This is an optimization exercise on Yosys and OpenROAD, whose aim is small area, a short achievable clock period and few clock cycles per item, not a production implementation. Where RTL was checked, it was by simulation tests only, not by an equivalence proof against the original. Not every run is shown, and edits may drop behaviour that the tests do not exercise. Function not checked in runs 2 and 4 to 10: the RTL went through the layout flow alone. Power is estimated from default activity; no workload was simulated.

[design/flow/config.mk]
export PLATFORM = sky130hd
export DESIGN_NAME = axis_matmul2x2
export DESIGN_NICKNAME = axis_matmul2x2
export VERILOG_FILES = /design/flow/design.v
export SDC_FILE = /design/flow/constraint.sdc
export NUM_CORES = 4
export LEC_CHECK = 0
export CAP_MARGIN = 20
export CORE_MARGIN = 2
export CORE_UTILIZATION = 40
export PLACE_DENSITY = 0.6
export SLEW_MARGIN = 20
[design/flow/design.v]
module booth2Encoder(
  input  [3:0] input_multiplier,
  output [1:0] output_X2,
  output [1:0] output_inv,
  output [1:0] output_set0
);
  wire [4:0] multiplier2 = {input_multiplier,1'h0};  
  wire [2:0] bits_0 = multiplier2[2:0];  
  wire [2:0] bits_1 = multiplier2[4:2];  
  wire  X2Bools_0 = ~(bits_0[0] ^ bits_0[1]);  
  wire  invBools_0 = bits_0[2];  
  wire [2:0] _set0Bools_0_T_1 = ~bits_0;  
  wire  set0Bools_0 = &bits_0 | &_set0Bools_0_T_1;  
  wire  X2Bools_1 = ~(bits_1[0] ^ bits_1[1]);  
  wire  invBools_1 = bits_1[2];  
  wire [2:0] _set0Bools_1_T_1 = ~bits_1;  
  wire  set0Bools_1 = &bits_1 | &_set0Bools_1_T_1;  
  assign output_X2 = {X2Bools_1,X2Bools_0};  
  assign output_inv = {invBools_1,invBools_0};  
  assign output_set0 = {set0Bools_1,set0Bools_0};  
endmodule
module ppGenerator(
  input        clock,
  input        reset,
  input  [3:0] inputData_multiplicand,
  input  [1:0] inputCtrl_X2,
  input  [1:0] inputCtrl_inv,
  input  [1:0] inputCtrl_Set0,
  output [7:0] outputData_pp_out_0,
  output [7:0] outputData_pp_out_1,
  output [7:0] outputData_sig_out
);
  reg [7:0] pp_0;  
  reg [7:0] pp_1;  
  reg [7:0] sign_com;  
  wire [4:0] _pp_X2_0_T_2 = {inputData_multiplicand,1'h0};  
  wire [4:0] _pp_X2_0_T_4 = {inputData_multiplicand[3],inputData_multiplicand};  
  wire [4:0] pp_X2_0 = inputCtrl_X2[0] ? _pp_X2_0_T_2 : _pp_X2_0_T_4;  
  wire [4:0] pp_set_0 = inputCtrl_Set0[0] ? $signed(5'sh0) : $signed(pp_X2_0);  
  wire [4:0] _pp_inv_0_T_3 = ~pp_set_0;  
  wire  E_inv_0 = inputCtrl_Set0[0] ? inputCtrl_inv[0] : inputCtrl_inv[0] ^ inputData_multiplicand[3];  
  wire  E_0 = ~E_inv_0;  
  wire [4:0] pp_temp_0_lo_lo = inputCtrl_inv[0] ? $signed(_pp_inv_0_T_3) : $signed(pp_set_0);  
  wire [7:0] pp_temp_0 = {E_0,E_inv_0,E_inv_0,pp_temp_0_lo_lo};  
  wire [4:0] pp_X2_1 = inputCtrl_X2[1] ? _pp_X2_0_T_2 : _pp_X2_0_T_4;  
  wire [4:0] pp_set_1 = inputCtrl_Set0[1] ? $signed(5'sh0) : $signed(pp_X2_1);  
  wire [4:0] _pp_inv_1_T_3 = ~pp_set_1;  
  wire  E_inv_1 = inputCtrl_Set0[1] ? inputCtrl_inv[1] : inputCtrl_inv[1] ^ inputData_multiplicand[3];  
  wire  E_1 = ~E_inv_1;  
  wire [4:0] pp_temp_1_lo_lo = inputCtrl_inv[1] ? $signed(_pp_inv_1_T_3) : $signed(pp_set_1);  
  wire [7:0] pp_temp_1 = {2'h1,E_1,pp_temp_1_lo_lo};  
  wire [7:0] _pp_1_T_3 = {pp_temp_1[5:0],1'h0,inputCtrl_inv[0]};  
  wire [3:0] _sign_com_T_2 = {1'h0,inputCtrl_inv[1],2'h0};  
  assign outputData_pp_out_0 = pp_0;  
  assign outputData_pp_out_1 = pp_1;  
  assign outputData_sig_out = sign_com;  
  always @(posedge clock) begin
    if (reset) begin  
      pp_0 <= 8'sh0;  
    end else begin
      pp_0 <= pp_temp_0;  
    end
    if (reset) begin  
      pp_1 <= 8'sh0;  
    end else begin
      pp_1 <= _pp_1_T_3;  
    end
    if (reset) begin  
      sign_com <= 8'sh0;  
    end else begin
      sign_com <= {{4{_sign_com_T_2[3]}},_sign_com_T_2};  
    end
  end
endmodule
module RCA(
  input  [7:0] input_a_in,
  input  [7:0] input_b_in,
  output [7:0] output_S
);
  wire  g_comb_0 = input_a_in[0] & input_b_in[0];  
  wire  p_comb_0 = input_a_in[0] ^ input_b_in[0];  
  wire  g_comb_1 = input_a_in[1] & input_b_in[1];  
  wire  p_comb_1 = input_a_in[1] ^ input_b_in[1];  
  wire  s_comb_1 = p_comb_1 ^ g_comb_0;  
  wire  c_comb_2 = g_comb_0 & p_comb_1 | g_comb_1;  
  wire  g_comb_2 = input_a_in[2] & input_b_in[2];  
  wire  p_comb_2 = input_a_in[2] ^ input_b_in[2];  
  wire  s_comb_2 = p_comb_2 ^ c_comb_2;  
  wire  c_comb_3 = c_comb_2 & p_comb_2 | g_comb_2;  
  wire  g_comb_3 = input_a_in[3] & input_b_in[3];  
  wire  p_comb_3 = input_a_in[3] ^ input_b_in[3];  
  wire  s_comb_3 = p_comb_3 ^ c_comb_3;  
  wire  c_comb_4 = c_comb_3 & p_comb_3 | g_comb_3;  
  wire  g_comb_4 = input_a_in[4] & input_b_in[4];  
  wire  p_comb_4 = input_a_in[4] ^ input_b_in[4];  
  wire  s_comb_4 = p_comb_4 ^ c_comb_4;  
  wire  c_comb_5 = c_comb_4 & p_comb_4 | g_comb_4;  
  wire  g_comb_5 = input_a_in[5] & input_b_in[5];  
  wire  p_comb_5 = input_a_in[5] ^ input_b_in[5];  
  wire  s_comb_5 = p_comb_5 ^ c_comb_5;  
  wire  c_comb_6 = c_comb_5 & p_comb_5 | g_comb_5;  
  wire  g_comb_6 = input_a_in[6] & input_b_in[6];  
  wire  p_comb_6 = input_a_in[6] ^ input_b_in[6];  
  wire  s_comb_6 = p_comb_6 ^ c_comb_6;  
  wire  c_comb_7 = c_comb_6 & p_comb_6 | g_comb_6;  
  wire  p_comb_7 = input_a_in[7] ^ input_b_in[7];  
  wire  s_comb_7 = p_comb_7 ^ c_comb_7;  
  assign output_S = {s_comb_7,s_comb_6,s_comb_5,s_comb_4,s_comb_3,s_comb_2,s_comb_1,p_comb_0};  
endmodule
module pp_compressor3_2(
  input  [7:0] input_pp0_in,
  input  [7:0] input_pp1_in,
  input  [7:0] input_pp2_in,
  output [7:0] output_S,
  output [7:0] output_C
);
  wire  g_comb_0 = input_pp0_in[0] & input_pp1_in[0];  
  wire  p_comb_0 = input_pp0_in[0] ^ input_pp1_in[0];  
  wire  s_comb_0 = p_comb_0 ^ input_pp2_in[0];  
  wire  c_comb_0 = input_pp2_in[0] & p_comb_0 | g_comb_0;  
  wire  g_comb_1 = input_pp0_in[1] & input_pp1_in[1];  
  wire  p_comb_1 = input_pp0_in[1] ^ input_pp1_in[1];  
  wire  s_comb_1 = p_comb_1 ^ input_pp2_in[1];  
  wire  c_comb_1 = input_pp2_in[1] & p_comb_1 | g_comb_1;  
  wire  g_comb_2 = input_pp0_in[2] & input_pp1_in[2];  
  wire  p_comb_2 = input_pp0_in[2] ^ input_pp1_in[2];  
  wire  s_comb_2 = p_comb_2 ^ input_pp2_in[2];  
  wire  c_comb_2 = input_pp2_in[2] & p_comb_2 | g_comb_2;  
  wire  g_comb_3 = input_pp0_in[3] & input_pp1_in[3];  
  wire  p_comb_3 = input_pp0_in[3] ^ input_pp1_in[3];  
  wire  s_comb_3 = p_comb_3 ^ input_pp2_in[3];  
  wire  c_comb_3 = input_pp2_in[3] & p_comb_3 | g_comb_3;  
  wire  g_comb_4 = input_pp0_in[4] & input_pp1_in[4];  
  wire  p_comb_4 = input_pp0_in[4] ^ input_pp1_in[4];  
  wire  s_comb_4 = p_comb_4 ^ input_pp2_in[4];  
  wire  c_comb_4 = input_pp2_in[4] & p_comb_4 | g_comb_4;  
  wire  g_comb_5 = input_pp0_in[5] & input_pp1_in[5];  
  wire  p_comb_5 = input_pp0_in[5] ^ input_pp1_in[5];  
  wire  s_comb_5 = p_comb_5 ^ input_pp2_in[5];  
  wire  c_comb_5 = input_pp2_in[5] & p_comb_5 | g_comb_5;  
  wire  g_comb_6 = input_pp0_in[6] & input_pp1_in[6];  
  wire  p_comb_6 = input_pp0_in[6] ^ input_pp1_in[6];  
  wire  s_comb_6 = p_comb_6 ^ input_pp2_in[6];  
  wire  c_comb_6 = input_pp2_in[6] & p_comb_6 | g_comb_6;  
  wire  g_comb_7 = input_pp0_in[7] & input_pp1_in[7];  
  wire  p_comb_7 = input_pp0_in[7] ^ input_pp1_in[7];  
  wire  s_comb_7 = p_comb_7 ^ input_pp2_in[7];  
  wire  c_comb_7 = input_pp2_in[7] & p_comb_7 | g_comb_7;  
  wire [7:0] _output_C_T = {c_comb_7,c_comb_6,c_comb_5,c_comb_4,c_comb_3,c_comb_2,c_comb_1,c_comb_0};  
  assign output_S = {s_comb_7,s_comb_6,s_comb_5,s_comb_4,s_comb_3,s_comb_2,s_comb_1,s_comb_0};  
  assign output_C = {_output_C_T[6:0],1'h0};  
endmodule
module wallaceTree(
  input  [7:0] io_data_i_0,
  input  [7:0] io_data_i_1,
  input  [7:0] io_data_i_2,
  output [7:0] io_data_o
);
  wire [7:0] rca_input_a_in;  
  wire [7:0] rca_input_b_in;  
  wire [7:0] rca_output_S;  
  wire [7:0] layer1CSA_0_input_pp0_in;  
  wire [7:0] layer1CSA_0_input_pp1_in;  
  wire [7:0] layer1CSA_0_input_pp2_in;  
  wire [7:0] layer1CSA_0_output_S;  
  wire [7:0] layer1CSA_0_output_C;  
  RCA rca (  
    .input_a_in(rca_input_a_in),
    .input_b_in(rca_input_b_in),
    .output_S(rca_output_S)
  );
  pp_compressor3_2 layer1CSA_0 (  
    .input_pp0_in(layer1CSA_0_input_pp0_in),
    .input_pp1_in(layer1CSA_0_input_pp1_in),
    .input_pp2_in(layer1CSA_0_input_pp2_in),
    .output_S(layer1CSA_0_output_S),
    .output_C(layer1CSA_0_output_C)
  );
  assign io_data_o = rca_output_S;  
  assign rca_input_a_in = layer1CSA_0_output_S;  
  assign rca_input_b_in = layer1CSA_0_output_C;  
  assign layer1CSA_0_input_pp0_in = io_data_i_0;  
  assign layer1CSA_0_input_pp1_in = io_data_i_1;  
  assign layer1CSA_0_input_pp2_in = io_data_i_2;  
endmodule
module Multiplier(
  input        clock,
  input        reset,
  input  [3:0] input_multiplicand,
  input  [3:0] input_multiplier,
  output [7:0] output_product
);
  wire [3:0] booth2_encoder_input_multiplier;  
  wire [1:0] booth2_encoder_output_X2;  
  wire [1:0] booth2_encoder_output_inv;  
  wire [1:0] booth2_encoder_output_set0;  
  wire  pp_generator_clock;  
  wire  pp_generator_reset;  
  wire [3:0] pp_generator_inputData_multiplicand;  
  wire [1:0] pp_generator_inputCtrl_X2;  
  wire [1:0] pp_generator_inputCtrl_inv;  
  wire [1:0] pp_generator_inputCtrl_Set0;  
  wire [7:0] pp_generator_outputData_pp_out_0;  
  wire [7:0] pp_generator_outputData_pp_out_1;  
  wire [7:0] pp_generator_outputData_sig_out;  
  wire [7:0] wallace_tree_io_data_i_0;  
  wire [7:0] wallace_tree_io_data_i_1;  
  wire [7:0] wallace_tree_io_data_i_2;  
  wire [7:0] wallace_tree_io_data_o;  
  booth2Encoder booth2_encoder (  
    .input_multiplier(booth2_encoder_input_multiplier),
    .output_X2(booth2_encoder_output_X2),
    .output_inv(booth2_encoder_output_inv),
    .output_set0(booth2_encoder_output_set0)
  );
  ppGenerator pp_generator (  
    .clock(pp_generator_clock),
    .reset(pp_generator_reset),
    .inputData_multiplicand(pp_generator_inputData_multiplicand),
    .inputCtrl_X2(pp_generator_inputCtrl_X2),
    .inputCtrl_inv(pp_generator_inputCtrl_inv),
    .inputCtrl_Set0(pp_generator_inputCtrl_Set0),
    .outputData_pp_out_0(pp_generator_outputData_pp_out_0),
    .outputData_pp_out_1(pp_generator_outputData_pp_out_1),
    .outputData_sig_out(pp_generator_outputData_sig_out)
  );
  wallaceTree wallace_tree (  
    .io_data_i_0(wallace_tree_io_data_i_0),
    .io_data_i_1(wallace_tree_io_data_i_1),
    .io_data_i_2(wallace_tree_io_data_i_2),
    .io_data_o(wallace_tree_io_data_o)
  );
  assign output_product = wallace_tree_io_data_o;  
  assign booth2_encoder_input_multiplier = input_multiplier;  
  assign pp_generator_clock = clock;
  assign pp_generator_reset = reset;
  assign pp_generator_inputData_multiplicand = input_multiplicand;  
  assign pp_generator_inputCtrl_X2 = booth2_encoder_output_X2;  
  assign pp_generator_inputCtrl_inv = booth2_encoder_output_inv;  
  assign pp_generator_inputCtrl_Set0 = booth2_encoder_output_set0;  
  assign wallace_tree_io_data_i_0 = pp_generator_outputData_pp_out_0;  
  assign wallace_tree_io_data_i_1 = pp_generator_outputData_pp_out_1;  
  assign wallace_tree_io_data_i_2 = pp_generator_outputData_sig_out;  
endmodule
module RCA_1(
  input  [15:0] input_a_in,
  input  [15:0] input_b_in,
  output [15:0] output_S
);
  wire  g_comb_0 = input_a_in[0] & input_b_in[0];  
  wire  p_comb_0 = input_a_in[0] ^ input_b_in[0];  
  wire  g_comb_1 = input_a_in[1] & input_b_in[1];  
  wire  p_comb_1 = input_a_in[1] ^ input_b_in[1];  
  wire  s_comb_1 = p_comb_1 ^ g_comb_0;  
  wire  c_comb_2 = g_comb_0 & p_comb_1 | g_comb_1;  
  wire  g_comb_2 = input_a_in[2] & input_b_in[2];  
  wire  p_comb_2 = input_a_in[2] ^ input_b_in[2];  
  wire  s_comb_2 = p_comb_2 ^ c_comb_2;  
  wire  c_comb_3 = c_comb_2 & p_comb_2 | g_comb_2;  
  wire  g_comb_3 = input_a_in[3] & input_b_in[3];  
  wire  p_comb_3 = input_a_in[3] ^ input_b_in[3];  
  wire  s_comb_3 = p_comb_3 ^ c_comb_3;  
  wire  c_comb_4 = c_comb_3 & p_comb_3 | g_comb_3;  
  wire  g_comb_4 = input_a_in[4] & input_b_in[4];  
  wire  p_comb_4 = input_a_in[4] ^ input_b_in[4];  
  wire  s_comb_4 = p_comb_4 ^ c_comb_4;  
  wire  c_comb_5 = c_comb_4 & p_comb_4 | g_comb_4;  
  wire  g_comb_5 = input_a_in[5] & input_b_in[5];  
  wire  p_comb_5 = input_a_in[5] ^ input_b_in[5];  
  wire  s_comb_5 = p_comb_5 ^ c_comb_5;  
  wire  c_comb_6 = c_comb_5 & p_comb_5 | g_comb_5;  
  wire  g_comb_6 = input_a_in[6] & input_b_in[6];  
  wire  p_comb_6 = input_a_in[6] ^ input_b_in[6];  
  wire  s_comb_6 = p_comb_6 ^ c_comb_6;  
  wire  c_comb_7 = c_comb_6 & p_comb_6 | g_comb_6;  
  wire  g_comb_7 = input_a_in[7] & input_b_in[7];  
  wire  p_comb_7 = input_a_in[7] ^ input_b_in[7];  
  wire  s_comb_7 = p_comb_7 ^ c_comb_7;  
  wire  c_comb_8 = c_comb_7 & p_comb_7 | g_comb_7;  
  wire  g_comb_8 = input_a_in[8] & input_b_in[8];  
  wire  p_comb_8 = input_a_in[8] ^ input_b_in[8];  
  wire  s_comb_8 = p_comb_8 ^ c_comb_8;  
  wire  c_comb_9 = c_comb_8 & p_comb_8 | g_comb_8;  
  wire  g_comb_9 = input_a_in[9] & input_b_in[9];  
  wire  p_comb_9 = input_a_in[9] ^ input_b_in[9];  
  wire  s_comb_9 = p_comb_9 ^ c_comb_9;  
  wire  c_comb_10 = c_comb_9 & p_comb_9 | g_comb_9;  
  wire  g_comb_10 = input_a_in[10] & input_b_in[10];  
  wire  p_comb_10 = input_a_in[10] ^ input_b_in[10];  
  wire  s_comb_10 = p_comb_10 ^ c_comb_10;  
  wire  c_comb_11 = c_comb_10 & p_comb_10 | g_comb_10;  
  wire  g_comb_11 = input_a_in[11] & input_b_in[11];  
  wire  p_comb_11 = input_a_in[11] ^ input_b_in[11];  
  wire  s_comb_11 = p_comb_11 ^ c_comb_11;  
  wire  c_comb_12 = c_comb_11 & p_comb_11 | g_comb_11;  
  wire  g_comb_12 = input_a_in[12] & input_b_in[12];  
  wire  p_comb_12 = input_a_in[12] ^ input_b_in[12];  
  wire  s_comb_12 = p_comb_12 ^ c_comb_12;  
  wire  c_comb_13 = c_comb_12 & p_comb_12 | g_comb_12;  
  wire  g_comb_13 = input_a_in[13] & input_b_in[13];  
  wire  p_comb_13 = input_a_in[13] ^ input_b_in[13];  
  wire  s_comb_13 = p_comb_13 ^ c_comb_13;  
  wire  c_comb_14 = c_comb_13 & p_comb_13 | g_comb_13;  
  wire  g_comb_14 = input_a_in[14] & input_b_in[14];  
  wire  p_comb_14 = input_a_in[14] ^ input_b_in[14];  
  wire  s_comb_14 = p_comb_14 ^ c_comb_14;  
  wire  c_comb_15 = c_comb_14 & p_comb_14 | g_comb_14;  
  wire  p_comb_15 = input_a_in[15] ^ input_b_in[15];  
  wire  s_comb_15 = p_comb_15 ^ c_comb_15;  
  wire [7:0] output_S_lo = {s_comb_7,s_comb_6,s_comb_5,s_comb_4,s_comb_3,s_comb_2,s_comb_1,p_comb_0};  
  assign output_S = {s_comb_15,s_comb_14,s_comb_13,s_comb_12,s_comb_11,s_comb_10,s_comb_9,s_comb_8,output_S_lo};  
endmodule
module MacUnit(
  input         clock,
  input         reset,
  input  [3:0]  io_in_a,
  input  [3:0]  io_in_b,
  input  [15:0] io_in_c,
  output [15:0] io_out_c
);
  wire  mul_clock;  
  wire  mul_reset;  
  wire [3:0] mul_input_multiplicand;  
  wire [3:0] mul_input_multiplier;  
  wire [7:0] mul_output_product;  
  wire [15:0] rca_input_a_in;  
  wire [15:0] rca_input_b_in;  
  wire [15:0] rca_output_S;  
  wire [7:0] _rca_input_a_in_T_2 = mul_output_product[7] ? 8'hff : 8'h0;  
  Multiplier mul (  
    .clock(mul_clock),
    .reset(mul_reset),
    .input_multiplicand(mul_input_multiplicand),
    .input_multiplier(mul_input_multiplier),
    .output_product(mul_output_product)
  );
  RCA_1 rca (  
    .input_a_in(rca_input_a_in),
    .input_b_in(rca_input_b_in),
    .output_S(rca_output_S)
  );
  assign io_out_c = rca_output_S;  
  assign mul_clock = clock;
  assign mul_reset = reset;
  assign mul_input_multiplicand = io_in_a;  
  assign mul_input_multiplier = io_in_b;  
  assign rca_input_a_in = {_rca_input_a_in_T_2,mul_output_product};  
  assign rca_input_b_in = io_in_c;  
endmodule
module PE(
  input         clock,
  input         reset,
  input         io_in_control_ctrl_send_data,
  input         io_in_control_ctrl_stall_data,
  input  [3:0]  io_in_a,
  input  [3:0]  io_in_b,
  input  [15:0] io_in_c,
  output        io_out_control_ctrl_send_data,
  output        io_out_control_ctrl_stall_data,
  output [3:0]  io_out_a,
  output [3:0]  io_out_b,
  output [15:0] io_out_c
);
  wire  mac_clock;  
  wire  mac_reset;  
  wire [3:0] mac_io_in_a;  
  wire [3:0] mac_io_in_b;  
  wire [15:0] mac_io_in_c;  
  wire [15:0] mac_io_out_c;  
  reg [3:0] a_reg;  
  reg [3:0] b_reg;  
  reg [15:0] c_reg;  
  MacUnit mac (  
    .clock(mac_clock),
    .reset(mac_reset),
    .io_in_a(mac_io_in_a),
    .io_in_b(mac_io_in_b),
    .io_in_c(mac_io_in_c),
    .io_out_c(mac_io_out_c)
  );
  assign io_out_control_ctrl_send_data = io_in_control_ctrl_send_data;  
  assign io_out_control_ctrl_stall_data = io_in_control_ctrl_stall_data;  
  assign io_out_a = a_reg;  
  assign io_out_b = b_reg;  
  assign io_out_c = c_reg;  
  assign mac_clock = clock;
  assign mac_reset = reset;
  assign mac_io_in_a = io_in_a;  
  assign mac_io_in_b = io_in_b;  
  assign mac_io_in_c = c_reg;  
  always @(posedge clock) begin
    if (reset) begin  
      a_reg <= 4'sh0;  
    end else begin
      a_reg <= io_in_a;  
    end
    if (reset) begin  
      b_reg <= 4'sh0;  
    end else begin
      b_reg <= io_in_b;  
    end
    if (reset) begin  
      c_reg <= 16'sh0;  
    end else if (!(io_in_control_ctrl_stall_data)) begin  
      if (io_in_control_ctrl_send_data) begin  
        c_reg <= io_in_c;
      end else begin
        c_reg <= mac_io_out_c;
      end
    end
  end
endmodule
module PE_2(
  input         clock,
  input         reset,
  input         io_in_control_ctrl_send_data,
  input         io_in_control_ctrl_stall_data,
  input  [3:0]  io_in_a,
  input  [3:0]  io_in_b,
  input  [15:0] io_in_c,
  output [3:0]  io_out_a,
  output [15:0] io_out_c
);
  wire  mac_clock;  
  wire  mac_reset;  
  wire [3:0] mac_io_in_a;  
  wire [3:0] mac_io_in_b;  
  wire [15:0] mac_io_in_c;  
  wire [15:0] mac_io_out_c;  
  reg [3:0] a_reg;  
  reg [15:0] c_reg;  
  MacUnit mac (  
    .clock(mac_clock),
    .reset(mac_reset),
    .io_in_a(mac_io_in_a),
    .io_in_b(mac_io_in_b),
    .io_in_c(mac_io_in_c),
    .io_out_c(mac_io_out_c)
  );
  assign io_out_a = a_reg;  
  assign io_out_c = c_reg;  
  assign mac_clock = clock;
  assign mac_reset = reset;
  assign mac_io_in_a = io_in_a;  
  assign mac_io_in_b = io_in_b;  
  assign mac_io_in_c = c_reg;  
  always @(posedge clock) begin
    if (reset) begin  
      a_reg <= 4'sh0;  
    end else begin
      a_reg <= io_in_a;  
    end
    if (reset) begin  
      c_reg <= 16'sh0;  
    end else if (!(io_in_control_ctrl_stall_data)) begin  
      if (io_in_control_ctrl_send_data) begin  
        c_reg <= io_in_c;
      end else begin
        c_reg <= mac_io_out_c;
      end
    end
  end
endmodule
module SystolicArray(
  input         clock,
  input         reset,
  input         io_in_control_0_ctrl_send_data,
  input         io_in_control_0_ctrl_stall_data,
  input         io_in_control_1_ctrl_send_data,
  input         io_in_control_1_ctrl_stall_data,
  input  [3:0]  io_in_a_0,
  input  [3:0]  io_in_a_1,
  input  [3:0]  io_in_b_0,
  input  [3:0]  io_in_b_1,
  input  [15:0] io_in_c_0,
  input  [15:0] io_in_c_1,
  output [15:0] io_out_c_0,
  output [15:0] io_out_c_1
);
  wire  sa_0_0_clock;  
  wire  sa_0_0_reset;  
  wire  sa_0_0_io_in_control_ctrl_send_data;  
  wire  sa_0_0_io_in_control_ctrl_stall_data;  
  wire [3:0] sa_0_0_io_in_a;  
  wire [3:0] sa_0_0_io_in_b;  
  wire [15:0] sa_0_0_io_in_c;  
  wire  sa_0_0_io_out_control_ctrl_send_data;  
  wire  sa_0_0_io_out_control_ctrl_stall_data;  
  wire [3:0] sa_0_0_io_out_a;  
  wire [3:0] sa_0_0_io_out_b;  
  wire [15:0] sa_0_0_io_out_c;  
  wire  sa_0_1_clock;  
  wire  sa_0_1_reset;  
  wire  sa_0_1_io_in_control_ctrl_send_data;  
  wire  sa_0_1_io_in_control_ctrl_stall_data;  
  wire [3:0] sa_0_1_io_in_a;  
  wire [3:0] sa_0_1_io_in_b;  
  wire [15:0] sa_0_1_io_in_c;  
  wire  sa_0_1_io_out_control_ctrl_send_data;  
  wire  sa_0_1_io_out_control_ctrl_stall_data;  
  wire [3:0] sa_0_1_io_out_a;  
  wire [3:0] sa_0_1_io_out_b;  
  wire [15:0] sa_0_1_io_out_c;  
  wire  sa_1_0_clock;  
  wire  sa_1_0_reset;  
  wire  sa_1_0_io_in_control_ctrl_send_data;  
  wire  sa_1_0_io_in_control_ctrl_stall_data;  
  wire [3:0] sa_1_0_io_in_a;  
  wire [3:0] sa_1_0_io_in_b;  
  wire [15:0] sa_1_0_io_in_c;  
  wire [3:0] sa_1_0_io_out_a;  
  wire [15:0] sa_1_0_io_out_c;  
  wire  sa_1_1_clock;  
  wire  sa_1_1_reset;  
  wire  sa_1_1_io_in_control_ctrl_send_data;  
  wire  sa_1_1_io_in_control_ctrl_stall_data;  
  wire [3:0] sa_1_1_io_in_a;  
  wire [3:0] sa_1_1_io_in_b;  
  wire [15:0] sa_1_1_io_in_c;  
  wire [3:0] sa_1_1_io_out_a;  
  wire [15:0] sa_1_1_io_out_c;  
  PE sa_0_0 (  
    .clock(sa_0_0_clock),
    .reset(sa_0_0_reset),
    .io_in_control_ctrl_send_data(sa_0_0_io_in_control_ctrl_send_data),
    .io_in_control_ctrl_stall_data(sa_0_0_io_in_control_ctrl_stall_data),
    .io_in_a(sa_0_0_io_in_a),
    .io_in_b(sa_0_0_io_in_b),
    .io_in_c(sa_0_0_io_in_c),
    .io_out_control_ctrl_send_data(sa_0_0_io_out_control_ctrl_send_data),
    .io_out_control_ctrl_stall_data(sa_0_0_io_out_control_ctrl_stall_data),
    .io_out_a(sa_0_0_io_out_a),
    .io_out_b(sa_0_0_io_out_b),
    .io_out_c(sa_0_0_io_out_c)
  );
  PE sa_0_1 (  
    .clock(sa_0_1_clock),
    .reset(sa_0_1_reset),
    .io_in_control_ctrl_send_data(sa_0_1_io_in_control_ctrl_send_data),
    .io_in_control_ctrl_stall_data(sa_0_1_io_in_control_ctrl_stall_data),
    .io_in_a(sa_0_1_io_in_a),
    .io_in_b(sa_0_1_io_in_b),
    .io_in_c(sa_0_1_io_in_c),
    .io_out_control_ctrl_send_data(sa_0_1_io_out_control_ctrl_send_data),
    .io_out_control_ctrl_stall_data(sa_0_1_io_out_control_ctrl_stall_data),
    .io_out_a(sa_0_1_io_out_a),
    .io_out_b(sa_0_1_io_out_b),
    .io_out_c(sa_0_1_io_out_c)
  );
  PE_2 sa_1_0 (  
    .clock(sa_1_0_clock),
    .reset(sa_1_0_reset),
    .io_in_control_ctrl_send_data(sa_1_0_io_in_control_ctrl_send_data),
    .io_in_control_ctrl_stall_data(sa_1_0_io_in_control_ctrl_stall_data),
    .io_in_a(sa_1_0_io_in_a),
    .io_in_b(sa_1_0_io_in_b),
    .io_in_c(sa_1_0_io_in_c),
    .io_out_a(sa_1_0_io_out_a),
    .io_out_c(sa_1_0_io_out_c)
  );
  PE_2 sa_1_1 (  
    .clock(sa_1_1_clock),
    .reset(sa_1_1_reset),
    .io_in_control_ctrl_send_data(sa_1_1_io_in_control_ctrl_send_data),
    .io_in_control_ctrl_stall_data(sa_1_1_io_in_control_ctrl_stall_data),
    .io_in_a(sa_1_1_io_in_a),
    .io_in_b(sa_1_1_io_in_b),
    .io_in_c(sa_1_1_io_in_c),
    .io_out_a(sa_1_1_io_out_a),
    .io_out_c(sa_1_1_io_out_c)
  );
  assign io_out_c_0 = sa_1_0_io_out_c;  
  assign io_out_c_1 = sa_1_1_io_out_c;  
  assign sa_0_0_clock = clock;
  assign sa_0_0_reset = reset;
  assign sa_0_0_io_in_control_ctrl_send_data = io_in_control_0_ctrl_send_data;  
  assign sa_0_0_io_in_control_ctrl_stall_data = io_in_control_0_ctrl_stall_data;  
  assign sa_0_0_io_in_a = io_in_a_0;  
  assign sa_0_0_io_in_b = io_in_b_0;  
  assign sa_0_0_io_in_c = io_in_c_0;  
  assign sa_0_1_clock = clock;
  assign sa_0_1_reset = reset;
  assign sa_0_1_io_in_control_ctrl_send_data = io_in_control_1_ctrl_send_data;  
  assign sa_0_1_io_in_control_ctrl_stall_data = io_in_control_1_ctrl_stall_data;  
  assign sa_0_1_io_in_a = sa_0_0_io_out_a;  
  assign sa_0_1_io_in_b = io_in_b_1;  
  assign sa_0_1_io_in_c = io_in_c_1;  
  assign sa_1_0_clock = clock;
  assign sa_1_0_reset = reset;
  assign sa_1_0_io_in_control_ctrl_send_data = sa_0_0_io_out_control_ctrl_send_data;  
  assign sa_1_0_io_in_control_ctrl_stall_data = sa_0_0_io_out_control_ctrl_stall_data;  
  assign sa_1_0_io_in_a = io_in_a_1;  
  assign sa_1_0_io_in_b = sa_0_0_io_out_b;  
  assign sa_1_0_io_in_c = sa_0_0_io_out_c;  
  assign sa_1_1_clock = clock;
  assign sa_1_1_reset = reset;
  assign sa_1_1_io_in_control_ctrl_send_data = sa_0_1_io_out_control_ctrl_send_data;  
  assign sa_1_1_io_in_control_ctrl_stall_data = sa_0_1_io_out_control_ctrl_stall_data;  
  assign sa_1_1_io_in_a = sa_1_0_io_out_a;  
  assign sa_1_1_io_in_b = sa_0_1_io_out_b;  
  assign sa_1_1_io_in_c = sa_0_1_io_out_c;  
endmodule
module GlobalCounter(
  input   clock,
  input   reset,
  input   io_start,
  output  io_tick
);
  reg [2:0] count;  
  wire  tick = count == 3'h4;  
  reg  enable;  
  wire  _GEN_0 = tick ? 1'h0 : enable;  
  wire  _GEN_1 = io_start | _GEN_0;  
  wire [2:0] _count_T_1 = count + 3'h1;  
  assign io_tick = count == 3'h4;  
  always @(posedge clock) begin
    if (reset) begin  
      count <= 3'h0;  
    end else if (enable) begin  
      if (count != 3'h4) begin  
        count <= _count_T_1;  
      end else begin
        count <= 3'h0;  
      end
    end
    if (reset) begin  
      enable <= 1'h0;  
    end else begin
      enable <= _GEN_1;
    end
  end
endmodule
module GlobalCounter_1(
  input   clock,
  input   reset,
  input   io_start,
  output  io_tick
);
  reg  count;  
  reg  enable;  
  wire  _GEN_0 = count ? 1'h0 : enable;  
  wire  _GEN_1 = io_start | _GEN_0;  
  wire  _GEN_2 = ~count & count + 1'h1;  
  assign io_tick = count;  
  always @(posedge clock) begin
    if (reset) begin  
      count <= 1'h0;  
    end else if (enable) begin  
      count <= _GEN_2;
    end
    if (reset) begin  
      enable <= 1'h0;  
    end else begin
      enable <= _GEN_1;
    end
  end
endmodule
module Controller(
  input   clock,
  input   reset,
  input   io_ibh_data_in_done,
  input   io_ibv_data_in_done,
  input   io_ob_empty,
  output  io_ctrl_ib_data_out,
  output  io_ctrl_ob_data_in,
  output  io_ctrl_sa_isIdle,
  output  io_ctrl_sa_isStall,
  output  io_ctrl_sa_send_data
);
  wire  cal_gc_clock;  
  wire  cal_gc_reset;  
  wire  cal_gc_io_start;  
  wire  cal_gc_io_tick;  
  wire  fall_gc_clock;  
  wire  fall_gc_reset;  
  wire  fall_gc_io_start;  
  wire  fall_gc_io_tick;  
  reg  delay_ctrl_ib_data_out;  
  reg [1:0] state;  
  reg  isStall;  
  wire  _T_2 = ~isStall;  
  wire  _T_3 = io_ibh_data_in_done & io_ibv_data_in_done & ~isStall;  
  wire  ctrl_ib_data_out = state == 2'h0 & _T_3;  
  reg  cal_done;  
  reg  fall_done;  
  reg  isIdle;  
  wire  _GEN_0 = cal_gc_io_tick | cal_done;  
  wire  _GEN_1 = fall_gc_io_tick | fall_done;  
  wire  _io_ctrl_ob_data_in_T = ~fall_done;  
  wire  _GEN_3 = io_ibh_data_in_done & io_ibv_data_in_done & ~isStall ? 1'h0 : isIdle;  
  wire [1:0] _GEN_6 = cal_gc_io_tick & ~io_ob_empty ? 2'h2 : state;  
  wire  _GEN_7 = cal_gc_io_tick & ~io_ob_empty | isStall;  
  wire [1:0] _GEN_10 = io_ob_empty ? 2'h3 : state;  
  wire  _GEN_11 = io_ob_empty ? 1'h0 : isStall;  
  wire [1:0] _GEN_12 = fall_done ? 2'h0 : state;  
  wire  _GEN_13 = fall_done | isIdle;  
  wire  _GEN_14 = fall_done ? 1'h0 : _GEN_0;  
  wire  _GEN_15 = fall_done ? 1'h0 : _GEN_1;  
  wire [1:0] _GEN_16 = state == 2'h3 ? _GEN_12 : state;  
  wire  _GEN_17 = state == 2'h3 ? _GEN_13 : isIdle;  
  wire  _GEN_18 = state == 2'h3 ? _GEN_14 : _GEN_0;  
  wire  _GEN_19 = state == 2'h3 ? _GEN_15 : _GEN_1;  
  wire  _GEN_22 = state == 2'h2 ? isIdle : _GEN_17;  
  wire  _GEN_27 = state == 2'h1 ? isIdle : _GEN_22;  
  wire  _GEN_31 = state == 2'h0 ? _GEN_3 : _GEN_27;  
  GlobalCounter cal_gc (  
    .clock(cal_gc_clock),
    .reset(cal_gc_reset),
    .io_start(cal_gc_io_start),
    .io_tick(cal_gc_io_tick)
  );
  GlobalCounter_1 fall_gc (  
    .clock(fall_gc_clock),
    .reset(fall_gc_reset),
    .io_start(fall_gc_io_start),
    .io_tick(fall_gc_io_tick)
  );
  assign io_ctrl_ib_data_out = ~delay_ctrl_ib_data_out & ctrl_ib_data_out;  
  assign io_ctrl_ob_data_in = cal_done & ~fall_done & _T_2;  
  assign io_ctrl_sa_isIdle = isIdle;  
  assign io_ctrl_sa_isStall = isStall;  
  assign io_ctrl_sa_send_data = cal_done & _io_ctrl_ob_data_in_T;  
  assign cal_gc_clock = clock;
  assign cal_gc_reset = reset;
  assign cal_gc_io_start = state == 2'h0 & _T_3;  
  assign fall_gc_clock = clock;
  assign fall_gc_reset = reset;
  assign fall_gc_io_start = cal_gc_io_tick & io_ob_empty | isStall & io_ob_empty;  
  always @(posedge clock) begin
    if (reset) begin  
      delay_ctrl_ib_data_out <= 1'h0;  
    end else begin
      delay_ctrl_ib_data_out <= ctrl_ib_data_out;  
    end
    if (reset) begin  
      state <= 2'h0;  
    end else if (state == 2'h0) begin  
      if (io_ibh_data_in_done & io_ibv_data_in_done & ~isStall) begin  
        state <= 2'h1;  
      end
    end else if (state == 2'h1) begin  
      if (cal_done & io_ob_empty) begin  
        state <= 2'h3;  
      end else begin
        state <= _GEN_6;
      end
    end else if (state == 2'h2) begin  
      state <= _GEN_10;
    end else begin
      state <= _GEN_16;
    end
    if (reset) begin  
      isStall <= 1'h0;  
    end else if (state == 2'h0) begin  
      if (io_ibh_data_in_done & io_ibv_data_in_done & ~isStall) begin  
        isStall <= 1'h0;  
      end
    end else if (state == 2'h1) begin  
      if (!(cal_done & io_ob_empty)) begin  
        isStall <= _GEN_7;
      end
    end else if (state == 2'h2) begin  
      isStall <= _GEN_11;
    end
    if (reset) begin  
      cal_done <= 1'h0;  
    end else if (state == 2'h0) begin  
      cal_done <= _GEN_0;
    end else if (state == 2'h1) begin  
      cal_done <= _GEN_0;
    end else if (state == 2'h2) begin  
      cal_done <= _GEN_0;
    end else begin
      cal_done <= _GEN_18;
    end
    if (reset) begin  
      fall_done <= 1'h0;  
    end else if (state == 2'h0) begin  
      fall_done <= _GEN_1;
    end else if (state == 2'h1) begin  
      fall_done <= _GEN_1;
    end else if (state == 2'h2) begin  
      fall_done <= _GEN_1;
    end else begin
      fall_done <= _GEN_19;
    end
    isIdle <= reset | _GEN_31;  
  end
endmodule
module SyncFIFO(
  input        clock,
  input        reset,
  input        io_enq,
  input        io_deq,
  input  [3:0] io_enqData,
  output [3:0] io_deqData,
  output       io_full,
  output       io_empty
);
  reg [3:0] mem_0;  
  reg [3:0] mem_1;  
  reg [1:0] readPtr;  
  reg [1:0] writePtr;  
  wire  isEmpty = readPtr == writePtr;  
  wire  _isFull_T_1 = ~writePtr[1];  
  wire [1:0] _isFull_T_3 = {_isFull_T_1,writePtr[0]};  
  wire  isFull = readPtr == _isFull_T_3;  
  wire [1:0] _writePtr_T_1 = writePtr + 2'h1;  
  wire [1:0] _readPtr_T_1 = readPtr + 2'h1;  
  wire [3:0] _GEN_6 = readPtr[0] ? $signed(mem_1) : $signed(mem_0);  
  assign io_deqData = io_deq & ~isEmpty ? $signed(_GEN_6) : $signed(4'sh0);  
  assign io_full = readPtr == _isFull_T_3;  
  assign io_empty = readPtr == writePtr;  
  always @(posedge clock) begin
    if (reset) begin  
      mem_0 <= 4'sh0;  
    end else if (io_enq & ~isFull) begin  
      if (~writePtr[0]) begin  
        mem_0 <= io_enqData;  
      end
    end
    if (reset) begin  
      mem_1 <= 4'sh0;  
    end else if (io_enq & ~isFull) begin  
      if (writePtr[0]) begin  
        mem_1 <= io_enqData;  
      end
    end
    if (reset) begin  
      readPtr <= 2'h0;  
    end else if (io_deq & ~isEmpty) begin  
      readPtr <= _readPtr_T_1;  
    end
    if (reset) begin  
      writePtr <= 2'h0;  
    end else if (io_enq & ~isFull) begin  
      writePtr <= _writePtr_T_1;  
    end
  end
endmodule
module InputBuffer(
  input        clock,
  input        reset,
  input        io_ctrl_ib_data_out,
  input        io_ctrl_sa_isIdle,
  output       io_data_in_ready,
  input        io_data_in_valid,
  input  [3:0] io_data_in_bits_0,
  input  [3:0] io_data_in_bits_1,
  output [3:0] io_data_out_0,
  output [3:0] io_data_out_1,
  output       io_ib_data_in_done
);
  wire  data_queue_0_clock;  
  wire  data_queue_0_reset;  
  wire  data_queue_0_io_enq;  
  wire  data_queue_0_io_deq;  
  wire [3:0] data_queue_0_io_enqData;  
  wire [3:0] data_queue_0_io_deqData;  
  wire  data_queue_0_io_full;  
  wire  data_queue_0_io_empty;  
  wire  data_queue_1_clock;  
  wire  data_queue_1_reset;  
  wire  data_queue_1_io_enq;  
  wire  data_queue_1_io_deq;  
  wire [3:0] data_queue_1_io_enqData;  
  wire [3:0] data_queue_1_io_deqData;  
  wire  data_queue_1_io_full;  
  wire  data_queue_1_io_empty;  
  reg  delay_count_1;  
  wire  allFull = data_queue_0_io_full & data_queue_1_io_full;  
  wire  allEmpty = data_queue_0_io_empty & data_queue_1_io_empty;  
  reg [1:0] state;  
  wire  _data_queue_0_io_enq_T = state == 2'h1;  
  wire  _data_queue_0_io_enq_T_1 = state == 2'h0;  
  wire  _data_queue_0_io_deq_T = state == 2'h2;  
  wire [1:0] _state_T = io_ctrl_ib_data_out ? 2'h2 : 2'h0;  
  wire [1:0] _GEN_5 = allEmpty ? 2'h0 : state;  
  wire  _GEN_9 = _data_queue_0_io_deq_T ? delay_count_1 & delay_count_1 - 1'h1 : delay_count_1;  
  wire  _GEN_10 = _data_queue_0_io_enq_T & allFull;  
  wire  _GEN_14 = _data_queue_0_io_enq_T ? delay_count_1 : _GEN_9;  
  SyncFIFO data_queue_0 (  
    .clock(data_queue_0_clock),
    .reset(data_queue_0_reset),
    .io_enq(data_queue_0_io_enq),
    .io_deq(data_queue_0_io_deq),
    .io_enqData(data_queue_0_io_enqData),
    .io_deqData(data_queue_0_io_deqData),
    .io_full(data_queue_0_io_full),
    .io_empty(data_queue_0_io_empty)
  );
  SyncFIFO data_queue_1 (  
    .clock(data_queue_1_clock),
    .reset(data_queue_1_reset),
    .io_enq(data_queue_1_io_enq),
    .io_deq(data_queue_1_io_deq),
    .io_enqData(data_queue_1_io_enqData),
    .io_deqData(data_queue_1_io_deqData),
    .io_full(data_queue_1_io_full),
    .io_empty(data_queue_1_io_empty)
  );
  assign io_data_in_ready = ~allFull & io_ctrl_sa_isIdle;  
  assign io_data_out_0 = data_queue_0_io_deqData;  
  assign io_data_out_1 = data_queue_1_io_deqData;  
  assign io_ib_data_in_done = _data_queue_0_io_enq_T_1 ? 1'h0 : _GEN_10;  
  assign data_queue_0_clock = clock;
  assign data_queue_0_reset = reset;
  assign data_queue_0_io_enq = (state == 2'h1 | state == 2'h0 & allEmpty) & io_data_in_valid & io_data_in_ready;  
  assign data_queue_0_io_deq = state == 2'h2 & ~data_queue_0_io_empty;  
  assign data_queue_0_io_enqData = io_data_in_bits_0;  
  assign data_queue_1_clock = clock;
  assign data_queue_1_reset = reset;
  assign data_queue_1_io_enq = (state == 2'h1 | state == 2'h0 & allEmpty) & io_data_in_valid & io_data_in_ready;  
  assign data_queue_1_io_deq = state == 2'h2 & ~delay_count_1 & ~data_queue_1_io_empty;  
  assign data_queue_1_io_enqData = io_data_in_bits_1;  
  always @(posedge clock) begin
    delay_count_1 <= _data_queue_0_io_enq_T_1 | _GEN_14;  
    if (reset) begin  
      state <= 2'h0;  
    end else if (_data_queue_0_io_enq_T_1) begin  
      if (io_data_in_valid & io_data_in_ready & allEmpty) begin  
        state <= 2'h1;  
      end else if (io_ctrl_ib_data_out) begin  
        state <= 2'h2;  
      end
    end else if (_data_queue_0_io_enq_T) begin  
      if (allFull) begin  
        state <= _state_T;  
      end
    end else if (_data_queue_0_io_deq_T) begin  
      state <= _GEN_5;
    end
  end
endmodule
module SyncFIFO_4(
  input         clock,
  input         reset,
  input         io_enq,
  input         io_deq,
  input  [15:0] io_enqData,
  output [15:0] io_deqData,
  output        io_empty
);
  reg [15:0] mem_0;  
  reg [15:0] mem_1;  
  reg [1:0] readPtr;  
  reg [1:0] writePtr;  
  wire  isEmpty = readPtr == writePtr;  
  wire  _isFull_T_1 = ~writePtr[1];  
  wire [1:0] _isFull_T_3 = {_isFull_T_1,writePtr[0]};  
  wire  isFull = readPtr == _isFull_T_3;  
  wire [1:0] _writePtr_T_1 = writePtr + 2'h1;  
  wire [1:0] _readPtr_T_1 = readPtr + 2'h1;  
  wire [15:0] _GEN_6 = readPtr[0] ? $signed(mem_1) : $signed(mem_0);  
  assign io_deqData = io_deq & ~isEmpty ? $signed(_GEN_6) : $signed(16'sh0);  
  assign io_empty = readPtr == writePtr;  
  always @(posedge clock) begin
    if (reset) begin  
      mem_0 <= 16'sh0;  
    end else if (io_enq & ~isFull) begin  
      if (~writePtr[0]) begin  
        mem_0 <= io_enqData;  
      end
    end
    if (reset) begin  
      mem_1 <= 16'sh0;  
    end else if (io_enq & ~isFull) begin  
      if (writePtr[0]) begin  
        mem_1 <= io_enqData;  
      end
    end
    if (reset) begin  
      readPtr <= 2'h0;  
    end else if (io_deq & ~isEmpty) begin  
      readPtr <= _readPtr_T_1;  
    end
    if (reset) begin  
      writePtr <= 2'h0;  
    end else if (io_enq & ~isFull) begin  
      writePtr <= _writePtr_T_1;  
    end
  end
endmodule
module OutputBuffer(
  input         clock,
  input         reset,
  input         io_ctrl_ob_data_in,
  input  [15:0] io_data_in_0,
  input  [15:0] io_data_in_1,
  input         io_data_out_ready,
  output        io_data_out_valid,
  output [15:0] io_data_out_bits_0,
  output [15:0] io_data_out_bits_1,
  output        io_ob_empty
);
  wire  data_queue_0_clock;  
  wire  data_queue_0_reset;  
  wire  data_queue_0_io_enq;  
  wire  data_queue_0_io_deq;  
  wire [15:0] data_queue_0_io_enqData;  
  wire [15:0] data_queue_0_io_deqData;  
  wire  data_queue_0_io_empty;  
  wire  data_queue_1_clock;  
  wire  data_queue_1_reset;  
  wire  data_queue_1_io_enq;  
  wire  data_queue_1_io_deq;  
  wire [15:0] data_queue_1_io_enqData;  
  wire [15:0] data_queue_1_io_deqData;  
  wire  data_queue_1_io_empty;  
  wire  allEmpty = data_queue_0_io_empty & data_queue_1_io_empty;  
  SyncFIFO_4 data_queue_0 (  
    .clock(data_queue_0_clock),
    .reset(data_queue_0_reset),
    .io_enq(data_queue_0_io_enq),
    .io_deq(data_queue_0_io_deq),
    .io_enqData(data_queue_0_io_enqData),
    .io_deqData(data_queue_0_io_deqData),
    .io_empty(data_queue_0_io_empty)
  );
  SyncFIFO_4 data_queue_1 (  
    .clock(data_queue_1_clock),
    .reset(data_queue_1_reset),
    .io_enq(data_queue_1_io_enq),
    .io_deq(data_queue_1_io_deq),
    .io_enqData(data_queue_1_io_enqData),
    .io_deqData(data_queue_1_io_deqData),
    .io_empty(data_queue_1_io_empty)
  );
  assign io_data_out_valid = ~allEmpty;  
  assign io_data_out_bits_0 = data_queue_0_io_deqData;  
  assign io_data_out_bits_1 = data_queue_1_io_deqData;  
  assign io_ob_empty = data_queue_0_io_empty & data_queue_1_io_empty;  
  assign data_queue_0_clock = clock;
  assign data_queue_0_reset = reset;
  assign data_queue_0_io_enq = io_ctrl_ob_data_in;  
  assign data_queue_0_io_deq = io_data_out_ready & ~allEmpty;  
  assign data_queue_0_io_enqData = io_data_in_0;  
  assign data_queue_1_clock = clock;
  assign data_queue_1_reset = reset;
  assign data_queue_1_io_enq = io_ctrl_ob_data_in;  
  assign data_queue_1_io_deq = io_data_out_ready & ~allEmpty;  
  assign data_queue_1_io_enqData = io_data_in_1;  
endmodule
module top(
  input         clock,
  input         reset,
  output        io_tpuIO_in_ready,
  input         io_tpuIO_in_valid,
  input  [3:0]  io_tpuIO_in_bits_in_a_0,
  input  [3:0]  io_tpuIO_in_bits_in_a_1,
  input  [3:0]  io_tpuIO_in_bits_in_b_0,
  input  [3:0]  io_tpuIO_in_bits_in_b_1,
  input  [15:0] io_tpuIO_in_bits_in_c_0,
  input  [15:0] io_tpuIO_in_bits_in_c_1,
  input         io_tpuIO_out_ready,
  output        io_tpuIO_out_valid,
  output [15:0] io_tpuIO_out_bits_out_c_0,
  output [15:0] io_tpuIO_out_bits_out_c_1
);
  wire  sa_clock;  
  wire  sa_reset;  
  wire  sa_io_in_control_0_ctrl_send_data;  
  wire  sa_io_in_control_0_ctrl_stall_data;  
  wire  sa_io_in_control_1_ctrl_send_data;  
  wire  sa_io_in_control_1_ctrl_stall_data;  
  wire [3:0] sa_io_in_a_0;  
  wire [3:0] sa_io_in_a_1;  
  wire [3:0] sa_io_in_b_0;  
  wire [3:0] sa_io_in_b_1;  
  wire [15:0] sa_io_in_c_0;  
  wire [15:0] sa_io_in_c_1;  
  wire [15:0] sa_io_out_c_0;  
  wire [15:0] sa_io_out_c_1;  
  wire  controller_clock;  
  wire  controller_reset;  
  wire  controller_io_ibh_data_in_done;  
  wire  controller_io_ibv_data_in_done;  
  wire  controller_io_ob_empty;  
  wire  controller_io_ctrl_ib_data_out;  
  wire  controller_io_ctrl_ob_data_in;  
  wire  controller_io_ctrl_sa_isIdle;  
  wire  controller_io_ctrl_sa_isStall;  
  wire  controller_io_ctrl_sa_send_data;  
  wire  inBuffer_h_clock;  
  wire  inBuffer_h_reset;  
  wire  inBuffer_h_io_ctrl_ib_data_out;  
  wire  inBuffer_h_io_ctrl_sa_isIdle;  
  wire  inBuffer_h_io_data_in_ready;  
  wire  inBuffer_h_io_data_in_valid;  
  wire [3:0] inBuffer_h_io_data_in_bits_0;  
  wire [3:0] inBuffer_h_io_data_in_bits_1;  
  wire [3:0] inBuffer_h_io_data_out_0;  
  wire [3:0] inBuffer_h_io_data_out_1;  
  wire  inBuffer_h_io_ib_data_in_done;  
  wire  inBuffer_v_clock;  
  wire  inBuffer_v_reset;  
  wire  inBuffer_v_io_ctrl_ib_data_out;  
  wire  inBuffer_v_io_ctrl_sa_isIdle;  
  wire  inBuffer_v_io_data_in_ready;  
  wire  inBuffer_v_io_data_in_valid;  
  wire [3:0] inBuffer_v_io_data_in_bits_0;  
  wire [3:0] inBuffer_v_io_data_in_bits_1;  
  wire [3:0] inBuffer_v_io_data_out_0;  
  wire [3:0] inBuffer_v_io_data_out_1;  
  wire  inBuffer_v_io_ib_data_in_done;  
  wire  outBuffer_clock;  
  wire  outBuffer_reset;  
  wire  outBuffer_io_ctrl_ob_data_in;  
  wire [15:0] outBuffer_io_data_in_0;  
  wire [15:0] outBuffer_io_data_in_1;  
  wire  outBuffer_io_data_out_ready;  
  wire  outBuffer_io_data_out_valid;  
  wire [15:0] outBuffer_io_data_out_bits_0;  
  wire [15:0] outBuffer_io_data_out_bits_1;  
  wire  outBuffer_io_ob_empty;  
  SystolicArray sa (  
    .clock(sa_clock),
    .reset(sa_reset),
    .io_in_control_0_ctrl_send_data(sa_io_in_control_0_ctrl_send_data),
    .io_in_control_0_ctrl_stall_data(sa_io_in_control_0_ctrl_stall_data),
    .io_in_control_1_ctrl_send_data(sa_io_in_control_1_ctrl_send_data),
    .io_in_control_1_ctrl_stall_data(sa_io_in_control_1_ctrl_stall_data),
    .io_in_a_0(sa_io_in_a_0),
    .io_in_a_1(sa_io_in_a_1),
    .io_in_b_0(sa_io_in_b_0),
    .io_in_b_1(sa_io_in_b_1),
    .io_in_c_0(sa_io_in_c_0),
    .io_in_c_1(sa_io_in_c_1),
    .io_out_c_0(sa_io_out_c_0),
    .io_out_c_1(sa_io_out_c_1)
  );
  Controller controller (  
    .clock(controller_clock),
    .reset(controller_reset),
    .io_ibh_data_in_done(controller_io_ibh_data_in_done),
    .io_ibv_data_in_done(controller_io_ibv_data_in_done),
    .io_ob_empty(controller_io_ob_empty),
    .io_ctrl_ib_data_out(controller_io_ctrl_ib_data_out),
    .io_ctrl_ob_data_in(controller_io_ctrl_ob_data_in),
    .io_ctrl_sa_isIdle(controller_io_ctrl_sa_isIdle),
    .io_ctrl_sa_isStall(controller_io_ctrl_sa_isStall),
    .io_ctrl_sa_send_data(controller_io_ctrl_sa_send_data)
  );
  InputBuffer inBuffer_h (  
    .clock(inBuffer_h_clock),
    .reset(inBuffer_h_reset),
    .io_ctrl_ib_data_out(inBuffer_h_io_ctrl_ib_data_out),
    .io_ctrl_sa_isIdle(inBuffer_h_io_ctrl_sa_isIdle),
    .io_data_in_ready(inBuffer_h_io_data_in_ready),
    .io_data_in_valid(inBuffer_h_io_data_in_valid),
    .io_data_in_bits_0(inBuffer_h_io_data_in_bits_0),
    .io_data_in_bits_1(inBuffer_h_io_data_in_bits_1),
    .io_data_out_0(inBuffer_h_io_data_out_0),
    .io_data_out_1(inBuffer_h_io_data_out_1),
    .io_ib_data_in_done(inBuffer_h_io_ib_data_in_done)
  );
  InputBuffer inBuffer_v (  
    .clock(inBuffer_v_clock),
    .reset(inBuffer_v_reset),
    .io_ctrl_ib_data_out(inBuffer_v_io_ctrl_ib_data_out),
    .io_ctrl_sa_isIdle(inBuffer_v_io_ctrl_sa_isIdle),
    .io_data_in_ready(inBuffer_v_io_data_in_ready),
    .io_data_in_valid(inBuffer_v_io_data_in_valid),
    .io_data_in_bits_0(inBuffer_v_io_data_in_bits_0),
    .io_data_in_bits_1(inBuffer_v_io_data_in_bits_1),
    .io_data_out_0(inBuffer_v_io_data_out_0),
    .io_data_out_1(inBuffer_v_io_data_out_1),
    .io_ib_data_in_done(inBuffer_v_io_ib_data_in_done)
  );
  OutputBuffer outBuffer (  
    .clock(outBuffer_clock),
    .reset(outBuffer_reset),
    .io_ctrl_ob_data_in(outBuffer_io_ctrl_ob_data_in),
    .io_data_in_0(outBuffer_io_data_in_0),
    .io_data_in_1(outBuffer_io_data_in_1),
    .io_data_out_ready(outBuffer_io_data_out_ready),
    .io_data_out_valid(outBuffer_io_data_out_valid),
    .io_data_out_bits_0(outBuffer_io_data_out_bits_0),
    .io_data_out_bits_1(outBuffer_io_data_out_bits_1),
    .io_ob_empty(outBuffer_io_ob_empty)
  );
  assign io_tpuIO_in_ready = inBuffer_h_io_data_in_ready & inBuffer_v_io_data_in_ready;  
  assign io_tpuIO_out_valid = outBuffer_io_data_out_valid;  
  assign io_tpuIO_out_bits_out_c_0 = outBuffer_io_data_out_bits_0;  
  assign io_tpuIO_out_bits_out_c_1 = outBuffer_io_data_out_bits_1;  
  assign sa_clock = clock;
  assign sa_reset = reset;
  assign sa_io_in_control_0_ctrl_send_data = controller_io_ctrl_sa_send_data;  
  assign sa_io_in_control_0_ctrl_stall_data = controller_io_ctrl_sa_isStall;  
  assign sa_io_in_control_1_ctrl_send_data = controller_io_ctrl_sa_send_data;  
  assign sa_io_in_control_1_ctrl_stall_data = controller_io_ctrl_sa_isStall;  
  assign sa_io_in_a_0 = inBuffer_h_io_data_out_0;  
  assign sa_io_in_a_1 = inBuffer_h_io_data_out_1;  
  assign sa_io_in_b_0 = inBuffer_v_io_data_out_0;  
  assign sa_io_in_b_1 = inBuffer_v_io_data_out_1;  
  assign sa_io_in_c_0 = io_tpuIO_in_bits_in_c_0;  
  assign sa_io_in_c_1 = io_tpuIO_in_bits_in_c_1;  
  assign controller_clock = clock;
  assign controller_reset = reset;
  assign controller_io_ibh_data_in_done = inBuffer_h_io_ib_data_in_done;  
  assign controller_io_ibv_data_in_done = inBuffer_v_io_ib_data_in_done;  
  assign controller_io_ob_empty = outBuffer_io_ob_empty;  
  assign inBuffer_h_clock = clock;
  assign inBuffer_h_reset = reset;
  assign inBuffer_h_io_ctrl_ib_data_out = controller_io_ctrl_ib_data_out;  
  assign inBuffer_h_io_ctrl_sa_isIdle = controller_io_ctrl_sa_isIdle;  
  assign inBuffer_h_io_data_in_valid = io_tpuIO_in_valid;  
  assign inBuffer_h_io_data_in_bits_0 = io_tpuIO_in_bits_in_a_0;  
  assign inBuffer_h_io_data_in_bits_1 = io_tpuIO_in_bits_in_a_1;  
  assign inBuffer_v_clock = clock;
  assign inBuffer_v_reset = reset;
  assign inBuffer_v_io_ctrl_ib_data_out = controller_io_ctrl_ib_data_out;  
  assign inBuffer_v_io_ctrl_sa_isIdle = controller_io_ctrl_sa_isIdle;  
  assign inBuffer_v_io_data_in_valid = io_tpuIO_in_valid;  
  assign inBuffer_v_io_data_in_bits_0 = io_tpuIO_in_bits_in_b_0;  
  assign inBuffer_v_io_data_in_bits_1 = io_tpuIO_in_bits_in_b_1;  
  assign outBuffer_clock = clock;
  assign outBuffer_reset = reset;
  assign outBuffer_io_ctrl_ob_data_in = controller_io_ctrl_ob_data_in;  
  assign outBuffer_io_data_in_0 = sa_io_out_c_0;  
  assign outBuffer_io_data_in_1 = sa_io_out_c_1;  
  assign outBuffer_io_data_out_ready = io_tpuIO_out_ready;  
endmodule
module axis_matmul2x2(
    input                       clk             ,
    input                       rst             ,
    input                       s_axis_tvalid   ,
    input     [31 : 0]          s_axis_tdata    ,
    input                       s_axis_tlast    ,
    output                      s_axis_tready   ,
    output                      m_axis_tvalid   ,
    output    [31 : 0]          m_axis_tdata    ,
    output                      m_axis_tlast    ,
    input                       m_axis_tready   
);
    wire [3:0]  io_in_a_0;
    wire [3:0]  io_in_a_1;
    wire [3:0]  io_in_b_0;
    wire [3:0]  io_in_b_1;
    wire [15:0] io_out_c_0;
    wire [15:0] io_out_c_1;
    assign io_in_a_0 = s_axis_tdata[00+:4];
    assign io_in_a_1 = s_axis_tdata[08+:4];
    assign io_in_b_0 = s_axis_tdata[16+:4];
    assign io_in_b_1 = s_axis_tdata[24+:4];
    assign m_axis_tdata = {io_out_c_1,io_out_c_0};
    assign m_axis_tlast = m_axis_tvalid;
    top u_top(
        .clock                       (clk              ),
        .reset                       (rst              ),
        .io_tpuIO_in_valid           (s_axis_tvalid    ),
        .io_tpuIO_in_ready           (s_axis_tready    ),
        .io_tpuIO_in_bits_in_a_0     (io_in_a_0        ),
        .io_tpuIO_in_bits_in_a_1     (io_in_a_1        ),
        .io_tpuIO_in_bits_in_b_0     (io_in_b_0        ),
        .io_tpuIO_in_bits_in_b_1     (io_in_b_1        ),
        .io_tpuIO_in_bits_in_c_0     (16'b0            ),
        .io_tpuIO_in_bits_in_c_1     (16'b0            ),
        .io_tpuIO_out_valid          (m_axis_tvalid    ),
        .io_tpuIO_out_ready          (m_axis_tready    ),
        .io_tpuIO_out_bits_out_c_0   (io_out_c_0       ),
        .io_tpuIO_out_bits_out_c_1   (io_out_c_1       )
    );
endmodule
[design/flow/constraint.sdc]
create_clock -name core_clock -period 7.5 [get_ports {clk}]
set_input_delay 1.5000 -clock core_clock [delete_from_list [all_inputs] [get_ports {clk}]]
set_output_delay 1.5000 -clock core_clock [all_outputs]
set_load 0.01 [all_outputs]
[design/flow/run.sh]
#!/bin/bash
# synth_recipe.tcl (not shown) runs the flow's synth.tcl, then flattens the netlist and writes it again
# the make line also repeats each setting of config.mk as NAME=value (left out here)
make -C /OpenROAD-flow-scripts/flow DESIGN_CONFIG=/design/flow/config.mk WORK_HOME=/design/flow/orfs CLKGATE_MAP_FILE= SYNTH_SCRIPT=/design/flow/synth_recipe.tcl finish
Fig. 1: run 1, M1 wires
Supply wires on this layer in grey.
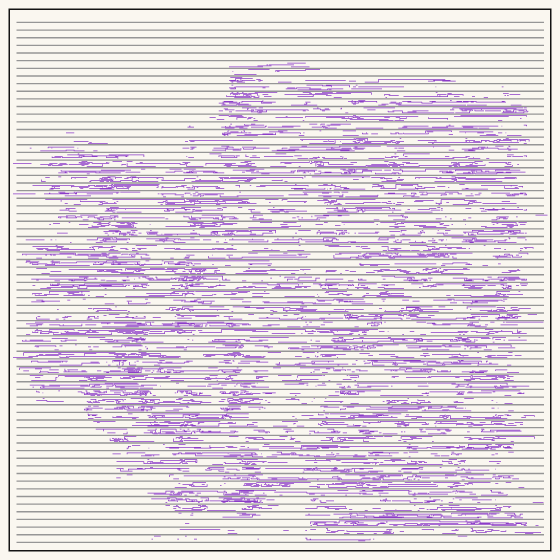
nets with wire on the layer: 1569
longest straight run: 40.9 um
wire length on this layer: 14400 um
share of all routed wire: 51%
main direction: horizontal
DR vias: 10025
global routing usage on met1: 22.41%
Routed Wire Length: 28260 um

Fig. 2: run 1, metal 2
Scale bar: 50 um.
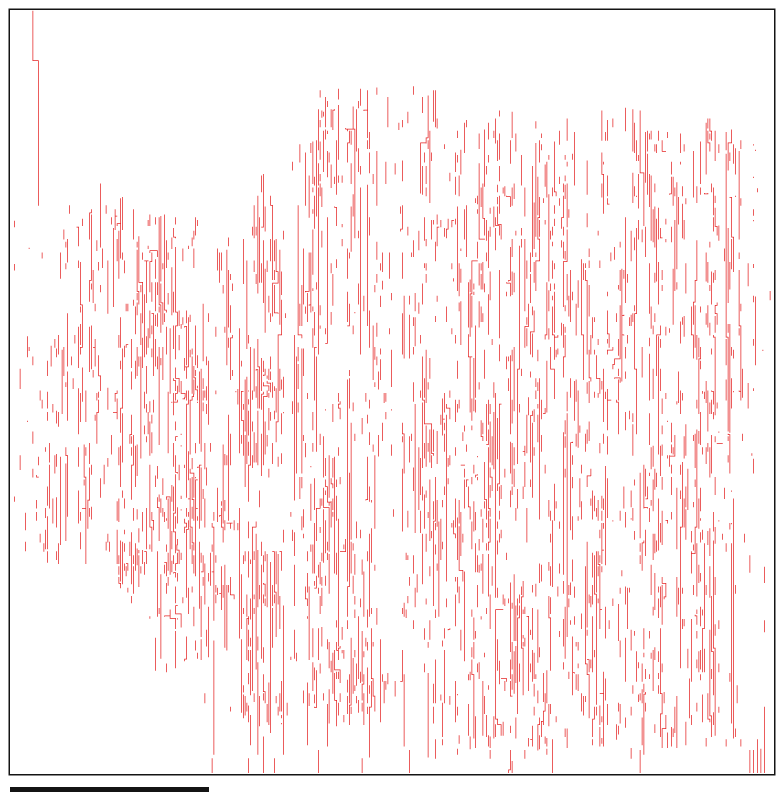
wire length on this layer: 12400 um
longest straight run: 60.2 um
main direction: vertical
met2 routing resource usage after global routing: 24.26%

Fig. 3: run 1, metal 3
Scale bar: 50 um.
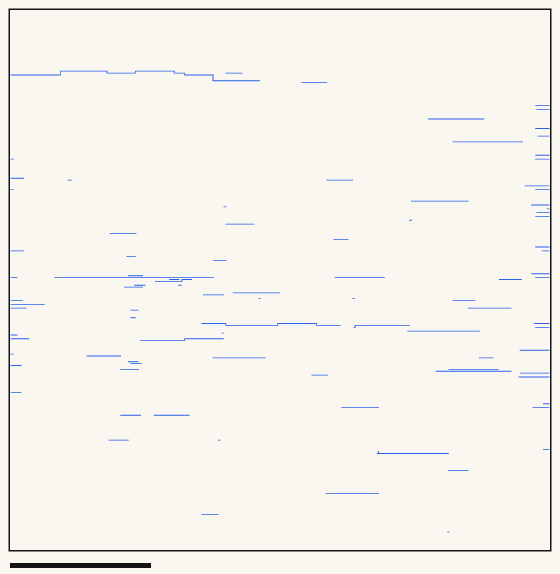
share of all routed wire: 3.1%
wire length on this layer: 883 um
met3 global-route usage: 1.900%

-- run 1: stage by stage --
step	hold slack (ns)	cell area (sq um)	setup slack, ns	utilization, %
after floorplan	0.4438	14150	0.09009	-
after global placement	0.4666	15010	-0.1574	43.25
after detailed placement	0.4780	15010	-0.1369	43.25
after CTS	0.4867	16130	0.001938	46.47
after global routing	0.5159	16170	0.006582	46.59
final	0.4906	16170	0.2379	46.59
-- run 1: cell families (layout without fill, tap and decap cells) --
| logic type | count (synthesis) | after routing | synth area share [%] |
|---|---|---|---|
| xor gates and xnor gates | 59 | 59 | 3.651 |
| buffers and inverters | 192 | 227 | 5.348 |
| DFF | 275 | 275 | 39.04 |
| adders and majority gates | 123 | 123 | 14.90 |
| muxes | 162 | 162 | 11.53 |
| AOI/OAI and AO/OA | 251 | 251 | 11.00 |
| and+or+nand+nor | 456 | 456 | 14.53 |
-- run 1: timing repair --
item                       4_1_cts  5_1_grt
setup endpoints to repair        1        4
gates resized for setup          3       12
hold buffers                     0        0
==> summary.txt, run 1 <==
- The terminating pin of the worst hold path is u_top.outBuffer.data_queue_1.mem_1[12]$_SDFFE_PP0P_.
- The total clock network power is 1.60 mW.
- Leaving out the clock tree, the finished layout contains a buffer count of 72.
- In this run the power spent charging and discharging nets is 0.9763 mW.
- For this run, the leading register cell type out of synthesis is sky130_fd_sc_hd__dfxtp_1.
- The kind of end point of the critical path is a flop.
- The count of buffers from port buffering is 54.
- The core area is 34710 sq um.
- The global-route layer with the greatest usage is met2.
- The starting density of the core is 40.77%.
- For this run, the total global-route usage over all layers was measured as 15.38%.
- The sum of negative setup slack is 0 ns.
- The net switching fraction of the power is 25.75%.
- Compared with the post-synthesis result, the final layout area differs by 14.28%.
- The share of the Yosys chip area taken by registers is 39.04%.
- Sorting the synthesized cells by how often they occur yields 283 x sky130_fd_sc_hd__nor2_1, 273 x sky130_fd_sc_hd__dfxtp_1, 154 x sky130_fd_sc_hd__mux2i_1.
- The non-filler instance count after layout is 2008.
- The final sequential cell count is 275.
- The clock insertion delay at the later pin of the skew report is 0.56 ns.
- In this run the worst path has a maximum fanout of 2.
- The share of synthesized area in the top cell type comes to 38.61%.
- The sum of met3 wire segment lengths after detailed routing is 883 um.
- Combinational logic is responsible for 13.8% of the overall power.
- In this run the top signal layer used is met4.
- The number of enable-type register cells in the synthesized netlist is 2.
- The worst clock skew is 0.01539 ns.
- Traced cell by cell, the critical path runs through fa_1 -> ha_1 -> fa_1 -> fa_1 -> fa_1 -> inv_1 -> fa_1 -> fa_1 -> fa_2 -> fa_1 -> fa_1 -> fa_1 -> fa_1 -> fa_1 -> fa_1 -> fa_1 -> xnor2_1 -> or4_1 -> a31oi_1.
- The multi-input gate area in the final layout is 7923 sq um.
- Routability-driven placement finished with a final weighted congestion of 0.7447.
- The library cell used most frequently in the layout, excluding fill and tap cells, is sky130_fd_sc_hd__nor2_1.
- The area of all sequential standard cells is 5529 sq um.
- In this run, power in flip-flops and latches comes to 1.66 mW.
- By area the synthesized netlist is led by sky130_fd_sc_hd__dfxtp_1 39%, sky130_fd_sc_hd__mux2i_1 11%, sky130_fd_sc_hd__fa_1 11%.
- The critical path crosses 19 cells after its start point.
- Sequential cells account for 43.9% of the total power.
- The launching point of the worst reg2reg path is u_top.sa.sa_1_1.mac.mul.pp_generator.pp_0[2]$_SDFF_PP0_.
- The routed wire length per instance is 14.07 um.
- The power density over the cells is 234.4 nW/um^2.
- The total overflow left after global routing is 0.
- The total routed wire length on the met1 layer is 14450 um.
- The largest cell class by area is multi-input gates.
- The type of the worst setup path is flop to flop.
- The total setup buffers inserted after CTS is 0.
- The worst-case register-to-register setup slack is 0.24 ns.
- The async set-or-reset flop fraction in the synthesized netlist is 0%.
- After detailed placement, the design holds a cell count of 1950.
- The synthesized design contains 275 register bits.
- The first global-routing pass estimated 47210 um of wire.
- Entering global routing, the biggest net connects 105 pins.
- Dividing the detail-routed via count by the number of cells gives 4.993.
- The cell-internal power is 2.815 mW.
- The worst setup path is launched from a flop.
- The die covers 36900 sq um.
- Across the whole layout, multi-input logic makes up 48.98% of the cell area.
- The flow ran to the end and the layout has no timing, DRC or antenna violations.
- Setup violations remaining at the end of the flow were counted as 0.
- After technology mapping, the gate count stands at 1518.
- The required time reported for the critical path endpoint is 7.98 ns.
- The most common cell in the synthesized netlist is sky130_fd_sc_hd__nor2_1.
- The routed design could run at a clock period as short as 7.262 ns.
- The worst register-to-register path has a depth of 19.
- The total I/O pin count is 72.
- The power consumption is 3.792 mW.
- The overall die width is 192.1 um.
- The clock tree from TritonCTS is built.
- Based on the critical path, the design can be clocked at up to 137.7 MHz.
- The actual transition at the worst max-transition pin is 1.135 ns.
- The remaining antenna violation count after routing is 0.
- After layout, the inverter instance count without clock inverters stands at 97.
- Registers represent a cell area share of 34.18%.
- After clock tree synthesis, the clock-pin slew on the worst setup and hold paths is 0.06 ns.
- Max-cap violations in this run came to 0.
- The number of rows created at floorplan is 68.
- The largest individual stage delay along the critical path comes from the cell sky130_fd_sc_hd__fa_1.
- The multi-input combinational cell count is 1051.
- The cell at the root of the clock tree is sky130_fd_sc_hd__clkbuf_16.
- The tree built by TritonCTS fans out to 275 sinks.
- The first-iteration detailed-routing DRC count is 558.
- The cell area that synthesis handed to floorplanning was 14150 sq um.
- Non-clock buffering takes up 4.185% of total cell area after layout.
- The number of different library cells in the post-synthesis netlist is 65.
- The group that draws the most power in this run is sequential cells.
- In the finished layout, the clock tree contains a buffer count of 46.
- The cell family contributing the most delay on the critical path is adder cells.
- Data arrives at the worst endpoint at 7.74 ns.
- The longest clock path from root to sink contains 3 buffers.
- The combinational cell power is 0.525 mW.
- The via count of the first global-routing pass is 9242.
- The library cell appearing most often on the critical path is sky130_fd_sc_hd__fa_1.
- The final-report hold violation count is 0.
- The library cells used most frequently in the layout, excluding fill and tap cells, are 283 x sky130_fd_sc_hd__nor2_1, 272 x sky130_fd_sc_hd__dfxtp_1, 154 x sky130_fd_sc_hd__mux2i_1.
- The final-report max-slew violation count was 0.
- Detailed routing placed a total of 12370 um of wire on met2.
- After synthesis, the mean cell area works out to 9.324 sq um.
- Clock tree buffers and inverters occupy 6.877% of the routed design's cell area.
Testbench counts for the RTL of run 1, summed over its fixed seeds: cycles 4,224, items 384.
--- run 2 (changed files replaced; the others as in run 1) ---
==> design/flow/design.v <==
module dot4(input [3:0] a0, input [3:0] b0, input [3:0] a1, input [3:0] b1, output [8:0] y);
    wire pp0_00 = a0[0] & b0[0];
    wire pp0_01 = a0[0] & b0[1];
    wire pp0_02 = a0[0] & b0[2];
    wire pp0_03 = ~(a0[0] & b0[3]);
    wire pp0_10 = a0[1] & b0[0];
    wire pp0_11 = a0[1] & b0[1];
    wire pp0_12 = a0[1] & b0[2];
    wire pp0_13 = ~(a0[1] & b0[3]);
    wire pp0_20 = a0[2] & b0[0];
    wire pp0_21 = a0[2] & b0[1];
    wire pp0_22 = a0[2] & b0[2];
    wire pp0_23 = ~(a0[2] & b0[3]);
    wire pp0_30 = ~(a0[3] & b0[0]);
    wire pp0_31 = ~(a0[3] & b0[1]);
    wire pp0_32 = ~(a0[3] & b0[2]);
    wire pp0_33 = a0[3] & b0[3];
    wire pp1_00 = a1[0] & b1[0];
    wire pp1_01 = a1[0] & b1[1];
    wire pp1_02 = a1[0] & b1[2];
    wire pp1_03 = ~(a1[0] & b1[3]);
    wire pp1_10 = a1[1] & b1[0];
    wire pp1_11 = a1[1] & b1[1];
    wire pp1_12 = a1[1] & b1[2];
    wire pp1_13 = ~(a1[1] & b1[3]);
    wire pp1_20 = a1[2] & b1[0];
    wire pp1_21 = a1[2] & b1[1];
    wire pp1_22 = a1[2] & b1[2];
    wire pp1_23 = ~(a1[2] & b1[3]);
    wire pp1_30 = ~(a1[3] & b1[0]);
    wire pp1_31 = ~(a1[3] & b1[1]);
    wire pp1_32 = ~(a1[3] & b1[2]);
    wire pp1_33 = a1[3] & b1[3];
    wire s1 = pp0_01 ^ pp0_10 ^ pp1_01;
    wire c2 = (pp0_01 & pp0_10) | (pp0_01 & pp1_01) | (pp0_10 & pp1_01);
    wire s3 = pp0_02 ^ pp0_11 ^ pp0_20;
    wire c4 = (pp0_02 & pp0_11) | (pp0_02 & pp0_20) | (pp0_11 & pp0_20);
    wire s5 = pp1_02 ^ pp1_11 ^ pp1_20;
    wire c6 = (pp1_02 & pp1_11) | (pp1_02 & pp1_20) | (pp1_11 & pp1_20);
    wire s7 = c2 ^ s3 ^ s5;
    wire c8 = (c2 & s3) | (c2 & s5) | (s3 & s5);
    wire s9 = pp0_03 ^ pp0_12 ^ pp0_21;
    wire c10 = (pp0_03 & pp0_12) | (pp0_03 & pp0_21) | (pp0_12 & pp0_21);
    wire s11 = pp0_30 ^ pp1_03 ^ pp1_12;
    wire c12 = (pp0_30 & pp1_03) | (pp0_30 & pp1_12) | (pp1_03 & pp1_12);
    wire s13 = pp1_21 ^ pp1_30 ^ c4;
    wire c14 = (pp1_21 & pp1_30) | (pp1_21 & c4) | (pp1_30 & c4);
    wire s15 = c6 ^ s11 ^ s9;
    wire c16 = (c6 & s11) | (c6 & s9) | (s11 & s9);
    wire s17 = c8 ^ s13 ^ s15;
    wire c18 = (c8 & s13) | (c8 & s15) | (s13 & s15);
    wire s19 = pp0_13 ^ pp0_22 ^ pp0_31;
    wire c20 = (pp0_13 & pp0_22) | (pp0_13 & pp0_31) | (pp0_22 & pp0_31);
    wire s21 = pp1_13 ^ pp1_22 ^ pp1_31;
    wire c22 = (pp1_13 & pp1_22) | (pp1_13 & pp1_31) | (pp1_22 & pp1_31);
    wire s23 = c10 ^ c12 ^ s19;
    wire c24 = (c10 & c12) | (c10 & s19) | (c12 & s19);
    wire s25 = s21 ^ c14 ^ c16;
    wire c26 = (s21 & c14) | (s21 & c16) | (c14 & c16);
    wire s27 = s23 ^ s25 ^ c18;
    wire c28 = (s23 & s25) | (s23 & c18) | (s25 & c18);
    wire s29 = ~(pp0_23 ^ pp0_32);
    wire c30 = pp0_23 | pp0_32;
    wire s31 = pp1_23 ^ pp1_32 ^ c20;
    wire c32 = (pp1_23 & pp1_32) | (pp1_23 & c20) | (pp1_32 & c20);
    wire s33 = c22 ^ s29 ^ c24;
    wire c34 = (c22 & s29) | (c22 & c24) | (s29 & c24);
    wire s35 = s31 ^ c26 ^ s33;
    wire c36 = (s31 & c26) | (s31 & s33) | (c26 & s33);
    wire s37 = pp0_33 ^ pp1_33 ^ c30;
    wire c38 = (pp0_33 & pp1_33) | (pp0_33 & c30) | (pp1_33 & c30);
    wire s39 = c32 ^ s37 ^ c34;
    wire c40 = (c32 & s37) | (c32 & c34) | (s37 & c34);
    assign y = {1'b1, c38, c36, c28, s27, s17, s7, pp1_10, pp0_00} + {1'b0, c40, s39, s35, 1'b0, 1'b0, 1'b0, s1, pp1_00};
endmodule
module axis_matmul2x2(
    input                       clk             ,
    input                       rst             ,
    input                       s_axis_tvalid   ,
    input     [31 : 0]          s_axis_tdata    ,
    input                       s_axis_tlast    ,
    output                      s_axis_tready   ,
    output                      m_axis_tvalid   ,
    output    [31 : 0]          m_axis_tdata    ,
    output                      m_axis_tlast    ,
    input                       m_axis_tready
);
    wire [3:0] ia0 = s_axis_tdata[3:0];
    wire [3:0] ia1 = s_axis_tdata[11:8];
    wire [3:0] ib0 = s_axis_tdata[19:16];
    wire [3:0] ib1 = s_axis_tdata[27:24];
    reg       hv;
    reg [3:0] h_a00, h_a10, h_b00, h_b01;
    reg       mv, mrow;
    reg [3:0] ma0, ma1, p_a01;
    reg [3:0] mb00, mb01, mb10, mb11;
    reg       ov;
    reg [8:0] oc0, oc1;
    wire out_free  = !ov || m_axis_tready;
    wire do_comp   = mv && out_free;
    wire comp_last = do_comp && !mrow;
    assign s_axis_tready = hv ? (!mv || comp_last)
                              : (!(mv && mrow) || do_comp);
    wire s_fire = s_axis_tvalid && s_axis_tready;
    wire [8:0] dot0, dot1;
    dot4 u_d0(.a0(ma0), .b0(mb00), .a1(ma1), .b1(mb10), .y(dot0));
    dot4 u_d1(.a0(ma0), .b0(mb01), .a1(ma1), .b1(mb11), .y(dot1));
    always @(posedge clk) begin
        if (rst) begin
            hv <= 1'b0;
            mv <= 1'b0;
            mrow <= 1'b0;
            ov <= 1'b0;
        end else begin
            if (do_comp)
                ov <= 1'b1;
            else if (m_axis_tready)
                ov <= 1'b0;
            if (s_fire && hv) begin
                mv <= 1'b1;
                mrow <= 1'b1;
            end else if (do_comp) begin
                mrow <= 1'b0;
                if (!mrow)
                    mv <= 1'b0;
            end
            if (s_fire)
                hv <= !hv;
        end
    end
    always @(posedge clk) begin
        if (s_fire && !hv) begin
            h_a00 <= ia0;
            h_a10 <= ia1;
            h_b00 <= ib0;
            h_b01 <= ib1;
        end
        if (s_fire && hv) begin
            ma0  <= h_a10;
            ma1  <= ia1;
            p_a01 <= ia0;
            mb00 <= h_b00;
            mb01 <= h_b01;
            mb10 <= ib0;
            mb11 <= ib1;
        end else if (do_comp && mrow) begin
            ma0 <= h_a00;
            ma1 <= p_a01;
        end
        if (do_comp) begin
            oc0 <= dot0;
            oc1 <= dot1;
        end
    end
    assign m_axis_tvalid = ov;
    assign m_axis_tlast  = ov;
    assign m_axis_tdata  = {{7{oc1[8]}}, oc1, {7{oc0[8]}}, oc0};
endmodule
Fig. 4: run 2, routed metal per tile
Scale bar: 20 um. 21 x 21 tiles, from dark purple (low) to yellow (high), scaled to the fullest tile. Values are wire area over tile area, all layers added.
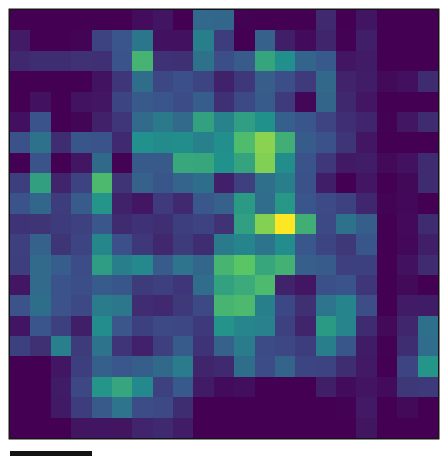
densest ninth of the die: centre
fullest tile: 0.44
tiles over half the peak: 7.9%
emptiest ninth of the die: north-east
nearly empty tiles: 20%
mean over tiles: 0.090
total track usage: 12.87%
Routed Wire Length: 6209 um

Fig. 5: run 2, metal 3
Scale bar: 20 um.
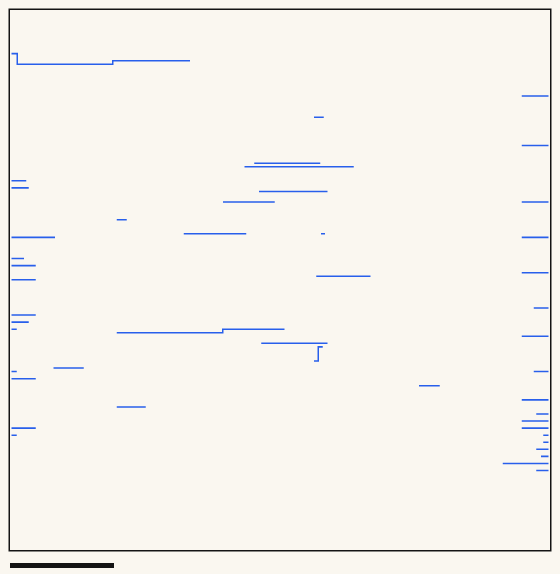
main direction: horizontal
nets with wire on the layer: 40
share of all routed wire: 4.7%
met3 global-route usage: 2.569%
DR vias: 2218

Fig. 6: run 2, metal 2
Scale bar: 20 um.
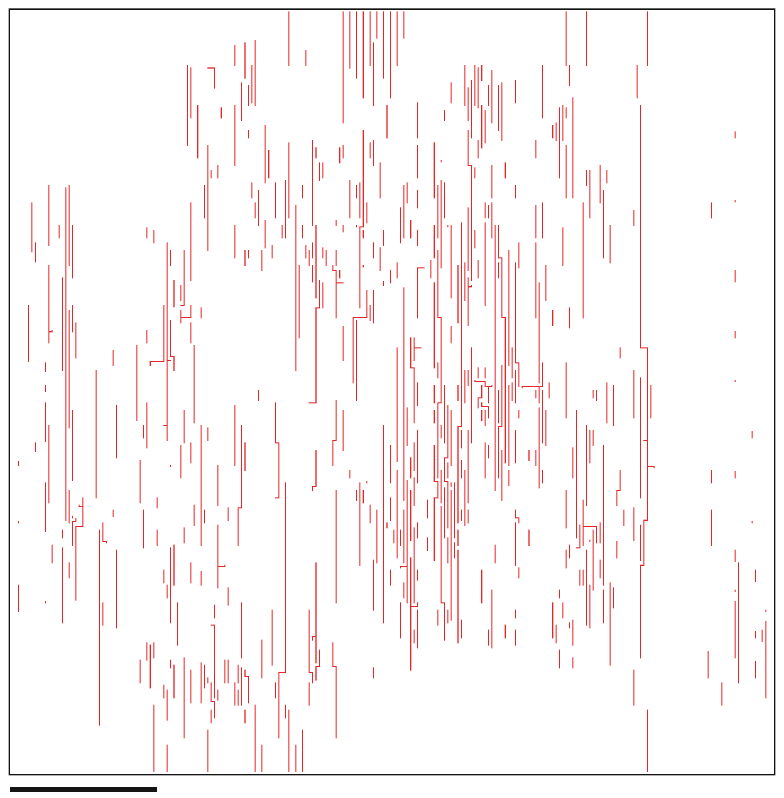
nets with wire on the layer: 352
longest straight run: 45.2 um
wire length on this layer: 2880 um
share of all routed wire: 46%
met2 routing resource usage after global routing: 20.54%

Fig. 7: run 2, the routed nets
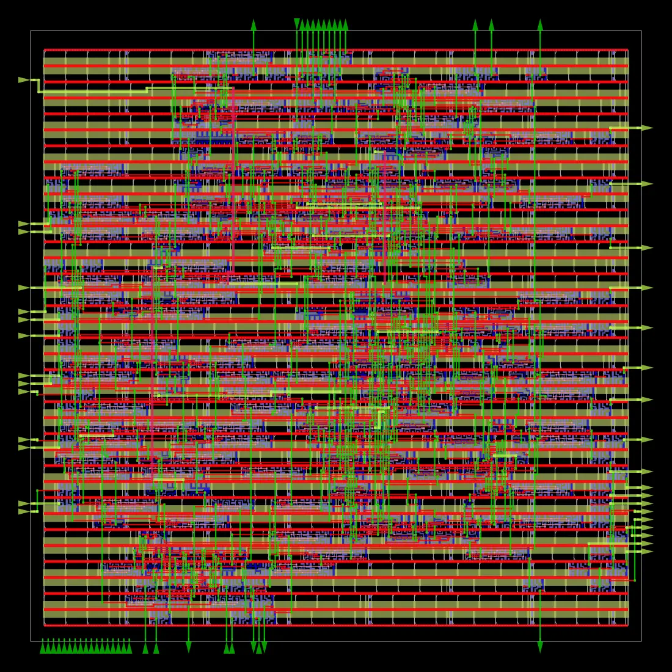
Routed WL per cell: 12.70 um
met3 wirelength from detailed routing: 289 um
wire length on met2: 2875 um
highest signal layer in the routed design: met4
met1 wire length: 2951 um

==> run 2 against run 1 <==
Compared with the run above:
- cell count is 76% lower
- largest cell class is now flip-flops and latches
- global-route usage is 2.5 points lower
- critical path depth is 14 lower
- highest routed layer unchanged
- worst hold slack worse by 0.074 ns
- cell area is 70% lower
==> summary.txt, run 2 <==
- The worst clock skew is 0.01141 ns (-0.003983 ns).
- The combinational cell power came to 0.275 mW (-48%).
- The number of rows created at floorplan is 36 (-47%).
- The minimum clock period after layout is 4.508 ns (-2.754 ns).
- The launching point of the worst reg2reg path is ma0[3]$_DFFE_PP_.
- STA classifies the critical path startpoint as an input port.
- The relative contribution of combinational cells to total power is 26.2% (+12 points).
- The maximum clock path buffer count is 2 (-1).
- The share of the synthesized area in the top cell type is 46.60% (+8.0 points).
- The area of the die is 10800 sq um (-71%).
- The quantity of gates resized following cts is 0 (-3).
- The adder-cell area share of the yosys netlist is 24.05% (+9.1 points).
- The global placer's final weighted congestion is 0.8037 (+7.9%).
- Ranked by power, first place goes to sequential cells.
- Counting instances, the worst hold path has a depth of 0.
- The power density over the cells is 217.8 nW/um^2 (-7.1%).
- The number of placed instances, taps included is 473 (-76%).
- The depth of the worst register-to-register path came to 13 (-6).
- The via-per-instance ratio is 4.536 (-9.1%).
- The starting density of the core came to 41.06% (+0.29 points).
- The part of the power in the clock network is 30.4%.
- The async set-or-reset flop fraction in the synthesized netlist is 0% (unchanged).
- The number of failing setup endpoints in the final timing report is 0 (unchanged).
- The total clock network power is 0.318 mW (-80%).
- The maximum frequency from static timing analysis is 221.8 MHz (+61%).
- The number of antenna diodes in the final layout is 0.
- The clock transition time at the flip-flop clock pins of the worst setup and hold paths is 0.08 ns (+0.02 ns).
- The most critical setup path has its endpoint at s_axis_tready.
- The critical path goes through clkdlybuf4s50_1 -> nor2b_4 -> maj3_1 -> nand2_1 -> clkdlybuf4s50_1.
- The required time reported for the critical path endpoint came to 6.00 ns (-1.98 ns).
- The total number of nets in the final design is 440.
- For hold timing, the worst endpoint is mb00[1]$_DFFE_PP_.
- The worst reg2reg path endpoint is oc0[7]$_DFFE_PP_.
- The number of buffers created by CTS is 9.
- The sequential share of power is 43.4% (-0.5 points).
- The net switching fraction of the power is 28.82% (+3.1 points).
- The gate count of the mapped netlist is 300 (-80%).
- The setup slack after layout is 2.992 ns (+2.754 ns).
- By area the synthesized netlist is led by sky130_fd_sc_hd__edfxtp_1 47%, sky130_fd_sc_hd__fa_1 20%, sky130_fd_sc_hd__and2_1 6.4%.
- In this run the most used layer during global routing was met2.
- The xor-xnor portion of the synthesized cell area was 2.631% (-1.0 points).
- The total setup buffers inserted after CTS came to 0 (unchanged).
- The slowest stage of the critical path belongs to the cell sky130_fd_sc_hd__clkdlybuf4s50_1.
- The clock insertion delay at the later pin of the skew report came to 0.34 ns (-0.22 ns).
- The number of hold buffers added after CTS was 0 (unchanged).
- The number of search-and-repair iterations in the first detailed-routing pass is 4.
- Setup repair after global routing left no endpoint under its margin.
- In the layout the commonest cells are 62 x sky130_fd_sc_hd__edfxtp_1, 54 x sky130_fd_sc_hd__clkdlybuf4s50_1, 41 x sky130_fd_sc_hd__and2_1.
- In this run the static leakage power is 1.869 nW.
- The mux share of post-synthesis cell area came to 3.007% (-8.5 points).
- The arrival time reported for the critical path endpoint is 3.01 ns (-4.73 ns).
- The CTS sink count is 66 (-76%).
- The share of the core filled with cells is 49.43% (+2.8 points).
- TritonCTS built the clock tree.
- The minimum hold slack is 0.4166 ns (-0.07405 ns).
- By instance count, the cell type seen most on the critical path is sky130_fd_sc_hd__clkdlybuf4s50_1.
- The summed instance area of the synthesized netlist is 3995 sq um (-72%).
- The number of synthesized register bits is 66 (-76%).
- The number of different library cells in the post-synthesis netlist is 33 (-49%).
- The largest single stage delay on the critical path is 0.52 ns.
- The area growth from synthesis to final layout is 20.39%.
- The total cell area at the placement stage is 4599 sq um (-69%).
- The flow ran to the end and the layout has no timing, DRC or antenna violations.
- The final-report hold violation count is 0 (unchanged).
- The count of yosys warnings during synthesis is 1.
- The switching power is 0.3020 mW (-69%).
- The remaining antenna violation count after routing is 0 (unchanged).
- The worst slack after detailed placement is 2.985 ns (+3.122 ns).
- The relative slew slack is 31.62%.
- After synthesis, the largest family of logic cells by area is adder cells.
- The compound-cell area share of the yosys netlist was 3.069% (-7.9 points).
- The final-report max-slew violation count is 0 (unchanged).
- The biggest fanout along the worst timing path is 6 (+4).
- The number of enable-type register cells in the synthesized netlist is 62 (+60).
- The total I/O pin count is 72 (unchanged).
- The library cell used most frequently in the layout, excluding fill and tap cells, is sky130_fd_sc_hd__edfxtp_1.
- The actual transition at the worst max-transition pin is 1.021 ns (-0.1138 ns).
- The global-route wire length before repair is 11000 um (-77%).
- The count of buffers from port buffering is 54 (unchanged).
- The via count of the first global-routing pass came to 2343 (-75%).
- The remaining design rule violation count is 0.
- The met1 layer usage reported by global route is 17.13% (-5.3 points).
- The first-iteration detailed-routing DRC count came to 70 (-87%).
- The sum of negative setup slack was 0 ns (unchanged).
- Counting instances in the post-synthesis netlist gives the leading cell types as 62 x sky130_fd_sc_hd__edfxtp_1, 41 x sky130_fd_sc_hd__and2_1, 40 x sky130_fd_sc_hd__fa_1, 40 x sky130_fd_sc_hd__inv_1, 29 x sky130_fd_sc_hd__nand2_1.
- The per-instance average area after synthesis came to 13.32 sq um (+43%).
- The most used flip-flop cell after synthesis is sky130_fd_sc_hd__edfxtp_1.
- The pin count of the biggest net entering global routing is 30 (-71%).
- The cell sitting at the root of the clock tree is a sky130_fd_sc_hd__clkbuf_8.
- Yosys instantiated no cell more often than sky130_fd_sc_hd__edfxtp_1.
- The simple-gate share of the synthesized area is 11.84% (-2.7 points).
- The overall die width is 103.9 um (-46%).
- The portion of the post-synthesis area used by sequential elements is 48.61% (+9.6 points).
- The non-filler instance count after layout is 489 (-76%).
- Tracing the worst setup path back leads to its startpoint at m_axis_tready.
- The kind of end point of the critical path is a primary output.
- The setup path with the least slack is of type input port to primary output.
- The core area is 9729 sq um (-72%).
- The worst-case register-to-register setup slack is 3.67 ns (+3.43 ns).
- The initial antenna violation count came to 0.
- The power consumption is 1.048 mW (-72%).
- The cell area after layout is 4810 sq um (-70%).
- The cell-internal power is 0.7457 mW (-74%).
- The max-cap check violation count is 0 (unchanged).
- The sequential power is 0.454 mW (-73%).
- The global-route congestion overflow total is 0 (unchanged).
-- run 2: cell types whose count changed after synthesis, sizes merged, moves of 31 or more --
cell    delta
clkbuf    -69
dfxtp    -269
mux2i    -154
and3      -35
fa        -36
xnor2     -32
a21oi    -106
a211oi    -40
ha        -35
nor2     -278
o21ai     -31
inv       -55
edfxtp    +60
-- run 2: logic make-up (layout without fill, tap and decap cells) --
kind of cell	Yosys count	count (layout)
xor gates and xnor gates	12	12
adders and majority gates	53	53
AOI/OAI and AO/OA	17	17
buffers and inverters	56	112
and+or+nand+nor	88	88
DFF	66	66
muxes	8	8
-- run 2: cell type report --
| class | instances | area, sq um |
|---|---|---|
| sequential | 66 | 1942 |
| tap | 133 | 166.4 |
| multi-input combinational | 178 | 1784 |
| timing repair buffer | 55 | 548.0 |
| inverter | 41 | 158.9 |
| fill | 880 | 4920 |
| clock buffer | 10 | 137.6 |
| clock inverter | 6 | 72.57 |
-- run 2: critical path: cells and delay by family --
family | cells | cell delay [ns]
buf+inv | 2 | 1.02
fa+ha+maj | 1 | 0.34
simple gates | 2 | 0.14
==> run 2 -> run 3 <==
==> design/flow/design.v (replaced) <==
module axis_matmul2x2(
    input                       clk             ,
    input                       rst             ,
    input                       s_axis_tvalid   ,
    input     [31 : 0]          s_axis_tdata    ,
    input                       s_axis_tlast    ,
    output                      s_axis_tready   ,
    output                      m_axis_tvalid   ,
    output    [31 : 0]          m_axis_tdata    ,
    output                      m_axis_tlast    ,
    input                       m_axis_tready
);
    wire [3:0] ia0 = s_axis_tdata[3:0];
    wire [3:0] ia1 = s_axis_tdata[11:8];
    wire [3:0] ib0 = s_axis_tdata[19:16];
    wire [3:0] ib1 = s_axis_tdata[27:24];
    reg       hv;
    reg [3:0] h_a00, h_a10, h_b00, h_b01;
    reg       mv, mrow;
    reg [3:0] ma0, ma1, p_a01;
    reg [3:0] mb00, mb01, mb10, mb11;
    reg       ov;
    reg [8:0] oc0, oc1;
    wire out_free  = !ov || m_axis_tready;
    wire do_comp   = mv && out_free;
    wire comp_last = do_comp && !mrow;
    assign s_axis_tready = hv ? (!mv || comp_last)
                              : (!(mv && mrow) || do_comp);
    wire s_fire = s_axis_tvalid && s_axis_tready;
    wire signed [8:0] dot0 = $signed(ma0) * $signed(mb00) + $signed(ma1) * $signed(mb10);
    wire signed [8:0] dot1 = $signed(ma0) * $signed(mb01) + $signed(ma1) * $signed(mb11);
    always @(posedge clk) begin
        if (rst) begin
            hv <= 1'b0;
            mv <= 1'b0;
            mrow <= 1'b0;
            ov <= 1'b0;
        end else begin
            if (do_comp)
                ov <= 1'b1;
            else if (m_axis_tready)
                ov <= 1'b0;
            if (s_fire && hv) begin
                mv <= 1'b1;
                mrow <= 1'b1;
            end else if (do_comp) begin
                mrow <= 1'b0;
                if (!mrow)
                    mv <= 1'b0;
            end
            if (s_fire)
                hv <= !hv;
        end
    end
    always @(posedge clk) begin
        if (s_fire && !hv) begin
            h_a00 <= ia0;
            h_a10 <= ia1;
            h_b00 <= ib0;
            h_b01 <= ib1;
        end
        if (s_fire && hv) begin
            ma0  <= h_a10;
            ma1  <= ia1;
            p_a01 <= ia0;
            mb00 <= h_b00;
            mb01 <= h_b01;
            mb10 <= ib0;
            mb11 <= ib1;
        end else if (do_comp && mrow) begin
            ma0 <= h_a00;
            ma1 <= p_a01;
        end
        if (do_comp) begin
            oc0 <= dot0;
            oc1 <= dot1;
        end
    end
    assign m_axis_tvalid = ov;
    assign m_axis_tlast  = ov;
    assign m_axis_tdata  = {{7{oc1[8]}}, oc1, {7{oc0[8]}}, oc0};
endmodule
Fig. 8: run 3, metal 2
Scale bar: 20 um.
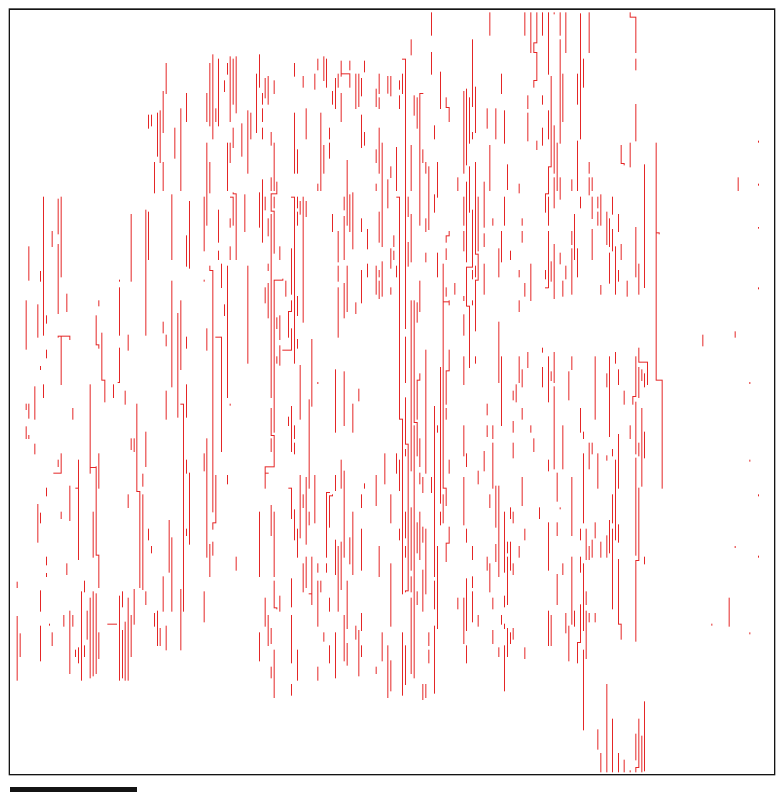
main direction: vertical
wire length on this layer: 3870 um
Routed Wire Length: 8598 um
DR vias: 3112
met2 routing resource usage after global routing: 20.37%

Fig. 9: run 3, M1 wires
Supply wires on this layer in grey.
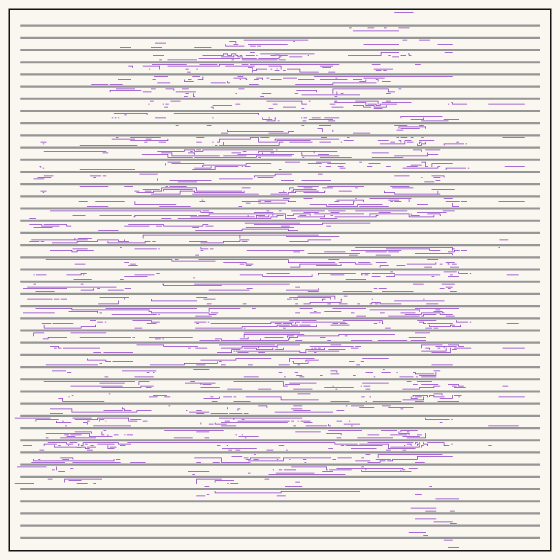
longest straight run: 46.2 um
nets with wire on the layer: 575
main direction: horizontal
wire length on this layer: 4340 um
share of all routed wire: 50%
global routing usage on met1: 18.28%

Fig. 10: run 3, routed metal per tile
Scale bar: 20 um. 24 x 24 tiles, from dark purple (low) to yellow (high), scaled to the fullest tile. Values are wire area over tile area, all layers added.
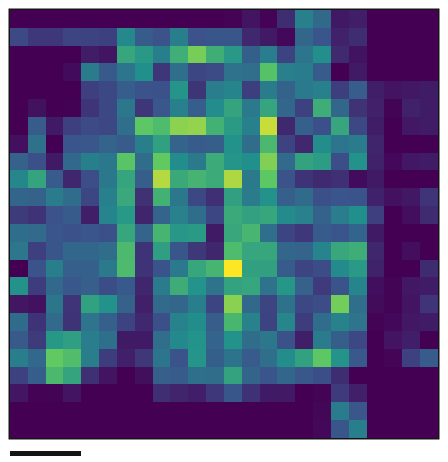
tiles over half the peak: 16%
densest ninth of the die: centre
fullest tile: 0.36
mean over tiles: 0.091
total track usage: 13.12%
Routed WL per cell: 12.37 um

Fig. 11: run 3, the worst timing path
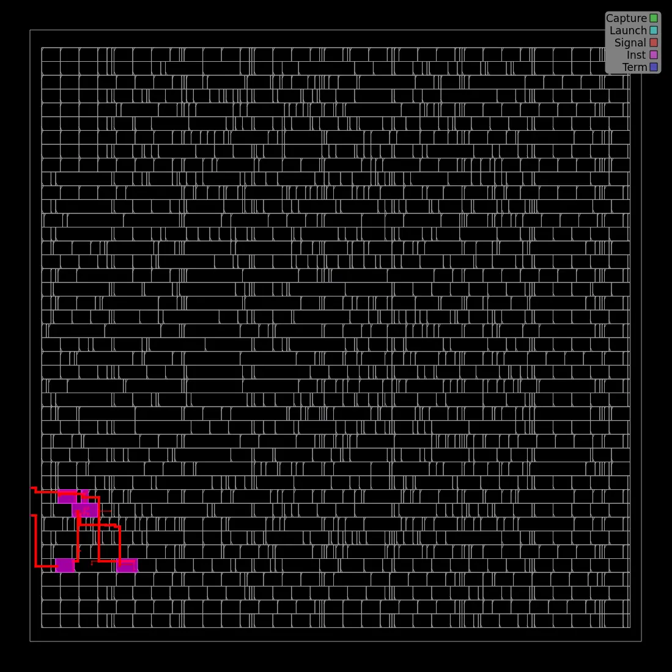
sum of negative setup slack: 0 ns
worst-case setup margin in the final layout: 2.950 ns
post-route insts no fill: 695
final core occ: 48.35%

==> run 3 against run 2 <==
Compared with the run above:
- maximum frequency down 0.92%
- register-to-register slack worse by 0.59 ns
- critical path depth is the same
- cell area up 33%
- area after synthesis increased by 36%
- via count up 40%
- count of clock-buffer cells in the layout stayed put
- worst hold slack better by 0.0049 ns
- wire length rose by 38%
- sequential power grew 9.9%
- synthesized cell count increased by 55%
==> summary.txt, run 3 <==
- The flow ran to the end and the layout has no timing, DRC or antenna violations.
- The overall die width is 120.4 um (+16%).
- The simple-gate share of the synthesized area came to 9.573% (-2.3 points).
- The first-iteration detailed-routing DRC count is 110 (+57%).
- The depth of the worst register-to-register path came to 13 (unchanged).
- The portion of the post-synthesis area used by sequential elements is 35.80% (-13 points).
- The number of failing setup endpoints in the final timing report is 0 (unchanged).
- The number of hold buffers added after CTS was 0 (unchanged).
- In the layout the commonest cells are 103 x sky130_fd_sc_hd__inv_1, 62 x sky130_fd_sc_hd__fa_1, 62 x sky130_fd_sc_hd__edfxtp_1.
- The number of diodes is 0 (unchanged).
- The adder-cell area share of the yosys netlist is 33.70% (+9.6 points).
- The required time reported for the critical path endpoint is 6.00 ns (about the same).
- The maximum frequency from static timing analysis is 219.8 MHz (-0.92%).
- The minimum clock period after layout is 4.550 ns (+0.04181 ns).
- STA classifies the critical path startpoint as an input port.
- The starting density of the core is 40.96% (-0.10 points).
- The pin count of the biggest net entering global routing is 31 (+3.3%).
- The cell at the root of the clock tree is sky130_fd_sc_hd__clkbuf_16.
- The max-cap check violation count is 0 (unchanged).
- The worst slack after detailed placement came to 2.954 ns (-0.03132 ns).
- TritonCTS built the clock tree.
- The quantity of gates resized following cts is 0 (unchanged).
- The relative slew slack is 45.95% (+14 points).
- The worst-case register-to-register setup slack is 3.08 ns (-0.59 ns).
- The clock transition time at the flip-flop clock pins of the worst setup and hold paths was 0.06 ns (-0.02 ns).
- The async set-or-reset flop fraction in the synthesized netlist came to 0% (unchanged).
- The compound-cell area share of the yosys netlist is 4.198% (+1.1 points).
- The total I/O pin count is 72 (unchanged).
- The number of rows created at floorplan is 42 (+17%).
- The number of placed instances, taps included came to 679 (+44%).
- The most used flip-flop cell after synthesis is sky130_fd_sc_hd__edfxtp_1.
- The CTS sink count was 66 (unchanged).
- The share of the synthesized area in the top cell type is 34.33% (-12 points).
- The gate count of the mapped netlist was 464 (+55%).
- The area growth from synthesis to final layout is 18.04%.
- The remaining antenna violation count after routing is 0 (unchanged).
- The global-route congestion overflow total came to 0 (unchanged).
- The per-instance average area after synthesis is 11.69 sq um (-12%).
- The terminating pin of the worst hold path is mb00[0]$_DFFE_PP_.
- The global-route wire length before repair is 14990 um (+36%).
- The number of buffers created by CTS was 9 (unchanged).
- The count of buffer and inverter cells on the critical path is 2 (unchanged).
- The worst clock skew came to 0.008229 ns (-0.003177 ns).
- The clock insertion delay at the later pin of the skew report is 0.33 ns (about the same).
- The biggest cell delay along the critical path is 0.53 ns (about the same).
- The cell area after layout came to 6402 sq um (+33%).
- The total routed wire length on the met1 layer is 4339 um (+47%).
- The commonest cells after synthesis are 103 x sky130_fd_sc_hd__inv_1, 62 x sky130_fd_sc_hd__edfxtp_1, 62 x sky130_fd_sc_hd__fa_1.
- The actual transition at the worst max-transition pin came to 0.8098 ns (-0.2113 ns).
- The total number of nets in the final design came to 659 (+50%).
- The maximum clock path buffer count is 2 (unchanged).
- The top metal layer carrying routed signals is met4.
- The via-per-instance ratio is 4.478 (-1.3%).
- The power density over the cells is 271.3 nW/um^2 (+25%).
Testbench counts for the RTL of run 3, summed over its fixed seeds: cycles 792, items 384.
run 3: cell count changes in the layout (fill, tap and decap cells not counted), sizes merged, moves of 5 or more:
cell,before,now
nor2b,3,11
nand2,30,22
inv,43,106
fa,40,62
ha,12,46
nor2,5,14
xnor2,10,19
o21ai,2,7
run 3: layout make-up:
class	count	area (sq um)
Timing Repair Buffer	55	548.0
Multi-Input combinational cell	279	2972
Tap cell	176	220.2
Sequential cell	66	1942
Inverter	103	386.6
Clock inverter	6	95.09
Clock buffer	10	239.0
Fill cell	1232	6840
run 3: per-layer routing:
metal	vias to the layer above	GRT usage, %
met2	43	20.37
met5	-	0
met1	1503	18.28
met4	0	4.360
li1	1557	-
met3	9	2.925
run 3: how the worst max path moves through the flow:
stage                            end  slack [ns]  depth (start not counted)
global placement       s_axis_tready        2.97                          5
detailed placement     s_axis_tready        2.95                          5
global route        oc1[8]$_DFFE_PP_        2.87                         13
finish                 s_axis_tready        2.95                          5
CTS                    s_axis_tready        2.94                          5
floorplan           oc0[8]$_DFFE_PP_        3.51                         13
run 3: report_power, final:
part	leakage, nW	internal, mW	switching (mW)
combinational	2.02	0.372	0.399
sequential	0.607	0.479	0.0195
clock	0.164	0.304	0.163
total	2.79	1.15	0.582
--- run 4 (changed files replaced; the others as in run 3) ---
removed: design/flow/run.sh
==> design/flow/design.v <==
module dot4p(input [3:0] a0, input [3:0] a1, input [4:0] t, input [3:0] b0, input [3:0] b1, output [8:0] y);
    wire r0_0 = (b0[0] & b1[0]) ? t[0] : ((b0[0] & a0[0]) | (b1[0] & a1[0]));
    wire r0_1 = (b0[0] & b1[0]) ? t[1] : ((b0[0] & a0[1]) | (b1[0] & a1[1]));
    wire r0_2 = (b0[0] & b1[0]) ? t[2] : ((b0[0] & a0[2]) | (b1[0] & a1[2]));
    wire r0_3 = (b0[0] & b1[0]) ? t[3] : ((b0[0] & a0[3]) | (b1[0] & a1[3]));
    wire r1_0 = (b0[1] & b1[1]) ? t[0] : ((b0[1] & a0[0]) | (b1[1] & a1[0]));
    wire r1_1 = (b0[1] & b1[1]) ? t[1] : ((b0[1] & a0[1]) | (b1[1] & a1[1]));
    wire r1_2 = (b0[1] & b1[1]) ? t[2] : ((b0[1] & a0[2]) | (b1[1] & a1[2]));
    wire r1_3 = (b0[1] & b1[1]) ? t[3] : ((b0[1] & a0[3]) | (b1[1] & a1[3]));
    wire r2_0 = (b0[2] & b1[2]) ? t[0] : ((b0[2] & a0[0]) | (b1[2] & a1[0]));
    wire r2_1 = (b0[2] & b1[2]) ? t[1] : ((b0[2] & a0[1]) | (b1[2] & a1[1]));
    wire r2_2 = (b0[2] & b1[2]) ? t[2] : ((b0[2] & a0[2]) | (b1[2] & a1[2]));
    wire r2_3 = (b0[2] & b1[2]) ? t[3] : ((b0[2] & a0[3]) | (b1[2] & a1[3]));
    wire r0_4 = (b0[0] & b1[0]) ? t[4] : ((b0[0] & a0[3]) | (b1[0] & a1[3]));
    wire r0_4n = (b0[0] & b1[0]) ? ~t[4] : ((~b0[0] | ~a0[3]) & (~b1[0] | ~a1[3]));
    wire r1_4n = (b0[1] & b1[1]) ? ~t[4] : ((~b0[1] | ~a0[3]) & (~b1[1] | ~a1[3]));
    wire r2_4n = (b0[2] & b1[2]) ? ~t[4] : ((~b0[2] | ~a0[3]) & (~b1[2] | ~a1[3]));
    wire r3_0 = (b0[3] & b1[3]) ? t[0] : ((b0[3] & a0[0]) | (b1[3] & a1[0]));
    wire r3_0n = (b0[3] & b1[3]) ? ~t[0] : ((~b0[3] | ~a0[0]) & (~b1[3] | ~a1[0]));
    wire r3_1n = (b0[3] & b1[3]) ? ~t[1] : ((~b0[3] | ~a0[1]) & (~b1[3] | ~a1[1]));
    wire r3_2n = (b0[3] & b1[3]) ? ~t[2] : ((~b0[3] | ~a0[2]) & (~b1[3] | ~a1[2]));
    wire r3_3n = (b0[3] & b1[3]) ? ~t[3] : ((~b0[3] | ~a0[3]) & (~b1[3] | ~a1[3]));
    wire r3_4 = (b0[3] & b1[3]) ? t[4] : ((b0[3] & a0[3]) | (b1[3] & a1[3]));
    wire s1 = r0_2 ^ r1_1 ^ r2_0;
    wire c2 = (r0_2 & r1_1) | (r0_2 & r2_0) | (r1_1 & r2_0);
    wire s3 = r0_3 ^ r1_2 ^ r2_1;
    wire c4 = (r0_3 & r1_2) | (r0_3 & r2_1) | (r1_2 & r2_1);
    wire s5 = r3_0 ^ c2 ^ s3;
    wire c6 = (r3_0 & c2) | (r3_0 & s3) | (c2 & s3);
    wire s7 = r0_4 ^ r1_3 ^ r2_2;
    wire c8 = (r0_4 & r1_3) | (r0_4 & r2_2) | (r1_3 & r2_2);
    wire s9 = r3_0n ^ r3_1n ^ c4;
    wire c10 = (r3_0n & r3_1n) | (r3_0n & c4) | (r3_1n & c4);
    wire s11 = s7 ^ s9 ^ c6;
    wire c12 = (s7 & s9) | (s7 & c6) | (s9 & c6);
    wire s13 = r0_4n ^ r1_4n ^ r2_3;
    wire c14 = (r0_4n & r1_4n) | (r0_4n & r2_3) | (r1_4n & r2_3);
    wire s15 = r3_2n ^ c8 ^ s13;
    wire c16 = (r3_2n & c8) | (r3_2n & s13) | (c8 & s13);
    wire s17 = c10 ^ s15 ^ c12;
    wire c18 = (c10 & s15) | (c10 & c12) | (s15 & c12);
    wire s19 = r2_4n ^ r3_3n ^ c14;
    wire c20 = (r2_4n & r3_3n) | (r2_4n & c14) | (r3_3n & c14);
    wire s21 = s19 ^ c16 ^ c18;
    wire c22 = (s19 & c16) | (s19 & c18) | (c16 & c18);
    wire s23 = r3_4 ^ c20 ^ c22;
    wire c24 = (r3_4 & c20) | (r3_4 & c22) | (c20 & c22);
    assign y = {c24, s23, s21, s17, s11, s5, s1, r0_1, r0_0} + {1'b0, 1'b0, 1'b0, 1'b0, 1'b0, 1'b0, 1'b0, r1_0, 1'b0} + 9'h100;
endmodule
module axis_matmul2x2(
    input                       clk             ,
    input                       rst             ,
    input                       s_axis_tvalid   ,
    input     [31 : 0]          s_axis_tdata    ,
    input                       s_axis_tlast    ,
    output                      s_axis_tready   ,
    output                      m_axis_tvalid   ,
    output    [31 : 0]          m_axis_tdata    ,
    output                      m_axis_tlast    ,
    input                       m_axis_tready
);
    wire [3:0] ia0 = s_axis_tdata[3:0];
    wire [3:0] ia1 = s_axis_tdata[11:8];
    wire [3:0] ib0 = s_axis_tdata[19:16];
    wire [3:0] ib1 = s_axis_tdata[27:24];
    reg       hv;
    reg [3:0] h_a00, h_a10, h_b00, h_b01;
    reg       mv, mrow;
    reg [3:0] ma0, ma1, p_a01;
    reg [4:0] mt;
    reg [3:0] mb00, mb01, mb10, mb11;
    reg       ov;
    reg [8:0] oc0, oc1;
    wire out_free  = !ov || m_axis_tready;
    wire do_comp   = mv && out_free;
    wire comp_last = do_comp && !mrow;
    assign s_axis_tready = hv ? (!mv || comp_last)
                              : (!(mv && mrow) || do_comp);
    wire s_fire = s_axis_tvalid && s_axis_tready;
    wire [8:0] dot0, dot1;
    dot4p u_d0(.a0(ma0), .a1(ma1), .t(mt), .b0(mb00), .b1(mb10), .y(dot0));
    dot4p u_d1(.a0(ma0), .a1(ma1), .t(mt), .b0(mb01), .b1(mb11), .y(dot1));
    wire ld_b1  = s_fire && hv;
    wire [3:0] na0 = ld_b1 ? h_a10 : h_a00;
    wire [3:0] na1 = ld_b1 ? ia1 : p_a01;
    wire [4:0] nt  = {na0[3], na0} + {na1[3], na1};
    always @(posedge clk) begin
        if (rst) begin
            hv <= 1'b0;
            mv <= 1'b0;
            mrow <= 1'b0;
            ov <= 1'b0;
        end else begin
            if (do_comp)
                ov <= 1'b1;
            else if (m_axis_tready)
                ov <= 1'b0;
            if (s_fire && hv) begin
                mv <= 1'b1;
                mrow <= 1'b1;
            end else if (do_comp) begin
                mrow <= 1'b0;
                if (!mrow)
                    mv <= 1'b0;
            end
            if (s_fire)
                hv <= !hv;
        end
    end
    always @(posedge clk) begin
        if (s_fire && !hv) begin
            h_a00 <= ia0;
            h_a10 <= ia1;
            h_b00 <= ib0;
            h_b01 <= ib1;
        end
        if (s_fire && hv) begin
            ma0  <= na0;
            ma1  <= na1;
            mt   <= nt;
            p_a01 <= ia0;
            mb00 <= h_b00;
            mb01 <= h_b01;
            mb10 <= ib0;
            mb11 <= ib1;
        end else if (do_comp && mrow) begin
            ma0 <= na0;
            ma1 <= na1;
            mt  <= nt;
        end
        if (do_comp) begin
            oc0 <= dot0;
            oc1 <= dot1;
        end
    end
    assign m_axis_tvalid = ov;
    assign m_axis_tlast  = ov;
    assign m_axis_tdata  = {{7{oc1[8]}}, oc1, {7{oc0[8]}}, oc0};
endmodule
==> design/flow/flow/run.sh <==
#!/bin/bash
# Standard ORFS layout, with two changes:
#  - synthesis runs Yosys's synth without its internal ABC pass (SYNTH_ARGS=-noabc),
#    so the full-adder extraction sees the RTL's adder structure directly;
#    the final ABC mapping still runs as usual;
#  - every input and output port still gets its own buffer, but a buf_2
#    instead of the slow delay buffer buffer_ports picks by default.
set -euo pipefail
bash standard.sh SYNTH_ARGS=-noabc \
  "BUFFER_PORTS_ARGS=-buffer_cell sky130_fd_sc_hd__buf_2" \
  finish > make_finish.log 2>&1
==> design/flow/standard.sh <==
#!/bin/bash
# synth_recipe.tcl (not shown) runs the flow's synth.tcl, then flattens the netlist and writes it again
# the make line also repeats each setting of config.mk as NAME=value (left out here)
make -C /OpenROAD-flow-scripts/flow DESIGN_CONFIG=/design/flow/config.mk WORK_HOME=/design/flow/orfs CLKGATE_MAP_FILE= SYNTH_SCRIPT=/design/flow/synth_recipe.tcl "${@:-finish}"
==> design/flow/config.mk <==
export PLATFORM = sky130hd
export DESIGN_NAME = axis_matmul2x2
export DESIGN_NICKNAME = axis_matmul2x2
export VERILOG_FILES = /design/flow/design.v
export SDC_FILE = /design/flow/constraint.sdc
export NUM_CORES = 4
export LEC_CHECK = 0
export CAP_MARGIN = 20
export CORE_MARGIN = 2
export CORE_UTILIZATION = 40
export PLACE_DENSITY = 0.6
export SETUP_SLACK_MARGIN = 4.5
export SLEW_MARGIN = 20
Fig. 12: run 4, metal 3
Scale bar: 20 um.
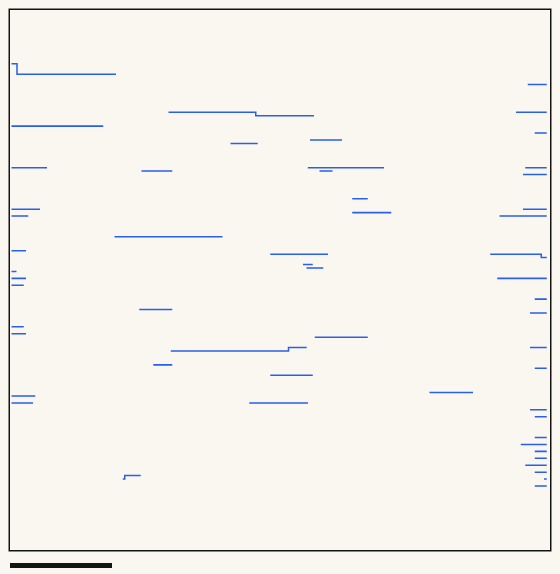
longest straight run: 23.0 um
share of all routed wire: 4.4%
nets with wire on the layer: 47
met3 global-route usage: 4.047%
DR vias: 2585
Routed Wire Length: 7949 um

Fig. 13: run 4, the routed nets
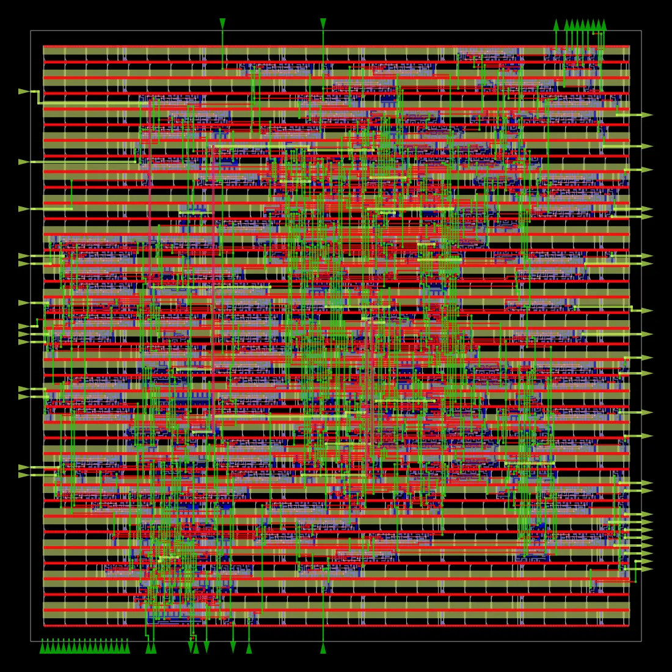
total track usage: 15.07%
met3 wirelength from detailed routing: 351 um
wire length on met2: 3736 um
Routed WL per cell: 15.38 um

Fig. 14: run 4, metal 2
Scale bar: 20 um.
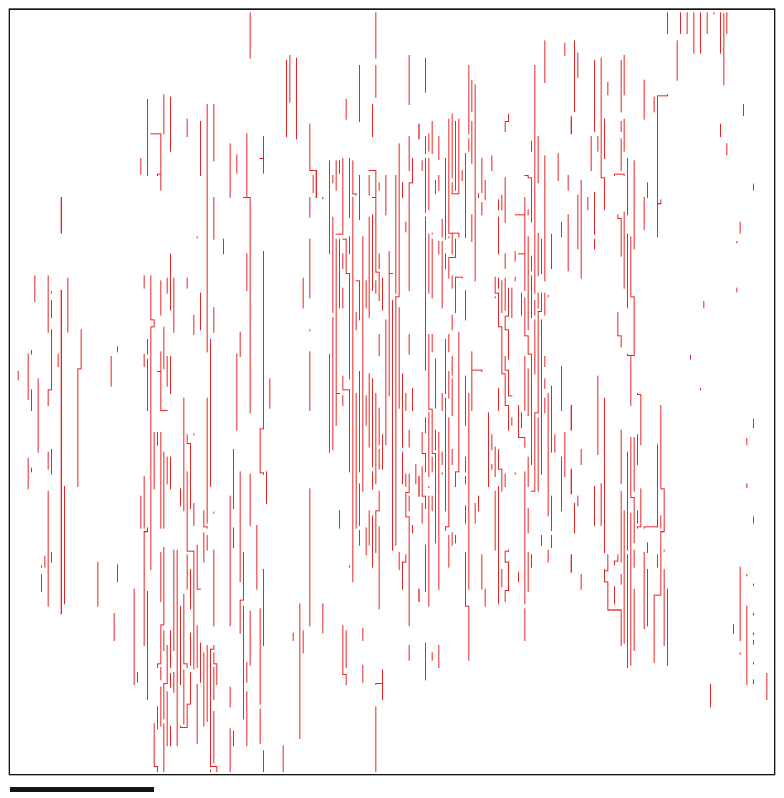
nets with wire on the layer: 352
main direction: vertical
wire length on this layer: 3740 um
share of all routed wire: 47%
met2 routing resource usage after global routing: 23.76%

Fig. 15: run 4, M1 wires
Supply wires on this layer in grey.
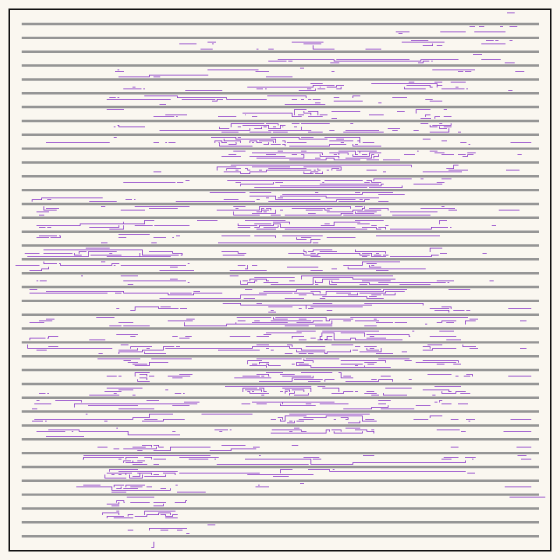
nets with wire on the layer: 376
share of all routed wire: 47%
main direction: horizontal
longest straight run: 35.4 um
wire length on this layer: 3730 um
global routing usage on met1: 20.17%

==> run 4 against run 3 <==
Compared with the run above:
- cell count shrank 26%
- sequential power fell by 2%
- power decreased by 39%
==> summary.txt, run 4 <==
- The top metal layer carrying routed signals is met4.
- The number of rows created at floorplan came to 37 (-12%).
- The number of placed instances, taps included is 477 (-30%).
- The total I/O pin count is 72 (unchanged).
- The clock insertion delay at the later pin of the skew report came to 0.35 ns (+0.02 ns).
- The run finished with no timing, DRC or antenna violations.
- The clock network area share was 3.537% (-1.7 points).
- The via-per-instance ratio is 5.000 (+12%).
- The maximum clock path buffer count is 2 (unchanged).
- The overall die width was 106.1 um (-12%).
- The power density over the cells is 209.6 nW/um^2 (-23%).
- The portion of the post-synthesis area used by sequential elements came to 50.15% (+14 points).
- The terminating pin of the worst hold path is mb00[0]$_DFFE_PP_.
- The commonest cells after synthesis are 67 x sky130_fd_sc_hd__edfxtp_1, 36 x sky130_fd_sc_hd__nand2_1, 27 x sky130_fd_sc_hd__mux2_2.
- The multi-input combinational area share is 40.54% (-5.9 points).
- The maximum frequency from static timing analysis was 245.5 MHz (+12%).
- The cell area after layout was 5059 sq um (-21%).
- The async set-or-reset flop fraction in the synthesized netlist was 0% (unchanged).
- The well-tap cell count is 136 (-23%).
- The non-filler instance count after layout is 517 (-26%).
- The fill cell instance count of the final layout is 908 (-26%).
- The sum of negative setup slack is 0 ns (unchanged).
- The clock transition time at the flip-flop clock pins of the worst setup and hold paths is 0.09 ns (+0.03 ns).
- The required time reported for the critical path endpoint is 7.62 ns (+1.62 ns).
- The number of hold buffers added after CTS came to 0 (unchanged).
- The worst-case register-to-register setup slack came to 3.43 ns (+0.35 ns).
- By area, the class that comes first in the final layout consists of flip-flops and latches.
- The number of buffers created by CTS is 9 (unchanged).
- The number of failing setup endpoints in the final timing report is 0 (unchanged).
- The worst slack after detailed placement is 3.223 ns (+0.2691 ns).
- The area growth from synthesis to final layout is 21.27%.
- The depth of the worst register-to-register path came to 11 (-2).
- The actual transition at the worst max-transition pin is 0.8789 ns (+0.06911 ns).
- The count of plain and timing-repair buffers in the layout is 81 (+47%).
- The proportion of final cell area spent on non-clock buffers came to 10.76% (+2.2 points).
- The first-iteration detailed-routing DRC count is 106 (-3.6%).
- Among all flip-flop cells after synthesis, the most frequent one is sky130_fd_sc_hd__edfxtp_1.
- The area of all sequential standard cells is 2092 sq um (+7.7%).
- The max-cap check violation count is 0 (unchanged).
- The count of inverters other than clock inverters in the layout is 6 (-94%).
- The minimum clock period after layout came to 4.074 ns (-0.4758 ns).
- The quantity of gates resized following cts is 14 (+14).
- The worst clock skew is 0.01431 ns (+0.006084 ns).
- The cell at the root of the clock tree is sky130_fd_sc_hd__clkbuf_8.
- The gate count of the mapped netlist is 310 (-33%).
- The CTS sink count is 71 (+7.6%).
- The clock tree from TritonCTS is built.
- The share of the core filled with cells was 49.44% (+1.1 points).
- The total routed wire length on the met1 layer was 3731 um (-14%).
- The share of the synthesized area in the top cell type was 48.23% (+14 points).
- The global-route congestion overflow total is 0 (unchanged).
- The relative slew slack is 41.34% (-4.6 points).
- The remaining antenna violation count after routing is 0 (unchanged).
- The global-route wire length before repair is 13080 um (-13%).
- The starting density of the core is 40.77% (-0.19 points).
- The multi-input gate area in the final layout came to 2051 sq um (-31%).
- The setup slack after layout was 3.426 ns (+0.4758 ns).
- The multi-input combinational cell count came to 207 (-26%).
- The critical path endpoint is oc0[8]$_DFFE_PP_.
- The per-instance average area after synthesis is 13.46 sq um (+15%).
run 4: cell types whose count changed after synthesis, sizes merged, moves of 13 or more:
cell and change:
a22o +26, a22oi +13, fa -37, and2 -34, inv -97, ha -38
nand2 +14, mux2 +21
run 4: where the power goes:
part           switching [mW]  total [mW]  internal (mW)
registers              0.0175       0.488          0.471
logic                   0.132       0.291          0.159
clock network           0.158       0.281          0.123
run 4: logic make-up after synthesis:
logic type / share of synthesized area (%)
xor+xnor: 2.939
buf+inv: 4.439
mux: 9.448
compound gates: 10.08
flops: 50.15
fa+ha+maj: 14.64
simple gates: 8.308
run 4: critical path: stages, from the launching register on:
cell	delay, ns
sky130_fd_sc_hd__edfxtp_1	0.53
sky130_fd_sc_hd__mux2_2	0.32
sky130_fd_sc_hd__a22o_1	0.20
sky130_fd_sc_hd__fa_2	0.37
sky130_fd_sc_hd__fa_1	0.48
sky130_fd_sc_hd__fa_2	0.36
sky130_fd_sc_hd__fa_2	0.34
sky130_fd_sc_hd__fa_2	0.34
sky130_fd_sc_hd__fa_1	0.51
sky130_fd_sc_hd__and3_1	0.16
sky130_fd_sc_hd__nand3_1	0.09
sky130_fd_sc_hd__xor2_1	0.14
==> run 4 -> run 5 <==
--- a/design/flow/design.v
+++ b/design/flow/design.v
@@ -21,31 +21,47 @@
     wire r3_2n = (b0[3] & b1[3]) ? ~t[2] : ((~b0[3] | ~a0[2]) & (~b1[3] | ~a1[2]));
     wire r3_3n = (b0[3] & b1[3]) ? ~t[3] : ((~b0[3] | ~a0[3]) & (~b1[3] | ~a1[3]));
     wire r3_4 = (b0[3] & b1[3]) ? t[4] : ((b0[3] & a0[3]) | (b1[3] & a1[3]));
-    wire s1 = r0_2 ^ r1_1 ^ r2_0;
-    wire c2 = (r0_2 & r1_1) | (r0_2 & r2_0) | (r1_1 & r2_0);
-    wire s3 = r0_3 ^ r1_2 ^ r2_1;
-    wire c4 = (r0_3 & r1_2) | (r0_3 & r2_1) | (r1_2 & r2_1);
-    wire s5 = r3_0 ^ c2 ^ s3;
-    wire c6 = (r3_0 & c2) | (r3_0 & s3) | (c2 & s3);
-    wire s7 = r0_4 ^ r1_3 ^ r2_2;
-    wire c8 = (r0_4 & r1_3) | (r0_4 & r2_2) | (r1_3 & r2_2);
-    wire s9 = r3_0n ^ r3_1n ^ c4;
-    wire c10 = (r3_0n & r3_1n) | (r3_0n & c4) | (r3_1n & c4);
-    wire s11 = s7 ^ s9 ^ c6;
-    wire c12 = (s7 & s9) | (s7 & c6) | (s9 & c6);
-    wire s13 = r0_4n ^ r1_4n ^ r2_3;
-    wire c14 = (r0_4n & r1_4n) | (r0_4n & r2_3) | (r1_4n & r2_3);
-    wire s15 = r3_2n ^ c8 ^ s13;
-    wire c16 = (r3_2n & c8) | (r3_2n & s13) | (c8 & s13);
-    wire s17 = c10 ^ s15 ^ c12;
-    wire c18 = (c10 & s15) | (c10 & c12) | (s15 & c12);
-    wire s19 = r2_4n ^ r3_3n ^ c14;
-    wire c20 = (r2_4n & r3_3n) | (r2_4n & c14) | (r3_3n & c14);
-    wire s21 = s19 ^ c16 ^ c18;
-    wire c22 = (s19 & c16) | (s19 & c18) | (c16 & c18);
-    wire s23 = r3_4 ^ c20 ^ c22;
-    wire c24 = (r3_4 & c20) | (r3_4 & c22) | (c20 & c22);
-    assign y = {c24, s23, s21, s17, s11, s5, s1, r0_1, r0_0} + {1'b0, 1'b0, 1'b0, 1'b0, 1'b0, 1'b0, 1'b0, r1_0, 1'b0} + 9'h100;
+    wire s1 = r0_1 ^ r1_0;
+    wire c2 = r0_1 & r1_0;
+    wire s3 = r0_2 ^ r1_1 ^ r2_0;
+    wire c4 = (r0_2 & r1_1) | (r0_2 & r2_0) | (r1_1 & r2_0);
+    wire s5 = c2 ^ s3;
+    wire c6 = c2 & s3;
+    wire s7 = r0_3 ^ r1_2 ^ r2_1;
+    wire c8 = (r0_3 & r1_2) | (r0_3 & r2_1) | (r1_2 & r2_1);
+    wire s9 = r3_0 ^ c4 ^ s7;
+    wire c10 = (r3_0 & c4) | (r3_0 & s7) | (c4 & s7);
+    wire s11 = c6 ^ s9;
+    wire c12 = c6 & s9;
+    wire s13 = r0_4 ^ r1_3 ^ r2_2;
+    wire c14 = (r0_4 & r1_3) | (r0_4 & r2_2) | (r1_3 & r2_2);
+    wire s15 = r3_0n ^ r3_1n ^ c8;
+    wire c16 = (r3_0n & r3_1n) | (r3_0n & c8) | (r3_1n & c8);
+    wire s17 = s13 ^ s15 ^ c10;
+    wire c18 = (s13 & s15) | (s13 & c10) | (s15 & c10);
+    wire s19 = c12 ^ s17;
+    wire c20 = c12 & s17;
+    wire s21 = r0_4n ^ r1_4n ^ r2_3;
+    wire c22 = (r0_4n & r1_4n) | (r0_4n & r2_3) | (r1_4n & r2_3);
+    wire s23 = r3_2n ^ c14 ^ s21;
+    wire c24 = (r3_2n & c14) | (r3_2n & s21) | (c14 & s21);
+    wire s25 = c16 ^ s23 ^ c18;
+    wire c26 = (c16 & s23) | (c16 & c18) | (s23 & c18);
+    wire s27 = c20 ^ s25;
+    wire c28 = c20 & s25;
+    wire s29 = r2_4n ^ r3_3n ^ c22;
+    wire c30 = (r2_4n & r3_3n) | (r2_4n & c22) | (r3_3n & c22);
+    wire s31 = s29 ^ c24 ^ c26;
+    wire c32 = (s29 & c24) | (s29 & c26) | (c24 & c26);
+    wire s33 = c28 ^ s31;
+    wire c34 = c28 & s31;
+    wire s35 = r3_4 ^ c30 ^ c32;
+    wire c36 = (r3_4 & c30) | (r3_4 & c32) | (c30 & c32);
+    wire s37 = c34 ^ s35;
+    wire c38 = c34 & s35;
+    wire s39 = c36 ^ c38;
+    wire c40 = c36 & c38;
+    assign y = {~s39, s37, s33, s27, s19, s11, s5, s1, r0_0};
 endmodule
 module axis_matmul2x2(
     input                       clk             ,
Fig. 16: run 5, the worst timing path
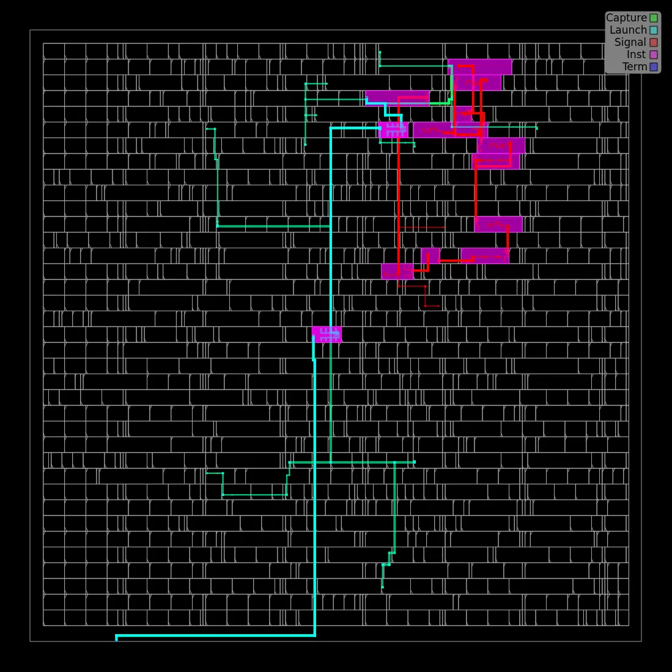
post-route insts no fill: 498
worst-case setup margin in the final layout: 3.552 ns

Fig. 17: run 5, the routed nets
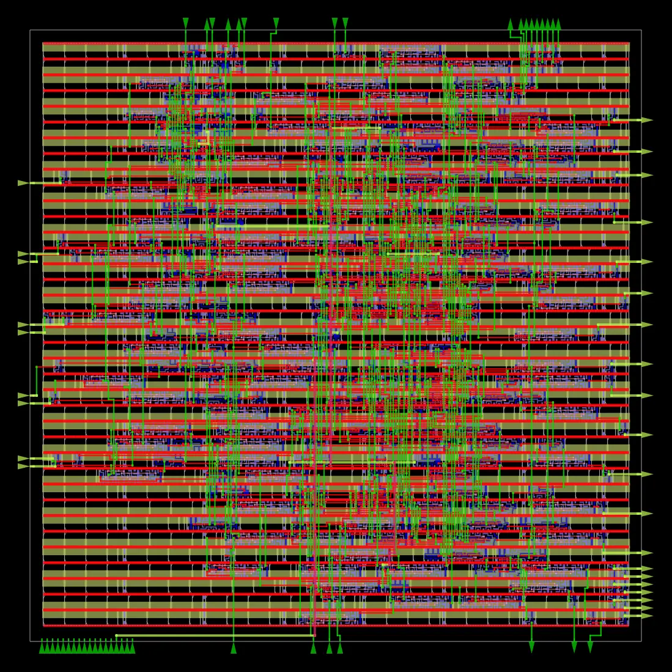
met3 wirelength from detailed routing: 211 um
wire length on met2: 3762 um
Routed Wire Length: 7518 um
total track usage: 13.90%
DR vias: 2440

Fig. 18: run 5, metal 2
Scale bar: 20 um.
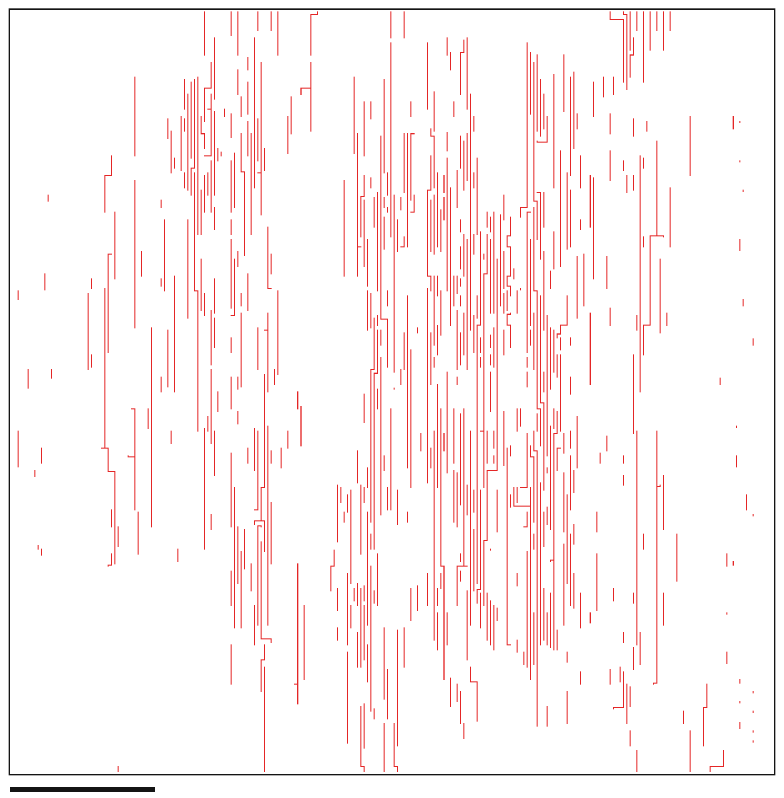
longest straight run: 38.1 um
nets with wire on the layer: 355
main direction: vertical
met2 routing resource usage after global routing: 23.09%

Fig. 19: run 5, where the registers sit
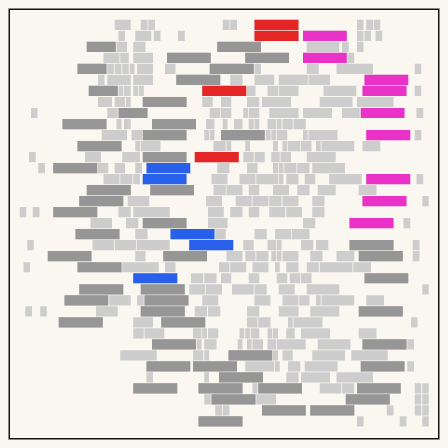
| colour | signal | sequential cells |
|---|---|---|
| magenta | oc1 | 9 |
| red | mb01 | 4 |
| blue | mt | 5 |
not coloured: 53
FF/Latch Area: 2092 sq um
fraction of standard cell area that is sequential: 42.31%
power attributed to sequential cells: 0.481 mW
final core occ: 48.55%

==> run 5 against run 4 <==
Compared with the run above:
- maximum frequency rose by 3.2%
- core utilization fell by 0.89 points
- count of clock-buffer cells in the layout rose by 1
- synthesized cell count fell by 5.5%
- sequential power fell by 1%
- area after synthesis fell by 0.87%
==> summary.txt, run 5 <==
- The run finished with no timing, DRC or antenna violations.
- The count of plain and timing-repair buffers in the layout is 79 (-2.5%).
- After detailed placement, the total cell area comes to 4512 sq um.
- The worst clock skew is 0.008892 ns (-0.005421 ns).
- For hold timing, the worst endpoint is mb01[3]$_DFFE_PP_.
- The maximum clock path buffer count came to 2 (unchanged).
- The proportion of final cell area spent on non-clock buffers is 9.590% (-1.2 points).
- The number of H-tree levels is 3.
- The portion of the post-synthesis area used by sequential elements is 50.59% (+0.44 points).
- The sequential share of power is 51.9% (+5.9 points).
- The well-tap cell count came to 136 (unchanged).
- In the final layout, the registers with the most flip-flops are oc0 (9), oc1 (9), mt (5).
- The net switching fraction of the power is 26.65% (-2.3 points).
- Ranked by total area, the top cell class in this layout is flip-flops and latches.
- The total I/O pin count was 72 (unchanged).
- The count of buffers added on input and output ports is 54.
- The cell area after layout is 4945 sq um (-2.3%).
- The actual transition at the worst max-transition pin is 0.8232 ns (-0.05573 ns).
- The total setup buffers inserted after CTS is 7.
- The number of buffers created by CTS is 9 (unchanged).
- The sum of negative setup slack is 0 ns (unchanged).
- The startpoint of the most critical setup path is mb11[1]$_DFFE_PP_.
- The multi-input gate area in the final layout is 2017 sq um (-1.6%).
- The core area is 10180 sq um.
- The number of search-and-repair iterations in the first detailed-routing pass is 4.
- The global-route wire length before repair is 11830 um (-9.5%).
- The multi-input combinational area share was 40.79% (+0.25 points).
- The maximum frequency from static timing analysis came to 253.3 MHz (+3.2%).
- The relative contribution of combinational cells to total power is 19.9% (-7.6 points).
- The number of hold buffers added after CTS is 0 (unchanged).
- The tree is rooted in a sky130_fd_sc_hd__clkbuf_8.
- The fill cell instance count of the final layout is 924 (+1.8%).
- The remaining antenna violation count after routing is 0 (unchanged).
- The count of inverters other than clock inverters in the layout is 7 (+1).
- The minimum clock period after layout was 3.948 ns (-0.1259 ns).
- The detailed router used layers up to and including met4.
- The worst hold path was traced through 0 stages.
- The clock insertion delay at the later pin of the skew report came to 0.35 ns (about the same).
- The CTS sink count is 71 (unchanged).
- The adder-cell area share of the yosys netlist is 17.79% (+3.2 points).
- The most frequent standard cell in the layout excluding fill and tap cells is sky130_fd_sc_hd__edfxtp_1.
- The cell-internal power is 0.6800 mW (-9.7%).
- By area, the combinational part of the netlist is dominated by adder cells.
- The number of different library cells in the post-synthesis netlist is 30.
- The number of placed instances, taps included is 460 (-3.6%).
- The met1 layer usage reported by global route is 17.70% (-2.5 points).
- The max-cap check violation count is 0 (unchanged).
- The per-instance average area after synthesis came to 14.11 sq um (+4.9%).
- The clock tree from TritonCTS is built.
- The simple-gate share of the synthesized area is 6.778% (-1.5 points).
- The number of failing setup endpoints in the final timing report is 0 (unchanged).
- The mux share of post-synthesis cell area came to 9.259% (-0.19 points).
- The area growth from synthesis to final layout is 19.58%.
- The final-report max-slew violation count came to 0.
- The depth of the worst register-to-register path was 10 (-1).
- The final sequential cell count is 71.
- The relative slew slack is 45.06% (+3.7 points).
- The via-per-instance ratio came to 4.900 (-2.0%).
- The compound-cell area share of the yosys netlist is 10.14% (+0.058 points).
- The most used flip-flop cell after synthesis is sky130_fd_sc_hd__edfxtp_1.
- The via count of the first global-routing pass was 2396.
- The quantity of gates resized following cts is 10 (-4).
- The met3 layer usage reported by global route came to 2.783% (-1.3 points).
- The part of the power in the clock network is 28.1% (+1.6 points).
- The switching power was 0.2470 mW (-20%).
- The multi-input combinational cell count is 189 (-8.7%).
- The xor-xnor portion of the synthesized cell area is 0.8472% (-2.1 points).
- Counting instances in the post-synthesis netlist gives the leading cell types as 67 x sky130_fd_sc_hd__edfxtp_1, 34 x sky130_fd_sc_hd__nand2_1, 26 x sky130_fd_sc_hd__a22o_1, 26 x sky130_fd_sc_hd__mux2_2, 25 x sky130_fd_sc_hd__fa_1.
- The kind of end point of the critical path is a flop.
- The number of rows created at floorplan was 37 (unchanged).
- Ranked by power, first place goes to sequential cells.
- In this run the most used layer during global routing was met2.
- The clock transition time at the flip-flop clock pins of the worst setup and hold paths is 0.08 ns (about the same).
- The combinational cell power is 0.185 mW (-36%).
- The routed wire length per instance is 15.10 um (-1.8%).
- The worst reg2reg path endpoint is oc1[8]$_DFFE_PP_.
- The area of the die is 11170 sq um.
- The initial antenna violation count came to 0.
- The global-route congestion overflow total came to 0 (unchanged).
- STA classifies the critical path startpoint as a flop.
- The total routed wire length on the met1 layer was 3420 um (-8.3%).
- The net count after synthesis is 373.
- In the layout the commonest cells are 67 x sky130_fd_sc_hd__edfxtp_1, 52 x sky130_fd_sc_hd__buf_2, 33 x sky130_fd_sc_hd__nand2_1.
- The share of the synthesized area in the top cell type is 48.65% (+0.42 points).
- The total clock network power is 0.261 mW (-7.1%).
- The clock network area share is 3.340% (-0.20 points).
- In this run the worst setup path terminates at oc1[8]$_DFFE_PP_.
- The overall die width is 105.7 um (-0.42%).
- The first-iteration detailed-routing DRC count is 115 (+8.5%).
- The starting density of the core is 40.60% (-0.17 points).
- The worst-case register-to-register setup slack is 3.55 ns (+0.13 ns).
- The power density over the cells came to 187.5 nW/um^2 (-11%).
- After synthesis the netlist holds a flip-flop and latch count of 71.
- The gate count of the mapped netlist is 293 (-5.5%).
- The async set-or-reset flop fraction in the synthesized netlist is 0% (unchanged).
- The worst slack after detailed placement is 3.501 ns (+0.2778 ns).
- The required time reported for the critical path endpoint is 7.60 ns (-0.02 ns).
==> run 5: cell count changes after synthesis, moves of 2 or more <==
cell	delta
sky130_fd_sc_hd__buf_1	-2
sky130_fd_sc_hd__xnor2_1	-6
sky130_fd_sc_hd__nand2_1	-2
sky130_fd_sc_hd__nand3_1	-7
sky130_fd_sc_hd__and3_1	-3
sky130_fd_sc_hd__nor2b_1	-2
sky130_fd_sc_hd__xor2_1	-4
sky130_fd_sc_hd__and2_1	-3
sky130_fd_sc_hd__ha_1	+10
sky130_fd_sc_hd__nor2_1	-2
==> run 5: worst max-delay path: stages (launching register included) <==
cell	delay, ns
sky130_fd_sc_hd__edfxtp_1	0.50
sky130_fd_sc_hd__mux2_4	0.33
sky130_fd_sc_hd__a22o_1	0.20
sky130_fd_sc_hd__fa_2	0.45
sky130_fd_sc_hd__fa_2	0.36
sky130_fd_sc_hd__fa_2	0.40
sky130_fd_sc_hd__fa_2	0.35
sky130_fd_sc_hd__fa_2	0.35
sky130_fd_sc_hd__fa_1	0.44
sky130_fd_sc_hd__ha_2	0.20
sky130_fd_sc_hd__xnor2_1	0.12
==> run 6: a larger rewrite; changed files in full <==
==> design/flow/design.v <==
module dot4(input [3:0] a0, input [3:0] b0, input [3:0] a1, input [3:0] b1, output [8:0] y);
    wire pp0_00 = a0[0] & b0[0];
    wire pp0_01 = a0[0] & b0[1];
    wire pp0_02 = a0[0] & b0[2];
    wire pp0_03 = ~a0[0] | ~b0[3];
    wire pp0_10 = a0[1] & b0[0];
    wire pp0_11 = a0[1] & b0[1];
    wire pp0_12 = a0[1] & b0[2];
    wire pp0_13 = ~a0[1] | ~b0[3];
    wire pp0_20 = a0[2] & b0[0];
    wire pp0_21 = a0[2] & b0[1];
    wire pp0_22 = a0[2] & b0[2];
    wire pp0_23 = a0[2] & b0[3];
    wire pp0_23n = ~a0[2] | ~b0[3];
    wire pp0_30 = ~a0[3] | ~b0[0];
    wire pp0_31 = ~a0[3] | ~b0[1];
    wire pp0_32 = ~a0[3] | ~b0[2];
    wire pp0_33 = a0[3] & b0[3];
    wire pp1_00 = a1[0] & b1[0];
    wire pp1_01 = a1[0] & b1[1];
    wire pp1_02 = a1[0] & b1[2];
    wire pp1_03 = ~a1[0] | ~b1[3];
    wire pp1_10 = a1[1] & b1[0];
    wire pp1_11 = a1[1] & b1[1];
    wire pp1_12 = a1[1] & b1[2];
    wire pp1_13 = ~a1[1] | ~b1[3];
    wire pp1_20 = a1[2] & b1[0];
    wire pp1_21 = a1[2] & b1[1];
    wire pp1_22 = a1[2] & b1[2];
    wire pp1_23 = ~a1[2] | ~b1[3];
    wire pp1_30 = ~a1[3] | ~b1[0];
    wire pp1_31 = ~a1[3] | ~b1[1];
    wire pp1_32 = ~a1[3] | ~b1[2];
    wire pp1_33 = a1[3] & b1[3];
    wire s1 = pp0_03 ^ pp0_12 ^ pp0_21;
    wire c2 = (pp0_03 & pp0_12) | (pp0_03 & pp0_21) | (pp0_12 & pp0_21);
    wire s3 = pp0_13 ^ pp0_22;
    wire c4 = pp0_13 & pp0_22;
    wire s5 = pp0_02 ^ pp0_11 ^ pp0_20;
    wire c6 = (pp0_02 & pp0_11) | (pp0_02 & pp0_20) | (pp0_11 & pp0_20);
    wire s7 = s1 ^ pp0_30 ^ pp1_03;
    wire c8 = (s1 & pp0_30) | (s1 & pp1_03) | (pp0_30 & pp1_03);
    wire s9 = pp1_12 ^ pp1_21;
    wire c10 = pp1_12 & pp1_21;
    wire s11 = s3 ^ pp0_31 ^ pp1_13;
    wire c12 = (s3 & pp0_31) | (s3 & pp1_13) | (pp0_31 & pp1_13);
    wire s13 = pp1_22 ^ pp1_31 ^ c2;
    wire c14 = (pp1_22 & pp1_31) | (pp1_22 & c2) | (pp1_31 & c2);
    wire s15 = pp0_23 ^ pp0_32 ^ pp1_23;
    wire c16 = (pp0_23 & pp0_32) | (pp0_23 & pp1_23) | (pp0_32 & pp1_23);
    wire s17 = pp1_32 ^ c4;
    wire c18 = pp1_32 & c4;
    wire s19 = pp0_23n ^ pp0_33;
    wire c20 = pp0_23n & pp0_33;
    wire s21 = pp0_01 ^ pp0_10;
    wire c22 = pp0_01 & pp0_10;
    wire s23 = s5 ^ pp1_02 ^ pp1_11;
    wire c24 = (s5 & pp1_02) | (s5 & pp1_11) | (pp1_02 & pp1_11);
    wire s25 = s7 ^ s9 ^ pp1_30;
    wire c26 = (s7 & s9) | (s7 & pp1_30) | (s9 & pp1_30);
    wire s27 = s11 ^ s13 ^ c8;
    wire c28 = (s11 & s13) | (s11 & c8) | (s13 & c8);
    wire s29 = s15 ^ s17 ^ c12;
    wire c30 = (s15 & s17) | (s15 & c12) | (s17 & c12);
    wire s31 = s19 ^ pp1_33 ^ c16;
    wire c32 = (s19 & pp1_33) | (s19 & c16) | (pp1_33 & c16);
    wire s33 = s21 ^ pp1_01;
    wire c34 = s21 & pp1_01;
    wire s35 = s23 ^ pp1_20 ^ c22;
    wire c36 = (s23 & pp1_20) | (s23 & c22) | (pp1_20 & c22);
    wire s37 = s25 ^ c6 ^ c24;
    wire c38 = (s25 & c6) | (s25 & c24) | (c6 & c24);
    wire s39 = s27 ^ c10 ^ c26;
    wire c40 = (s27 & c10) | (s27 & c26) | (c10 & c26);
    wire s41 = s29 ^ c14 ^ c28;
    wire c42 = (s29 & c14) | (s29 & c28) | (c14 & c28);
    wire s43 = s31 ^ c18 ^ c30;
    wire c44 = (s31 & c18) | (s31 & c30) | (c18 & c30);
    wire s45 = c20 ^ c32;
    wire c46 = c20 & c32;
    wire g0 = pp0_00 & pp1_00;
    wire p0 = pp0_00 | pp1_00;
    wire x0 = pp0_00 ^ pp1_00;
    wire g1 = s33 & pp1_10;
    wire p1 = s33 | pp1_10;
    wire x1 = s33 ^ pp1_10;
    wire g2 = s35 & c34;
    wire p2 = s35 | c34;
    wire x2 = s35 ^ c34;
    wire g3 = s37 & c36;
    wire p3 = s37 | c36;
    wire x3 = s37 ^ c36;
    wire g4 = s39 & c38;
    wire p4 = s39 | c38;
    wire x4 = s39 ^ c38;
    wire g5 = s41 & c40;
    wire p5 = s41 | c40;
    wire x5 = s41 ^ c40;
    wire g6 = s43 & c42;
    wire p6 = s43 | c42;
    wire x6 = s43 ^ c42;
    wire g7 = s45 & c44;
    wire p7 = s45 | c44;
    wire x7 = s45 ^ c44;
    wire G0_1 = g1 | (p1 & g0);
    wire P0_1 = p1 & p0;
    wire G0_3 = g3 | (p3 & g2);
    wire P0_3 = p3 & p2;
    wire G0_5 = g5 | (p5 & g4);
    wire P0_5 = p5 & p4;
    wire G0_7 = g7 | (p7 & g6);
    wire P0_7 = p7 & p6;
    wire G1_2 = g2 | (p2 & G0_1);
    wire P1_2 = p2 & P0_1;
    wire G1_3 = G0_3 | (P0_3 & G0_1);
    wire P1_3 = P0_3 & P0_1;
    wire G1_6 = g6 | (p6 & G0_5);
    wire P1_6 = p6 & P0_5;
    wire G1_7 = G0_7 | (P0_7 & G0_5);
    wire P1_7 = P0_7 & P0_5;
    wire G2_4 = g4 | (p4 & G1_3);
    wire P2_4 = p4 & P1_3;
    wire G2_5 = G0_5 | (P0_5 & G1_3);
    wire P2_5 = P0_5 & P1_3;
    wire G2_6 = G1_6 | (P1_6 & G1_3);
    wire P2_6 = P1_6 & P1_3;
    wire G2_7 = G1_7 | (P1_7 & G1_3);
    wire P2_7 = P1_7 & P1_3;
    wire G3_8 = 1'b0 | (c46 & G2_7);
    wire P3_8 = c46 & P2_7;
    assign y = {(~(c46 ^ G2_7)), (x7 ^ G2_6), (x6 ^ G2_5), (x5 ^ G2_4), (x4 ^ G1_3), (x3 ^ G1_2), (x2 ^ G0_1), (x1 ^ g0), (x0)};
endmodule
module axis_matmul2x2(
    input                       clk             ,
    input                       rst             ,
    input                       s_axis_tvalid   ,
    input     [31 : 0]          s_axis_tdata    ,
    input                       s_axis_tlast    ,
    output                      s_axis_tready   ,
    output                      m_axis_tvalid   ,
    output    [31 : 0]          m_axis_tdata    ,
    output                      m_axis_tlast    ,
    input                       m_axis_tready
);
    wire [3:0] ia0 = s_axis_tdata[3:0];
    wire [3:0] ia1 = s_axis_tdata[11:8];
    wire [3:0] ib0 = s_axis_tdata[19:16];
    wire [3:0] ib1 = s_axis_tdata[27:24];
    reg       hv;
    reg [3:0] h_a00, h_a10, h_b00, h_b01;
    reg       mv, mrow;
    reg [3:0] ma0, ma1, p_a01;
    reg [3:0] mb00, mb01, mb10, mb11;
    reg       ov;
    reg [8:0] oc0, oc1;
    wire out_free  = !ov || m_axis_tready;
    wire do_comp   = mv && out_free;
    wire comp_last = do_comp && !mrow;
    assign s_axis_tready = hv ? (!mv || comp_last)
                              : (!(mv && mrow) || do_comp);
    wire s_fire = s_axis_tvalid && s_axis_tready;
    wire [8:0] dot0, dot1;
    dot4 u_d0(.a0(ma0), .b0(mb00), .a1(ma1), .b1(mb10), .y(dot0));
    dot4 u_d1(.a0(ma0), .b0(mb01), .a1(ma1), .b1(mb11), .y(dot1));
    always @(posedge clk) begin
        if (rst) begin
            hv <= 1'b0;
            mv <= 1'b0;
            mrow <= 1'b0;
            ov <= 1'b0;
        end else begin
            if (do_comp)
                ov <= 1'b1;
            else if (m_axis_tready)
                ov <= 1'b0;
            if (s_fire && hv) begin
                mv <= 1'b1;
                mrow <= 1'b1;
            end else if (do_comp) begin
                mrow <= 1'b0;
                if (!mrow)
                    mv <= 1'b0;
            end
            if (s_fire)
                hv <= !hv;
        end
    end
    always @(posedge clk) begin
        if (s_fire && !hv) begin
            h_a00 <= ia0;
            h_a10 <= ia1;
            h_b00 <= ib0;
            h_b01 <= ib1;
        end
        if (s_fire && hv) begin
            ma0  <= h_a10;
            ma1  <= ia1;
            p_a01 <= ia0;
            mb00 <= h_b00;
            mb01 <= h_b01;
            mb10 <= ib0;
            mb11 <= ib1;
        end else if (do_comp && mrow) begin
            ma0 <= h_a00;
            ma1 <= p_a01;
        end
        if (do_comp) begin
            oc0 <= dot0;
            oc1 <= dot1;
        end
    end
    assign m_axis_tvalid = ov;
    assign m_axis_tlast  = ov;
    assign m_axis_tdata  = {{7{oc1[8]}}, oc1, {7{oc0[8]}}, oc0};
endmodule
Fig. 20: run 6, the worst timing path
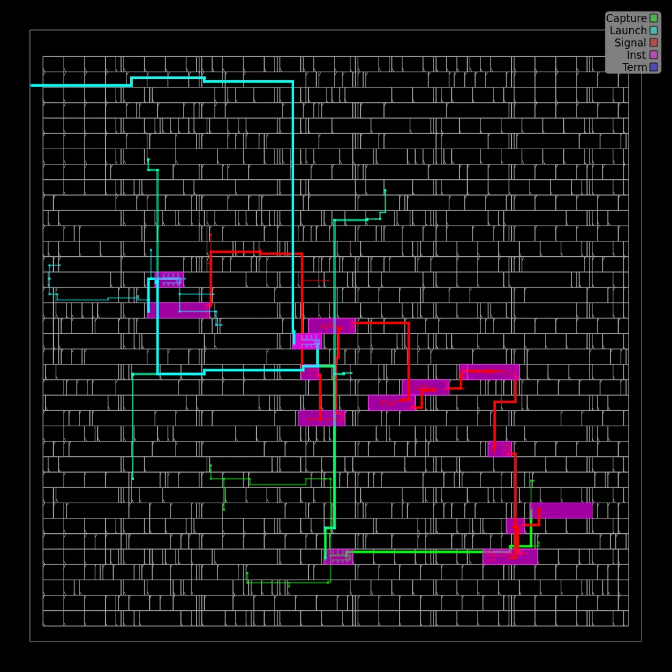
final core occ: 50.76%
time the final worst path needs with I/O delays and setup: 3.836 ns

Fig. 21: run 6, routed metal per tile
Scale bar: 20 um. 22 x 22 tiles, from dark purple (low) to yellow (high), scaled to the fullest tile. Values are wire area over tile area, all layers added.
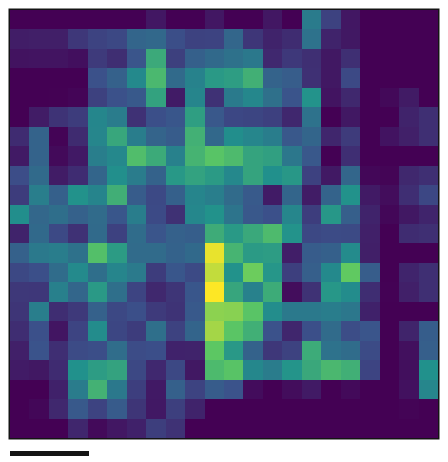
mean over tiles: 0.099
densest ninth of the die: centre
tiles over half the peak: 14%
Routed Wire Length: 7538 um
total track usage: 14.17%
Routed WL per cell: 14.14 um

Fig. 22: run 6, the routed nets
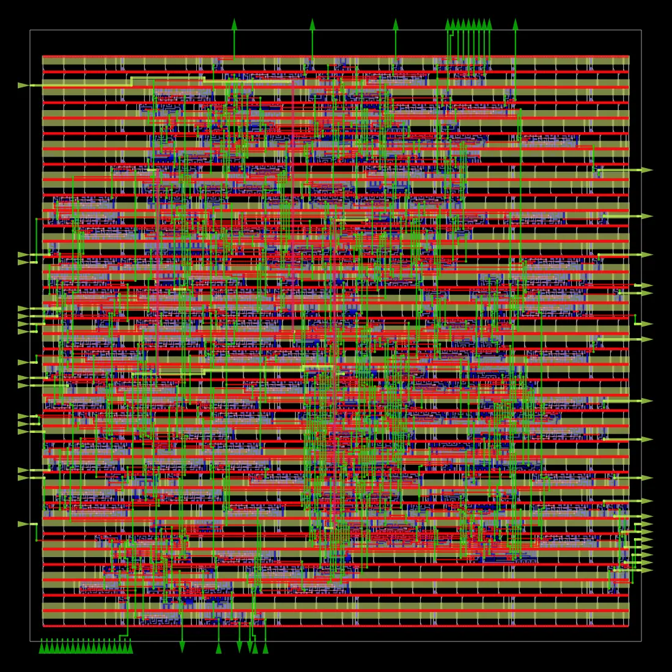
met1 wire length: 3638 um
DR vias: 2475
wire length on met2: 3556 um
met3 wirelength from detailed routing: 208 um

Fig. 23: run 6, metal 2
Scale bar: 20 um.
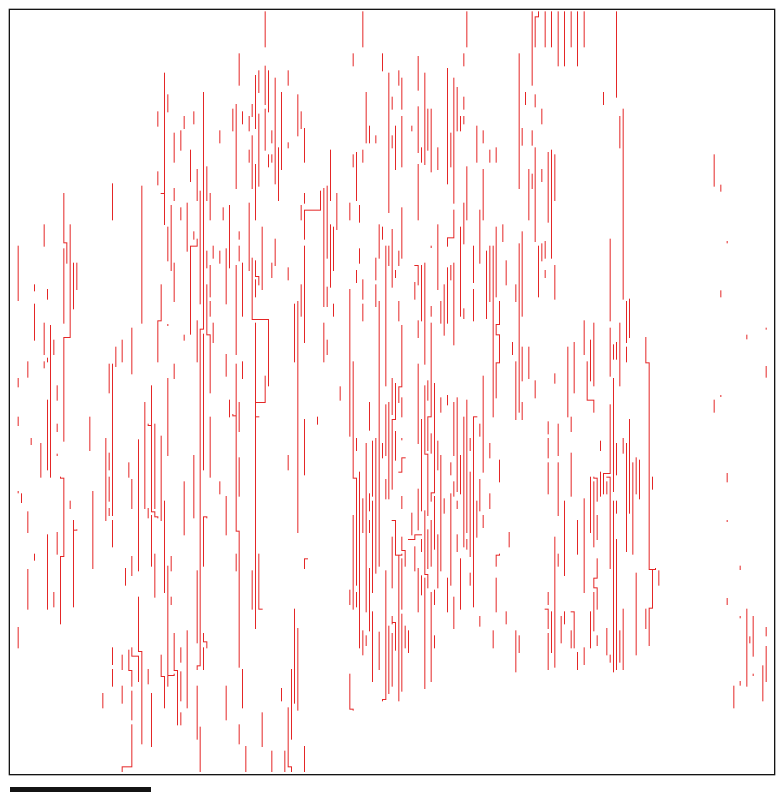
share of all routed wire: 47%
nets with wire on the layer: 408
wire length on this layer: 3560 um
main direction: vertical
met2 routing resource usage after global routing: 22.15%

==> run 6 against run 5 <==
Compared with the run above:
- combinational power increased by 93%
- core utilization increased by 2.2 points
- sequential power decreased by 6.7%
- flip-flop and latch count decreased by 5
- clock skew increased by 0.0037 ns
- register-to-register slack improved by 0.11 ns
- maximum frequency increased by 2.9%
==> summary.txt, run 6 <==
- The relative slew slack was 56.32% (+11 points).
- The part of the power in the clock network was 27.8% (-0.3 points).
- The critical path starts at ma0[2]$_DFFE_PP_.
- The number of rows created at floorplan came to 37 (unchanged).
- The worst register-to-register path begins at ma0[2]$_DFFE_PP_.
- The max-cap check violation count is 0 (unchanged).
- The final-report hold violation count is 0.
- The remaining antenna violation count after routing is 0 (unchanged).
- sky130_fd_sc_hd__edfxtp_1 is the most common cell in the netlist.
- The via-per-instance ratio is 4.644 (-5.2%).
- The mux share of post-synthesis cell area is 2.080% (-7.2 points).
- The layer flagged by global routing as most heavily used is met2.
- The area growth from synthesis to final layout is 22.10%.
- The met1 layer usage reported by global route is 19.16% (+1.5 points).
- The arrival time reported for the critical path endpoint is 3.95 ns.
- Sorting the synthesized cells by how often they occur yields 62 x sky130_fd_sc_hd__edfxtp_1, 41 x sky130_fd_sc_hd__and2_1, 40 x sky130_fd_sc_hd__ha_1.
- The power density over the cells is 211.1 nW/um^2 (+13%).
- The total cell area at the placement stage is 4737 sq um (+5.0%).
- The cell area after layout is 5288 sq um (+6.9%).
- In the final layout, the registers with the most flip-flops are oc0 (9), oc1 (9).
- The kind of cell with the highest combined delay along the critical path is adder cells.
- The worst min-delay path category is flop to flop.
- Signal routing reaches up to met4.
- The number of H-tree levels came to 3 (unchanged).
- The global-route congestion overflow total came to 0 (unchanged).
- The async set-or-reset flop fraction in the synthesized netlist is 0% (unchanged).
- The maximum frequency from static timing analysis is 260.7 MHz (+2.9%).
- The sum of negative setup slack came to 0 ns (unchanged).
- The overall die width came to 108.1 um (+2.2%).
- The sequential share of power is 40.2% (-12 points).
- The switching power is 0.3422 mW (+39%).
- For this run, the number of Yosys warnings is 1.
- The number of search-and-repair iterations in the first detailed-routing pass was 4 (unchanged).
- The area of the die came to 11670 sq um (+4.5%).
- The cell at the slowest stage of the critical path is sky130_fd_sc_hd__fa_2.
- The worst slack after detailed placement is 3.454 ns (-0.04622 ns).
- The largest family of logic cells by synthesized area is adder cells.
- The final critical-path share of the clock period is 51.15%.
- The setup slack after layout came to 3.664 ns (+0.1117 ns).
- The power consumption is 1.116 mW.
- The required time reported for the critical path endpoint is 7.61 ns (about the same).
- The number of diodes is 0.
- Setup repair after global routing could not meet its margin everywhere.
- The xor-xnor portion of the synthesized cell area is 1.618% (+0.77 points).
- The via count of the first global-routing pass came to 2549 (+6.4%).
- The initial antenna violation count came to 0 (unchanged).
- The count of buffers from port buffering is 54 (unchanged).
- In the post-synthesis netlist, the biggest area contributors are sky130_fd_sc_hd__edfxtp_1 43%, sky130_fd_sc_hd__fa_1 18%, sky130_fd_sc_hd__ha_1 12%.
- The CTS sink count is 66 (-7.0%).
- The per-instance average area after synthesis is 13.28 sq um (-5.9%).
- The portion of the post-synthesis area used by sequential elements came to 44.84% (-5.7 points).
- VDD sags by at most 120.9 uV.
- In this run the cell area of the synthesized design comes to 4330 sq um.
- The non-filler instance count after layout is 533 (+7.0%).
- The global-route wire length before repair is 12420 um (+5.0%).
- The global placer's final weighted congestion is 0.7601.
- The met3 layer usage reported by global route is 2.712% (-0.070 points).
- The tree is rooted in a sky130_fd_sc_hd__clkbuf_8.
- The share of post-route cells with drive strength above 1 is 40.55%.
- The simple-gate share of the synthesized area was 13.52% (+6.7 points).
- The biggest cell delay along the critical path is 0.55 ns (+0.05 ns).
- The worst hold path startpoint is h_b00[2]$_DFFE_PP_.
- The cell-internal power was 0.7740 mW (+14%).
- The share of the synthesized area in the top cell type was 42.99% (-5.7 points).
- The number of failing setup endpoints in the final timing report is 0 (unchanged).
- The clock transition time at the flip-flop clock pins of the worst setup and hold paths is 0.09 ns (about the same).
- The most frequent standard cell in the layout excluding fill and tap cells is sky130_fd_sc_hd__edfxtp_1.
- The actual transition at the worst max-transition pin came to 0.6538 ns (-0.1694 ns).
- In this design, the critical path's most frequently occurring cell is sky130_fd_sc_hd__fa_2.
- The maximum clock path buffer count is 2 (unchanged).
- The net switching fraction of the power is 30.66% (+4.0 points).
- In this run the vertical extent of the chip is 108.1 um.
- The net count after synthesis is 441 (+18%).
- The core area came to 10420 sq um (+2.3%).
- Walking the worst path, the cells encountered are and2_4 -> fa_2 -> fa_2 -> fa_2 -> fa_2 -> inv_2 -> ha_4 -> or4_4 -> o221ai_4 -> xor2_1.
- Detailed placement ended at an HPWL of 5315 um.
- The most used flip-flop cell after synthesis is sky130_fd_sc_hd__edfxtp_1.
- The clock insertion delay at the later pin of the skew report was 0.35 ns (about the same).
- The final-report max-slew violation count is 0 (unchanged).
- The number of different library cells in the post-synthesis netlist is 32 (+6.7%).
- The count of buffer and inverter cells on the critical path came to 1 (+1).
- The number of buffers created by CTS is 9 (unchanged).
- The gate count of the mapped netlist is 326 (+11%).
- The biggest area contributor in the post-synthesis netlist is sky130_fd_sc_hd__edfxtp_1.
- The kind of end point of the critical path is a flop.
- The clock tree from TritonCTS is built.
- The relative contribution of combinational cells to total power is 32.0% (+12 points).
- The number of hold buffers added after CTS is 0 (unchanged).
- The first-iteration detailed-routing DRC count came to 58 (-50%).
- The flow ran to the end and the layout has no timing, DRC or antenna violations.
- The worst clock skew is 0.01258 ns (+0.003685 ns).
- The fill cell instance count of the final layout was 901 (-2.5%).
- The number of placed instances, taps included is 500 (+8.7%).
- Leaving out fill and tap cells, the most frequent cells in the layout are 62 x sky130_fd_sc_hd__edfxtp_1, 53 x sky130_fd_sc_hd__buf_2, 34 x sky130_fd_sc_hd__and2_1.
- The compound-cell area share of the yosys netlist is 3.207% (-6.9 points).
- The worst setup path is launched from a flop.
- The adder-cell area share of the yosys netlist is 29.36% (+12 points).
- The starting density of the core is 41.57% (+0.97 points).
- The number of synthesized register bits is 66 (-7.0%).
- The total I/O pin count is 72 (unchanged).
run 6: what timing repair did:
item                                   4_1_cts  5_1_grt
endpoints found under the hold margin        0        0
setup endpoints to repair                   15       35
resized for setup                           23       27
pin swaps                                   34       28
buffers inserted                            12        4
run 6: final cells by class:
type                            count  area (sq um)  share of cell area [%]
Tap cell                          136         170.2                   3.218
Clock inverter                      7         76.32                   1.443
Inverter                           30         116.4                   2.201
Multi-Input combinational cell    214          2436                   46.07
Timing Repair Buffer               71         422.9                   7.998
Clock buffer                        9         123.9                   2.343
Sequential cell                    66          1942                   36.72
run 6: final timing paths:
check | cells past startpoint | to | slack [ns]
setup reg to reg | 10 | oc1[7]$_DFFE_PP_ | 3.66
hold reg to reg | 0 | mb00[2]$_DFFE_PP_ | 0.42
hold / removal | 0 | mb00[2]$_DFFE_PP_ | 0.42
setup / recovery | 10 | oc1[7]$_DFFE_PP_ | 3.66
run 6: power groups by stage:
stage	registers, mW	logic [mW]	clock network, mW
after CTS	0.449	0.319	0.319
after floorplan	0.457	0.228	0
final	0.449	0.357	0.310
after global placement	0.457	0.281	0
after detailed placement	0.458	0.286	0
after global routing	0.451	0.403	0.333
==> run 6 -> run 7 <==
--- a/design/flow/design.v
+++ b/design/flow/design.v
@@ -102,33 +102,15 @@
     wire g7 = s45 & c44;
     wire p7 = s45 | c44;
     wire x7 = s45 ^ c44;
-    wire G0_1 = g1 | (p1 & g0);
-    wire P0_1 = p1 & p0;
-    wire G0_3 = g3 | (p3 & g2);
-    wire P0_3 = p3 & p2;
-    wire G0_5 = g5 | (p5 & g4);
-    wire P0_5 = p5 & p4;
-    wire G0_7 = g7 | (p7 & g6);
-    wire P0_7 = p7 & p6;
-    wire G1_2 = g2 | (p2 & G0_1);
-    wire P1_2 = p2 & P0_1;
-    wire G1_3 = G0_3 | (P0_3 & G0_1);
-    wire P1_3 = P0_3 & P0_1;
-    wire G1_6 = g6 | (p6 & G0_5);
-    wire P1_6 = p6 & P0_5;
-    wire G1_7 = G0_7 | (P0_7 & G0_5);
-    wire P1_7 = P0_7 & P0_5;
-    wire G2_4 = g4 | (p4 & G1_3);
-    wire P2_4 = p4 & P1_3;
-    wire G2_5 = G0_5 | (P0_5 & G1_3);
-    wire P2_5 = P0_5 & P1_3;
-    wire G2_6 = G1_6 | (P1_6 & G1_3);
-    wire P2_6 = P1_6 & P1_3;
-    wire G2_7 = G1_7 | (P1_7 & G1_3);
-    wire P2_7 = P1_7 & P1_3;
-    wire G3_8 = 1'b0 | (c46 & G2_7);
-    wire P3_8 = c46 & P2_7;
-    assign y = {(~(c46 ^ G2_7)), (x7 ^ G2_6), (x6 ^ G2_5), (x5 ^ G2_4), (x4 ^ G1_3), (x3 ^ G1_2), (x2 ^ G0_1), (x1 ^ g0), (x0)};
+    wire k1 = g0 | (p0 & 1'b0);
+    wire k2 = g1 | (p1 & k1);
+    wire k3 = g2 | (p2 & k2);
+    wire k4 = g3 | (p3 & k3);
+    wire k5 = g4 | (p4 & k4);
+    wire k6 = g5 | (p5 & k5);
+    wire k7 = g6 | (p6 & k6);
+    wire k8 = g7 | (p7 & k7);
+    assign y = {(~(c46 ^ k8)), (x7 ^ k7), (x6 ^ k6), (x5 ^ k5), (x4 ^ k4), (x3 ^ k3), (x2 ^ k2), (x1 ^ k1), (x0)};
 endmodule
 module axis_matmul2x2(
     input                       clk             ,
Fig. 24: run 7, M1 wires
Supply wires on this layer in grey.
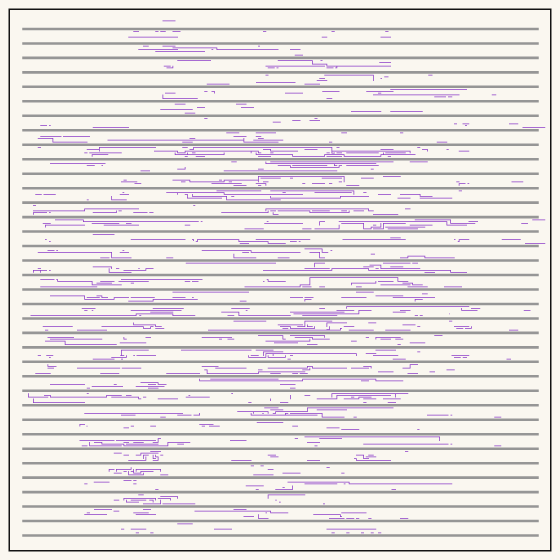
main direction: horizontal
nets with wire on the layer: 312
DR vias: 1916
Routed Wire Length: 5778 um

Fig. 25: run 7, metal 2
Scale bar: 20 um.
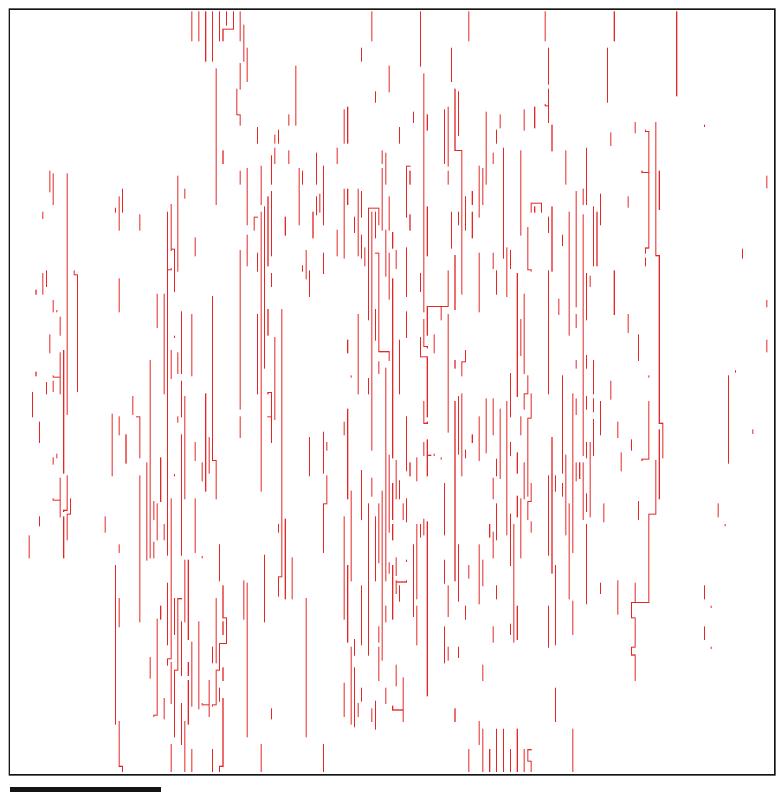
nets with wire on the layer: 334
longest straight run: 45.6 um
met2 routing resource usage after global routing: 20.02%

Fig. 26: run 7, metal 3
Scale bar: 20 um.
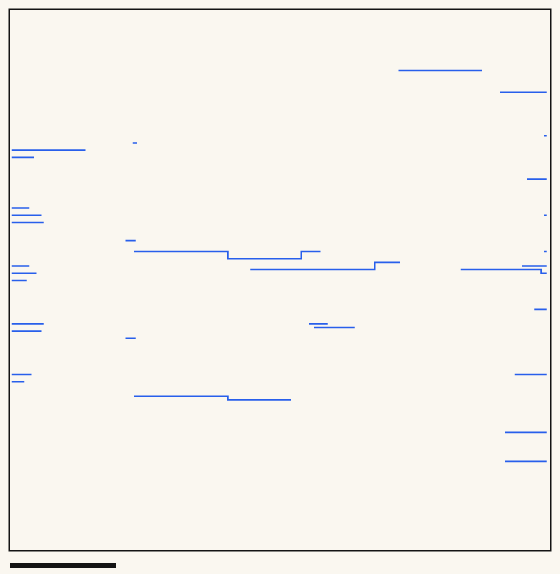
wire length on this layer: 241 um
nets with wire on the layer: 27
main direction: horizontal
longest straight run: 23.2 um
met3 global-route usage: 2.692%

Fig. 27: run 7, routed metal per tile
Scale bar: 20 um. 20 x 20 tiles, from dark purple (low) to yellow (high), scaled to the fullest tile. Values are wire area over tile area, all layers added.
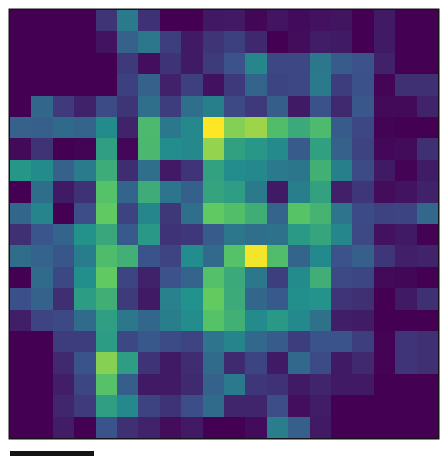
emptiest ninth of the die: south-east
nearly empty tiles: 19%
mean over tiles: 0.087
tiles over half the peak: 14%
fullest tile: 0.36
total track usage: 12.49%
Routed WL per cell: 13.56 um

==> run 7 against run 6 <==
Compared with the run above:
- first-iteration DRC count increased by 110%
- maximum frequency decreased by 18%
- cell area decreased by 17%
- synthesized cell count decreased by 27%
- core utilization decreased by 3.1 points
- non-clock buffer count decreased by 13
- die area decreased by 12%
- via count decreased by 23%
- global-route usage decreased by 1.7 points
- clock skew decreased by 0.00094 ns
- critical path type unchanged
- largest power group unchanged
- highest routed layer unchanged
==> summary.txt, run 7 <==
- The run finished with no timing, DRC or antenna violations.
- The worst-case register-to-register setup slack was 2.80 ns (-0.86 ns).
- The commonest cells after synthesis are 62 x sky130_fd_sc_hd__edfxtp_1, 46 x sky130_fd_sc_hd__fa_1, 40 x sky130_fd_sc_hd__and2_1.
- The CTS sink count was 66 (unchanged).
- The number of placed instances, taps included is 407 (-19%).
- The switching power was 0.2282 mW (-33%).
- The most used flip-flop cell after synthesis is sky130_fd_sc_hd__edfxtp_1.
- The share of the synthesized area in the top cell type is 48.98% (+6.0 points).
- The per-instance average area after synthesis was 15.90 sq um (+20%).
- The clock insertion delay at the later pin of the skew report is 0.34 ns (about the same).
- The fill cell instance count of the final layout is 832 (-7.7%).
- The global-route congestion overflow total is 0 (unchanged).
- The total cell area at the placement stage is 4175 sq um (-12%).
- The final sequential cell count is 66 (unchanged).
- The biggest cell delay along the critical path is 0.53 ns (-0.02 ns).
- The fraction of standard cell area that is sequential is 44.13% (+7.4 points).
- The net count after synthesis was 338 (-23%).
- The async set-or-reset flop fraction in the synthesized netlist is 0% (unchanged).
- Walking the worst path, the cells encountered are and2_4 -> fa_1 -> fa_1 -> fa_1 -> fa_1 -> fa_2 -> fa_2 -> fa_2 -> fa_2 -> fa_2 -> xnor2_1.
- The number of search-and-repair iterations in the first detailed-routing pass is 4 (unchanged).
- Setup repair after global routing could not meet its margin everywhere.
- The maximum clock path buffer count is 2 (unchanged).
- The final-report hold violation count is 0 (unchanged).
- In the layout the commonest cells are 62 x sky130_fd_sc_hd__edfxtp_1, 52 x sky130_fd_sc_hd__buf_2, 34 x sky130_fd_sc_hd__fa_1.
- In the final layout, the registers with the most flip-flops are oc0 (9), oc1 (9).
- The depth of the worst register-to-register path is 11 (+1).
- The gate count of the mapped netlist was 239 (-27%).
- The multi-input combinational area share was 40.55% (-5.5 points).
- The min-delay analysis places its worst path in the category flop to flop.
- The actual transition at the worst max-transition pin is 1.047 ns (+0.3932 ns).
- The sequential share of power was 49.9% (+9.7 points).
- The sum of met2 wire segment lengths after detailed routing came to 2806 um (-21%).
- The number of different library cells in the post-synthesis netlist is 22 (-31%).
- The via-per-instance ratio is 4.498 (-3.1%).
- The required time reported for the critical path endpoint came to 7.60 ns (about the same).
- The number of H-tree levels came to 3 (unchanged).
- The first-iteration detailed-routing DRC count is 119 (+110%).
- The count of cell instances traversed by the critical path is 11 (+1).
- The critical path endpoint is oc0[8]$_DFFE_PP_.
- The most numerous cell type found on the critical path is sky130_fd_sc_hd__fa_2.
- The heaviest power group is sequential cells.
- The number of synthesized register bits is 66 (unchanged).
- The sum of met3 wire segment lengths after detailed routing is 240 um (+15%).
- The portion of the post-synthesis area used by sequential elements was 51.09% (+6.2 points).
- STA classifies the critical path startpoint as a flop.
- The chip height was 101.5 um (-6.1%).
- The final critical-path share of the clock period came to 62.63% (+11 points).
==> run 7: how the worst min path moves through the flow <==
stage,depth (start not counted),end
2_1_floorplan,0,mb00[0]$_DFFE_PP_
3_3_place_gp,0,mb01[0]$_DFFE_PP_
3_5_place_dp,0,mb00[0]$_DFFE_PP_
4_1_cts,0,mb01[1]$_DFFE_PP_
5_1_grt,0,mb00[1]$_DFFE_PP_
6_report,0,mb00[1]$_DFFE_PP_
==> run 7: kinds of logic (layout without fill, tap and decap cells) <==
family                   after synthesis  in the layout  synth area share, %
AO/OA/AOI/OAI                          9              9                1.679
multiplexers                           8              8                2.963
flip-flops                            66             66                51.09
buffers and inverters                 20             78                3.654
AND/OR/NAND/NOR                       71             71                10.40
XOR/XNOR                               2              2               0.4609
adder cells (fa/ha/maj)               63             63                29.76
==> run 7: stage by stage <==
step,total power [mW],worst slack [ns]
3_3_place_gp,0.6239,2.779
3_5_place_dp,0.6278,2.772
6_report,0.9005,2.803
4_1_cts,0.9167,2.771
5_1_grt,0.9591,2.671
2_1_floorplan,0.5873,2.971
==> run 7: timing repair <==
action / CTS / global route
setup buffers: 3 / 0
pin swaps: 0 / 1
resized for setup: 2 / 2
endpoints found under the setup margin: 13 / 13
==> run 8: a larger rewrite; changed files in full <==
removed: design/flow/flow/run.sh
removed: design/flow/standard.sh
==> design/flow/design.v <==
module dot4(input [3:0] a0, input [3:0] b0, input [3:0] a1, input [3:0] b1, output [8:0] y);
    wire pp0_00 = a0[0] & b0[0];
    wire pp0_01 = a0[0] & b0[1];
    wire pp0_02 = a0[0] & b0[2];
    wire pp0_03 = ~(a0[0] & b0[3]);
    wire pp0_10 = a0[1] & b0[0];
    wire pp0_11 = a0[1] & b0[1];
    wire pp0_12 = a0[1] & b0[2];
    wire pp0_13 = ~(a0[1] & b0[3]);
    wire pp0_20 = a0[2] & b0[0];
    wire pp0_21 = a0[2] & b0[1];
    wire pp0_22 = a0[2] & b0[2];
    wire pp0_23 = ~(a0[2] & b0[3]);
    wire pp0_30 = ~(a0[3] & b0[0]);
    wire pp0_31 = ~(a0[3] & b0[1]);
    wire pp0_32 = ~(a0[3] & b0[2]);
    wire pp0_33 = a0[3] & b0[3];
    wire pp1_00 = a1[0] & b1[0];
    wire pp1_01 = a1[0] & b1[1];
    wire pp1_02 = a1[0] & b1[2];
    wire pp1_03 = ~(a1[0] & b1[3]);
    wire pp1_10 = a1[1] & b1[0];
    wire pp1_11 = a1[1] & b1[1];
    wire pp1_12 = a1[1] & b1[2];
    wire pp1_13 = ~(a1[1] & b1[3]);
    wire pp1_20 = a1[2] & b1[0];
    wire pp1_21 = a1[2] & b1[1];
    wire pp1_22 = a1[2] & b1[2];
    wire pp1_23 = ~(a1[2] & b1[3]);
    wire pp1_30 = ~(a1[3] & b1[0]);
    wire pp1_31 = ~(a1[3] & b1[1]);
    wire pp1_32 = ~(a1[3] & b1[2]);
    wire pp1_33 = a1[3] & b1[3];
    wire s1 = pp0_00 ^ pp1_00;
    wire c2 = pp0_00 & pp1_00;
    wire s3 = pp0_01 ^ pp0_10 ^ pp1_01;
    wire c4 = (pp0_01 & pp0_10) | (pp0_01 & pp1_01) | (pp0_10 & pp1_01);
    wire s5 = pp1_10 ^ c2 ^ s3;
    wire c6 = (pp1_10 & c2) | (pp1_10 & s3) | (c2 & s3);
    wire s7 = pp0_02 ^ pp0_11 ^ pp0_20;
    wire c8 = (pp0_02 & pp0_11) | (pp0_02 & pp0_20) | (pp0_11 & pp0_20);
    wire s9 = pp1_02 ^ pp1_11 ^ pp1_20;
    wire c10 = (pp1_02 & pp1_11) | (pp1_02 & pp1_20) | (pp1_11 & pp1_20);
    wire s11 = c4 ^ s7 ^ s9;
    wire c12 = (c4 & s7) | (c4 & s9) | (s7 & s9);
    wire s13 = c6 ^ s11;
    wire c14 = c6 & s11;
    wire s15 = pp0_03 ^ pp0_12 ^ pp0_21;
    wire c16 = (pp0_03 & pp0_12) | (pp0_03 & pp0_21) | (pp0_12 & pp0_21);
    wire s17 = pp0_30 ^ pp1_03 ^ pp1_12;
    wire c18 = (pp0_30 & pp1_03) | (pp0_30 & pp1_12) | (pp1_03 & pp1_12);
    wire s19 = pp1_21 ^ pp1_30 ^ c10;
    wire c20 = (pp1_21 & pp1_30) | (pp1_21 & c10) | (pp1_30 & c10);
    wire s21 = c8 ^ s15 ^ s17;
    wire c22 = (c8 & s15) | (c8 & s17) | (s15 & s17);
    wire s23 = c12 ^ s19 ^ s21;
    wire c24 = (c12 & s19) | (c12 & s21) | (s19 & s21);
    wire s25 = c14 ^ s23;
    wire c26 = c14 & s23;
    wire s27 = pp0_13 ^ pp0_22 ^ pp0_31;
    wire c28 = (pp0_13 & pp0_22) | (pp0_13 & pp0_31) | (pp0_22 & pp0_31);
    wire s29 = pp1_13 ^ pp1_22 ^ pp1_31;
    wire c30 = (pp1_13 & pp1_22) | (pp1_13 & pp1_31) | (pp1_22 & pp1_31);
    wire s31 = c16 ^ c18 ^ s27;
    wire c32 = (c16 & c18) | (c16 & s27) | (c18 & s27);
    wire s33 = s29 ^ c20 ^ c22;
    wire c34 = (s29 & c20) | (s29 & c22) | (c20 & c22);
    wire s35 = s31 ^ s33 ^ c24;
    wire c36 = (s31 & s33) | (s31 & c24) | (s33 & c24);
    wire s37 = c26 ^ s35;
    wire c38 = c26 & s35;
    wire s39 = ~(pp0_23 ^ pp0_32);
    wire c40 = pp0_23 | pp0_32;
    wire s41 = pp1_23 ^ pp1_32 ^ c28;
    wire c42 = (pp1_23 & pp1_32) | (pp1_23 & c28) | (pp1_32 & c28);
    wire s43 = c30 ^ s39 ^ c32;
    wire c44 = (c30 & s39) | (c30 & c32) | (s39 & c32);
    wire s45 = s41 ^ c34 ^ s43;
    wire c46 = (s41 & c34) | (s41 & s43) | (c34 & s43);
    wire s47 = c36 ^ s45 ^ c38;
    wire c48 = (c36 & s45) | (c36 & c38) | (s45 & c38);
    wire s49 = pp0_33 ^ pp1_33 ^ c40;
    wire c50 = (pp0_33 & pp1_33) | (pp0_33 & c40) | (pp1_33 & c40);
    wire s51 = c42 ^ s49 ^ c44;
    wire c52 = (c42 & s49) | (c42 & c44) | (s49 & c44);
    wire s53 = s51 ^ c46 ^ c48;
    wire c54 = (s51 & c46) | (s51 & c48) | (c46 & c48);
    wire s55 = c50 ^ c52 ^ c54;
    wire c56 = (c50 & c52) | (c50 & c54) | (c52 & c54);
    wire s57 = ~c56;
    wire c58 = c56;
    assign y = {s57 , s55 , s53 , s47 , s37 , s25 , s13 , s5 , s1};
endmodule
module axis_matmul2x2(
    input                       clk             ,
    input                       rst             ,
    input                       s_axis_tvalid   ,
    input     [31 : 0]          s_axis_tdata    ,
    input                       s_axis_tlast    ,
    output                      s_axis_tready   ,
    output                      m_axis_tvalid   ,
    output    [31 : 0]          m_axis_tdata    ,
    output                      m_axis_tlast    ,
    input                       m_axis_tready
);
    wire [3:0] ia0 = s_axis_tdata[3:0];
    wire [3:0] ia1 = s_axis_tdata[11:8];
    wire [3:0] ib0 = s_axis_tdata[19:16];
    wire [3:0] ib1 = s_axis_tdata[27:24];
    reg       hv;
    reg [3:0] h_a00, h_a10, h_b00, h_b01;
    reg       mv, mrow;
    reg [3:0] ma0, ma1, p_a01;
    reg [3:0] mb00, mb01, mb10, mb11;
    reg       ov;
    reg [8:0] oc0, oc1;
    wire out_free  = !ov || m_axis_tready;
    wire do_comp   = mv && out_free;
    wire comp_last = do_comp && !mrow;
    assign s_axis_tready = hv ? (!mv || comp_last)
                              : (!(mv && mrow) || do_comp);
    wire s_fire = s_axis_tvalid && s_axis_tready;
    wire [8:0] dot0, dot1;
    dot4 u_d0(.a0(ma0), .b0(mb00), .a1(ma1), .b1(mb10), .y(dot0));
    dot4 u_d1(.a0(ma0), .b0(mb01), .a1(ma1), .b1(mb11), .y(dot1));
    always @(posedge clk) begin
        if (rst) begin
            hv <= 1'b0;
            mv <= 1'b0;
            mrow <= 1'b0;
            ov <= 1'b0;
        end else begin
            if (do_comp)
                ov <= 1'b1;
            else if (m_axis_tready)
                ov <= 1'b0;
            if (s_fire && hv) begin
                mv <= 1'b1;
                mrow <= 1'b1;
            end else if (do_comp) begin
                mrow <= 1'b0;
                if (!mrow)
                    mv <= 1'b0;
            end
            if (s_fire)
                hv <= !hv;
        end
    end
    always @(posedge clk) begin
        if (s_fire && !hv) begin
            h_a00 <= ia0;
            h_a10 <= ia1;
            h_b00 <= ib0;
            h_b01 <= ib1;
        end
        if (s_fire && hv) begin
            ma0  <= h_a10;
            ma1  <= ia1;
            p_a01 <= ia0;
            mb00 <= h_b00;
            mb01 <= h_b01;
            mb10 <= ib0;
            mb11 <= ib1;
        end else if (do_comp && mrow) begin
            ma0 <= h_a00;
            ma1 <= p_a01;
        end
        if (do_comp) begin
            oc0 <= dot0;
            oc1 <= dot1;
        end
    end
    assign m_axis_tvalid = ov;
    assign m_axis_tlast  = ov;
    assign m_axis_tdata  = {{7{oc1[8]}}, oc1, {7{oc0[8]}}, oc0};
endmodule
==> design/flow/run.sh <==
#!/bin/bash
# synth_recipe.tcl (not shown) runs the flow's synth.tcl, then flattens the netlist and writes it again
# the make line also repeats each setting of config.mk as NAME=value (left out here)
make -C /OpenROAD-flow-scripts/flow DESIGN_CONFIG=/design/flow/config.mk WORK_HOME=/design/flow/orfs CLKGATE_MAP_FILE= SYNTH_SCRIPT=/design/flow/synth_recipe.tcl finish
==> design/flow/config.mk <==
export PLATFORM = sky130hd
export DESIGN_NAME = axis_matmul2x2
export DESIGN_NICKNAME = axis_matmul2x2
export VERILOG_FILES = /design/flow/design.v
export SDC_FILE = /design/flow/constraint.sdc
export NUM_CORES = 4
export LEC_CHECK = 0
export CAP_MARGIN = 20
export CORE_MARGIN = 2
export CORE_UTILIZATION = 40
export PLACE_DENSITY = 0.6
export SLEW_MARGIN = 20
Fig. 28: run 8, metal 2
Scale bar: 20 um.
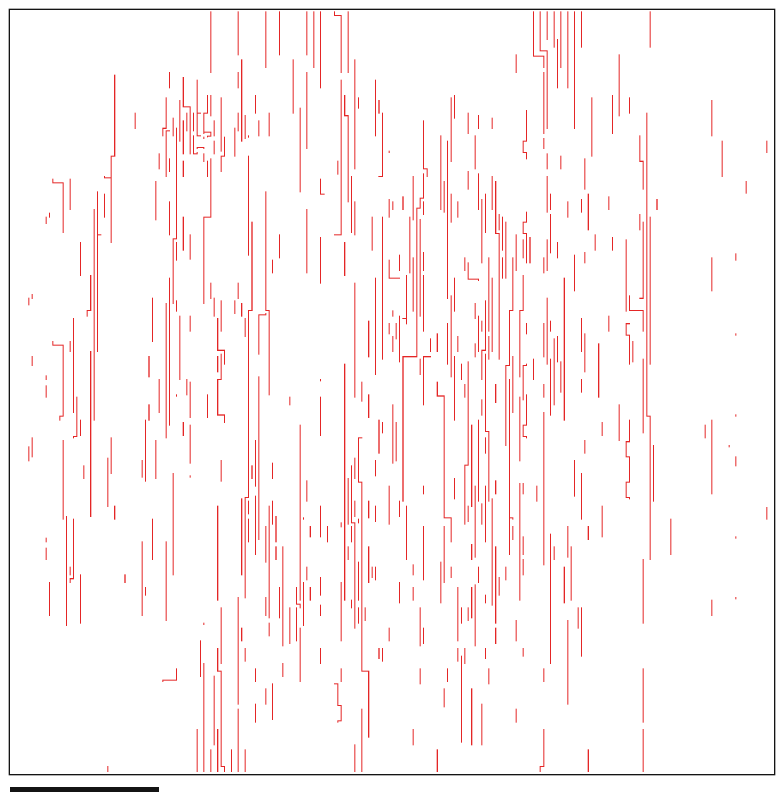
wire length on this layer: 2810 um
nets with wire on the layer: 347
share of all routed wire: 48%
longest straight run: 40.6 um
main direction: vertical
met2 routing resource usage after global routing: 20.95%
DR vias: 2058
Routed Wire Length: 5900 um

Fig. 29: run 8, the routed nets
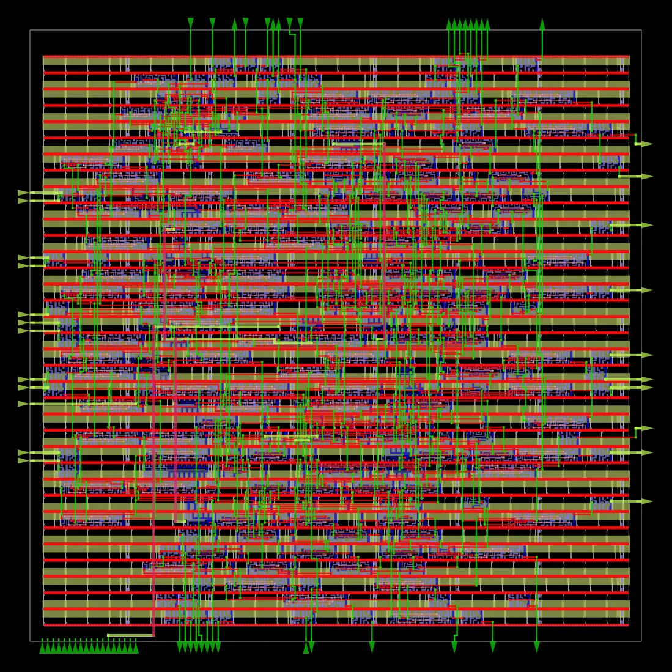
met3 wirelength from detailed routing: 177 um
total track usage: 12.92%

Fig. 30: run 8, routed metal per tile
Scale bar: 20 um. 20 x 20 tiles, from dark purple (low) to yellow (high), scaled to the fullest tile. Values are wire area over tile area, all layers added.
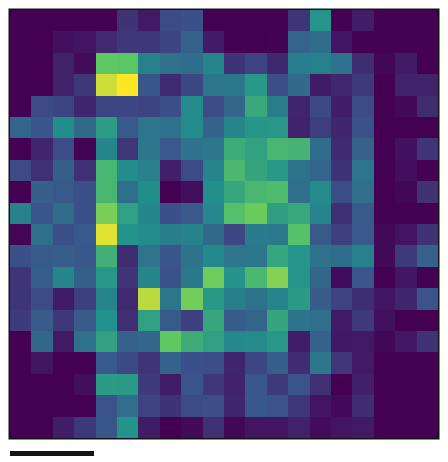
mean over tiles: 0.087
emptiest ninth of the die: south-east
densest ninth of the die: centre
fullest tile: 0.35
tiles over half the peak: 14%
Routed WL per cell: 12.69 um

Fig. 31: run 8, M1 wires
Supply wires on this layer in grey.
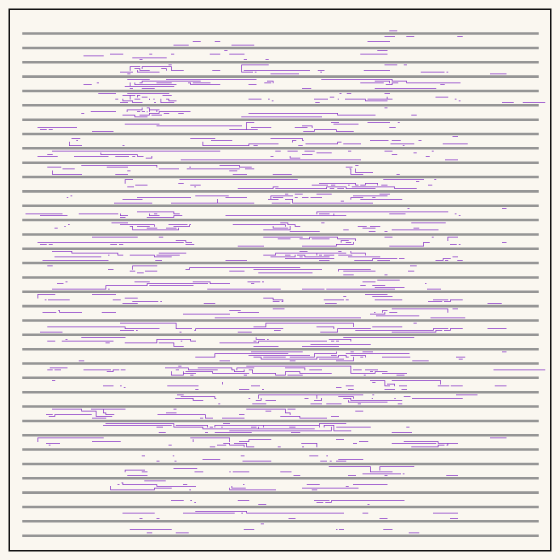
longest straight run: 34.0 um
nets with wire on the layer: 348
wire length on this layer: 2780 um
share of all routed wire: 47%
main direction: horizontal
global routing usage on met1: 16.49%

==> run 8 against run 7 <==
Compared with the run above:
- clock skew decreased by 0.0042 ns
- synthesized cell count grew 17%
- area after synthesis is 1.9% higher
- non-clock buffer count shrank 2
- critical endpoint is now s_axis_tready
- largest cell class unchanged
- sequential power up 1%
- highest routed layer unchanged
- wire length up 2.1%
==> summary.txt, run 8 <==
- The flow ran to the end and the layout has no timing, DRC or antenna violations.
- The largest family of logic cells by synthesized area is adder cells.
- The adder-cell area share of the yosys netlist was 27.27% (-2.5 points).
- The via-per-instance ratio is 4.426 (-1.6%).
- The net count after synthesis is 373 (+10%).
- The biggest fanout along the worst timing path is 7.
- The number of rows created at floorplan is 35.
- The cell family contributing the most delay on the critical path is buffers and inverters.
- The total I/O pin count is 72.
- The worst min-delay path category is flop to flop.
- The most common cell in the synthesized netlist is sky130_fd_sc_hd__edfxtp_1.
- The largest cell class by area is flip-flops and latches.
- The final-report hold violation count is 0 (unchanged).
- The async set-or-reset flop fraction in the synthesized netlist is 0% (unchanged).
- Of the cells placed in the final design, the portion with a size suffix greater than 1 is 8.333%.
- The number of different library cells in the post-synthesis netlist is 19 (-14%).
- The critical path contains buffers and inverters numbering 2 combined.
- The most used flip-flop cell after synthesis is sky130_fd_sc_hd__edfxtp_1.
- The multi-input combinational area share is 34.66% (-5.9 points).
- The switching power was 0.2490 mW (+9.1%).
- The HPWL after detailed placement is 4400 um.
- Ranked by power, first place goes to sequential cells.
- The maximum clock path buffer count is 2 (unchanged).
- The final layout contains 424 nets.
- The signal on the critical path passes through clkdlybuf4s50_1 -> nor2b_1 -> maj3_1 -> nand2_1 -> clkdlybuf4s50_1.
- STA classifies the critical path startpoint as an input port.
- The starting density of the core is 41.52%.
- The library cell appearing most often on the critical path is sky130_fd_sc_hd__clkdlybuf4s50_1.
- The largest registers in the layout are oc0 (9), oc1 (9).
- The proportion of final cell area spent on non-clock buffers is 11.90%.
- The total cell area at the placement stage was 4472 sq um (+7.1%).
- The global-route congestion overflow total is 0 (unchanged).
- The flow inserted 129 tap cells.
- The portion of the post-synthesis area used by sequential elements is 50.15% (-0.94 points).
- The gate count of the mapped netlist came to 280 (+17%).
- The maximum frequency from static timing analysis is 216.3 MHz.
- The total setup buffers inserted after CTS is 0 (-3).
- The final-report max-slew violation count came to 0.
- Combinational cells consume a total of 0.185 mW.
- The per-instance average area after synthesis is 13.83 sq um (-13%).
- The area of the die is 10480 sq um.
- 146 cells are multi-input combinational gates.
- The largest individual stage delay along the critical path comes from the cell sky130_fd_sc_hd__clkdlybuf4s50_1.
- In the final layout, flip-flops and latches occupy 1942 sq um.
- The fraction of standard cell area that is sequential came to 41.60% (-2.5 points).
- Summed over all instances, the cell type with the most area after synthesis is sky130_fd_sc_hd__edfxtp_1.
- The relative slew slack is 46.15%.
- The number of synthesized register bits came to 66 (unchanged).
- The biggest cell delay along the critical path is 0.48 ns (-0.05 ns).
- The quantity of gates resized following cts is 0 (-2).
- The number of H-tree levels came to 3 (unchanged).
- Relative to the synthesized area, the layout overhead comes to 20.55%.
- The final critical-path share of the clock period is 61.63% (-1.0 points).
- The final sequential cell count is 66 (unchanged).
- The sequential share of power is 48.5% (-1.4 points).
- The mux share of post-synthesis cell area was 2.908% (-0.055 points).
- The compound-cell area share of the yosys netlist is 1.680% (about the same).
- Routability-driven placement finished with a final weighted congestion of 0.8206.
- The chip height came to 102.4 um (+0.90%).
- The number of enable-type register cells in the synthesized netlist is 62.
- The number of search-and-repair iterations in the first detailed-routing pass is 4 (unchanged).
- The sum of negative setup slack is 0 ns.
- The multi-input combinational cells in the finished layout cover a total of 1618 sq um.
- The actual transition at the worst max-transition pin is 0.8069 ns (-0.2400 ns).
- After synthesis, the most frequently instantiated cells are 62 x sky130_fd_sc_hd__edfxtp_1, 52 x sky130_fd_sc_hd__inv_1, 46 x sky130_fd_sc_hd__fa_1.
- The number of diodes is 0.
- The relative contribution of combinational cells to total power is 19.7%.
- The library cells used most frequently in the layout, excluding fill and tap cells, are 62 x sky130_fd_sc_hd__edfxtp_1, 54 x sky130_fd_sc_hd__clkdlybuf4s50_1, 52 x sky130_fd_sc_hd__inv_1.
- The fill cell instance count of the final layout is 820 (-1.4%).
- The worst setup path is of the input port to primary output kind.
- The initial antenna violation count is 0.
- The cell area after layout is 4668 sq um.
- The cell at the root of the clock tree is sky130_fd_sc_hd__clkbuf_8.
- STA classifies the critical path endpoint as a primary output.
- Counting plain and timing-repair buffers in the layout gives 56.
- The worst clock skew is 0.007443 ns.
- Power attributed to the clock group is 0.298 mW.
- The setup slack after layout came to 2.878 ns (+0.07509 ns).
- Setup violations remaining at the end of the flow were counted as 0.
- The number of buffers created by CTS is 9.
- The remaining antenna violation count after routing is 0.
- The CTS sink count is 66 (unchanged).
- The xor-xnor portion of the synthesized cell area is 0% (-0.46 points).
- For the sequential group, total power comes out at 0.454 mW.
- The leakage power is 1.859 nW.
- The count of yosys warnings during synthesis is 1.
- The required time reported for the critical path endpoint is 6.00 ns (-1.60 ns).
- The simple-gate share of the synthesized area is 9.758% (-0.64 points).
- The pin count of the biggest net entering global routing is 21.
- The worst slack after detailed placement came to 2.900 ns (+0.1285 ns).
- The clock insertion delay at the later pin of the skew report is 0.34 ns (about the same).
- The share of the synthesized area in the top cell type is 48.08% (-0.90 points).
- In the routed design, unresolved DRC markers number 0.
- The part of the power in the clock network is 31.8%.
- Setup repair after global routing left no endpoint under its margin.
- The first-iteration detailed-routing DRC count was 79 (-34%).
[run 8: cell count changes after synthesis, sizes merged, moves of 2 or more]
cell / before / now
inv: 4 / 52
ha: 16 / 10
and2: 40 / 42
xnor2: 2 / 0
[run 8: metrics by stage]
step	utilization (%)	power [mW]	instances
2_1_floorplan	-	0.5907	280
3_3_place_gp	47.94	0.6468	449
3_5_place_dp	47.94	0.6538	449
4_1_cts	50.05	0.9533	465
5_1_grt	50.05	1.004	465
6_report	50.05	0.9366	465
[run 8: path summary, 6_finish.rpt]
check | startpoint | end | slack, ns | depth (start not counted)
min reg2reg | h_b00[2]$_DFFE_PP_ | mb00[2]$_DFFE_PP_ | 0.42 | 0
min | h_b00[2]$_DFFE_PP_ | mb00[2]$_DFFE_PP_ | 0.42 | 0
max | m_axis_tready | s_axis_tready | 2.88 | 5
max reg2reg | ma0[3]$_DFFE_PP_ | oc1[7]$_DFFE_PP_ | 3.25 | 14
[run 8: layer usage]
layer / part of all wire (%) / track usage (%)
met5: 0 / 0
met1: 47 / 16.49
met2: 48 / 20.95
met4: 2.3 / 7.077
met3: 3.0 / 2.394
==> run 8 -> run 9 <==
--- a/design/flow/config.mk
+++ b/design/flow/config.mk
@@ -9,4 +9,5 @@
 export CORE_MARGIN = 2
 export CORE_UTILIZATION = 40
 export PLACE_DENSITY = 0.6
+export SETUP_SLACK_MARGIN = 4.5
 export SLEW_MARGIN = 20
Fig. 32: run 9, M1 wires
Supply wires on this layer in grey.
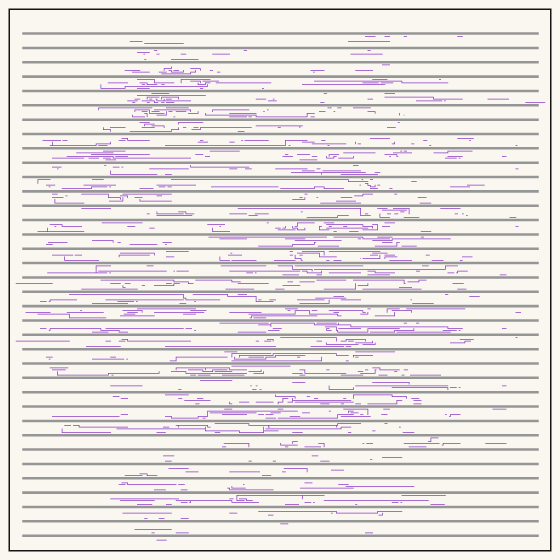
nets with wire on the layer: 365
main direction: horizontal
longest straight run: 33.6 um
DR vias: 2127
Routed Wire Length: 6164 um
global routing usage on met1: 17.49%

Fig. 33: run 9, the routed nets
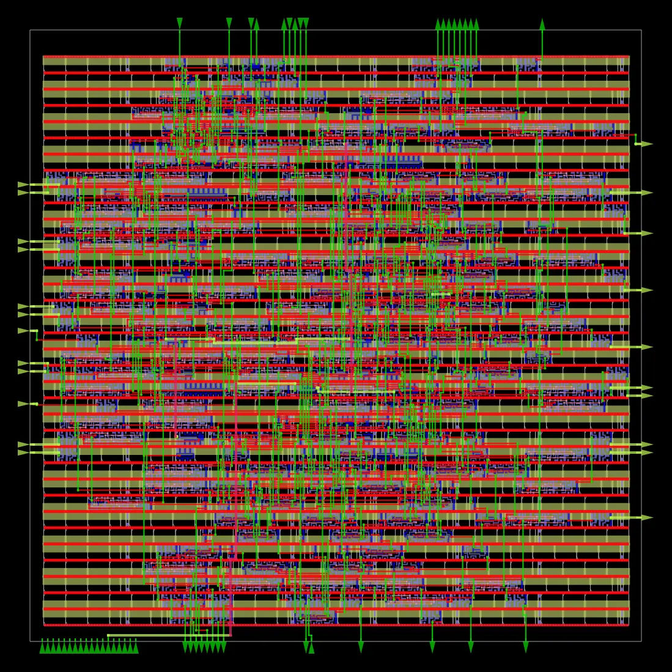
met3 wirelength from detailed routing: 149 um
wire length on met2: 3071 um
total track usage: 13.35%
Routed WL per cell: 12.90 um

Fig. 34: run 9, the worst timing path
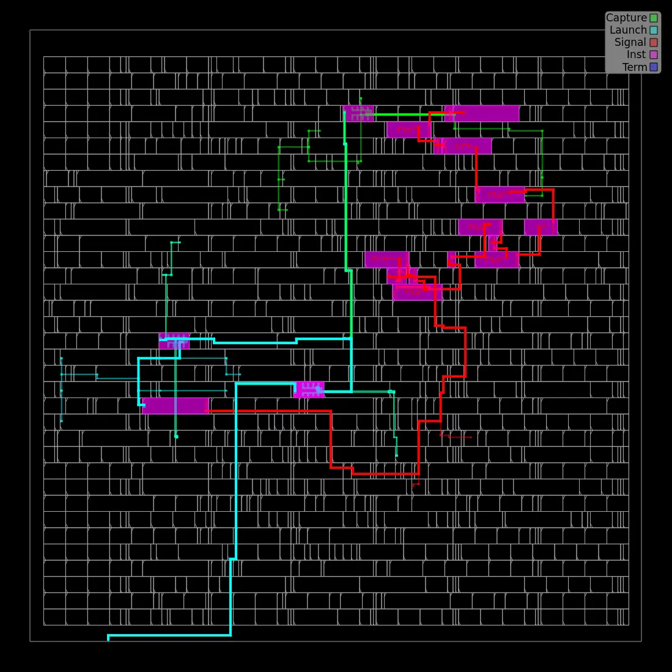
time the final worst path needs with I/O delays and setup: 4.061 ns
worst-case setup margin in the final layout: 3.439 ns
post-route insts no fill: 478

Fig. 35: run 9, metal 3
Scale bar: 20 um.
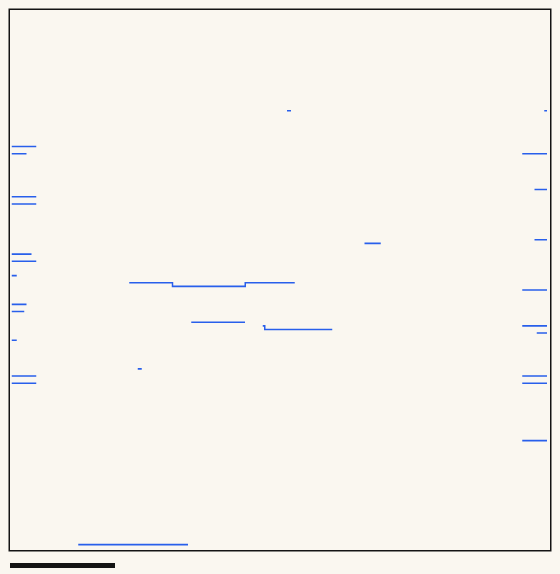
share of all routed wire: 2.4%
longest straight run: 20.5 um
nets with wire on the layer: 25
met3 global-route usage: 2.257%

==> run 9 against run 8 <==
Compared with the run above:
- still clean on timing, DRC and antenna
- clock power is 24% higher
- combinational power is about 10% higher
- die area stayed put
- sequential power hardly changed
- core utilization is 2.6 points higher
- flip-flop and latch count stayed put
- worst hold slack better by 0.0048 ns
- critical endpoint is now oc1[7]$_DFFE_PP_
- largest power group unchanged
- highest routed layer unchanged
==> summary.txt, run 9 <==
- The relative contribution of combinational cells to total power is 19.8% (about the same).
- The fraction of standard cell area that is sequential is 39.51% (-2.1 points).
- In the final design, more cell area goes to flip-flops and latches than to any other class.
- The maximum clock path buffer count is 2 (unchanged).
- The number of synthesized register bits is 66 (unchanged).
- The simple-gate share of the synthesized area is 9.758% (unchanged).
- The number of enable-type register cells in the synthesized netlist is 62 (unchanged).
- Yosys instantiated no cell more often than sky130_fd_sc_hd__edfxtp_1.
- The via-per-instance ratio is 4.450 (+0.54%).
- The kind of end point of the critical path is a flop.
- The share of the synthesized area in the top cell type came to 48.08% (unchanged).
- The pin count of the biggest net entering global routing was 19 (-9.5%).
- The remaining antenna violation count after routing is 0 (unchanged).
- The worst clock skew is 0.01201 ns (+0.004564 ns).
- The number of buffers created by CTS is 9 (unchanged).
- The share of post-route cells with drive strength above 1 is 22.06% (+14 points).
- The relative slew slack is 57.92% (+12 points).
- The number of failing setup endpoints in the final timing report came to 0 (unchanged).
- The number of search-and-repair iterations in the first detailed-routing pass was 4 (unchanged).
- The actual transition at the worst max-transition pin was 0.6309 ns (-0.1760 ns).
- The remaining design rule violation count is 0 (unchanged).
- The well-tap cell count is 129 (unchanged).
- The global-route congestion overflow total is 0 (unchanged).
- The final sequential cell count is 66 (unchanged).
- The multi-input combinational cell count is 146 (unchanged).
- The maximum frequency from static timing analysis is 246.2 MHz (+14%).
- The number of rows created at floorplan was 35 (unchanged).
- The per-instance average area after synthesis is 13.83 sq um (unchanged).
- The cell area after layout came to 4915 sq um (+5.3%).
- The largest total area in the synthesized netlist belongs to sky130_fd_sc_hd__edfxtp_1.
- The largest individual stage delay along the critical path comes from the cell sky130_fd_sc_hd__edfxtp_1.
- The final critical-path share of the clock period is 54.15% (-7.5 points).
- The number of different library cells in the post-synthesis netlist is 19 (unchanged).
- The chip height is 102.4 um (unchanged).
- The total I/O pin count is 72 (unchanged).
- The initial antenna violation count came to 0 (unchanged).
- The total cell area at the placement stage is 4516 sq um (+0.98%).
- The fill cell instance count of the final layout was 799 (-2.6%).
- The CTS sink count came to 66 (unchanged).
- The number of H-tree levels is 3 (unchanged).
- The count of plain and timing-repair buffers in the layout is 68 (+21%).
- The met2 usage is 22.01% (+1.1 points).
- The async set-or-reset flop fraction in the synthesized netlist was 0% (unchanged).
- The clock insertion delay at the later pin of the skew report is 0.34 ns (about the same).
- The starting density of the core was 41.52% (unchanged).
- The compound-cell area share of the yosys netlist is 1.680% (unchanged).
- The area of all sequential standard cells is 1942 sq um (unchanged).
- The global-route layer with the greatest usage is met2.
- The gate count of the mapped netlist is 280 (unchanged).
- From synthesis to final layout, the design area changed by 26.91%.
- The cell at the root of the clock tree is sky130_fd_sc_hd__clkbuf_8.
- The number of diodes is 0 (unchanged).
- The adder-cell area share of the yosys netlist was 27.27% (unchanged).
- The portion of the post-synthesis area used by sequential elements is 50.15% (unchanged).
- The multi-input combinational area share is 34.52% (-0.13 points).
- The worst min-delay path category is flop to flop.
- The flow ran to the end and the layout has no timing, DRC or antenna violations.
- The depth of the worst register-to-register path is 14 (unchanged).
- The sum of net half-perimeters after detailed placement came to 4533 um (+3.0%).
- The worst setup path is launched from a flop.
- The multi-input gate area in the final layout is 1697 sq um (+4.9%).
- The share of the core filled with cells is 52.69% (+2.6 points).
- The power consumption is 1.028 mW (+9.7%).
- The biggest fanout along the worst timing path is 8 (+1).
- In the synthesized netlist the dominant register cell turns out to be sky130_fd_sc_hd__edfxtp_1.
- The first-iteration detailed-routing DRC count is 77 (-2.5%).
- Sorting the synthesized cells by how often they occur yields 62 x sky130_fd_sc_hd__edfxtp_1, 52 x sky130_fd_sc_hd__inv_1, 46 x sky130_fd_sc_hd__fa_1.
- The cell depth of the worst hold path is 0 (unchanged).
- The switching power is 0.2593 mW (+4.1%).
- The count of buffer and inverter cells on the critical path is 5 (+3).
- Setup repair after global routing could not meet its margin everywhere.
- The library cell appearing most often on the critical path is sky130_fd_sc_hd__fa_1.
- The number of placed instances, taps included is 449 (unchanged).
- The sum of negative setup slack is 0 ns (unchanged).
- The leakage power is 1.946 nW (+4.7%).
- The proportion of final cell area spent on non-clock buffers is 13.42% (+1.5 points).
- The xor-xnor portion of the synthesized cell area is 0% (unchanged).
==> run 9: cell counts after synthesis <==
Identical to the previous run, type by type.
==> run 9: path summary, 6_finish.rpt <==
check | start | endpoint | slack (ns)
max | ma1[0]$_DFFE_PP_ | oc1[7]$_DFFE_PP_ | 3.44
min | h_b01[1]$_DFFE_PP_ | mb01[1]$_DFFE_PP_ | 0.42
max reg2reg | ma1[0]$_DFFE_PP_ | oc1[7]$_DFFE_PP_ | 3.44
min reg2reg | h_b01[1]$_DFFE_PP_ | mb01[1]$_DFFE_PP_ | 0.42
==> run 9: per-layer routing <==
metal	up-vias	share of wire (%)
met5	-	0
met4	0	1.6
met3	7	2.4
met2	32	50
met1	1085	46
li1	1003	-
==> run 9: power groups by stage <==
stage / sequential [mW] / clock, mW / combinational [mW]
after floorplan: 0.462 / 0 / 0.139
after global placement: 0.462 / 0 / 0.194
after detailed placement: 0.463 / 0 / 0.201
after CTS: 0.454 / 0.378 / 0.208
after global routing: 0.457 / 0.395 / 0.245
final: 0.454 / 0.370 / 0.204
==> run 9: repair_timing <==
action,in CTS,in global routing
gates resized for setup,19,13
gates cloned,1,0
pin swaps,7,3
buffers inserted,6,6
hold endpoints to repair,0,0
setup endpoints to repair,39,21
==> run 9 -> run 10 <==
--- a/design/flow/config.mk
+++ b/design/flow/config.mk
@@ -5,6 +5,7 @@
 export SDC_FILE = /design/flow/constraint.sdc
 export NUM_CORES = 4
 export LEC_CHECK = 0
+export ABC_CLOCK_PERIOD_IN_PS = 3000
 export CAP_MARGIN = 20
 export CORE_MARGIN = 2
 export CORE_UTILIZATION = 40
Fig. 36: run 10, metal 2
Scale bar: 20 um.
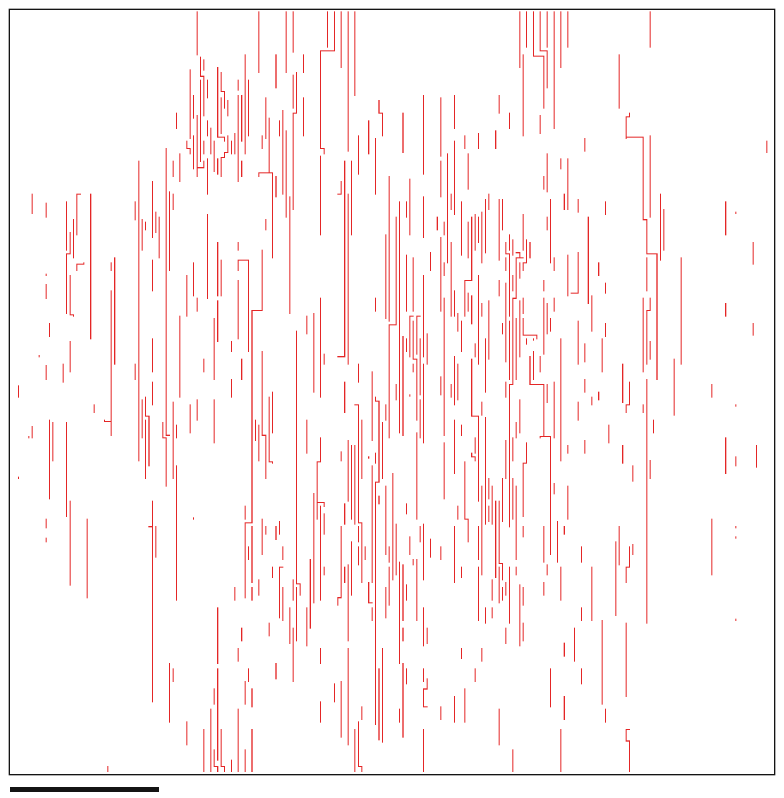
wire length on this layer: 3070 um
longest straight run: 40.1 um
share of all routed wire: 50%
main direction: vertical
nets with wire on the layer: 366
met2 routing resource usage after global routing: 22.01%

Fig. 37: run 10, M4 wires
Supply wires on this layer in grey. Cells faint in the background.
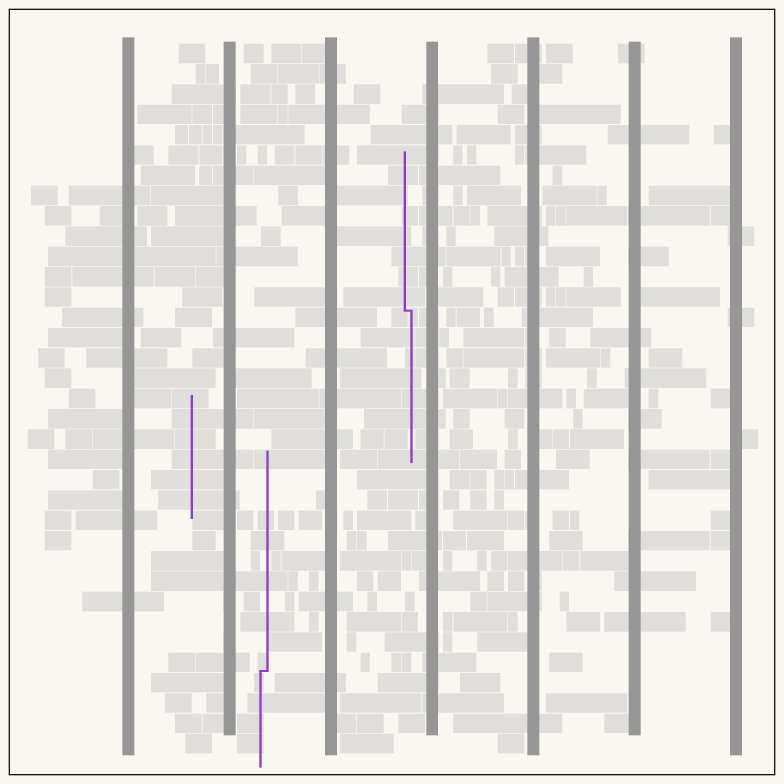
longest straight run: 29.4 um
nets with wire on the layer: 2
share of all routed wire: 1.7%

==> run 10 against run 9 <==
Compared with the run above:
- first-iteration DRC count unchanged
- non-clock buffer count is the same
- sequential power about the same
- wire length unchanged
- clock power is essentially flat
- flip-flop and latch count stayed put
- still clean on timing, DRC and antenna
- core utilization is the same
- die area unchanged
- combinational power about the same
- register-to-register slack hardly changed
- maximum frequency is the same
- count of clock-buffer cells in the layout unchanged
==> summary.txt, run 10 <==
- For this run, the number of Yosys warnings is 1.
- On the worst path, the slowest cell contributes a delay of 0.53 ns.
- The via count of the first global-routing pass is 2208.
- The remaining antenna violation count after routing is 0 (unchanged).
- The first global-routing pass estimated 10500 um of wire.
- STA classifies the critical path startpoint as a flop.
- The setup slack after layout is 3.439 ns (unchanged).
- The clock insertion delay at the later pin of the skew report is 0.34 ns (about the same).
- Setup repair after global routing could not meet its margin everywhere.
- The leakage power is 1.946 nW (unchanged).
- The met3 layer usage reported by global route is 2.257% (unchanged).
- The minimum clock period after layout came to 4.061 ns (unchanged).
- The number of diodes is 0 (unchanged).
- The overall die width is 102.4 um.
- The share of post-route cells with drive strength above 1 is 22.06% (unchanged).
- The final critical-path share of the clock period is 54.15% (unchanged).
- The biggest fanout along the worst timing path is 8 (unchanged).
- The compound-cell area share of the yosys netlist is 1.680% (unchanged).
- The worst min-delay path category is flop to flop.
- The actual transition at the worst max-transition pin came to 0.6309 ns (unchanged).
- The via-per-instance ratio is 4.450 (unchanged).
- The total number of vias is 2127 (unchanged).
- The largest family of logic cells by synthesized area is adder cells.
- Ranked by total cell area, the synthesized netlist is headed by sky130_fd_sc_hd__edfxtp_1 48%, sky130_fd_sc_hd__fa_1 24%, sky130_fd_sc_hd__and2_1 6.8%.
- The non-filler instance count after layout is 478 (unchanged).
- The cell at the root of the clock tree is sky130_fd_sc_hd__clkbuf_8.
- The worst register-to-register path ends at oc1[7]$_DFFE_PP_.
- The number of enable-type register cells in the synthesized netlist is 62 (unchanged).
- The number of synthesized register bits is 66 (unchanged).
- The layer flagged by global routing as most heavily used is met2.
- Prior to clock tree synthesis, the placed netlist has a worst setup slack of 2.983 ns.
- The remaining design rule violation count was 0 (unchanged).
- In the layout the commonest cells are 62 x sky130_fd_sc_hd__edfxtp_1, 52 x sky130_fd_sc_hd__clkdlybuf4s50_1, 44 x sky130_fd_sc_hd__inv_1.
- The worst clock skew was 0.01201 ns (unchanged).
- The critical path ends at oc1[7]$_DFFE_PP_.
- The area of the die is 10480 sq um.
- The core region is 9328 sq um.
- The adder-cell area share of the yosys netlist is 27.27% (unchanged).
- The CTS sink count came to 66 (unchanged).
- By count the netlist is led by 62 x sky130_fd_sc_hd__edfxtp_1, 52 x sky130_fd_sc_hd__inv_1, 46 x sky130_fd_sc_hd__fa_1.
- The simple-gate share of the synthesized area is 9.758% (unchanged).
- The sum of negative setup slack is 0 ns (unchanged).
- Hold timing on the final database bottoms out at a slack of 0.4249 ns.
- The relative slew slack is 57.92% (unchanged).
- The count of buffer and inverter cells on the critical path is 5 (unchanged).
- The overall routed net length is 6164 um (unchanged).
- The number of placed instances, taps included was 449 (unchanged).
- The critical path goes through and2_4 -> fa_1 -> inv_1 -> fa_2 -> inv_2 -> fa_1 -> inv_1 -> fa_1 -> ha_2 -> fa_2 -> fa_2 -> inv_2 -> fa_1 -> inv_1.
- The xor-xnor portion of the synthesized cell area is 0% (unchanged).
- The total cell area at the placement stage is 4516 sq um (unchanged).
- The gate count of the mapped netlist is 280 (unchanged).
- The launching point of the worst reg2reg path is ma1[0]$_DFFE_PP_.
- Summed over all instances, the cell type with the most area after synthesis is sky130_fd_sc_hd__edfxtp_1.
- The number of H-tree levels is 3 (unchanged).
- The global-route congestion overflow total is 0 (unchanged).
- The count of cell instances traversed by the critical path is 14.
- The startpoint of the most critical setup path is ma1[0]$_DFFE_PP_.
- The share of the core filled with cells is 52.69% (unchanged).
- The first-iteration detailed-routing DRC count was 77 (unchanged).
- The worst-case register-to-register setup slack was 3.44 ns (about the same).
- The slowest stage of the critical path is the sky130_fd_sc_hd__edfxtp_1 cell.
- The cell depth of the worst hold path was 0 (unchanged).
- The library cell appearing most often on the critical path is sky130_fd_sc_hd__fa_1.
- The portion of the post-synthesis area used by sequential elements was 50.15% (unchanged).
- The worst hold path startpoint is h_b01[1]$_DFFE_PP_.
- The clock tree from TritonCTS is built.
- The most frequent standard cell in the layout excluding fill and tap cells is sky130_fd_sc_hd__edfxtp_1.
- The cell area after layout is 4915 sq um (unchanged).
- The starting density of the core is 41.52% (unchanged).
- The global-route usage over all layers is 13.35% (unchanged).
- The per-instance average area after synthesis is 13.83 sq um (unchanged).
- The area growth from synthesis to final layout is 26.91% (unchanged).
- The number of rows created at floorplan came to 35 (unchanged).
- The final-report max-slew violation count is 0.
- The initial antenna violation count is 0 (unchanged).
- The synthesized netlist occupies a cell area of 3872 sq um.
- The number of search-and-repair iterations in the first detailed-routing pass is 4 (unchanged).
- The maximum clock path buffer count is 2 (unchanged).
- The power consumption came to 1.028 mW (unchanged).
- The sum of net half-perimeters after detailed placement came to 4533 um (unchanged).
- STA puts the critical path data arrival time at 4.27 ns.
- The total I/O pin count was 72 (unchanged).
- The number of failing setup endpoints in the final timing report is 0 (unchanged).
- Among all cell types in the netlist, the one instantiated most often is sky130_fd_sc_hd__edfxtp_1.
- The async set-or-reset flop fraction in the synthesized netlist is 0% (unchanged).
- The depth of the worst register-to-register path is 14 (unchanged).
- The met1 layer usage reported by global route is 17.49% (unchanged).
- The maximum frequency from static timing analysis is 246.2 MHz (unchanged).
- After clock tree synthesis, the clock-pin slew on the worst setup and hold paths is 0.08 ns.
- The number of buffers created by CTS is 9 (unchanged).
- The pin count of the biggest net entering global routing was 19 (unchanged).
- The chip height is 102.4 um (unchanged).
- The flow ran to the end and the layout has no timing, DRC or antenna violations.
- The routed wire length per instance was 12.90 um (unchanged).
- The number of different library cells in the post-synthesis netlist is 19 (unchanged).
- The share of the synthesized area in the top cell type was 48.08% (unchanged).
- The path with the worst hold slack has its endpoint at mb01[1]$_DFFE_PP_.
- STA classifies the critical path endpoint as a flop.
- The most used flip-flop cell after synthesis is sky130_fd_sc_hd__edfxtp_1.
-- run 10: layer usage --
| layer | share of wire (%) | wire length, um | vias up |
|---|---|---|---|
| li1 | - | - | 1003 |
| met1 | 46 | 2841 | 1085 |
| met2 | 50 | 3071 | 32 |
| met3 | 2.4 | 149 | 7 |
| met4 | 1.6 | 101 | 0 |
| met5 | 0 | 0 | - |
-- run 10: layout make-up --
class / instances / area, sq um
clock buffers: 9 / 123.9
repair buffers: 68 / 659.4
flip-flops and latches: 66 / 1942
inverters: 52 / 198.9
fillers: 799 / 4413
multi-input cells: 146 / 1697
well taps: 129 / 161.4
clock inverters: 7 / 125.1
repair inverters: 1 / 7.507
-- run 10: report_power, final --
group	leakage (nW)	internal, mW	switching (mW)	total, mW
combinational	1.21	0.103	0.100	0.204
clock	0.124	0.224	0.146	0.370
sequential	0.608	0.441	0.0128	0.454
-- run 10: repair_timing --
| item | in CTS | in global routing |
|---|---|---|
| buffers inserted | 6 | 6 |
| cloned | 1 | 0 |
| setup endpoints to repair | 39 | 21 |
| resized for setup | 19 | 13 |
| pin swaps | 7 | 3 |
--- run 11 (changed files replaced; the others as in run 10) ---
removed: design/flow/run.sh
==> design/flow/design.v <==
module dot4(input [3:0] a0, input [3:0] b0, input [3:0] a1, input [3:0] b1, output [8:0] y);
    wire pp0_00 = a0[0] & b0[0];
    wire pp0_01 = a0[0] & b0[1];
    wire pp0_02 = a0[0] & b0[2];
    wire pp0_03 = ~a0[0] | ~b0[3];
    wire pp0_10 = a0[1] & b0[0];
    wire pp0_11 = a0[1] & b0[1];
    wire pp0_12 = a0[1] & b0[2];
    wire pp0_13 = ~a0[1] | ~b0[3];
    wire pp0_20 = a0[2] & b0[0];
    wire pp0_21 = a0[2] & b0[1];
    wire pp0_22 = a0[2] & b0[2];
    wire pp0_23 = a0[2] & b0[3];
    wire pp0_23n = ~a0[2] | ~b0[3];
    wire pp0_30 = ~a0[3] | ~b0[0];
    wire pp0_31 = ~a0[3] | ~b0[1];
    wire pp0_32 = ~a0[3] | ~b0[2];
    wire pp0_33 = a0[3] & b0[3];
    wire pp1_00 = a1[0] & b1[0];
    wire pp1_01 = a1[0] & b1[1];
    wire pp1_02 = a1[0] & b1[2];
    wire pp1_03 = ~a1[0] | ~b1[3];
    wire pp1_10 = a1[1] & b1[0];
    wire pp1_11 = a1[1] & b1[1];
    wire pp1_12 = a1[1] & b1[2];
    wire pp1_13 = ~a1[1] | ~b1[3];
    wire pp1_20 = a1[2] & b1[0];
    wire pp1_21 = a1[2] & b1[1];
    wire pp1_22 = a1[2] & b1[2];
    wire pp1_23 = ~a1[2] | ~b1[3];
    wire pp1_30 = ~a1[3] | ~b1[0];
    wire pp1_31 = ~a1[3] | ~b1[1];
    wire pp1_32 = ~a1[3] | ~b1[2];
    wire pp1_33 = a1[3] & b1[3];
    wire s1 = pp0_00 ^ pp1_00;
    wire c2 = pp0_00 & pp1_00;
    wire s3 = pp0_01 ^ pp0_10 ^ pp1_01;
    wire c4 = (pp0_01 & pp0_10) | (pp0_01 & pp1_01) | (pp0_10 & pp1_01);
    wire s5 = pp1_10 ^ c2 ^ s3;
    wire c6 = (pp1_10 & c2) | (pp1_10 & s3) | (c2 & s3);
    wire s7 = pp0_02 ^ pp0_11 ^ pp0_20;
    wire c8 = (pp0_02 & pp0_11) | (pp0_02 & pp0_20) | (pp0_11 & pp0_20);
    wire s9 = pp1_02 ^ pp1_11 ^ pp1_20;
    wire c10 = (pp1_02 & pp1_11) | (pp1_02 & pp1_20) | (pp1_11 & pp1_20);
    wire s11 = c4 ^ s7 ^ s9;
    wire c12 = (c4 & s7) | (c4 & s9) | (s7 & s9);
    wire s13 = c6 ^ s11;
    wire c14 = c6 & s11;
    wire s15 = pp0_03 ^ pp0_12 ^ pp0_21;
    wire c16 = (pp0_03 & pp0_12) | (pp0_03 & pp0_21) | (pp0_12 & pp0_21);
    wire s17 = pp0_30 ^ pp1_03 ^ pp1_12;
    wire c18 = (pp0_30 & pp1_03) | (pp0_30 & pp1_12) | (pp1_03 & pp1_12);
    wire s19 = pp1_21 ^ pp1_30 ^ c10;
    wire c20 = (pp1_21 & pp1_30) | (pp1_21 & c10) | (pp1_30 & c10);
    wire s21 = c8 ^ s15 ^ s17;
    wire c22 = (c8 & s15) | (c8 & s17) | (s15 & s17);
    wire s23 = c12 ^ s19 ^ s21;
    wire c24 = (c12 & s19) | (c12 & s21) | (s19 & s21);
    wire s25 = c14 ^ s23;
    wire c26 = c14 & s23;
    wire s27 = pp0_13 ^ pp0_22 ^ pp0_31;
    wire c28 = (pp0_13 & pp0_22) | (pp0_13 & pp0_31) | (pp0_22 & pp0_31);
    wire s29 = pp1_13 ^ pp1_22 ^ pp1_31;
    wire c30 = (pp1_13 & pp1_22) | (pp1_13 & pp1_31) | (pp1_22 & pp1_31);
    wire s31 = c16 ^ c18 ^ s27;
    wire c32 = (c16 & c18) | (c16 & s27) | (c18 & s27);
    wire s33 = s29 ^ c20 ^ c22;
    wire c34 = (s29 & c20) | (s29 & c22) | (c20 & c22);
    wire s35 = s31 ^ s33 ^ c24;
    wire c36 = (s31 & s33) | (s31 & c24) | (s33 & c24);
    wire s37 = c26 ^ s35;
    wire c38 = c26 & s35;
    wire s39 = pp0_23 ^ pp0_32 ^ pp1_23;
    wire c40 = (pp0_23 & pp0_32) | (pp0_23 & pp1_23) | (pp0_32 & pp1_23);
    wire s41 = pp1_32 ^ c28 ^ c30;
    wire c42 = (pp1_32 & c28) | (pp1_32 & c30) | (c28 & c30);
    wire s43 = s39 ^ c32 ^ s41;
    wire c44 = (s39 & c32) | (s39 & s41) | (c32 & s41);
    wire s45 = c34 ^ s43 ^ c36;
    wire c46 = (c34 & s43) | (c34 & c36) | (s43 & c36);
    wire s47 = c38 ^ s45;
    wire c48 = c38 & s45;
    wire s49 = pp0_23n ^ pp0_33 ^ pp1_33;
    wire c50 = (pp0_23n & pp0_33) | (pp0_23n & pp1_33) | (pp0_33 & pp1_33);
    wire s51 = c40 ^ s49 ^ c42;
    wire c52 = (c40 & s49) | (c40 & c42) | (s49 & c42);
    wire s53 = c44 ^ s51 ^ c46;
    wire c54 = (c44 & s51) | (c44 & c46) | (s51 & c46);
    wire s55 = c48 ^ s53;
    wire c56 = c48 & s53;
    wire s57 = c50 ^ c52 ^ c54;
    wire c58 = (c50 & c52) | (c50 & c54) | (c52 & c54);
    wire s59 = c56 ^ s57;
    wire c60 = c56 & s57;
    wire s61 = c58 ^ c60;
    wire c62 = c58 & c60;
    assign y = {~s61, s59, s55, s47, s37, s25, s13, s5, s1};
endmodule
module axis_matmul2x2(
    input                       clk             ,
    input                       rst             ,
    input                       s_axis_tvalid   ,
    input     [31 : 0]          s_axis_tdata    ,
    input                       s_axis_tlast    ,
    output                      s_axis_tready   ,
    output                      m_axis_tvalid   ,
    output    [31 : 0]          m_axis_tdata    ,
    output                      m_axis_tlast    ,
    input                       m_axis_tready
);
    wire [3:0] ia0 = s_axis_tdata[3:0];
    wire [3:0] ia1 = s_axis_tdata[11:8];
    wire [3:0] ib0 = s_axis_tdata[19:16];
    wire [3:0] ib1 = s_axis_tdata[27:24];
    reg       hv;
    reg [3:0] h_a00, h_a10, h_b00, h_b01;
    reg       mv, mrow;
    reg [3:0] ma0, ma1, p_a01;
    reg [3:0] mb00, mb01, mb10, mb11;
    reg       ov;
    reg [8:0] oc0, oc1;
    wire out_free  = !ov || m_axis_tready;
    wire do_comp   = mv && out_free;
    wire comp_last = do_comp && !mrow;
    assign s_axis_tready = hv ? (!mv || comp_last)
                              : (!(mv && mrow) || do_comp);
    wire s_fire = s_axis_tvalid && s_axis_tready;
    wire [8:0] dot0, dot1;
    dot4 u_d0(.a0(ma0), .b0(mb00), .a1(ma1), .b1(mb10), .y(dot0));
    dot4 u_d1(.a0(ma0), .b0(mb01), .a1(ma1), .b1(mb11), .y(dot1));
    always @(posedge clk) begin
        if (rst) begin
            hv <= 1'b0;
            mv <= 1'b0;
            mrow <= 1'b0;
            ov <= 1'b0;
        end else begin
            if (do_comp)
                ov <= 1'b1;
            else if (m_axis_tready)
                ov <= 1'b0;
            if (s_fire && hv) begin
                mv <= 1'b1;
                mrow <= 1'b1;
            end else if (do_comp) begin
                mrow <= 1'b0;
                if (!mrow)
                    mv <= 1'b0;
            end
            if (s_fire)
                hv <= !hv;
        end
    end
    always @(posedge clk) begin
        if (s_fire && !hv) begin
            h_a00 <= ia0;
            h_a10 <= ia1;
            h_b00 <= ib0;
            h_b01 <= ib1;
        end
        if (s_fire && hv) begin
            ma0  <= h_a10;
            ma1  <= ia1;
            p_a01 <= ia0;
            mb00 <= h_b00;
            mb01 <= h_b01;
            mb10 <= ib0;
            mb11 <= ib1;
        end else if (do_comp && mrow) begin
            ma0 <= h_a00;
            ma1 <= p_a01;
        end
        if (do_comp) begin
            oc0 <= dot0;
            oc1 <= dot1;
        end
    end
    assign m_axis_tvalid = ov;
    assign m_axis_tlast  = ov;
    assign m_axis_tdata  = {{7{oc1[8]}}, oc1, {7{oc0[8]}}, oc0};
endmodule
==> design/flow/flow/run.sh <==
#!/bin/bash
# Standard ORFS layout, with two changes:
#  - synthesis runs Yosys's synth without its internal ABC pass (SYNTH_ARGS=-noabc),
#    so the full-adder extraction sees the RTL's adder structure directly;
#    the final ABC mapping still runs as usual;
#  - every input and output port still gets its own buffer, but a buf_2
#    instead of the slow delay buffer buffer_ports picks by default.
set -euo pipefail
bash standard.sh SYNTH_ARGS=-noabc \
  "BUFFER_PORTS_ARGS=-buffer_cell sky130_fd_sc_hd__buf_2" \
  finish > make_finish.log 2>&1
==> design/flow/standard.sh <==
#!/bin/bash
# synth_recipe.tcl (not shown) runs the flow's synth.tcl, then flattens the netlist and writes it again
# the make line also repeats each setting of config.mk as NAME=value (left out here)
make -C /OpenROAD-flow-scripts/flow DESIGN_CONFIG=/design/flow/config.mk WORK_HOME=/design/flow/orfs CLKGATE_MAP_FILE= SYNTH_SCRIPT=/design/flow/synth_recipe.tcl "${@:-finish}"
==> design/flow/config.mk <==
export PLATFORM = sky130hd
export DESIGN_NAME = axis_matmul2x2
export DESIGN_NICKNAME = axis_matmul2x2
export VERILOG_FILES = /design/flow/design.v
export SDC_FILE = /design/flow/constraint.sdc
export NUM_CORES = 4
export LEC_CHECK = 0
export CAP_MARGIN = 20
export CORE_MARGIN = 2
export CORE_UTILIZATION = 40
export PLACE_DENSITY = 0.6
export SETUP_SLACK_MARGIN = 5
export SLEW_MARGIN = 20
Fig. 38: run 11, the routed nets
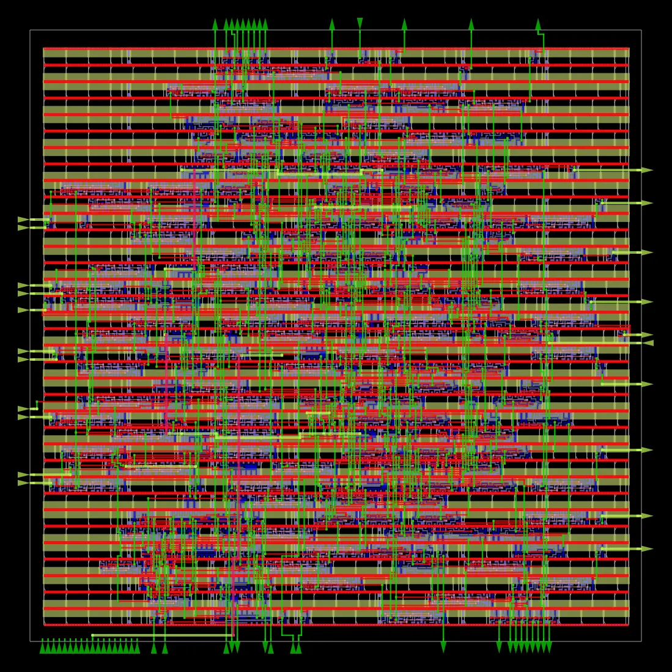
Routed WL per cell: 14.82 um
total track usage: 13.96%

Fig. 39: run 11, the worst timing path
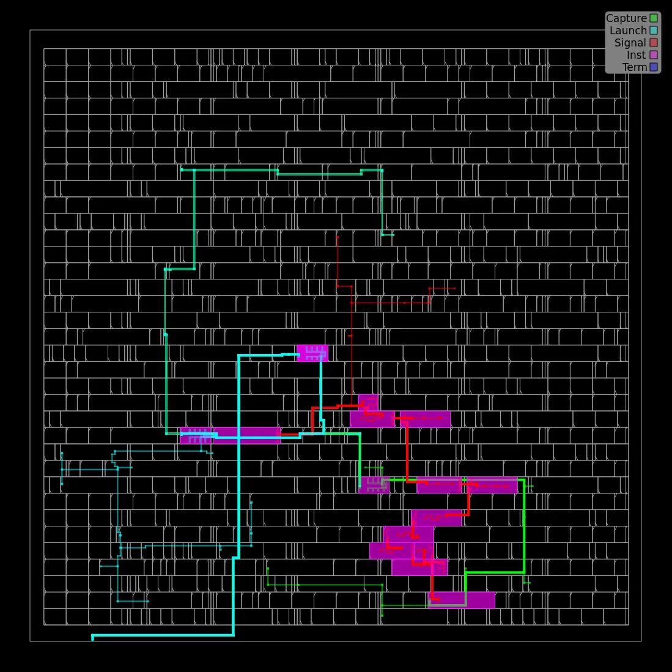
worst-case setup margin in the final layout: 3.336 ns
final core occ: 50.65%
post-route insts no fill: 422

Fig. 40: run 11, metal 3
Scale bar: 20 um.
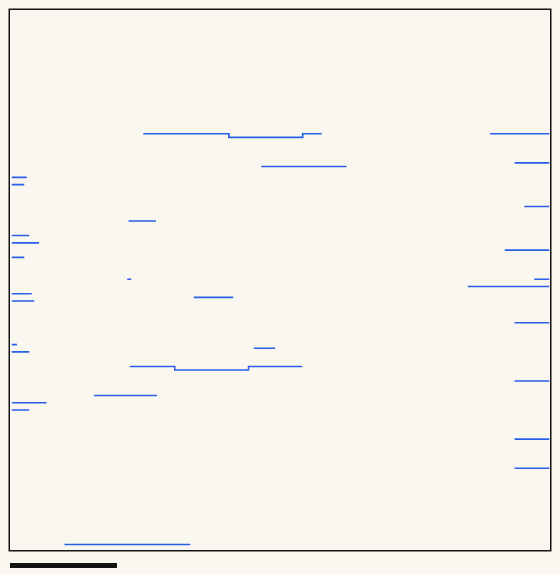
nets with wire on the layer: 26
main direction: horizontal
met3 global-route usage: 3.606%
DR vias: 1983

Fig. 41: run 11, M1 wires
Supply wires on this layer in grey.
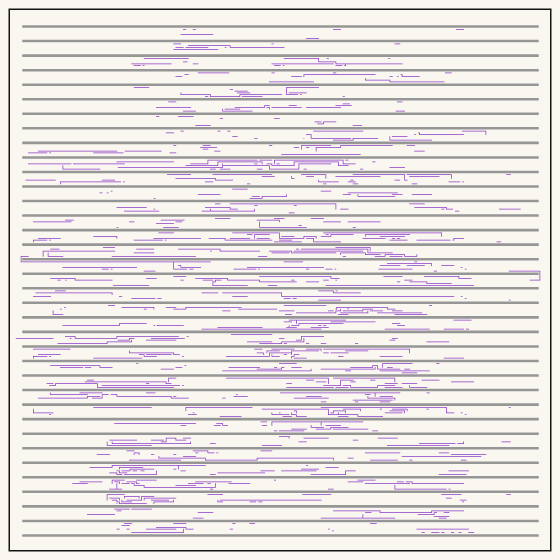
main direction: horizontal
share of all routed wire: 47%
wire length on this layer: 2920 um
Routed Wire Length: 6252 um
global routing usage on met1: 19.65%

==> run 11 against run 10 <==
Compared with the run above:
- setup slack worse by 0.10 ns
- worst hold slack got worse by 0.0050 ns
- still clean
- highest routed layer unchanged
- global-route usage grew 0.61 points
- first-iteration DRC count shrank 36%
==> summary.txt, run 11 <==
- The clock tree from TritonCTS is built.
- The sequential power is 0.454 mW (about the same).
- The pin count of the biggest net entering global routing came to 19 (unchanged).
- The biggest cell delay along the critical path came to 0.51 ns (-0.02 ns).
- The sum of net half-perimeters after detailed placement came to 4364 um (-3.7%).
- The worst min-delay path category is flop to flop.
- The fraction of standard cell area that is sequential was 41.69% (+2.2 points).
- The number of placed instances, taps included is 389 (-13%).
- The global-route congestion overflow total is 0 (unchanged).
- In this run the worst setup path begins at ma0[1]$_DFFE_PP_.
- The total I/O pin count came to 72 (unchanged).
- The run finished with no timing, DRC or antenna violations.
- The area of the die came to 10200 sq um (-2.7%).
- The cell-internal power is 0.7158 mW (-6.8%).
- The library cell appearing most often on the critical path is sky130_fd_sc_hd__fa_2.
- The chip height is 101.0 um (-1.3%).
- The number of synthesized register bits was 66 (unchanged).
- The number of buffers created by CTS is 9 (unchanged).
- The fill cell instance count of the final layout was 793 (-0.75%).
- The count of buffer and inverter cells on the critical path came to 0 (-5).
- In the post-synthesis netlist, the biggest area contributors are sky130_fd_sc_hd__edfxtp_1 49%, sky130_fd_sc_hd__fa_1 24%, sky130_fd_sc_hd__and2_1 6.8%.
- The cell area after layout is 4658 sq um (-5.2%).
- The number of H-tree levels is 3 (unchanged).
- The async set-or-reset flop fraction in the synthesized netlist is 0% (unchanged).
- By count the netlist is led by 62 x sky130_fd_sc_hd__edfxtp_1, 46 x sky130_fd_sc_hd__fa_1, 41 x sky130_fd_sc_hd__and2_1.
- The area of all sequential standard cells is 1942 sq um (unchanged).
- The multi-input gate area in the final layout is 1916 sq um (+13%).
- The leakage power came to 1.765 nW (-9.3%).
- The cell depth of the worst hold path came to 0 (unchanged).
- From synthesis to final layout, the design area changed by 23.73%.
- The global-route wire length before repair is 10550 um (+0.47%).
- The initial antenna violation count came to 0 (unchanged).
- The launching point of the worst reg2reg path is ma0[1]$_DFFE_PP_.
- The final-report max-slew violation count is 0 (unchanged).
- The per-instance average area after synthesis was 15.69 sq um (+13%).
- The kind of end point of the critical path is a flop.
- The worst reg2reg path endpoint is oc0[8]$_DFFE_PP_.
- The well-tap cell count came to 111 (-14%).
- The share of the synthesized area in the top cell type came to 49.45% (+1.4 points).
- The relative slew slack was 62.04% (+4.1 points).
- The combinational cell power was 0.246 mW (+21%).
Testbench counts for the RTL of run 11, summed over its fixed seeds: cycles 792, items 384.
==> run 11: cell count changes in the layout (fill, tap and decap cells not counted), sizes merged <==
| cell | previous run | this run |
|---|---|---|
| nand2 | 26 | 27 |
| xnor2 | 0 | 2 |
| clkbuf | 9 | 12 |
| bufinv | 3 | 0 |
| buf | 16 | 70 |
| inv | 52 | 5 |
| clkinvlp | 2 | 4 |
| clkinv | 3 | 2 |
| ha | 10 | 14 |
| clkdlybuf4s50 | 52 | 0 |
| and2 | 42 | 41 |
==> run 11: per-layer routing <==
layer	GRT usage (%)	vias to the layer above	routed length [um]
met5	0	-	0
met4	4.990	0	79
met3	3.606	6	240
met2	21.13	36	3015
met1	19.65	999	2916
li1	-	942	-
==> run 11: worst max-delay path by stage <==
stage,to,slack (ns),cells after the start
6_report,oc0[8]$_DFFE_PP_,3.34,10
5_1_grt,oc0[8]$_DFFE_PP_,3.22,10
4_1_cts,oc1[8]$_DFFE_PP_,3.33,10
3_5_place_dp,oc1[8]$_DFFE_PP_,3.33,10
3_3_place_gp,oc1[8]$_DFFE_PP_,3.33,10
2_1_floorplan,oc0[7]$_DFFE_PP_,3.53,9
==> run 11 -> run 12 <==
--- a/design/flow/config.mk
+++ b/design/flow/config.mk
@@ -9,5 +9,5 @@
 export CORE_MARGIN = 2
 export CORE_UTILIZATION = 40
 export PLACE_DENSITY = 0.6
-export SETUP_SLACK_MARGIN = 5
+export SETUP_SLACK_MARGIN = 4.5
 export SLEW_MARGIN = 20
Fig. 42: run 12, metal 3
Scale bar: 20 um.
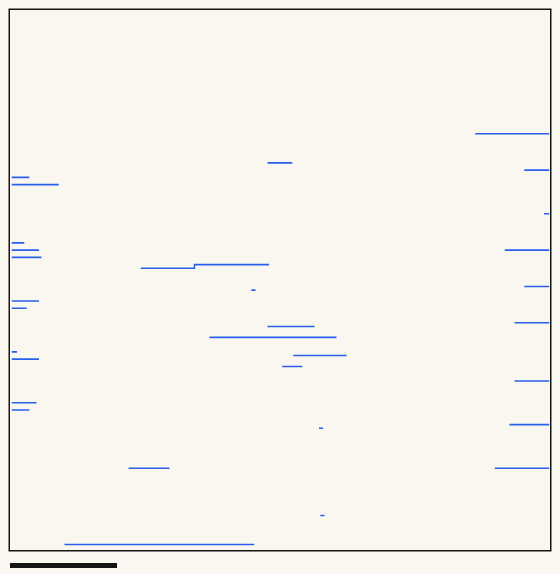
nets with wire on the layer: 26
main direction: horizontal
longest straight run: 35.2 um
wire length on this layer: 222 um
Routed Wire Length: 6020 um
DR vias: 1907
met3 global-route usage: 2.843%

Fig. 43: run 12, routed metal per tile
Scale bar: 20 um. 20 x 20 tiles, from dark purple (low) to yellow (high), scaled to the fullest tile. Values are wire area over tile area, all layers added.
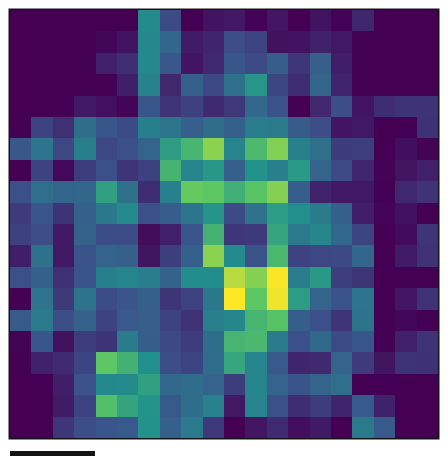
tiles over half the peak: 11%
emptiest ninth of the die: north-east
nearly empty tiles: 21%
fullest tile: 0.39
densest ninth of the die: centre
mean over tiles: 0.091
Routed WL per cell: 14.61 um
total track usage: 13.51%

Fig. 44: run 12, metal 2
Scale bar: 20 um.
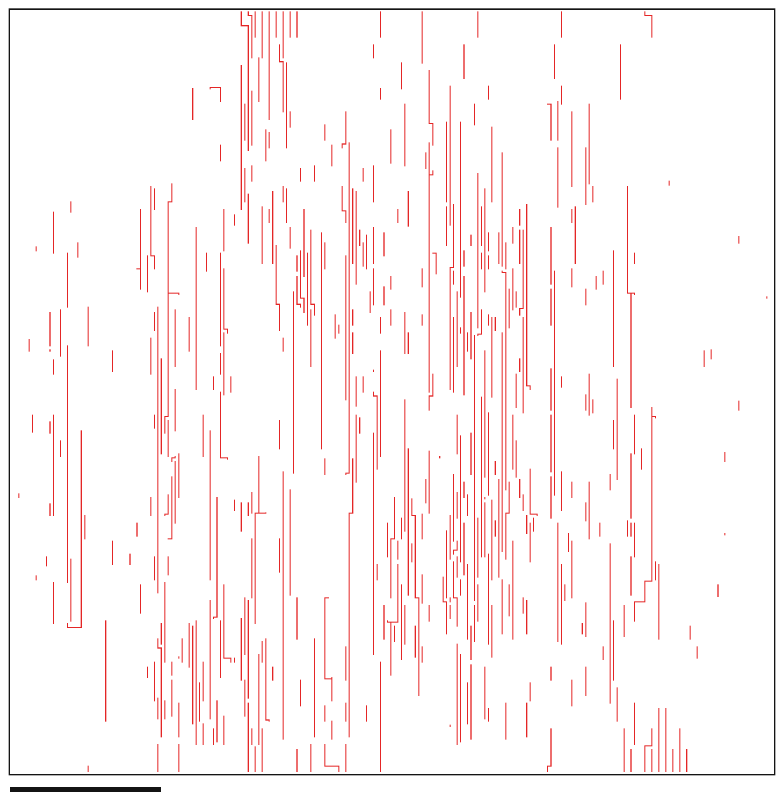
wire length on this layer: 2940 um
share of all routed wire: 49%
met2 routing resource usage after global routing: 21.38%

Fig. 45: run 12, the worst timing path
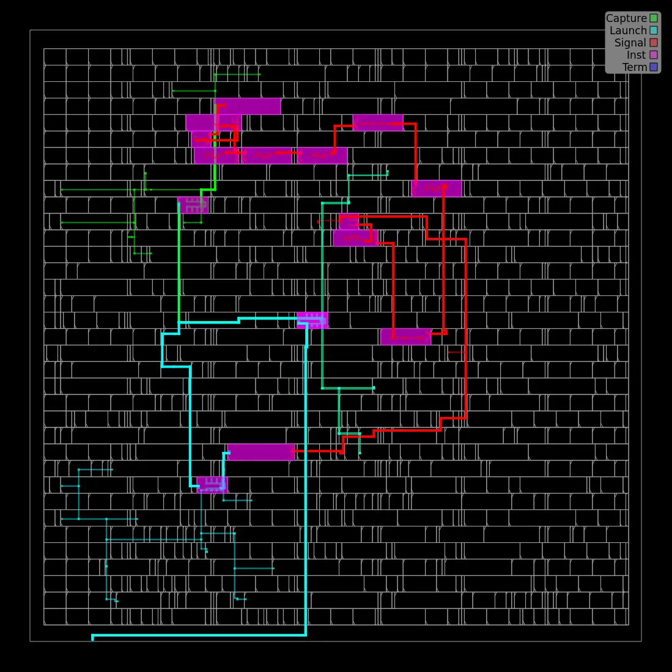
final core occ: 48.90%
worst-case setup margin in the final layout: 3.316 ns

==> run 12 against run 11 <==
Compared with the run above:
- synthesized cell count unchanged
- flip-flop and latch count stayed put
- cell area is 3.5% lower
- power about the same
- critical path depth is the same
- sequential share of layout area is 1.5 points higher
- global-route usage fell by 0.45 points
- setup slack worse by 0.019 ns
- critical endpoint is now oc1[8]$_DFFE_PP_
==> summary.txt, run 12 <==
- The run finished with no timing, DRC or antenna violations.
- The core area is 9196 sq um.
- The detailed router used layers up to and including met4.
- The total routed wire length on the met1 layer is 2756 um (-5.5%).
- The cell at the root of the clock tree is sky130_fd_sc_hd__clkbuf_8.
- In this run, synthesis inferred 62 flip-flops with an integrated enable.
- The maximum frequency from static timing analysis is 239.0 MHz.
- The launching point of the worst reg2reg path is ma1[1]$_DFFE_PP_.
- The number of H-tree levels is 3 (unchanged).
- TritonCTS built the clock tree.
- The compound-cell area share of the yosys netlist is 1.728%.
- The global-route wire length before repair came to 10260 um (-2.7%).
- The startpoint of the most critical setup path is ma1[1]$_DFFE_PP_.
- The repair_antennas step left the layout with diodes totalling 0.
- The net switching fraction of the power is 27.45%.
- The sum of met2 wire segment lengths after detailed routing is 2940 um (-2.5%).
- The multi-input gate area in the final layout was 1851 sq um (-3.4%).
- The cell area after layout is 4497 sq um (-3.5%).
- After synthesis the cells add up to 3765 sq um.
- The non-filler instance count after layout is 412 (-2.4%).
- The relative slew slack is 55.64% (-6.4 points).
- The number of different library cells in the post-synthesis netlist is 20.
- The per-instance average area after synthesis was 15.69 sq um (unchanged).
- Summing all placed instances gives a cell area of 4143 sq um.
- The leakage power is 1.709 nW (-3.2%).
- Setup repair after global routing could not meet its margin everywhere.
- The worst slack after detailed placement is 3.320 ns.
- The depth of the worst register-to-register path is 10.
- The sum of net half-perimeters after detailed placement came to 4323 um (-0.93%).
- The area of the die is 10200 sq um (unchanged).
- The global-route congestion overflow total came to 0 (unchanged).
- The initial antenna violation count is 0 (unchanged).
- The via-per-instance ratio is 4.629.
- The adder-cell area share of the yosys netlist is 29.38%.
- The final-report max-slew violation count is 0 (unchanged).
- The pin count of the biggest net entering global routing was 21 (+2).
- The share of the synthesized area in the top cell type is 49.45% (unchanged).
- The fill cell instance count of the final layout is 812 (+2.4%).
- The number of buffers created by CTS is 9 (unchanged).
- The sequential power is 0.453 mW (about the same).
- The cell-internal power came to 0.7135 mW (-0.32%).
- In the synthesized netlist the dominant register cell turns out to be sky130_fd_sc_hd__edfxtp_1.
- The number of failing setup endpoints in the final timing report is 0.
- The via count of the first global-routing pass is 2050.
- In this run, flip-flops and latches consume 46.1% of the power.
- The worst reg2reg path endpoint is oc1[8]$_DFFE_PP_.
- The total I/O pin count is 72 (unchanged).
- The number of placed instances, taps included is 391 (+0.51%).
- The final critical-path share of the clock period is 55.78%.
- Data on the critical path arrives at its endpoint at 4.27 ns.
- STA classifies the critical path endpoint as a flop.
- Once the clock tree was built, the resizer swapped 9 gates to a different size.
- The number of synthesized register bits was 66 (unchanged).
- After routing, the total negative slack on setup checks comes to 0 ns.
- The count of yosys warnings during synthesis is 1.
- In the final layout, the registers with the most flip-flops are oc0 (9), oc1 (9).
- The cell depth of the worst hold path is 0 (unchanged).
- The worst min-delay path category is flop to flop.
- The combinational cell power was 0.227 mW (-8%).
- The count of nets left with antenna violations once routing finished came out at 0.
- In the synthesized netlist, the cells that appear most often are 62 x sky130_fd_sc_hd__edfxtp_1, 46 x sky130_fd_sc_hd__fa_1, 41 x sky130_fd_sc_hd__and2_1.
- The async set-or-reset flop fraction in the synthesized netlist came to 0% (unchanged).
- The net count after synthesis is 337.
- The area growth from synthesis to final layout is 19.44%.
- The chip height is 101.0 um (unchanged).
- In the routed design, unresolved DRC markers number 0.
- Yosys attributes the largest share of cell area to sky130_fd_sc_hd__edfxtp_1 49%, sky130_fd_sc_hd__fa_1 24%, sky130_fd_sc_hd__and2_1 6.8%.
- STA puts the critical path data required time at 7.59 ns.
- The first routing iteration left 55 violations.
- The area of all sequential standard cells is 1942 sq um (unchanged).
- The sum of met3 wire segment lengths after detailed routing is 221 um (-7.9%).
- The tool flagged a number of max-cap violations equal to 0.
- Following the worst setup path forward leads to its endpoint at oc1[8]$_DFFE_PP_.
- The layer flagged by global routing as most heavily used is met2.
- In this run the horizontal extent of the chip is 101.0 um.
- The met1 layer usage reported by global route is 17.52% (-2.1 points).
- The design draws 0.9835 mW.
- The worst-case register-to-register setup slack is 3.32 ns.
## run 12: cell counts after synthesis
No cell type changed its count.
## run 12: cells by family (layout without fill, tap and decap cells)
group                    count (synthesis)  after routing
AO/OA/AOI/OAI                            9              9
XOR/XNOR                                 2              2
adder cells (fa/ha/maj)                 61             61
buffers and inverters                   22             83
flip-flops                              66             66
multiplexers                             8              8
AND/OR/NAND/NOR                         72             72
## run 12: final cells by class
type	count	share of cell area, %
clock inverters	7	1.697
flip-flops and latches	66	43.18
well taps	111	3.088
multi-input cells	152	41.15
repair buffers	60	7.373
repair inverters	1	0.1669
clock buffers	9	2.755
inverters	6	0.5843
## run 12: critical path, stage by stage (launching register included)
cell                       delay (ns)
sky130_fd_sc_hd__edfxtp_1        0.53
sky130_fd_sc_hd__and2_4          0.20
sky130_fd_sc_hd__fa_1            0.52
sky130_fd_sc_hd__fa_2            0.47
sky130_fd_sc_hd__fa_2            0.37
sky130_fd_sc_hd__fa_2            0.39
sky130_fd_sc_hd__fa_2            0.34
sky130_fd_sc_hd__fa_2            0.34
sky130_fd_sc_hd__fa_1            0.48
sky130_fd_sc_hd__ha_4            0.18
sky130_fd_sc_hd__xnor2_1         0.11
==> run 12 -> run 13 <==
--- a/design/flow/config.mk
+++ b/design/flow/config.mk
@@ -8,6 +8,8 @@
 export CAP_MARGIN = 20
 export CORE_MARGIN = 2
 export CORE_UTILIZATION = 40
+export CTS_BUF_LIST = sky130_fd_sc_hd__clkbuf_4 sky130_fd_sc_hd__clkbuf_8
+export CTS_CLUSTER_SIZE = 40
 export PLACE_DENSITY = 0.6
 export SETUP_SLACK_MARGIN = 4.5
 export SLEW_MARGIN = 20
Fig. 46: run 13, the routed nets
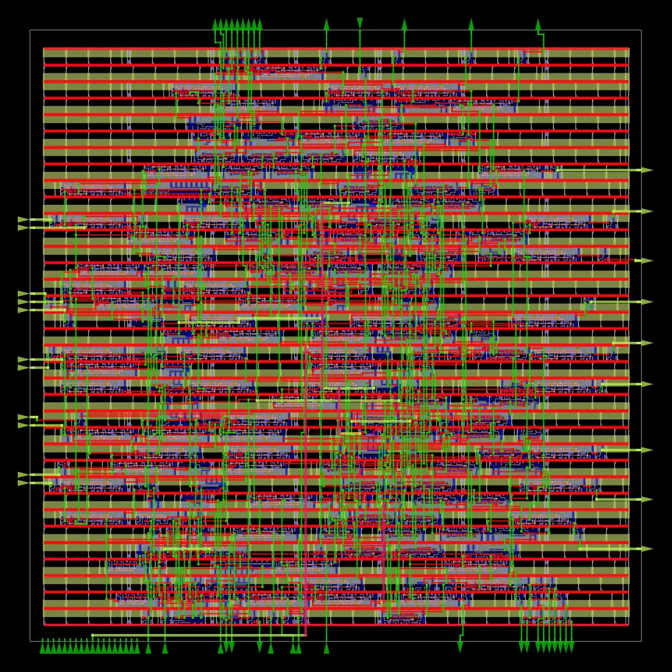
met1 wire length: 2756 um
met3 wirelength from detailed routing: 221 um
wire length on met2: 2940 um

Fig. 47: run 13, M1 wires
Supply wires on this layer in grey.
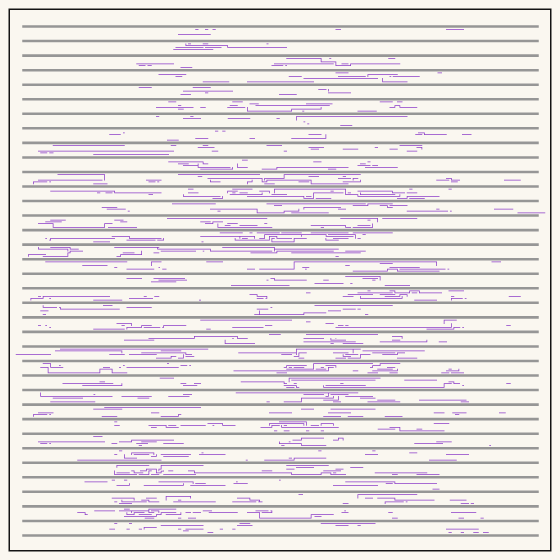
wire length on this layer: 2760 um
longest straight run: 27.6 um
nets with wire on the layer: 324
main direction: horizontal
global routing usage on met1: 17.52%

==> run 13 against run 12 <==
Compared with the run above:
- flip-flop and latch count did not move
- maximum frequency unchanged
- sequential power about the same
- largest cell class unchanged
==> summary.txt, run 13 <==
- The area of all sequential standard cells is 1942 sq um (unchanged).
- The sum of net half-perimeters after detailed placement is 4323 um (unchanged).
- Setup repair after global routing could not meet its margin everywhere.
- The number of synthesized register bits was 66 (unchanged).
- The area of the die is 10200 sq um (unchanged).
- The biggest cell delay along the critical path is 0.53 ns (about the same).
- The cell-internal power was 0.7135 mW (unchanged).
- The overall routed net length was 6020 um (unchanged).
- The via count of the first global-routing pass is 2050 (unchanged).
- The setup slack after layout is 3.316 ns (unchanged).
- The chip height is 101.0 um (unchanged).
- The count of plain and timing-repair buffers in the layout is 60 (unchanged).
- The global-route wire length before repair is 10260 um (unchanged).
- The critical path goes through and2_4 -> fa_1 -> fa_2 -> fa_2 -> fa_2 -> fa_2 -> fa_2 -> fa_1 -> ha_4 -> xnor2_1.
- The pin count of the biggest net entering global routing is 21 (unchanged).
- The number of diodes was 0 (unchanged).
- The worst slack after detailed placement is 3.320 ns (unchanged).
- The global-route congestion overflow total was 0 (unchanged).
- The sequential power is 0.453 mW (about the same).
- For this run, the leading register cell type out of synthesis is sky130_fd_sc_hd__edfxtp_1.
- The depth of the worst register-to-register path is 10 (unchanged).
- The cell at the slowest stage of the critical path is sky130_fd_sc_hd__edfxtp_1.
- The flow ran to the end and the layout has no timing, DRC or antenna violations.
- The final-report max-slew violation count is 0 (unchanged).
- The count of yosys warnings during synthesis is 1 (unchanged).
- The sequential share of power came to 46.1% (about the same).
- The multi-input combinational area share is 41.15% (unchanged).
- The maximum frequency from static timing analysis is 239.0 MHz (unchanged).
- The power consumption is 0.9835 mW (unchanged).
- The well-tap cell count was 111 (unchanged).
- The net count after synthesis is 337 (unchanged).
- The per-instance average area after synthesis is 15.69 sq um (unchanged).
- The worst-case register-to-register setup slack was 3.32 ns (about the same).
- The largest cell class by area is flip-flops and latches.
- The leakage power is 1.709 nW (unchanged).
- The core area was 9196 sq um (unchanged).
- The number of buffers created by CTS is 9 (unchanged).
- The worst hold path belongs to the class flop to flop.
- The fill cell instance count of the final layout came to 812 (unchanged).
- Grouping stages by cell kind, the critical path spends the most delay in adder cells.
- The required time reported for the critical path endpoint is 7.59 ns (about the same).
- Ranked by total cell area, the synthesized netlist is headed by sky130_fd_sc_hd__edfxtp_1 49%, sky130_fd_sc_hd__fa_1 24%, sky130_fd_sc_hd__and2_1 6.8%.
- The critical path endpoint is oc1[8]$_DFFE_PP_.
- In the final layout, the registers with the most flip-flops are oc0 (9), oc1 (9).
- The net switching fraction of the power is 27.45% (unchanged).
- The launching point of the worst reg2reg path is ma1[1]$_DFFE_PP_.
- The count of buffer and inverter cells on the critical path is 0 (unchanged).
- The worst reg2reg path endpoint is oc1[8]$_DFFE_PP_.
- The fraction of standard cell area that is sequential was 43.18% (unchanged).
## run 13: cell counts in the layout (fill, tap and decap cells not counted)
Identical to the previous run, type by type.
## run 13: stage by stage
step / instances / instance area (sq um)
after floorplan: 240 / 3842
after global placement: 391 / 4143
after detailed placement: 391 / 4143
after CTS: 411 / 4422
after global routing: 412 / 4497
final: 412 / 4497
## run 13: cells by family (layout without fill, tap and decap cells)
logic type / count (synthesis) / in the layout
muxes: 8 / 8
DFF: 66 / 66
AOI/OAI and AO/OA: 9 / 9
and+or+nand+nor: 72 / 72
buffers and inverters: 22 / 83
xor gates and xnor gates: 2 / 2
adders and majority gates: 61 / 61
## run 13: routing by layer
metal | vias up | track usage [%] | wire length, um
met5 | - | 0 | 0
met4 | 0 | 7.277 | 102
met3 | 9 | 2.843 | 221
met2 | 35 | 21.38 | 2940
li1 | 917 | - | -
met1 | 946 | 17.52 | 2756
## run 13: what timing repair did
item                       CTS  global route
gates resized for setup      9             8
setup buffers                4             0
setup endpoints to repair   11            31
pin swaps                    6             1
cloned                       0             1
==> run 13 -> run 14 <==
==> design/flow/flow/run.sh (replaced) <==
#!/bin/bash
# Standard ORFS layout, with two changes:
#  - synthesis runs Yosys's synth without its internal ABC pass (SYNTH_ARGS=-noabc),
#    so the full-adder extraction sees the RTL's adder structure directly;
#    the final ABC mapping still runs as usual;
#  - every input and output port still gets its own buffer, but a buf_1
#    instead of the slow delay buffer buffer_ports picks by default.
set -euo pipefail
bash standard.sh SYNTH_ARGS=-noabc \
  "BUFFER_PORTS_ARGS=-buffer_cell sky130_fd_sc_hd__buf_1" \
  finish > make_finish.log 2>&1
--- a/design/flow/config.mk
+++ b/design/flow/config.mk
@@ -8,8 +8,6 @@
 export CAP_MARGIN = 20
 export CORE_MARGIN = 2
 export CORE_UTILIZATION = 40
-export CTS_BUF_LIST = sky130_fd_sc_hd__clkbuf_4 sky130_fd_sc_hd__clkbuf_8
-export CTS_CLUSTER_SIZE = 40
 export PLACE_DENSITY = 0.6
 export SETUP_SLACK_MARGIN = 4.5
 export SLEW_MARGIN = 20
Fig. 48: run 14, the worst timing path
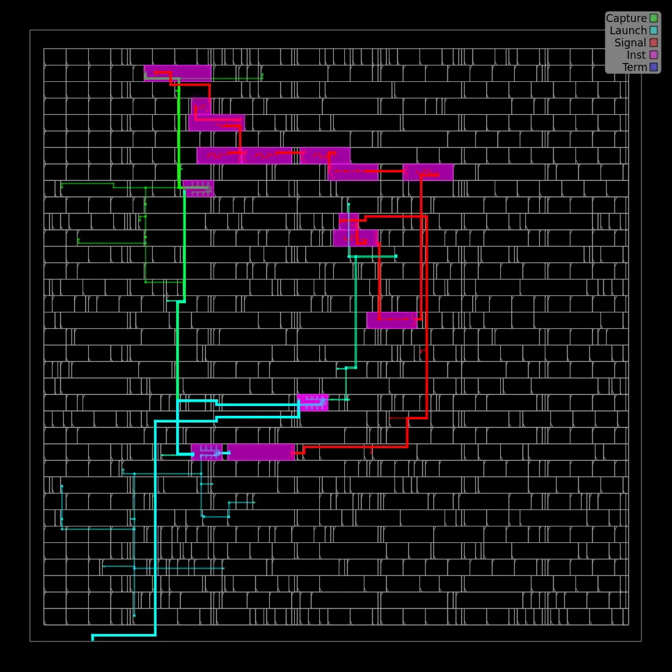
time the final worst path needs with I/O delays and setup: 4.143 ns
post-route insts no fill: 418
worst-case setup margin in the final layout: 3.357 ns
final core occ: 48.56%

Fig. 49: run 14, metal 2
Scale bar: 20 um.
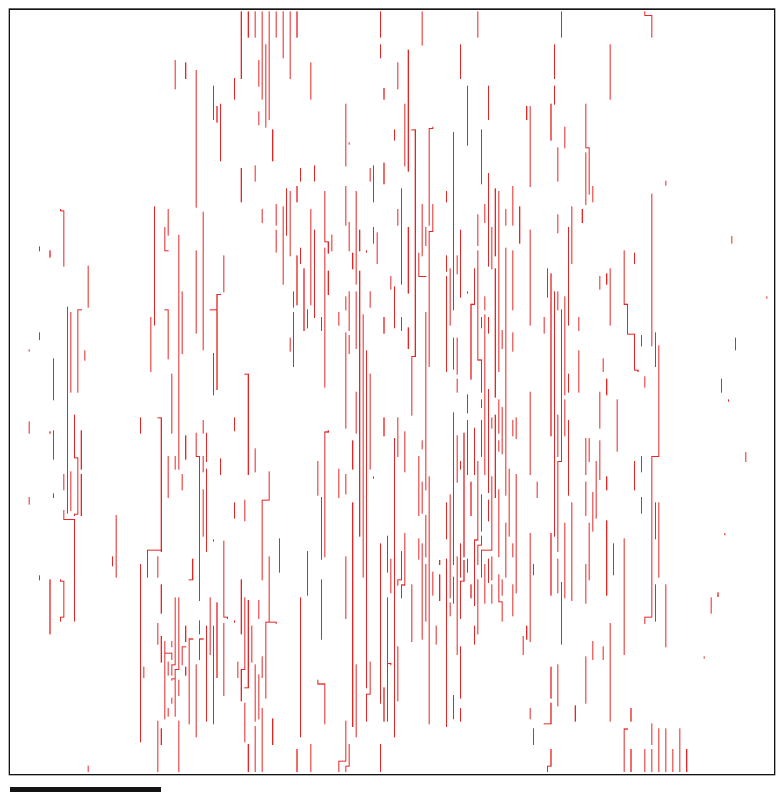
main direction: vertical
share of all routed wire: 49%
nets with wire on the layer: 324
DR vias: 1924
Routed Wire Length: 6062 um
met2 routing resource usage after global routing: 20.92%

Fig. 50: run 14, M1 wires
Supply wires on this layer in grey.
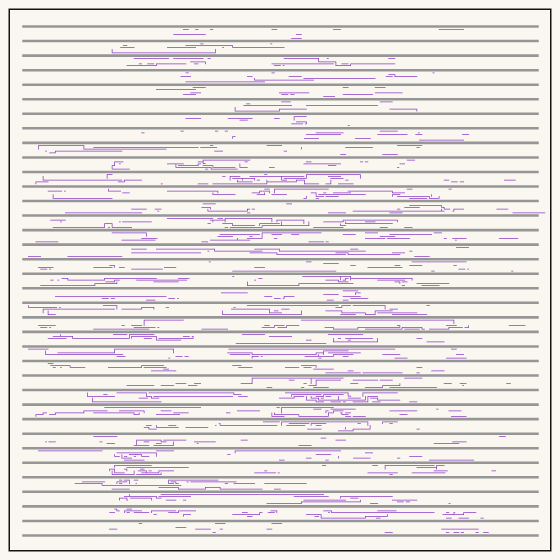
main direction: horizontal
longest straight run: 31.0 um
share of all routed wire: 45%
wire length on this layer: 2730 um
global routing usage on met1: 17.32%

Fig. 51: run 14, metal 3
Scale bar: 20 um.
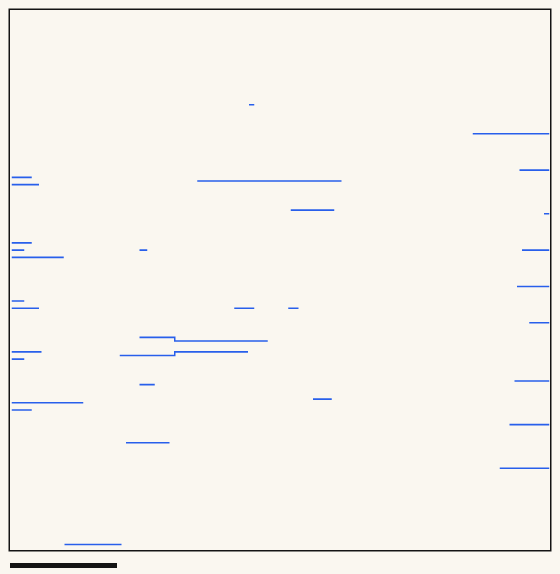
main direction: horizontal
wire length on this layer: 225 um
share of all routed wire: 3.7%
nets with wire on the layer: 26
met3 global-route usage: 2.288%

==> run 14 against run 13 <==
Compared with the run above:
- global-route usage fell by 0.53 points
- wire length rose by 0.70%
- via count rose by 0.89%
- combinational power fell by 8.8%
- setup slack improved by 0.041 ns
- first-iteration DRC count rose by 27%
- largest power group unchanged
==> summary.txt, run 14 <==
- The global placer's final weighted congestion is 0.7810.
- Traced cell by cell, the critical path runs through and2_4 -> fa_1 -> fa_2 -> fa_2 -> fa_2 -> fa_2 -> fa_2 -> fa_1 -> ha_4 -> xnor2_1.
- The most used flip-flop cell after synthesis is sky130_fd_sc_hd__edfxtp_1.
- The biggest cell delay along the critical path is 0.52 ns (about the same).
- The cell-internal power is 0.7504 mW (+5.2%).
- The worst setup path is of the flop to flop kind.
- The number of synthesized register bits is 66 (unchanged).
- The leakage power was 1.612 nW (-5.6%).
- In this run, synthesis inferred 62 flip-flops with an integrated enable.
- The total setup buffers inserted after CTS came to 9 (+5).
- The count of buffer and inverter cells on the critical path is 0 (unchanged).
- The sequential power is 0.453 mW (about the same).
- The portion of the post-synthesis area used by sequential elements is 51.58%.
- The global-route congestion overflow total is 0 (unchanged).
- The worst clock skew is 0.008933 ns.
- By instance count, the cell type seen most on the critical path is sky130_fd_sc_hd__fa_2.
- In the post-synthesis netlist, the cell with the most instances is sky130_fd_sc_hd__edfxtp_1.
- The layout clock buffer count is 12.
- The well-tap cell count came to 111 (unchanged).
- The total cell area at the placement stage was 4075 sq um (-1.6%).
- Setup repair after global routing could not meet its margin everywhere.
- The area of all sequential standard cells was 1942 sq um (unchanged).
- The remaining antenna violation count after routing is 0.
- The global-route wire length before repair is 10010 um (-2.5%).
- Ranked by total cell area, the synthesized netlist is headed by sky130_fd_sc_hd__edfxtp_1 49%, sky130_fd_sc_hd__fa_1 24%, sky130_fd_sc_hd__and2_1 6.8%.
- For this configuration, the core starts out at a cell density of 40.94%.
- The net count after synthesis was 337 (unchanged).
- The cell family contributing the most delay on the critical path is adder cells.
- The area growth from synthesis to final layout is 18.61%.
- The first-iteration detailed-routing DRC count is 70.
- The multi-input combinational area share was 40.54% (-0.61 points).
- The area of the die is 10200 sq um (unchanged).
- The number of placed instances, taps included is 391 (unchanged).
- The final-report max-slew violation count is 0 (unchanged).
- The core area is 9196 sq um (unchanged).
- The worst min-delay path category is flop to flop.
- The largest cell class by area is flip-flops and latches.
- The maximum frequency from static timing analysis was 241.4 MHz (+0.98%).
- The via-per-instance ratio is 4.603.
- The part of the power in the clock network is 34.2%.
- The async set-or-reset flop fraction in the synthesized netlist is 0%.
- The sequential share of power was 45.2% (-0.9 points).
- The remaining design rule violation count is 0.
- The cell area after layout was 4466 sq um (-0.70%).
- The max-cap check violation count is 0.
- The sum of net half-perimeters after detailed placement is 4324 um (about the same).
- The net switching fraction of the power is 25.17% (-2.3 points).
- The per-instance average area after synthesis came to 15.69 sq um (unchanged).
- The chip height is 101.0 um (unchanged).
- The pin count of the biggest net entering global routing is 21 (unchanged).
- The required time reported for the critical path endpoint is 7.58 ns (about the same).
- The first TritonRoute pass finished after 4 iterations.
- The share of post-route cells with drive strength above 1 is 23.13%.
- The minimum hold slack is 0.4219 ns.
- The count of plain and timing-repair buffers in the layout is 66 (+10%).
- The run finished with no timing, DRC or antenna violations.
- After clock tree synthesis, the flow added hold-fix buffers numbering 0.
- The quantity of gates resized following cts is 11 (+2).
- The count of yosys warnings during synthesis is 1 (unchanged).
- The number of diodes is 0 (unchanged).
- The fill cell instance count of the final layout is 804 (-0.99%).
- The clock drives 66 sinks.
- The summed instance area of the synthesized netlist is 3765 sq um.
- For this design the ratio of total power to cell area is 224.6 nW/um^2.
- The number of buffers created by CTS was 9 (unchanged).
- The via count of the first global-routing pass is 2034 (-0.78%).
- The largest registers in the layout are oc0 (9), oc1 (9).
- The actual transition at the worst max-transition pin is 1.024 ns.
- The clock transition time at the flip-flop clock pins of the worst setup and hold paths is 0.08 ns.
- The fraction of standard cell area that is sequential came to 43.49% (+0.30 points).
- The initial antenna violation count is 0.
- The cell at the slowest stage of the critical path is sky130_fd_sc_hd__fa_1.
- The non-clock inverters instantiated in the layout total 7.
run 14: per-stage QoR:
| stage | power, mW | setup slack, ns |
|---|---|---|
| floorplan | 0.6072 | 3.526 |
| global placement | 0.6498 | 3.314 |
| detailed placement | 0.6556 | 3.285 |
| CTS | 1.015 | 3.321 |
| global route | 1.071 | 3.235 |
| finish | 1.003 | 3.357 |
run 14: routing by layer:
metal	wire (um)	up-vias	track usage (%)
li1	-	928	-
met1	2728	950	17.32
met2	2993	37	20.92
met3	224	9	2.288
met4	116	0	5.821
met5	0	-	0
run 14: cells by family after synthesis:
logic type      after synthesis  synth area share, %
fa+ha+maj                    61                29.38
mux                           8                2.991
xor+xnor                      2               0.4654
compound gates                9                1.728
flops                        66                51.58
simple gates                 72                9.970
buf+inv                      22                3.888
run 14: path summary, 6_finish.rpt:
check	start	slack, ns	depth (start not counted)	end
worst max-delay path	ma1[1]$_DFFE_PP_	3.36	10	oc1[8]$_DFFE_PP_
worst min-delay path	h_b01[2]$_DFFE_PP_	0.42	0	mb01[2]$_DFFE_PP_
worst max register to register	ma1[1]$_DFFE_PP_	3.36	10	oc1[8]$_DFFE_PP_
worst min register to register	h_b01[2]$_DFFE_PP_	0.42	0	mb01[2]$_DFFE_PP_

separate check: timing with driven ports:
No port has a modelled driver above. Below, the same layouts with a new extraction and two added sets of constraints.
Step 1: set_driving_cell puts a clkbuf_16 on clk and a buf_2 on each other input, an assumption about the parent block.
Step 2 adds t to the input delays and takes it off the output delays; t is the mean of the earliest and latest rising clock arrival at the registers after step 1. Input paths then give back, and output paths get back, about the clock's delay inside the block.
Three values: ideal ports, drivers, drivers and shift; two values: the first two.
run	shift t [ns]	setup slack, ns	latest minus earliest clock arrival (ns)	worst data-port slew with drivers (ns)	cell pins on the clock port's net
run 1	0.602	0.238 / 0.238 / 0.238	0.017 / 0.016	0.05	1
run 2	0.365	2.992 / 2.967 / 2.967	0.012 / 0.011	0.03	1
run 3	0.364	2.950 / 2.922 / 2.922	0.009 / 0.008	0.03	1
run 4	0.376	3.426 / 3.426 / 3.426	0.015 / 0.015	0.06	1
run 5	0.373	3.552 / 3.552 / 3.552	0.010 / 0.010	0.04	1
run 6	0.377	3.664 / 3.664 / 3.664	0.013 / 0.013	0.04	1
run 7	0.363	2.803 / 2.803 / 2.803	0.011 / 0.011	0.04	1
run 8	0.364	2.878 / 2.856 / 2.856	0.009 / 0.009	0.04	1
run 9	0.362	3.439 / 3.439 / 3.439	0.012 / 0.012	0.05	1
run 10	0.362	3.439 / 3.439 / 3.439	0.012 / 0.012	0.05	1
run 11	0.359	3.336 / 3.336 / 3.336	0.009 / 0.009	0.05	1
run 12	0.363	3.316 / 3.316 / 3.316	0.010 / 0.010	0.05	1
run 13	0.363	3.316 / 3.316 / 3.316	0.010 / 0.010	0.05	1
run 14	0.351	3.357 / 3.357 / 3.357	0.008 / 0.009	0.05	1
After both steps setup and hold are still met in every run listed. For run 3, which loses most, drivers alone change the setup slack by -0.028 ns; drivers and shift together by -0.028 ns.
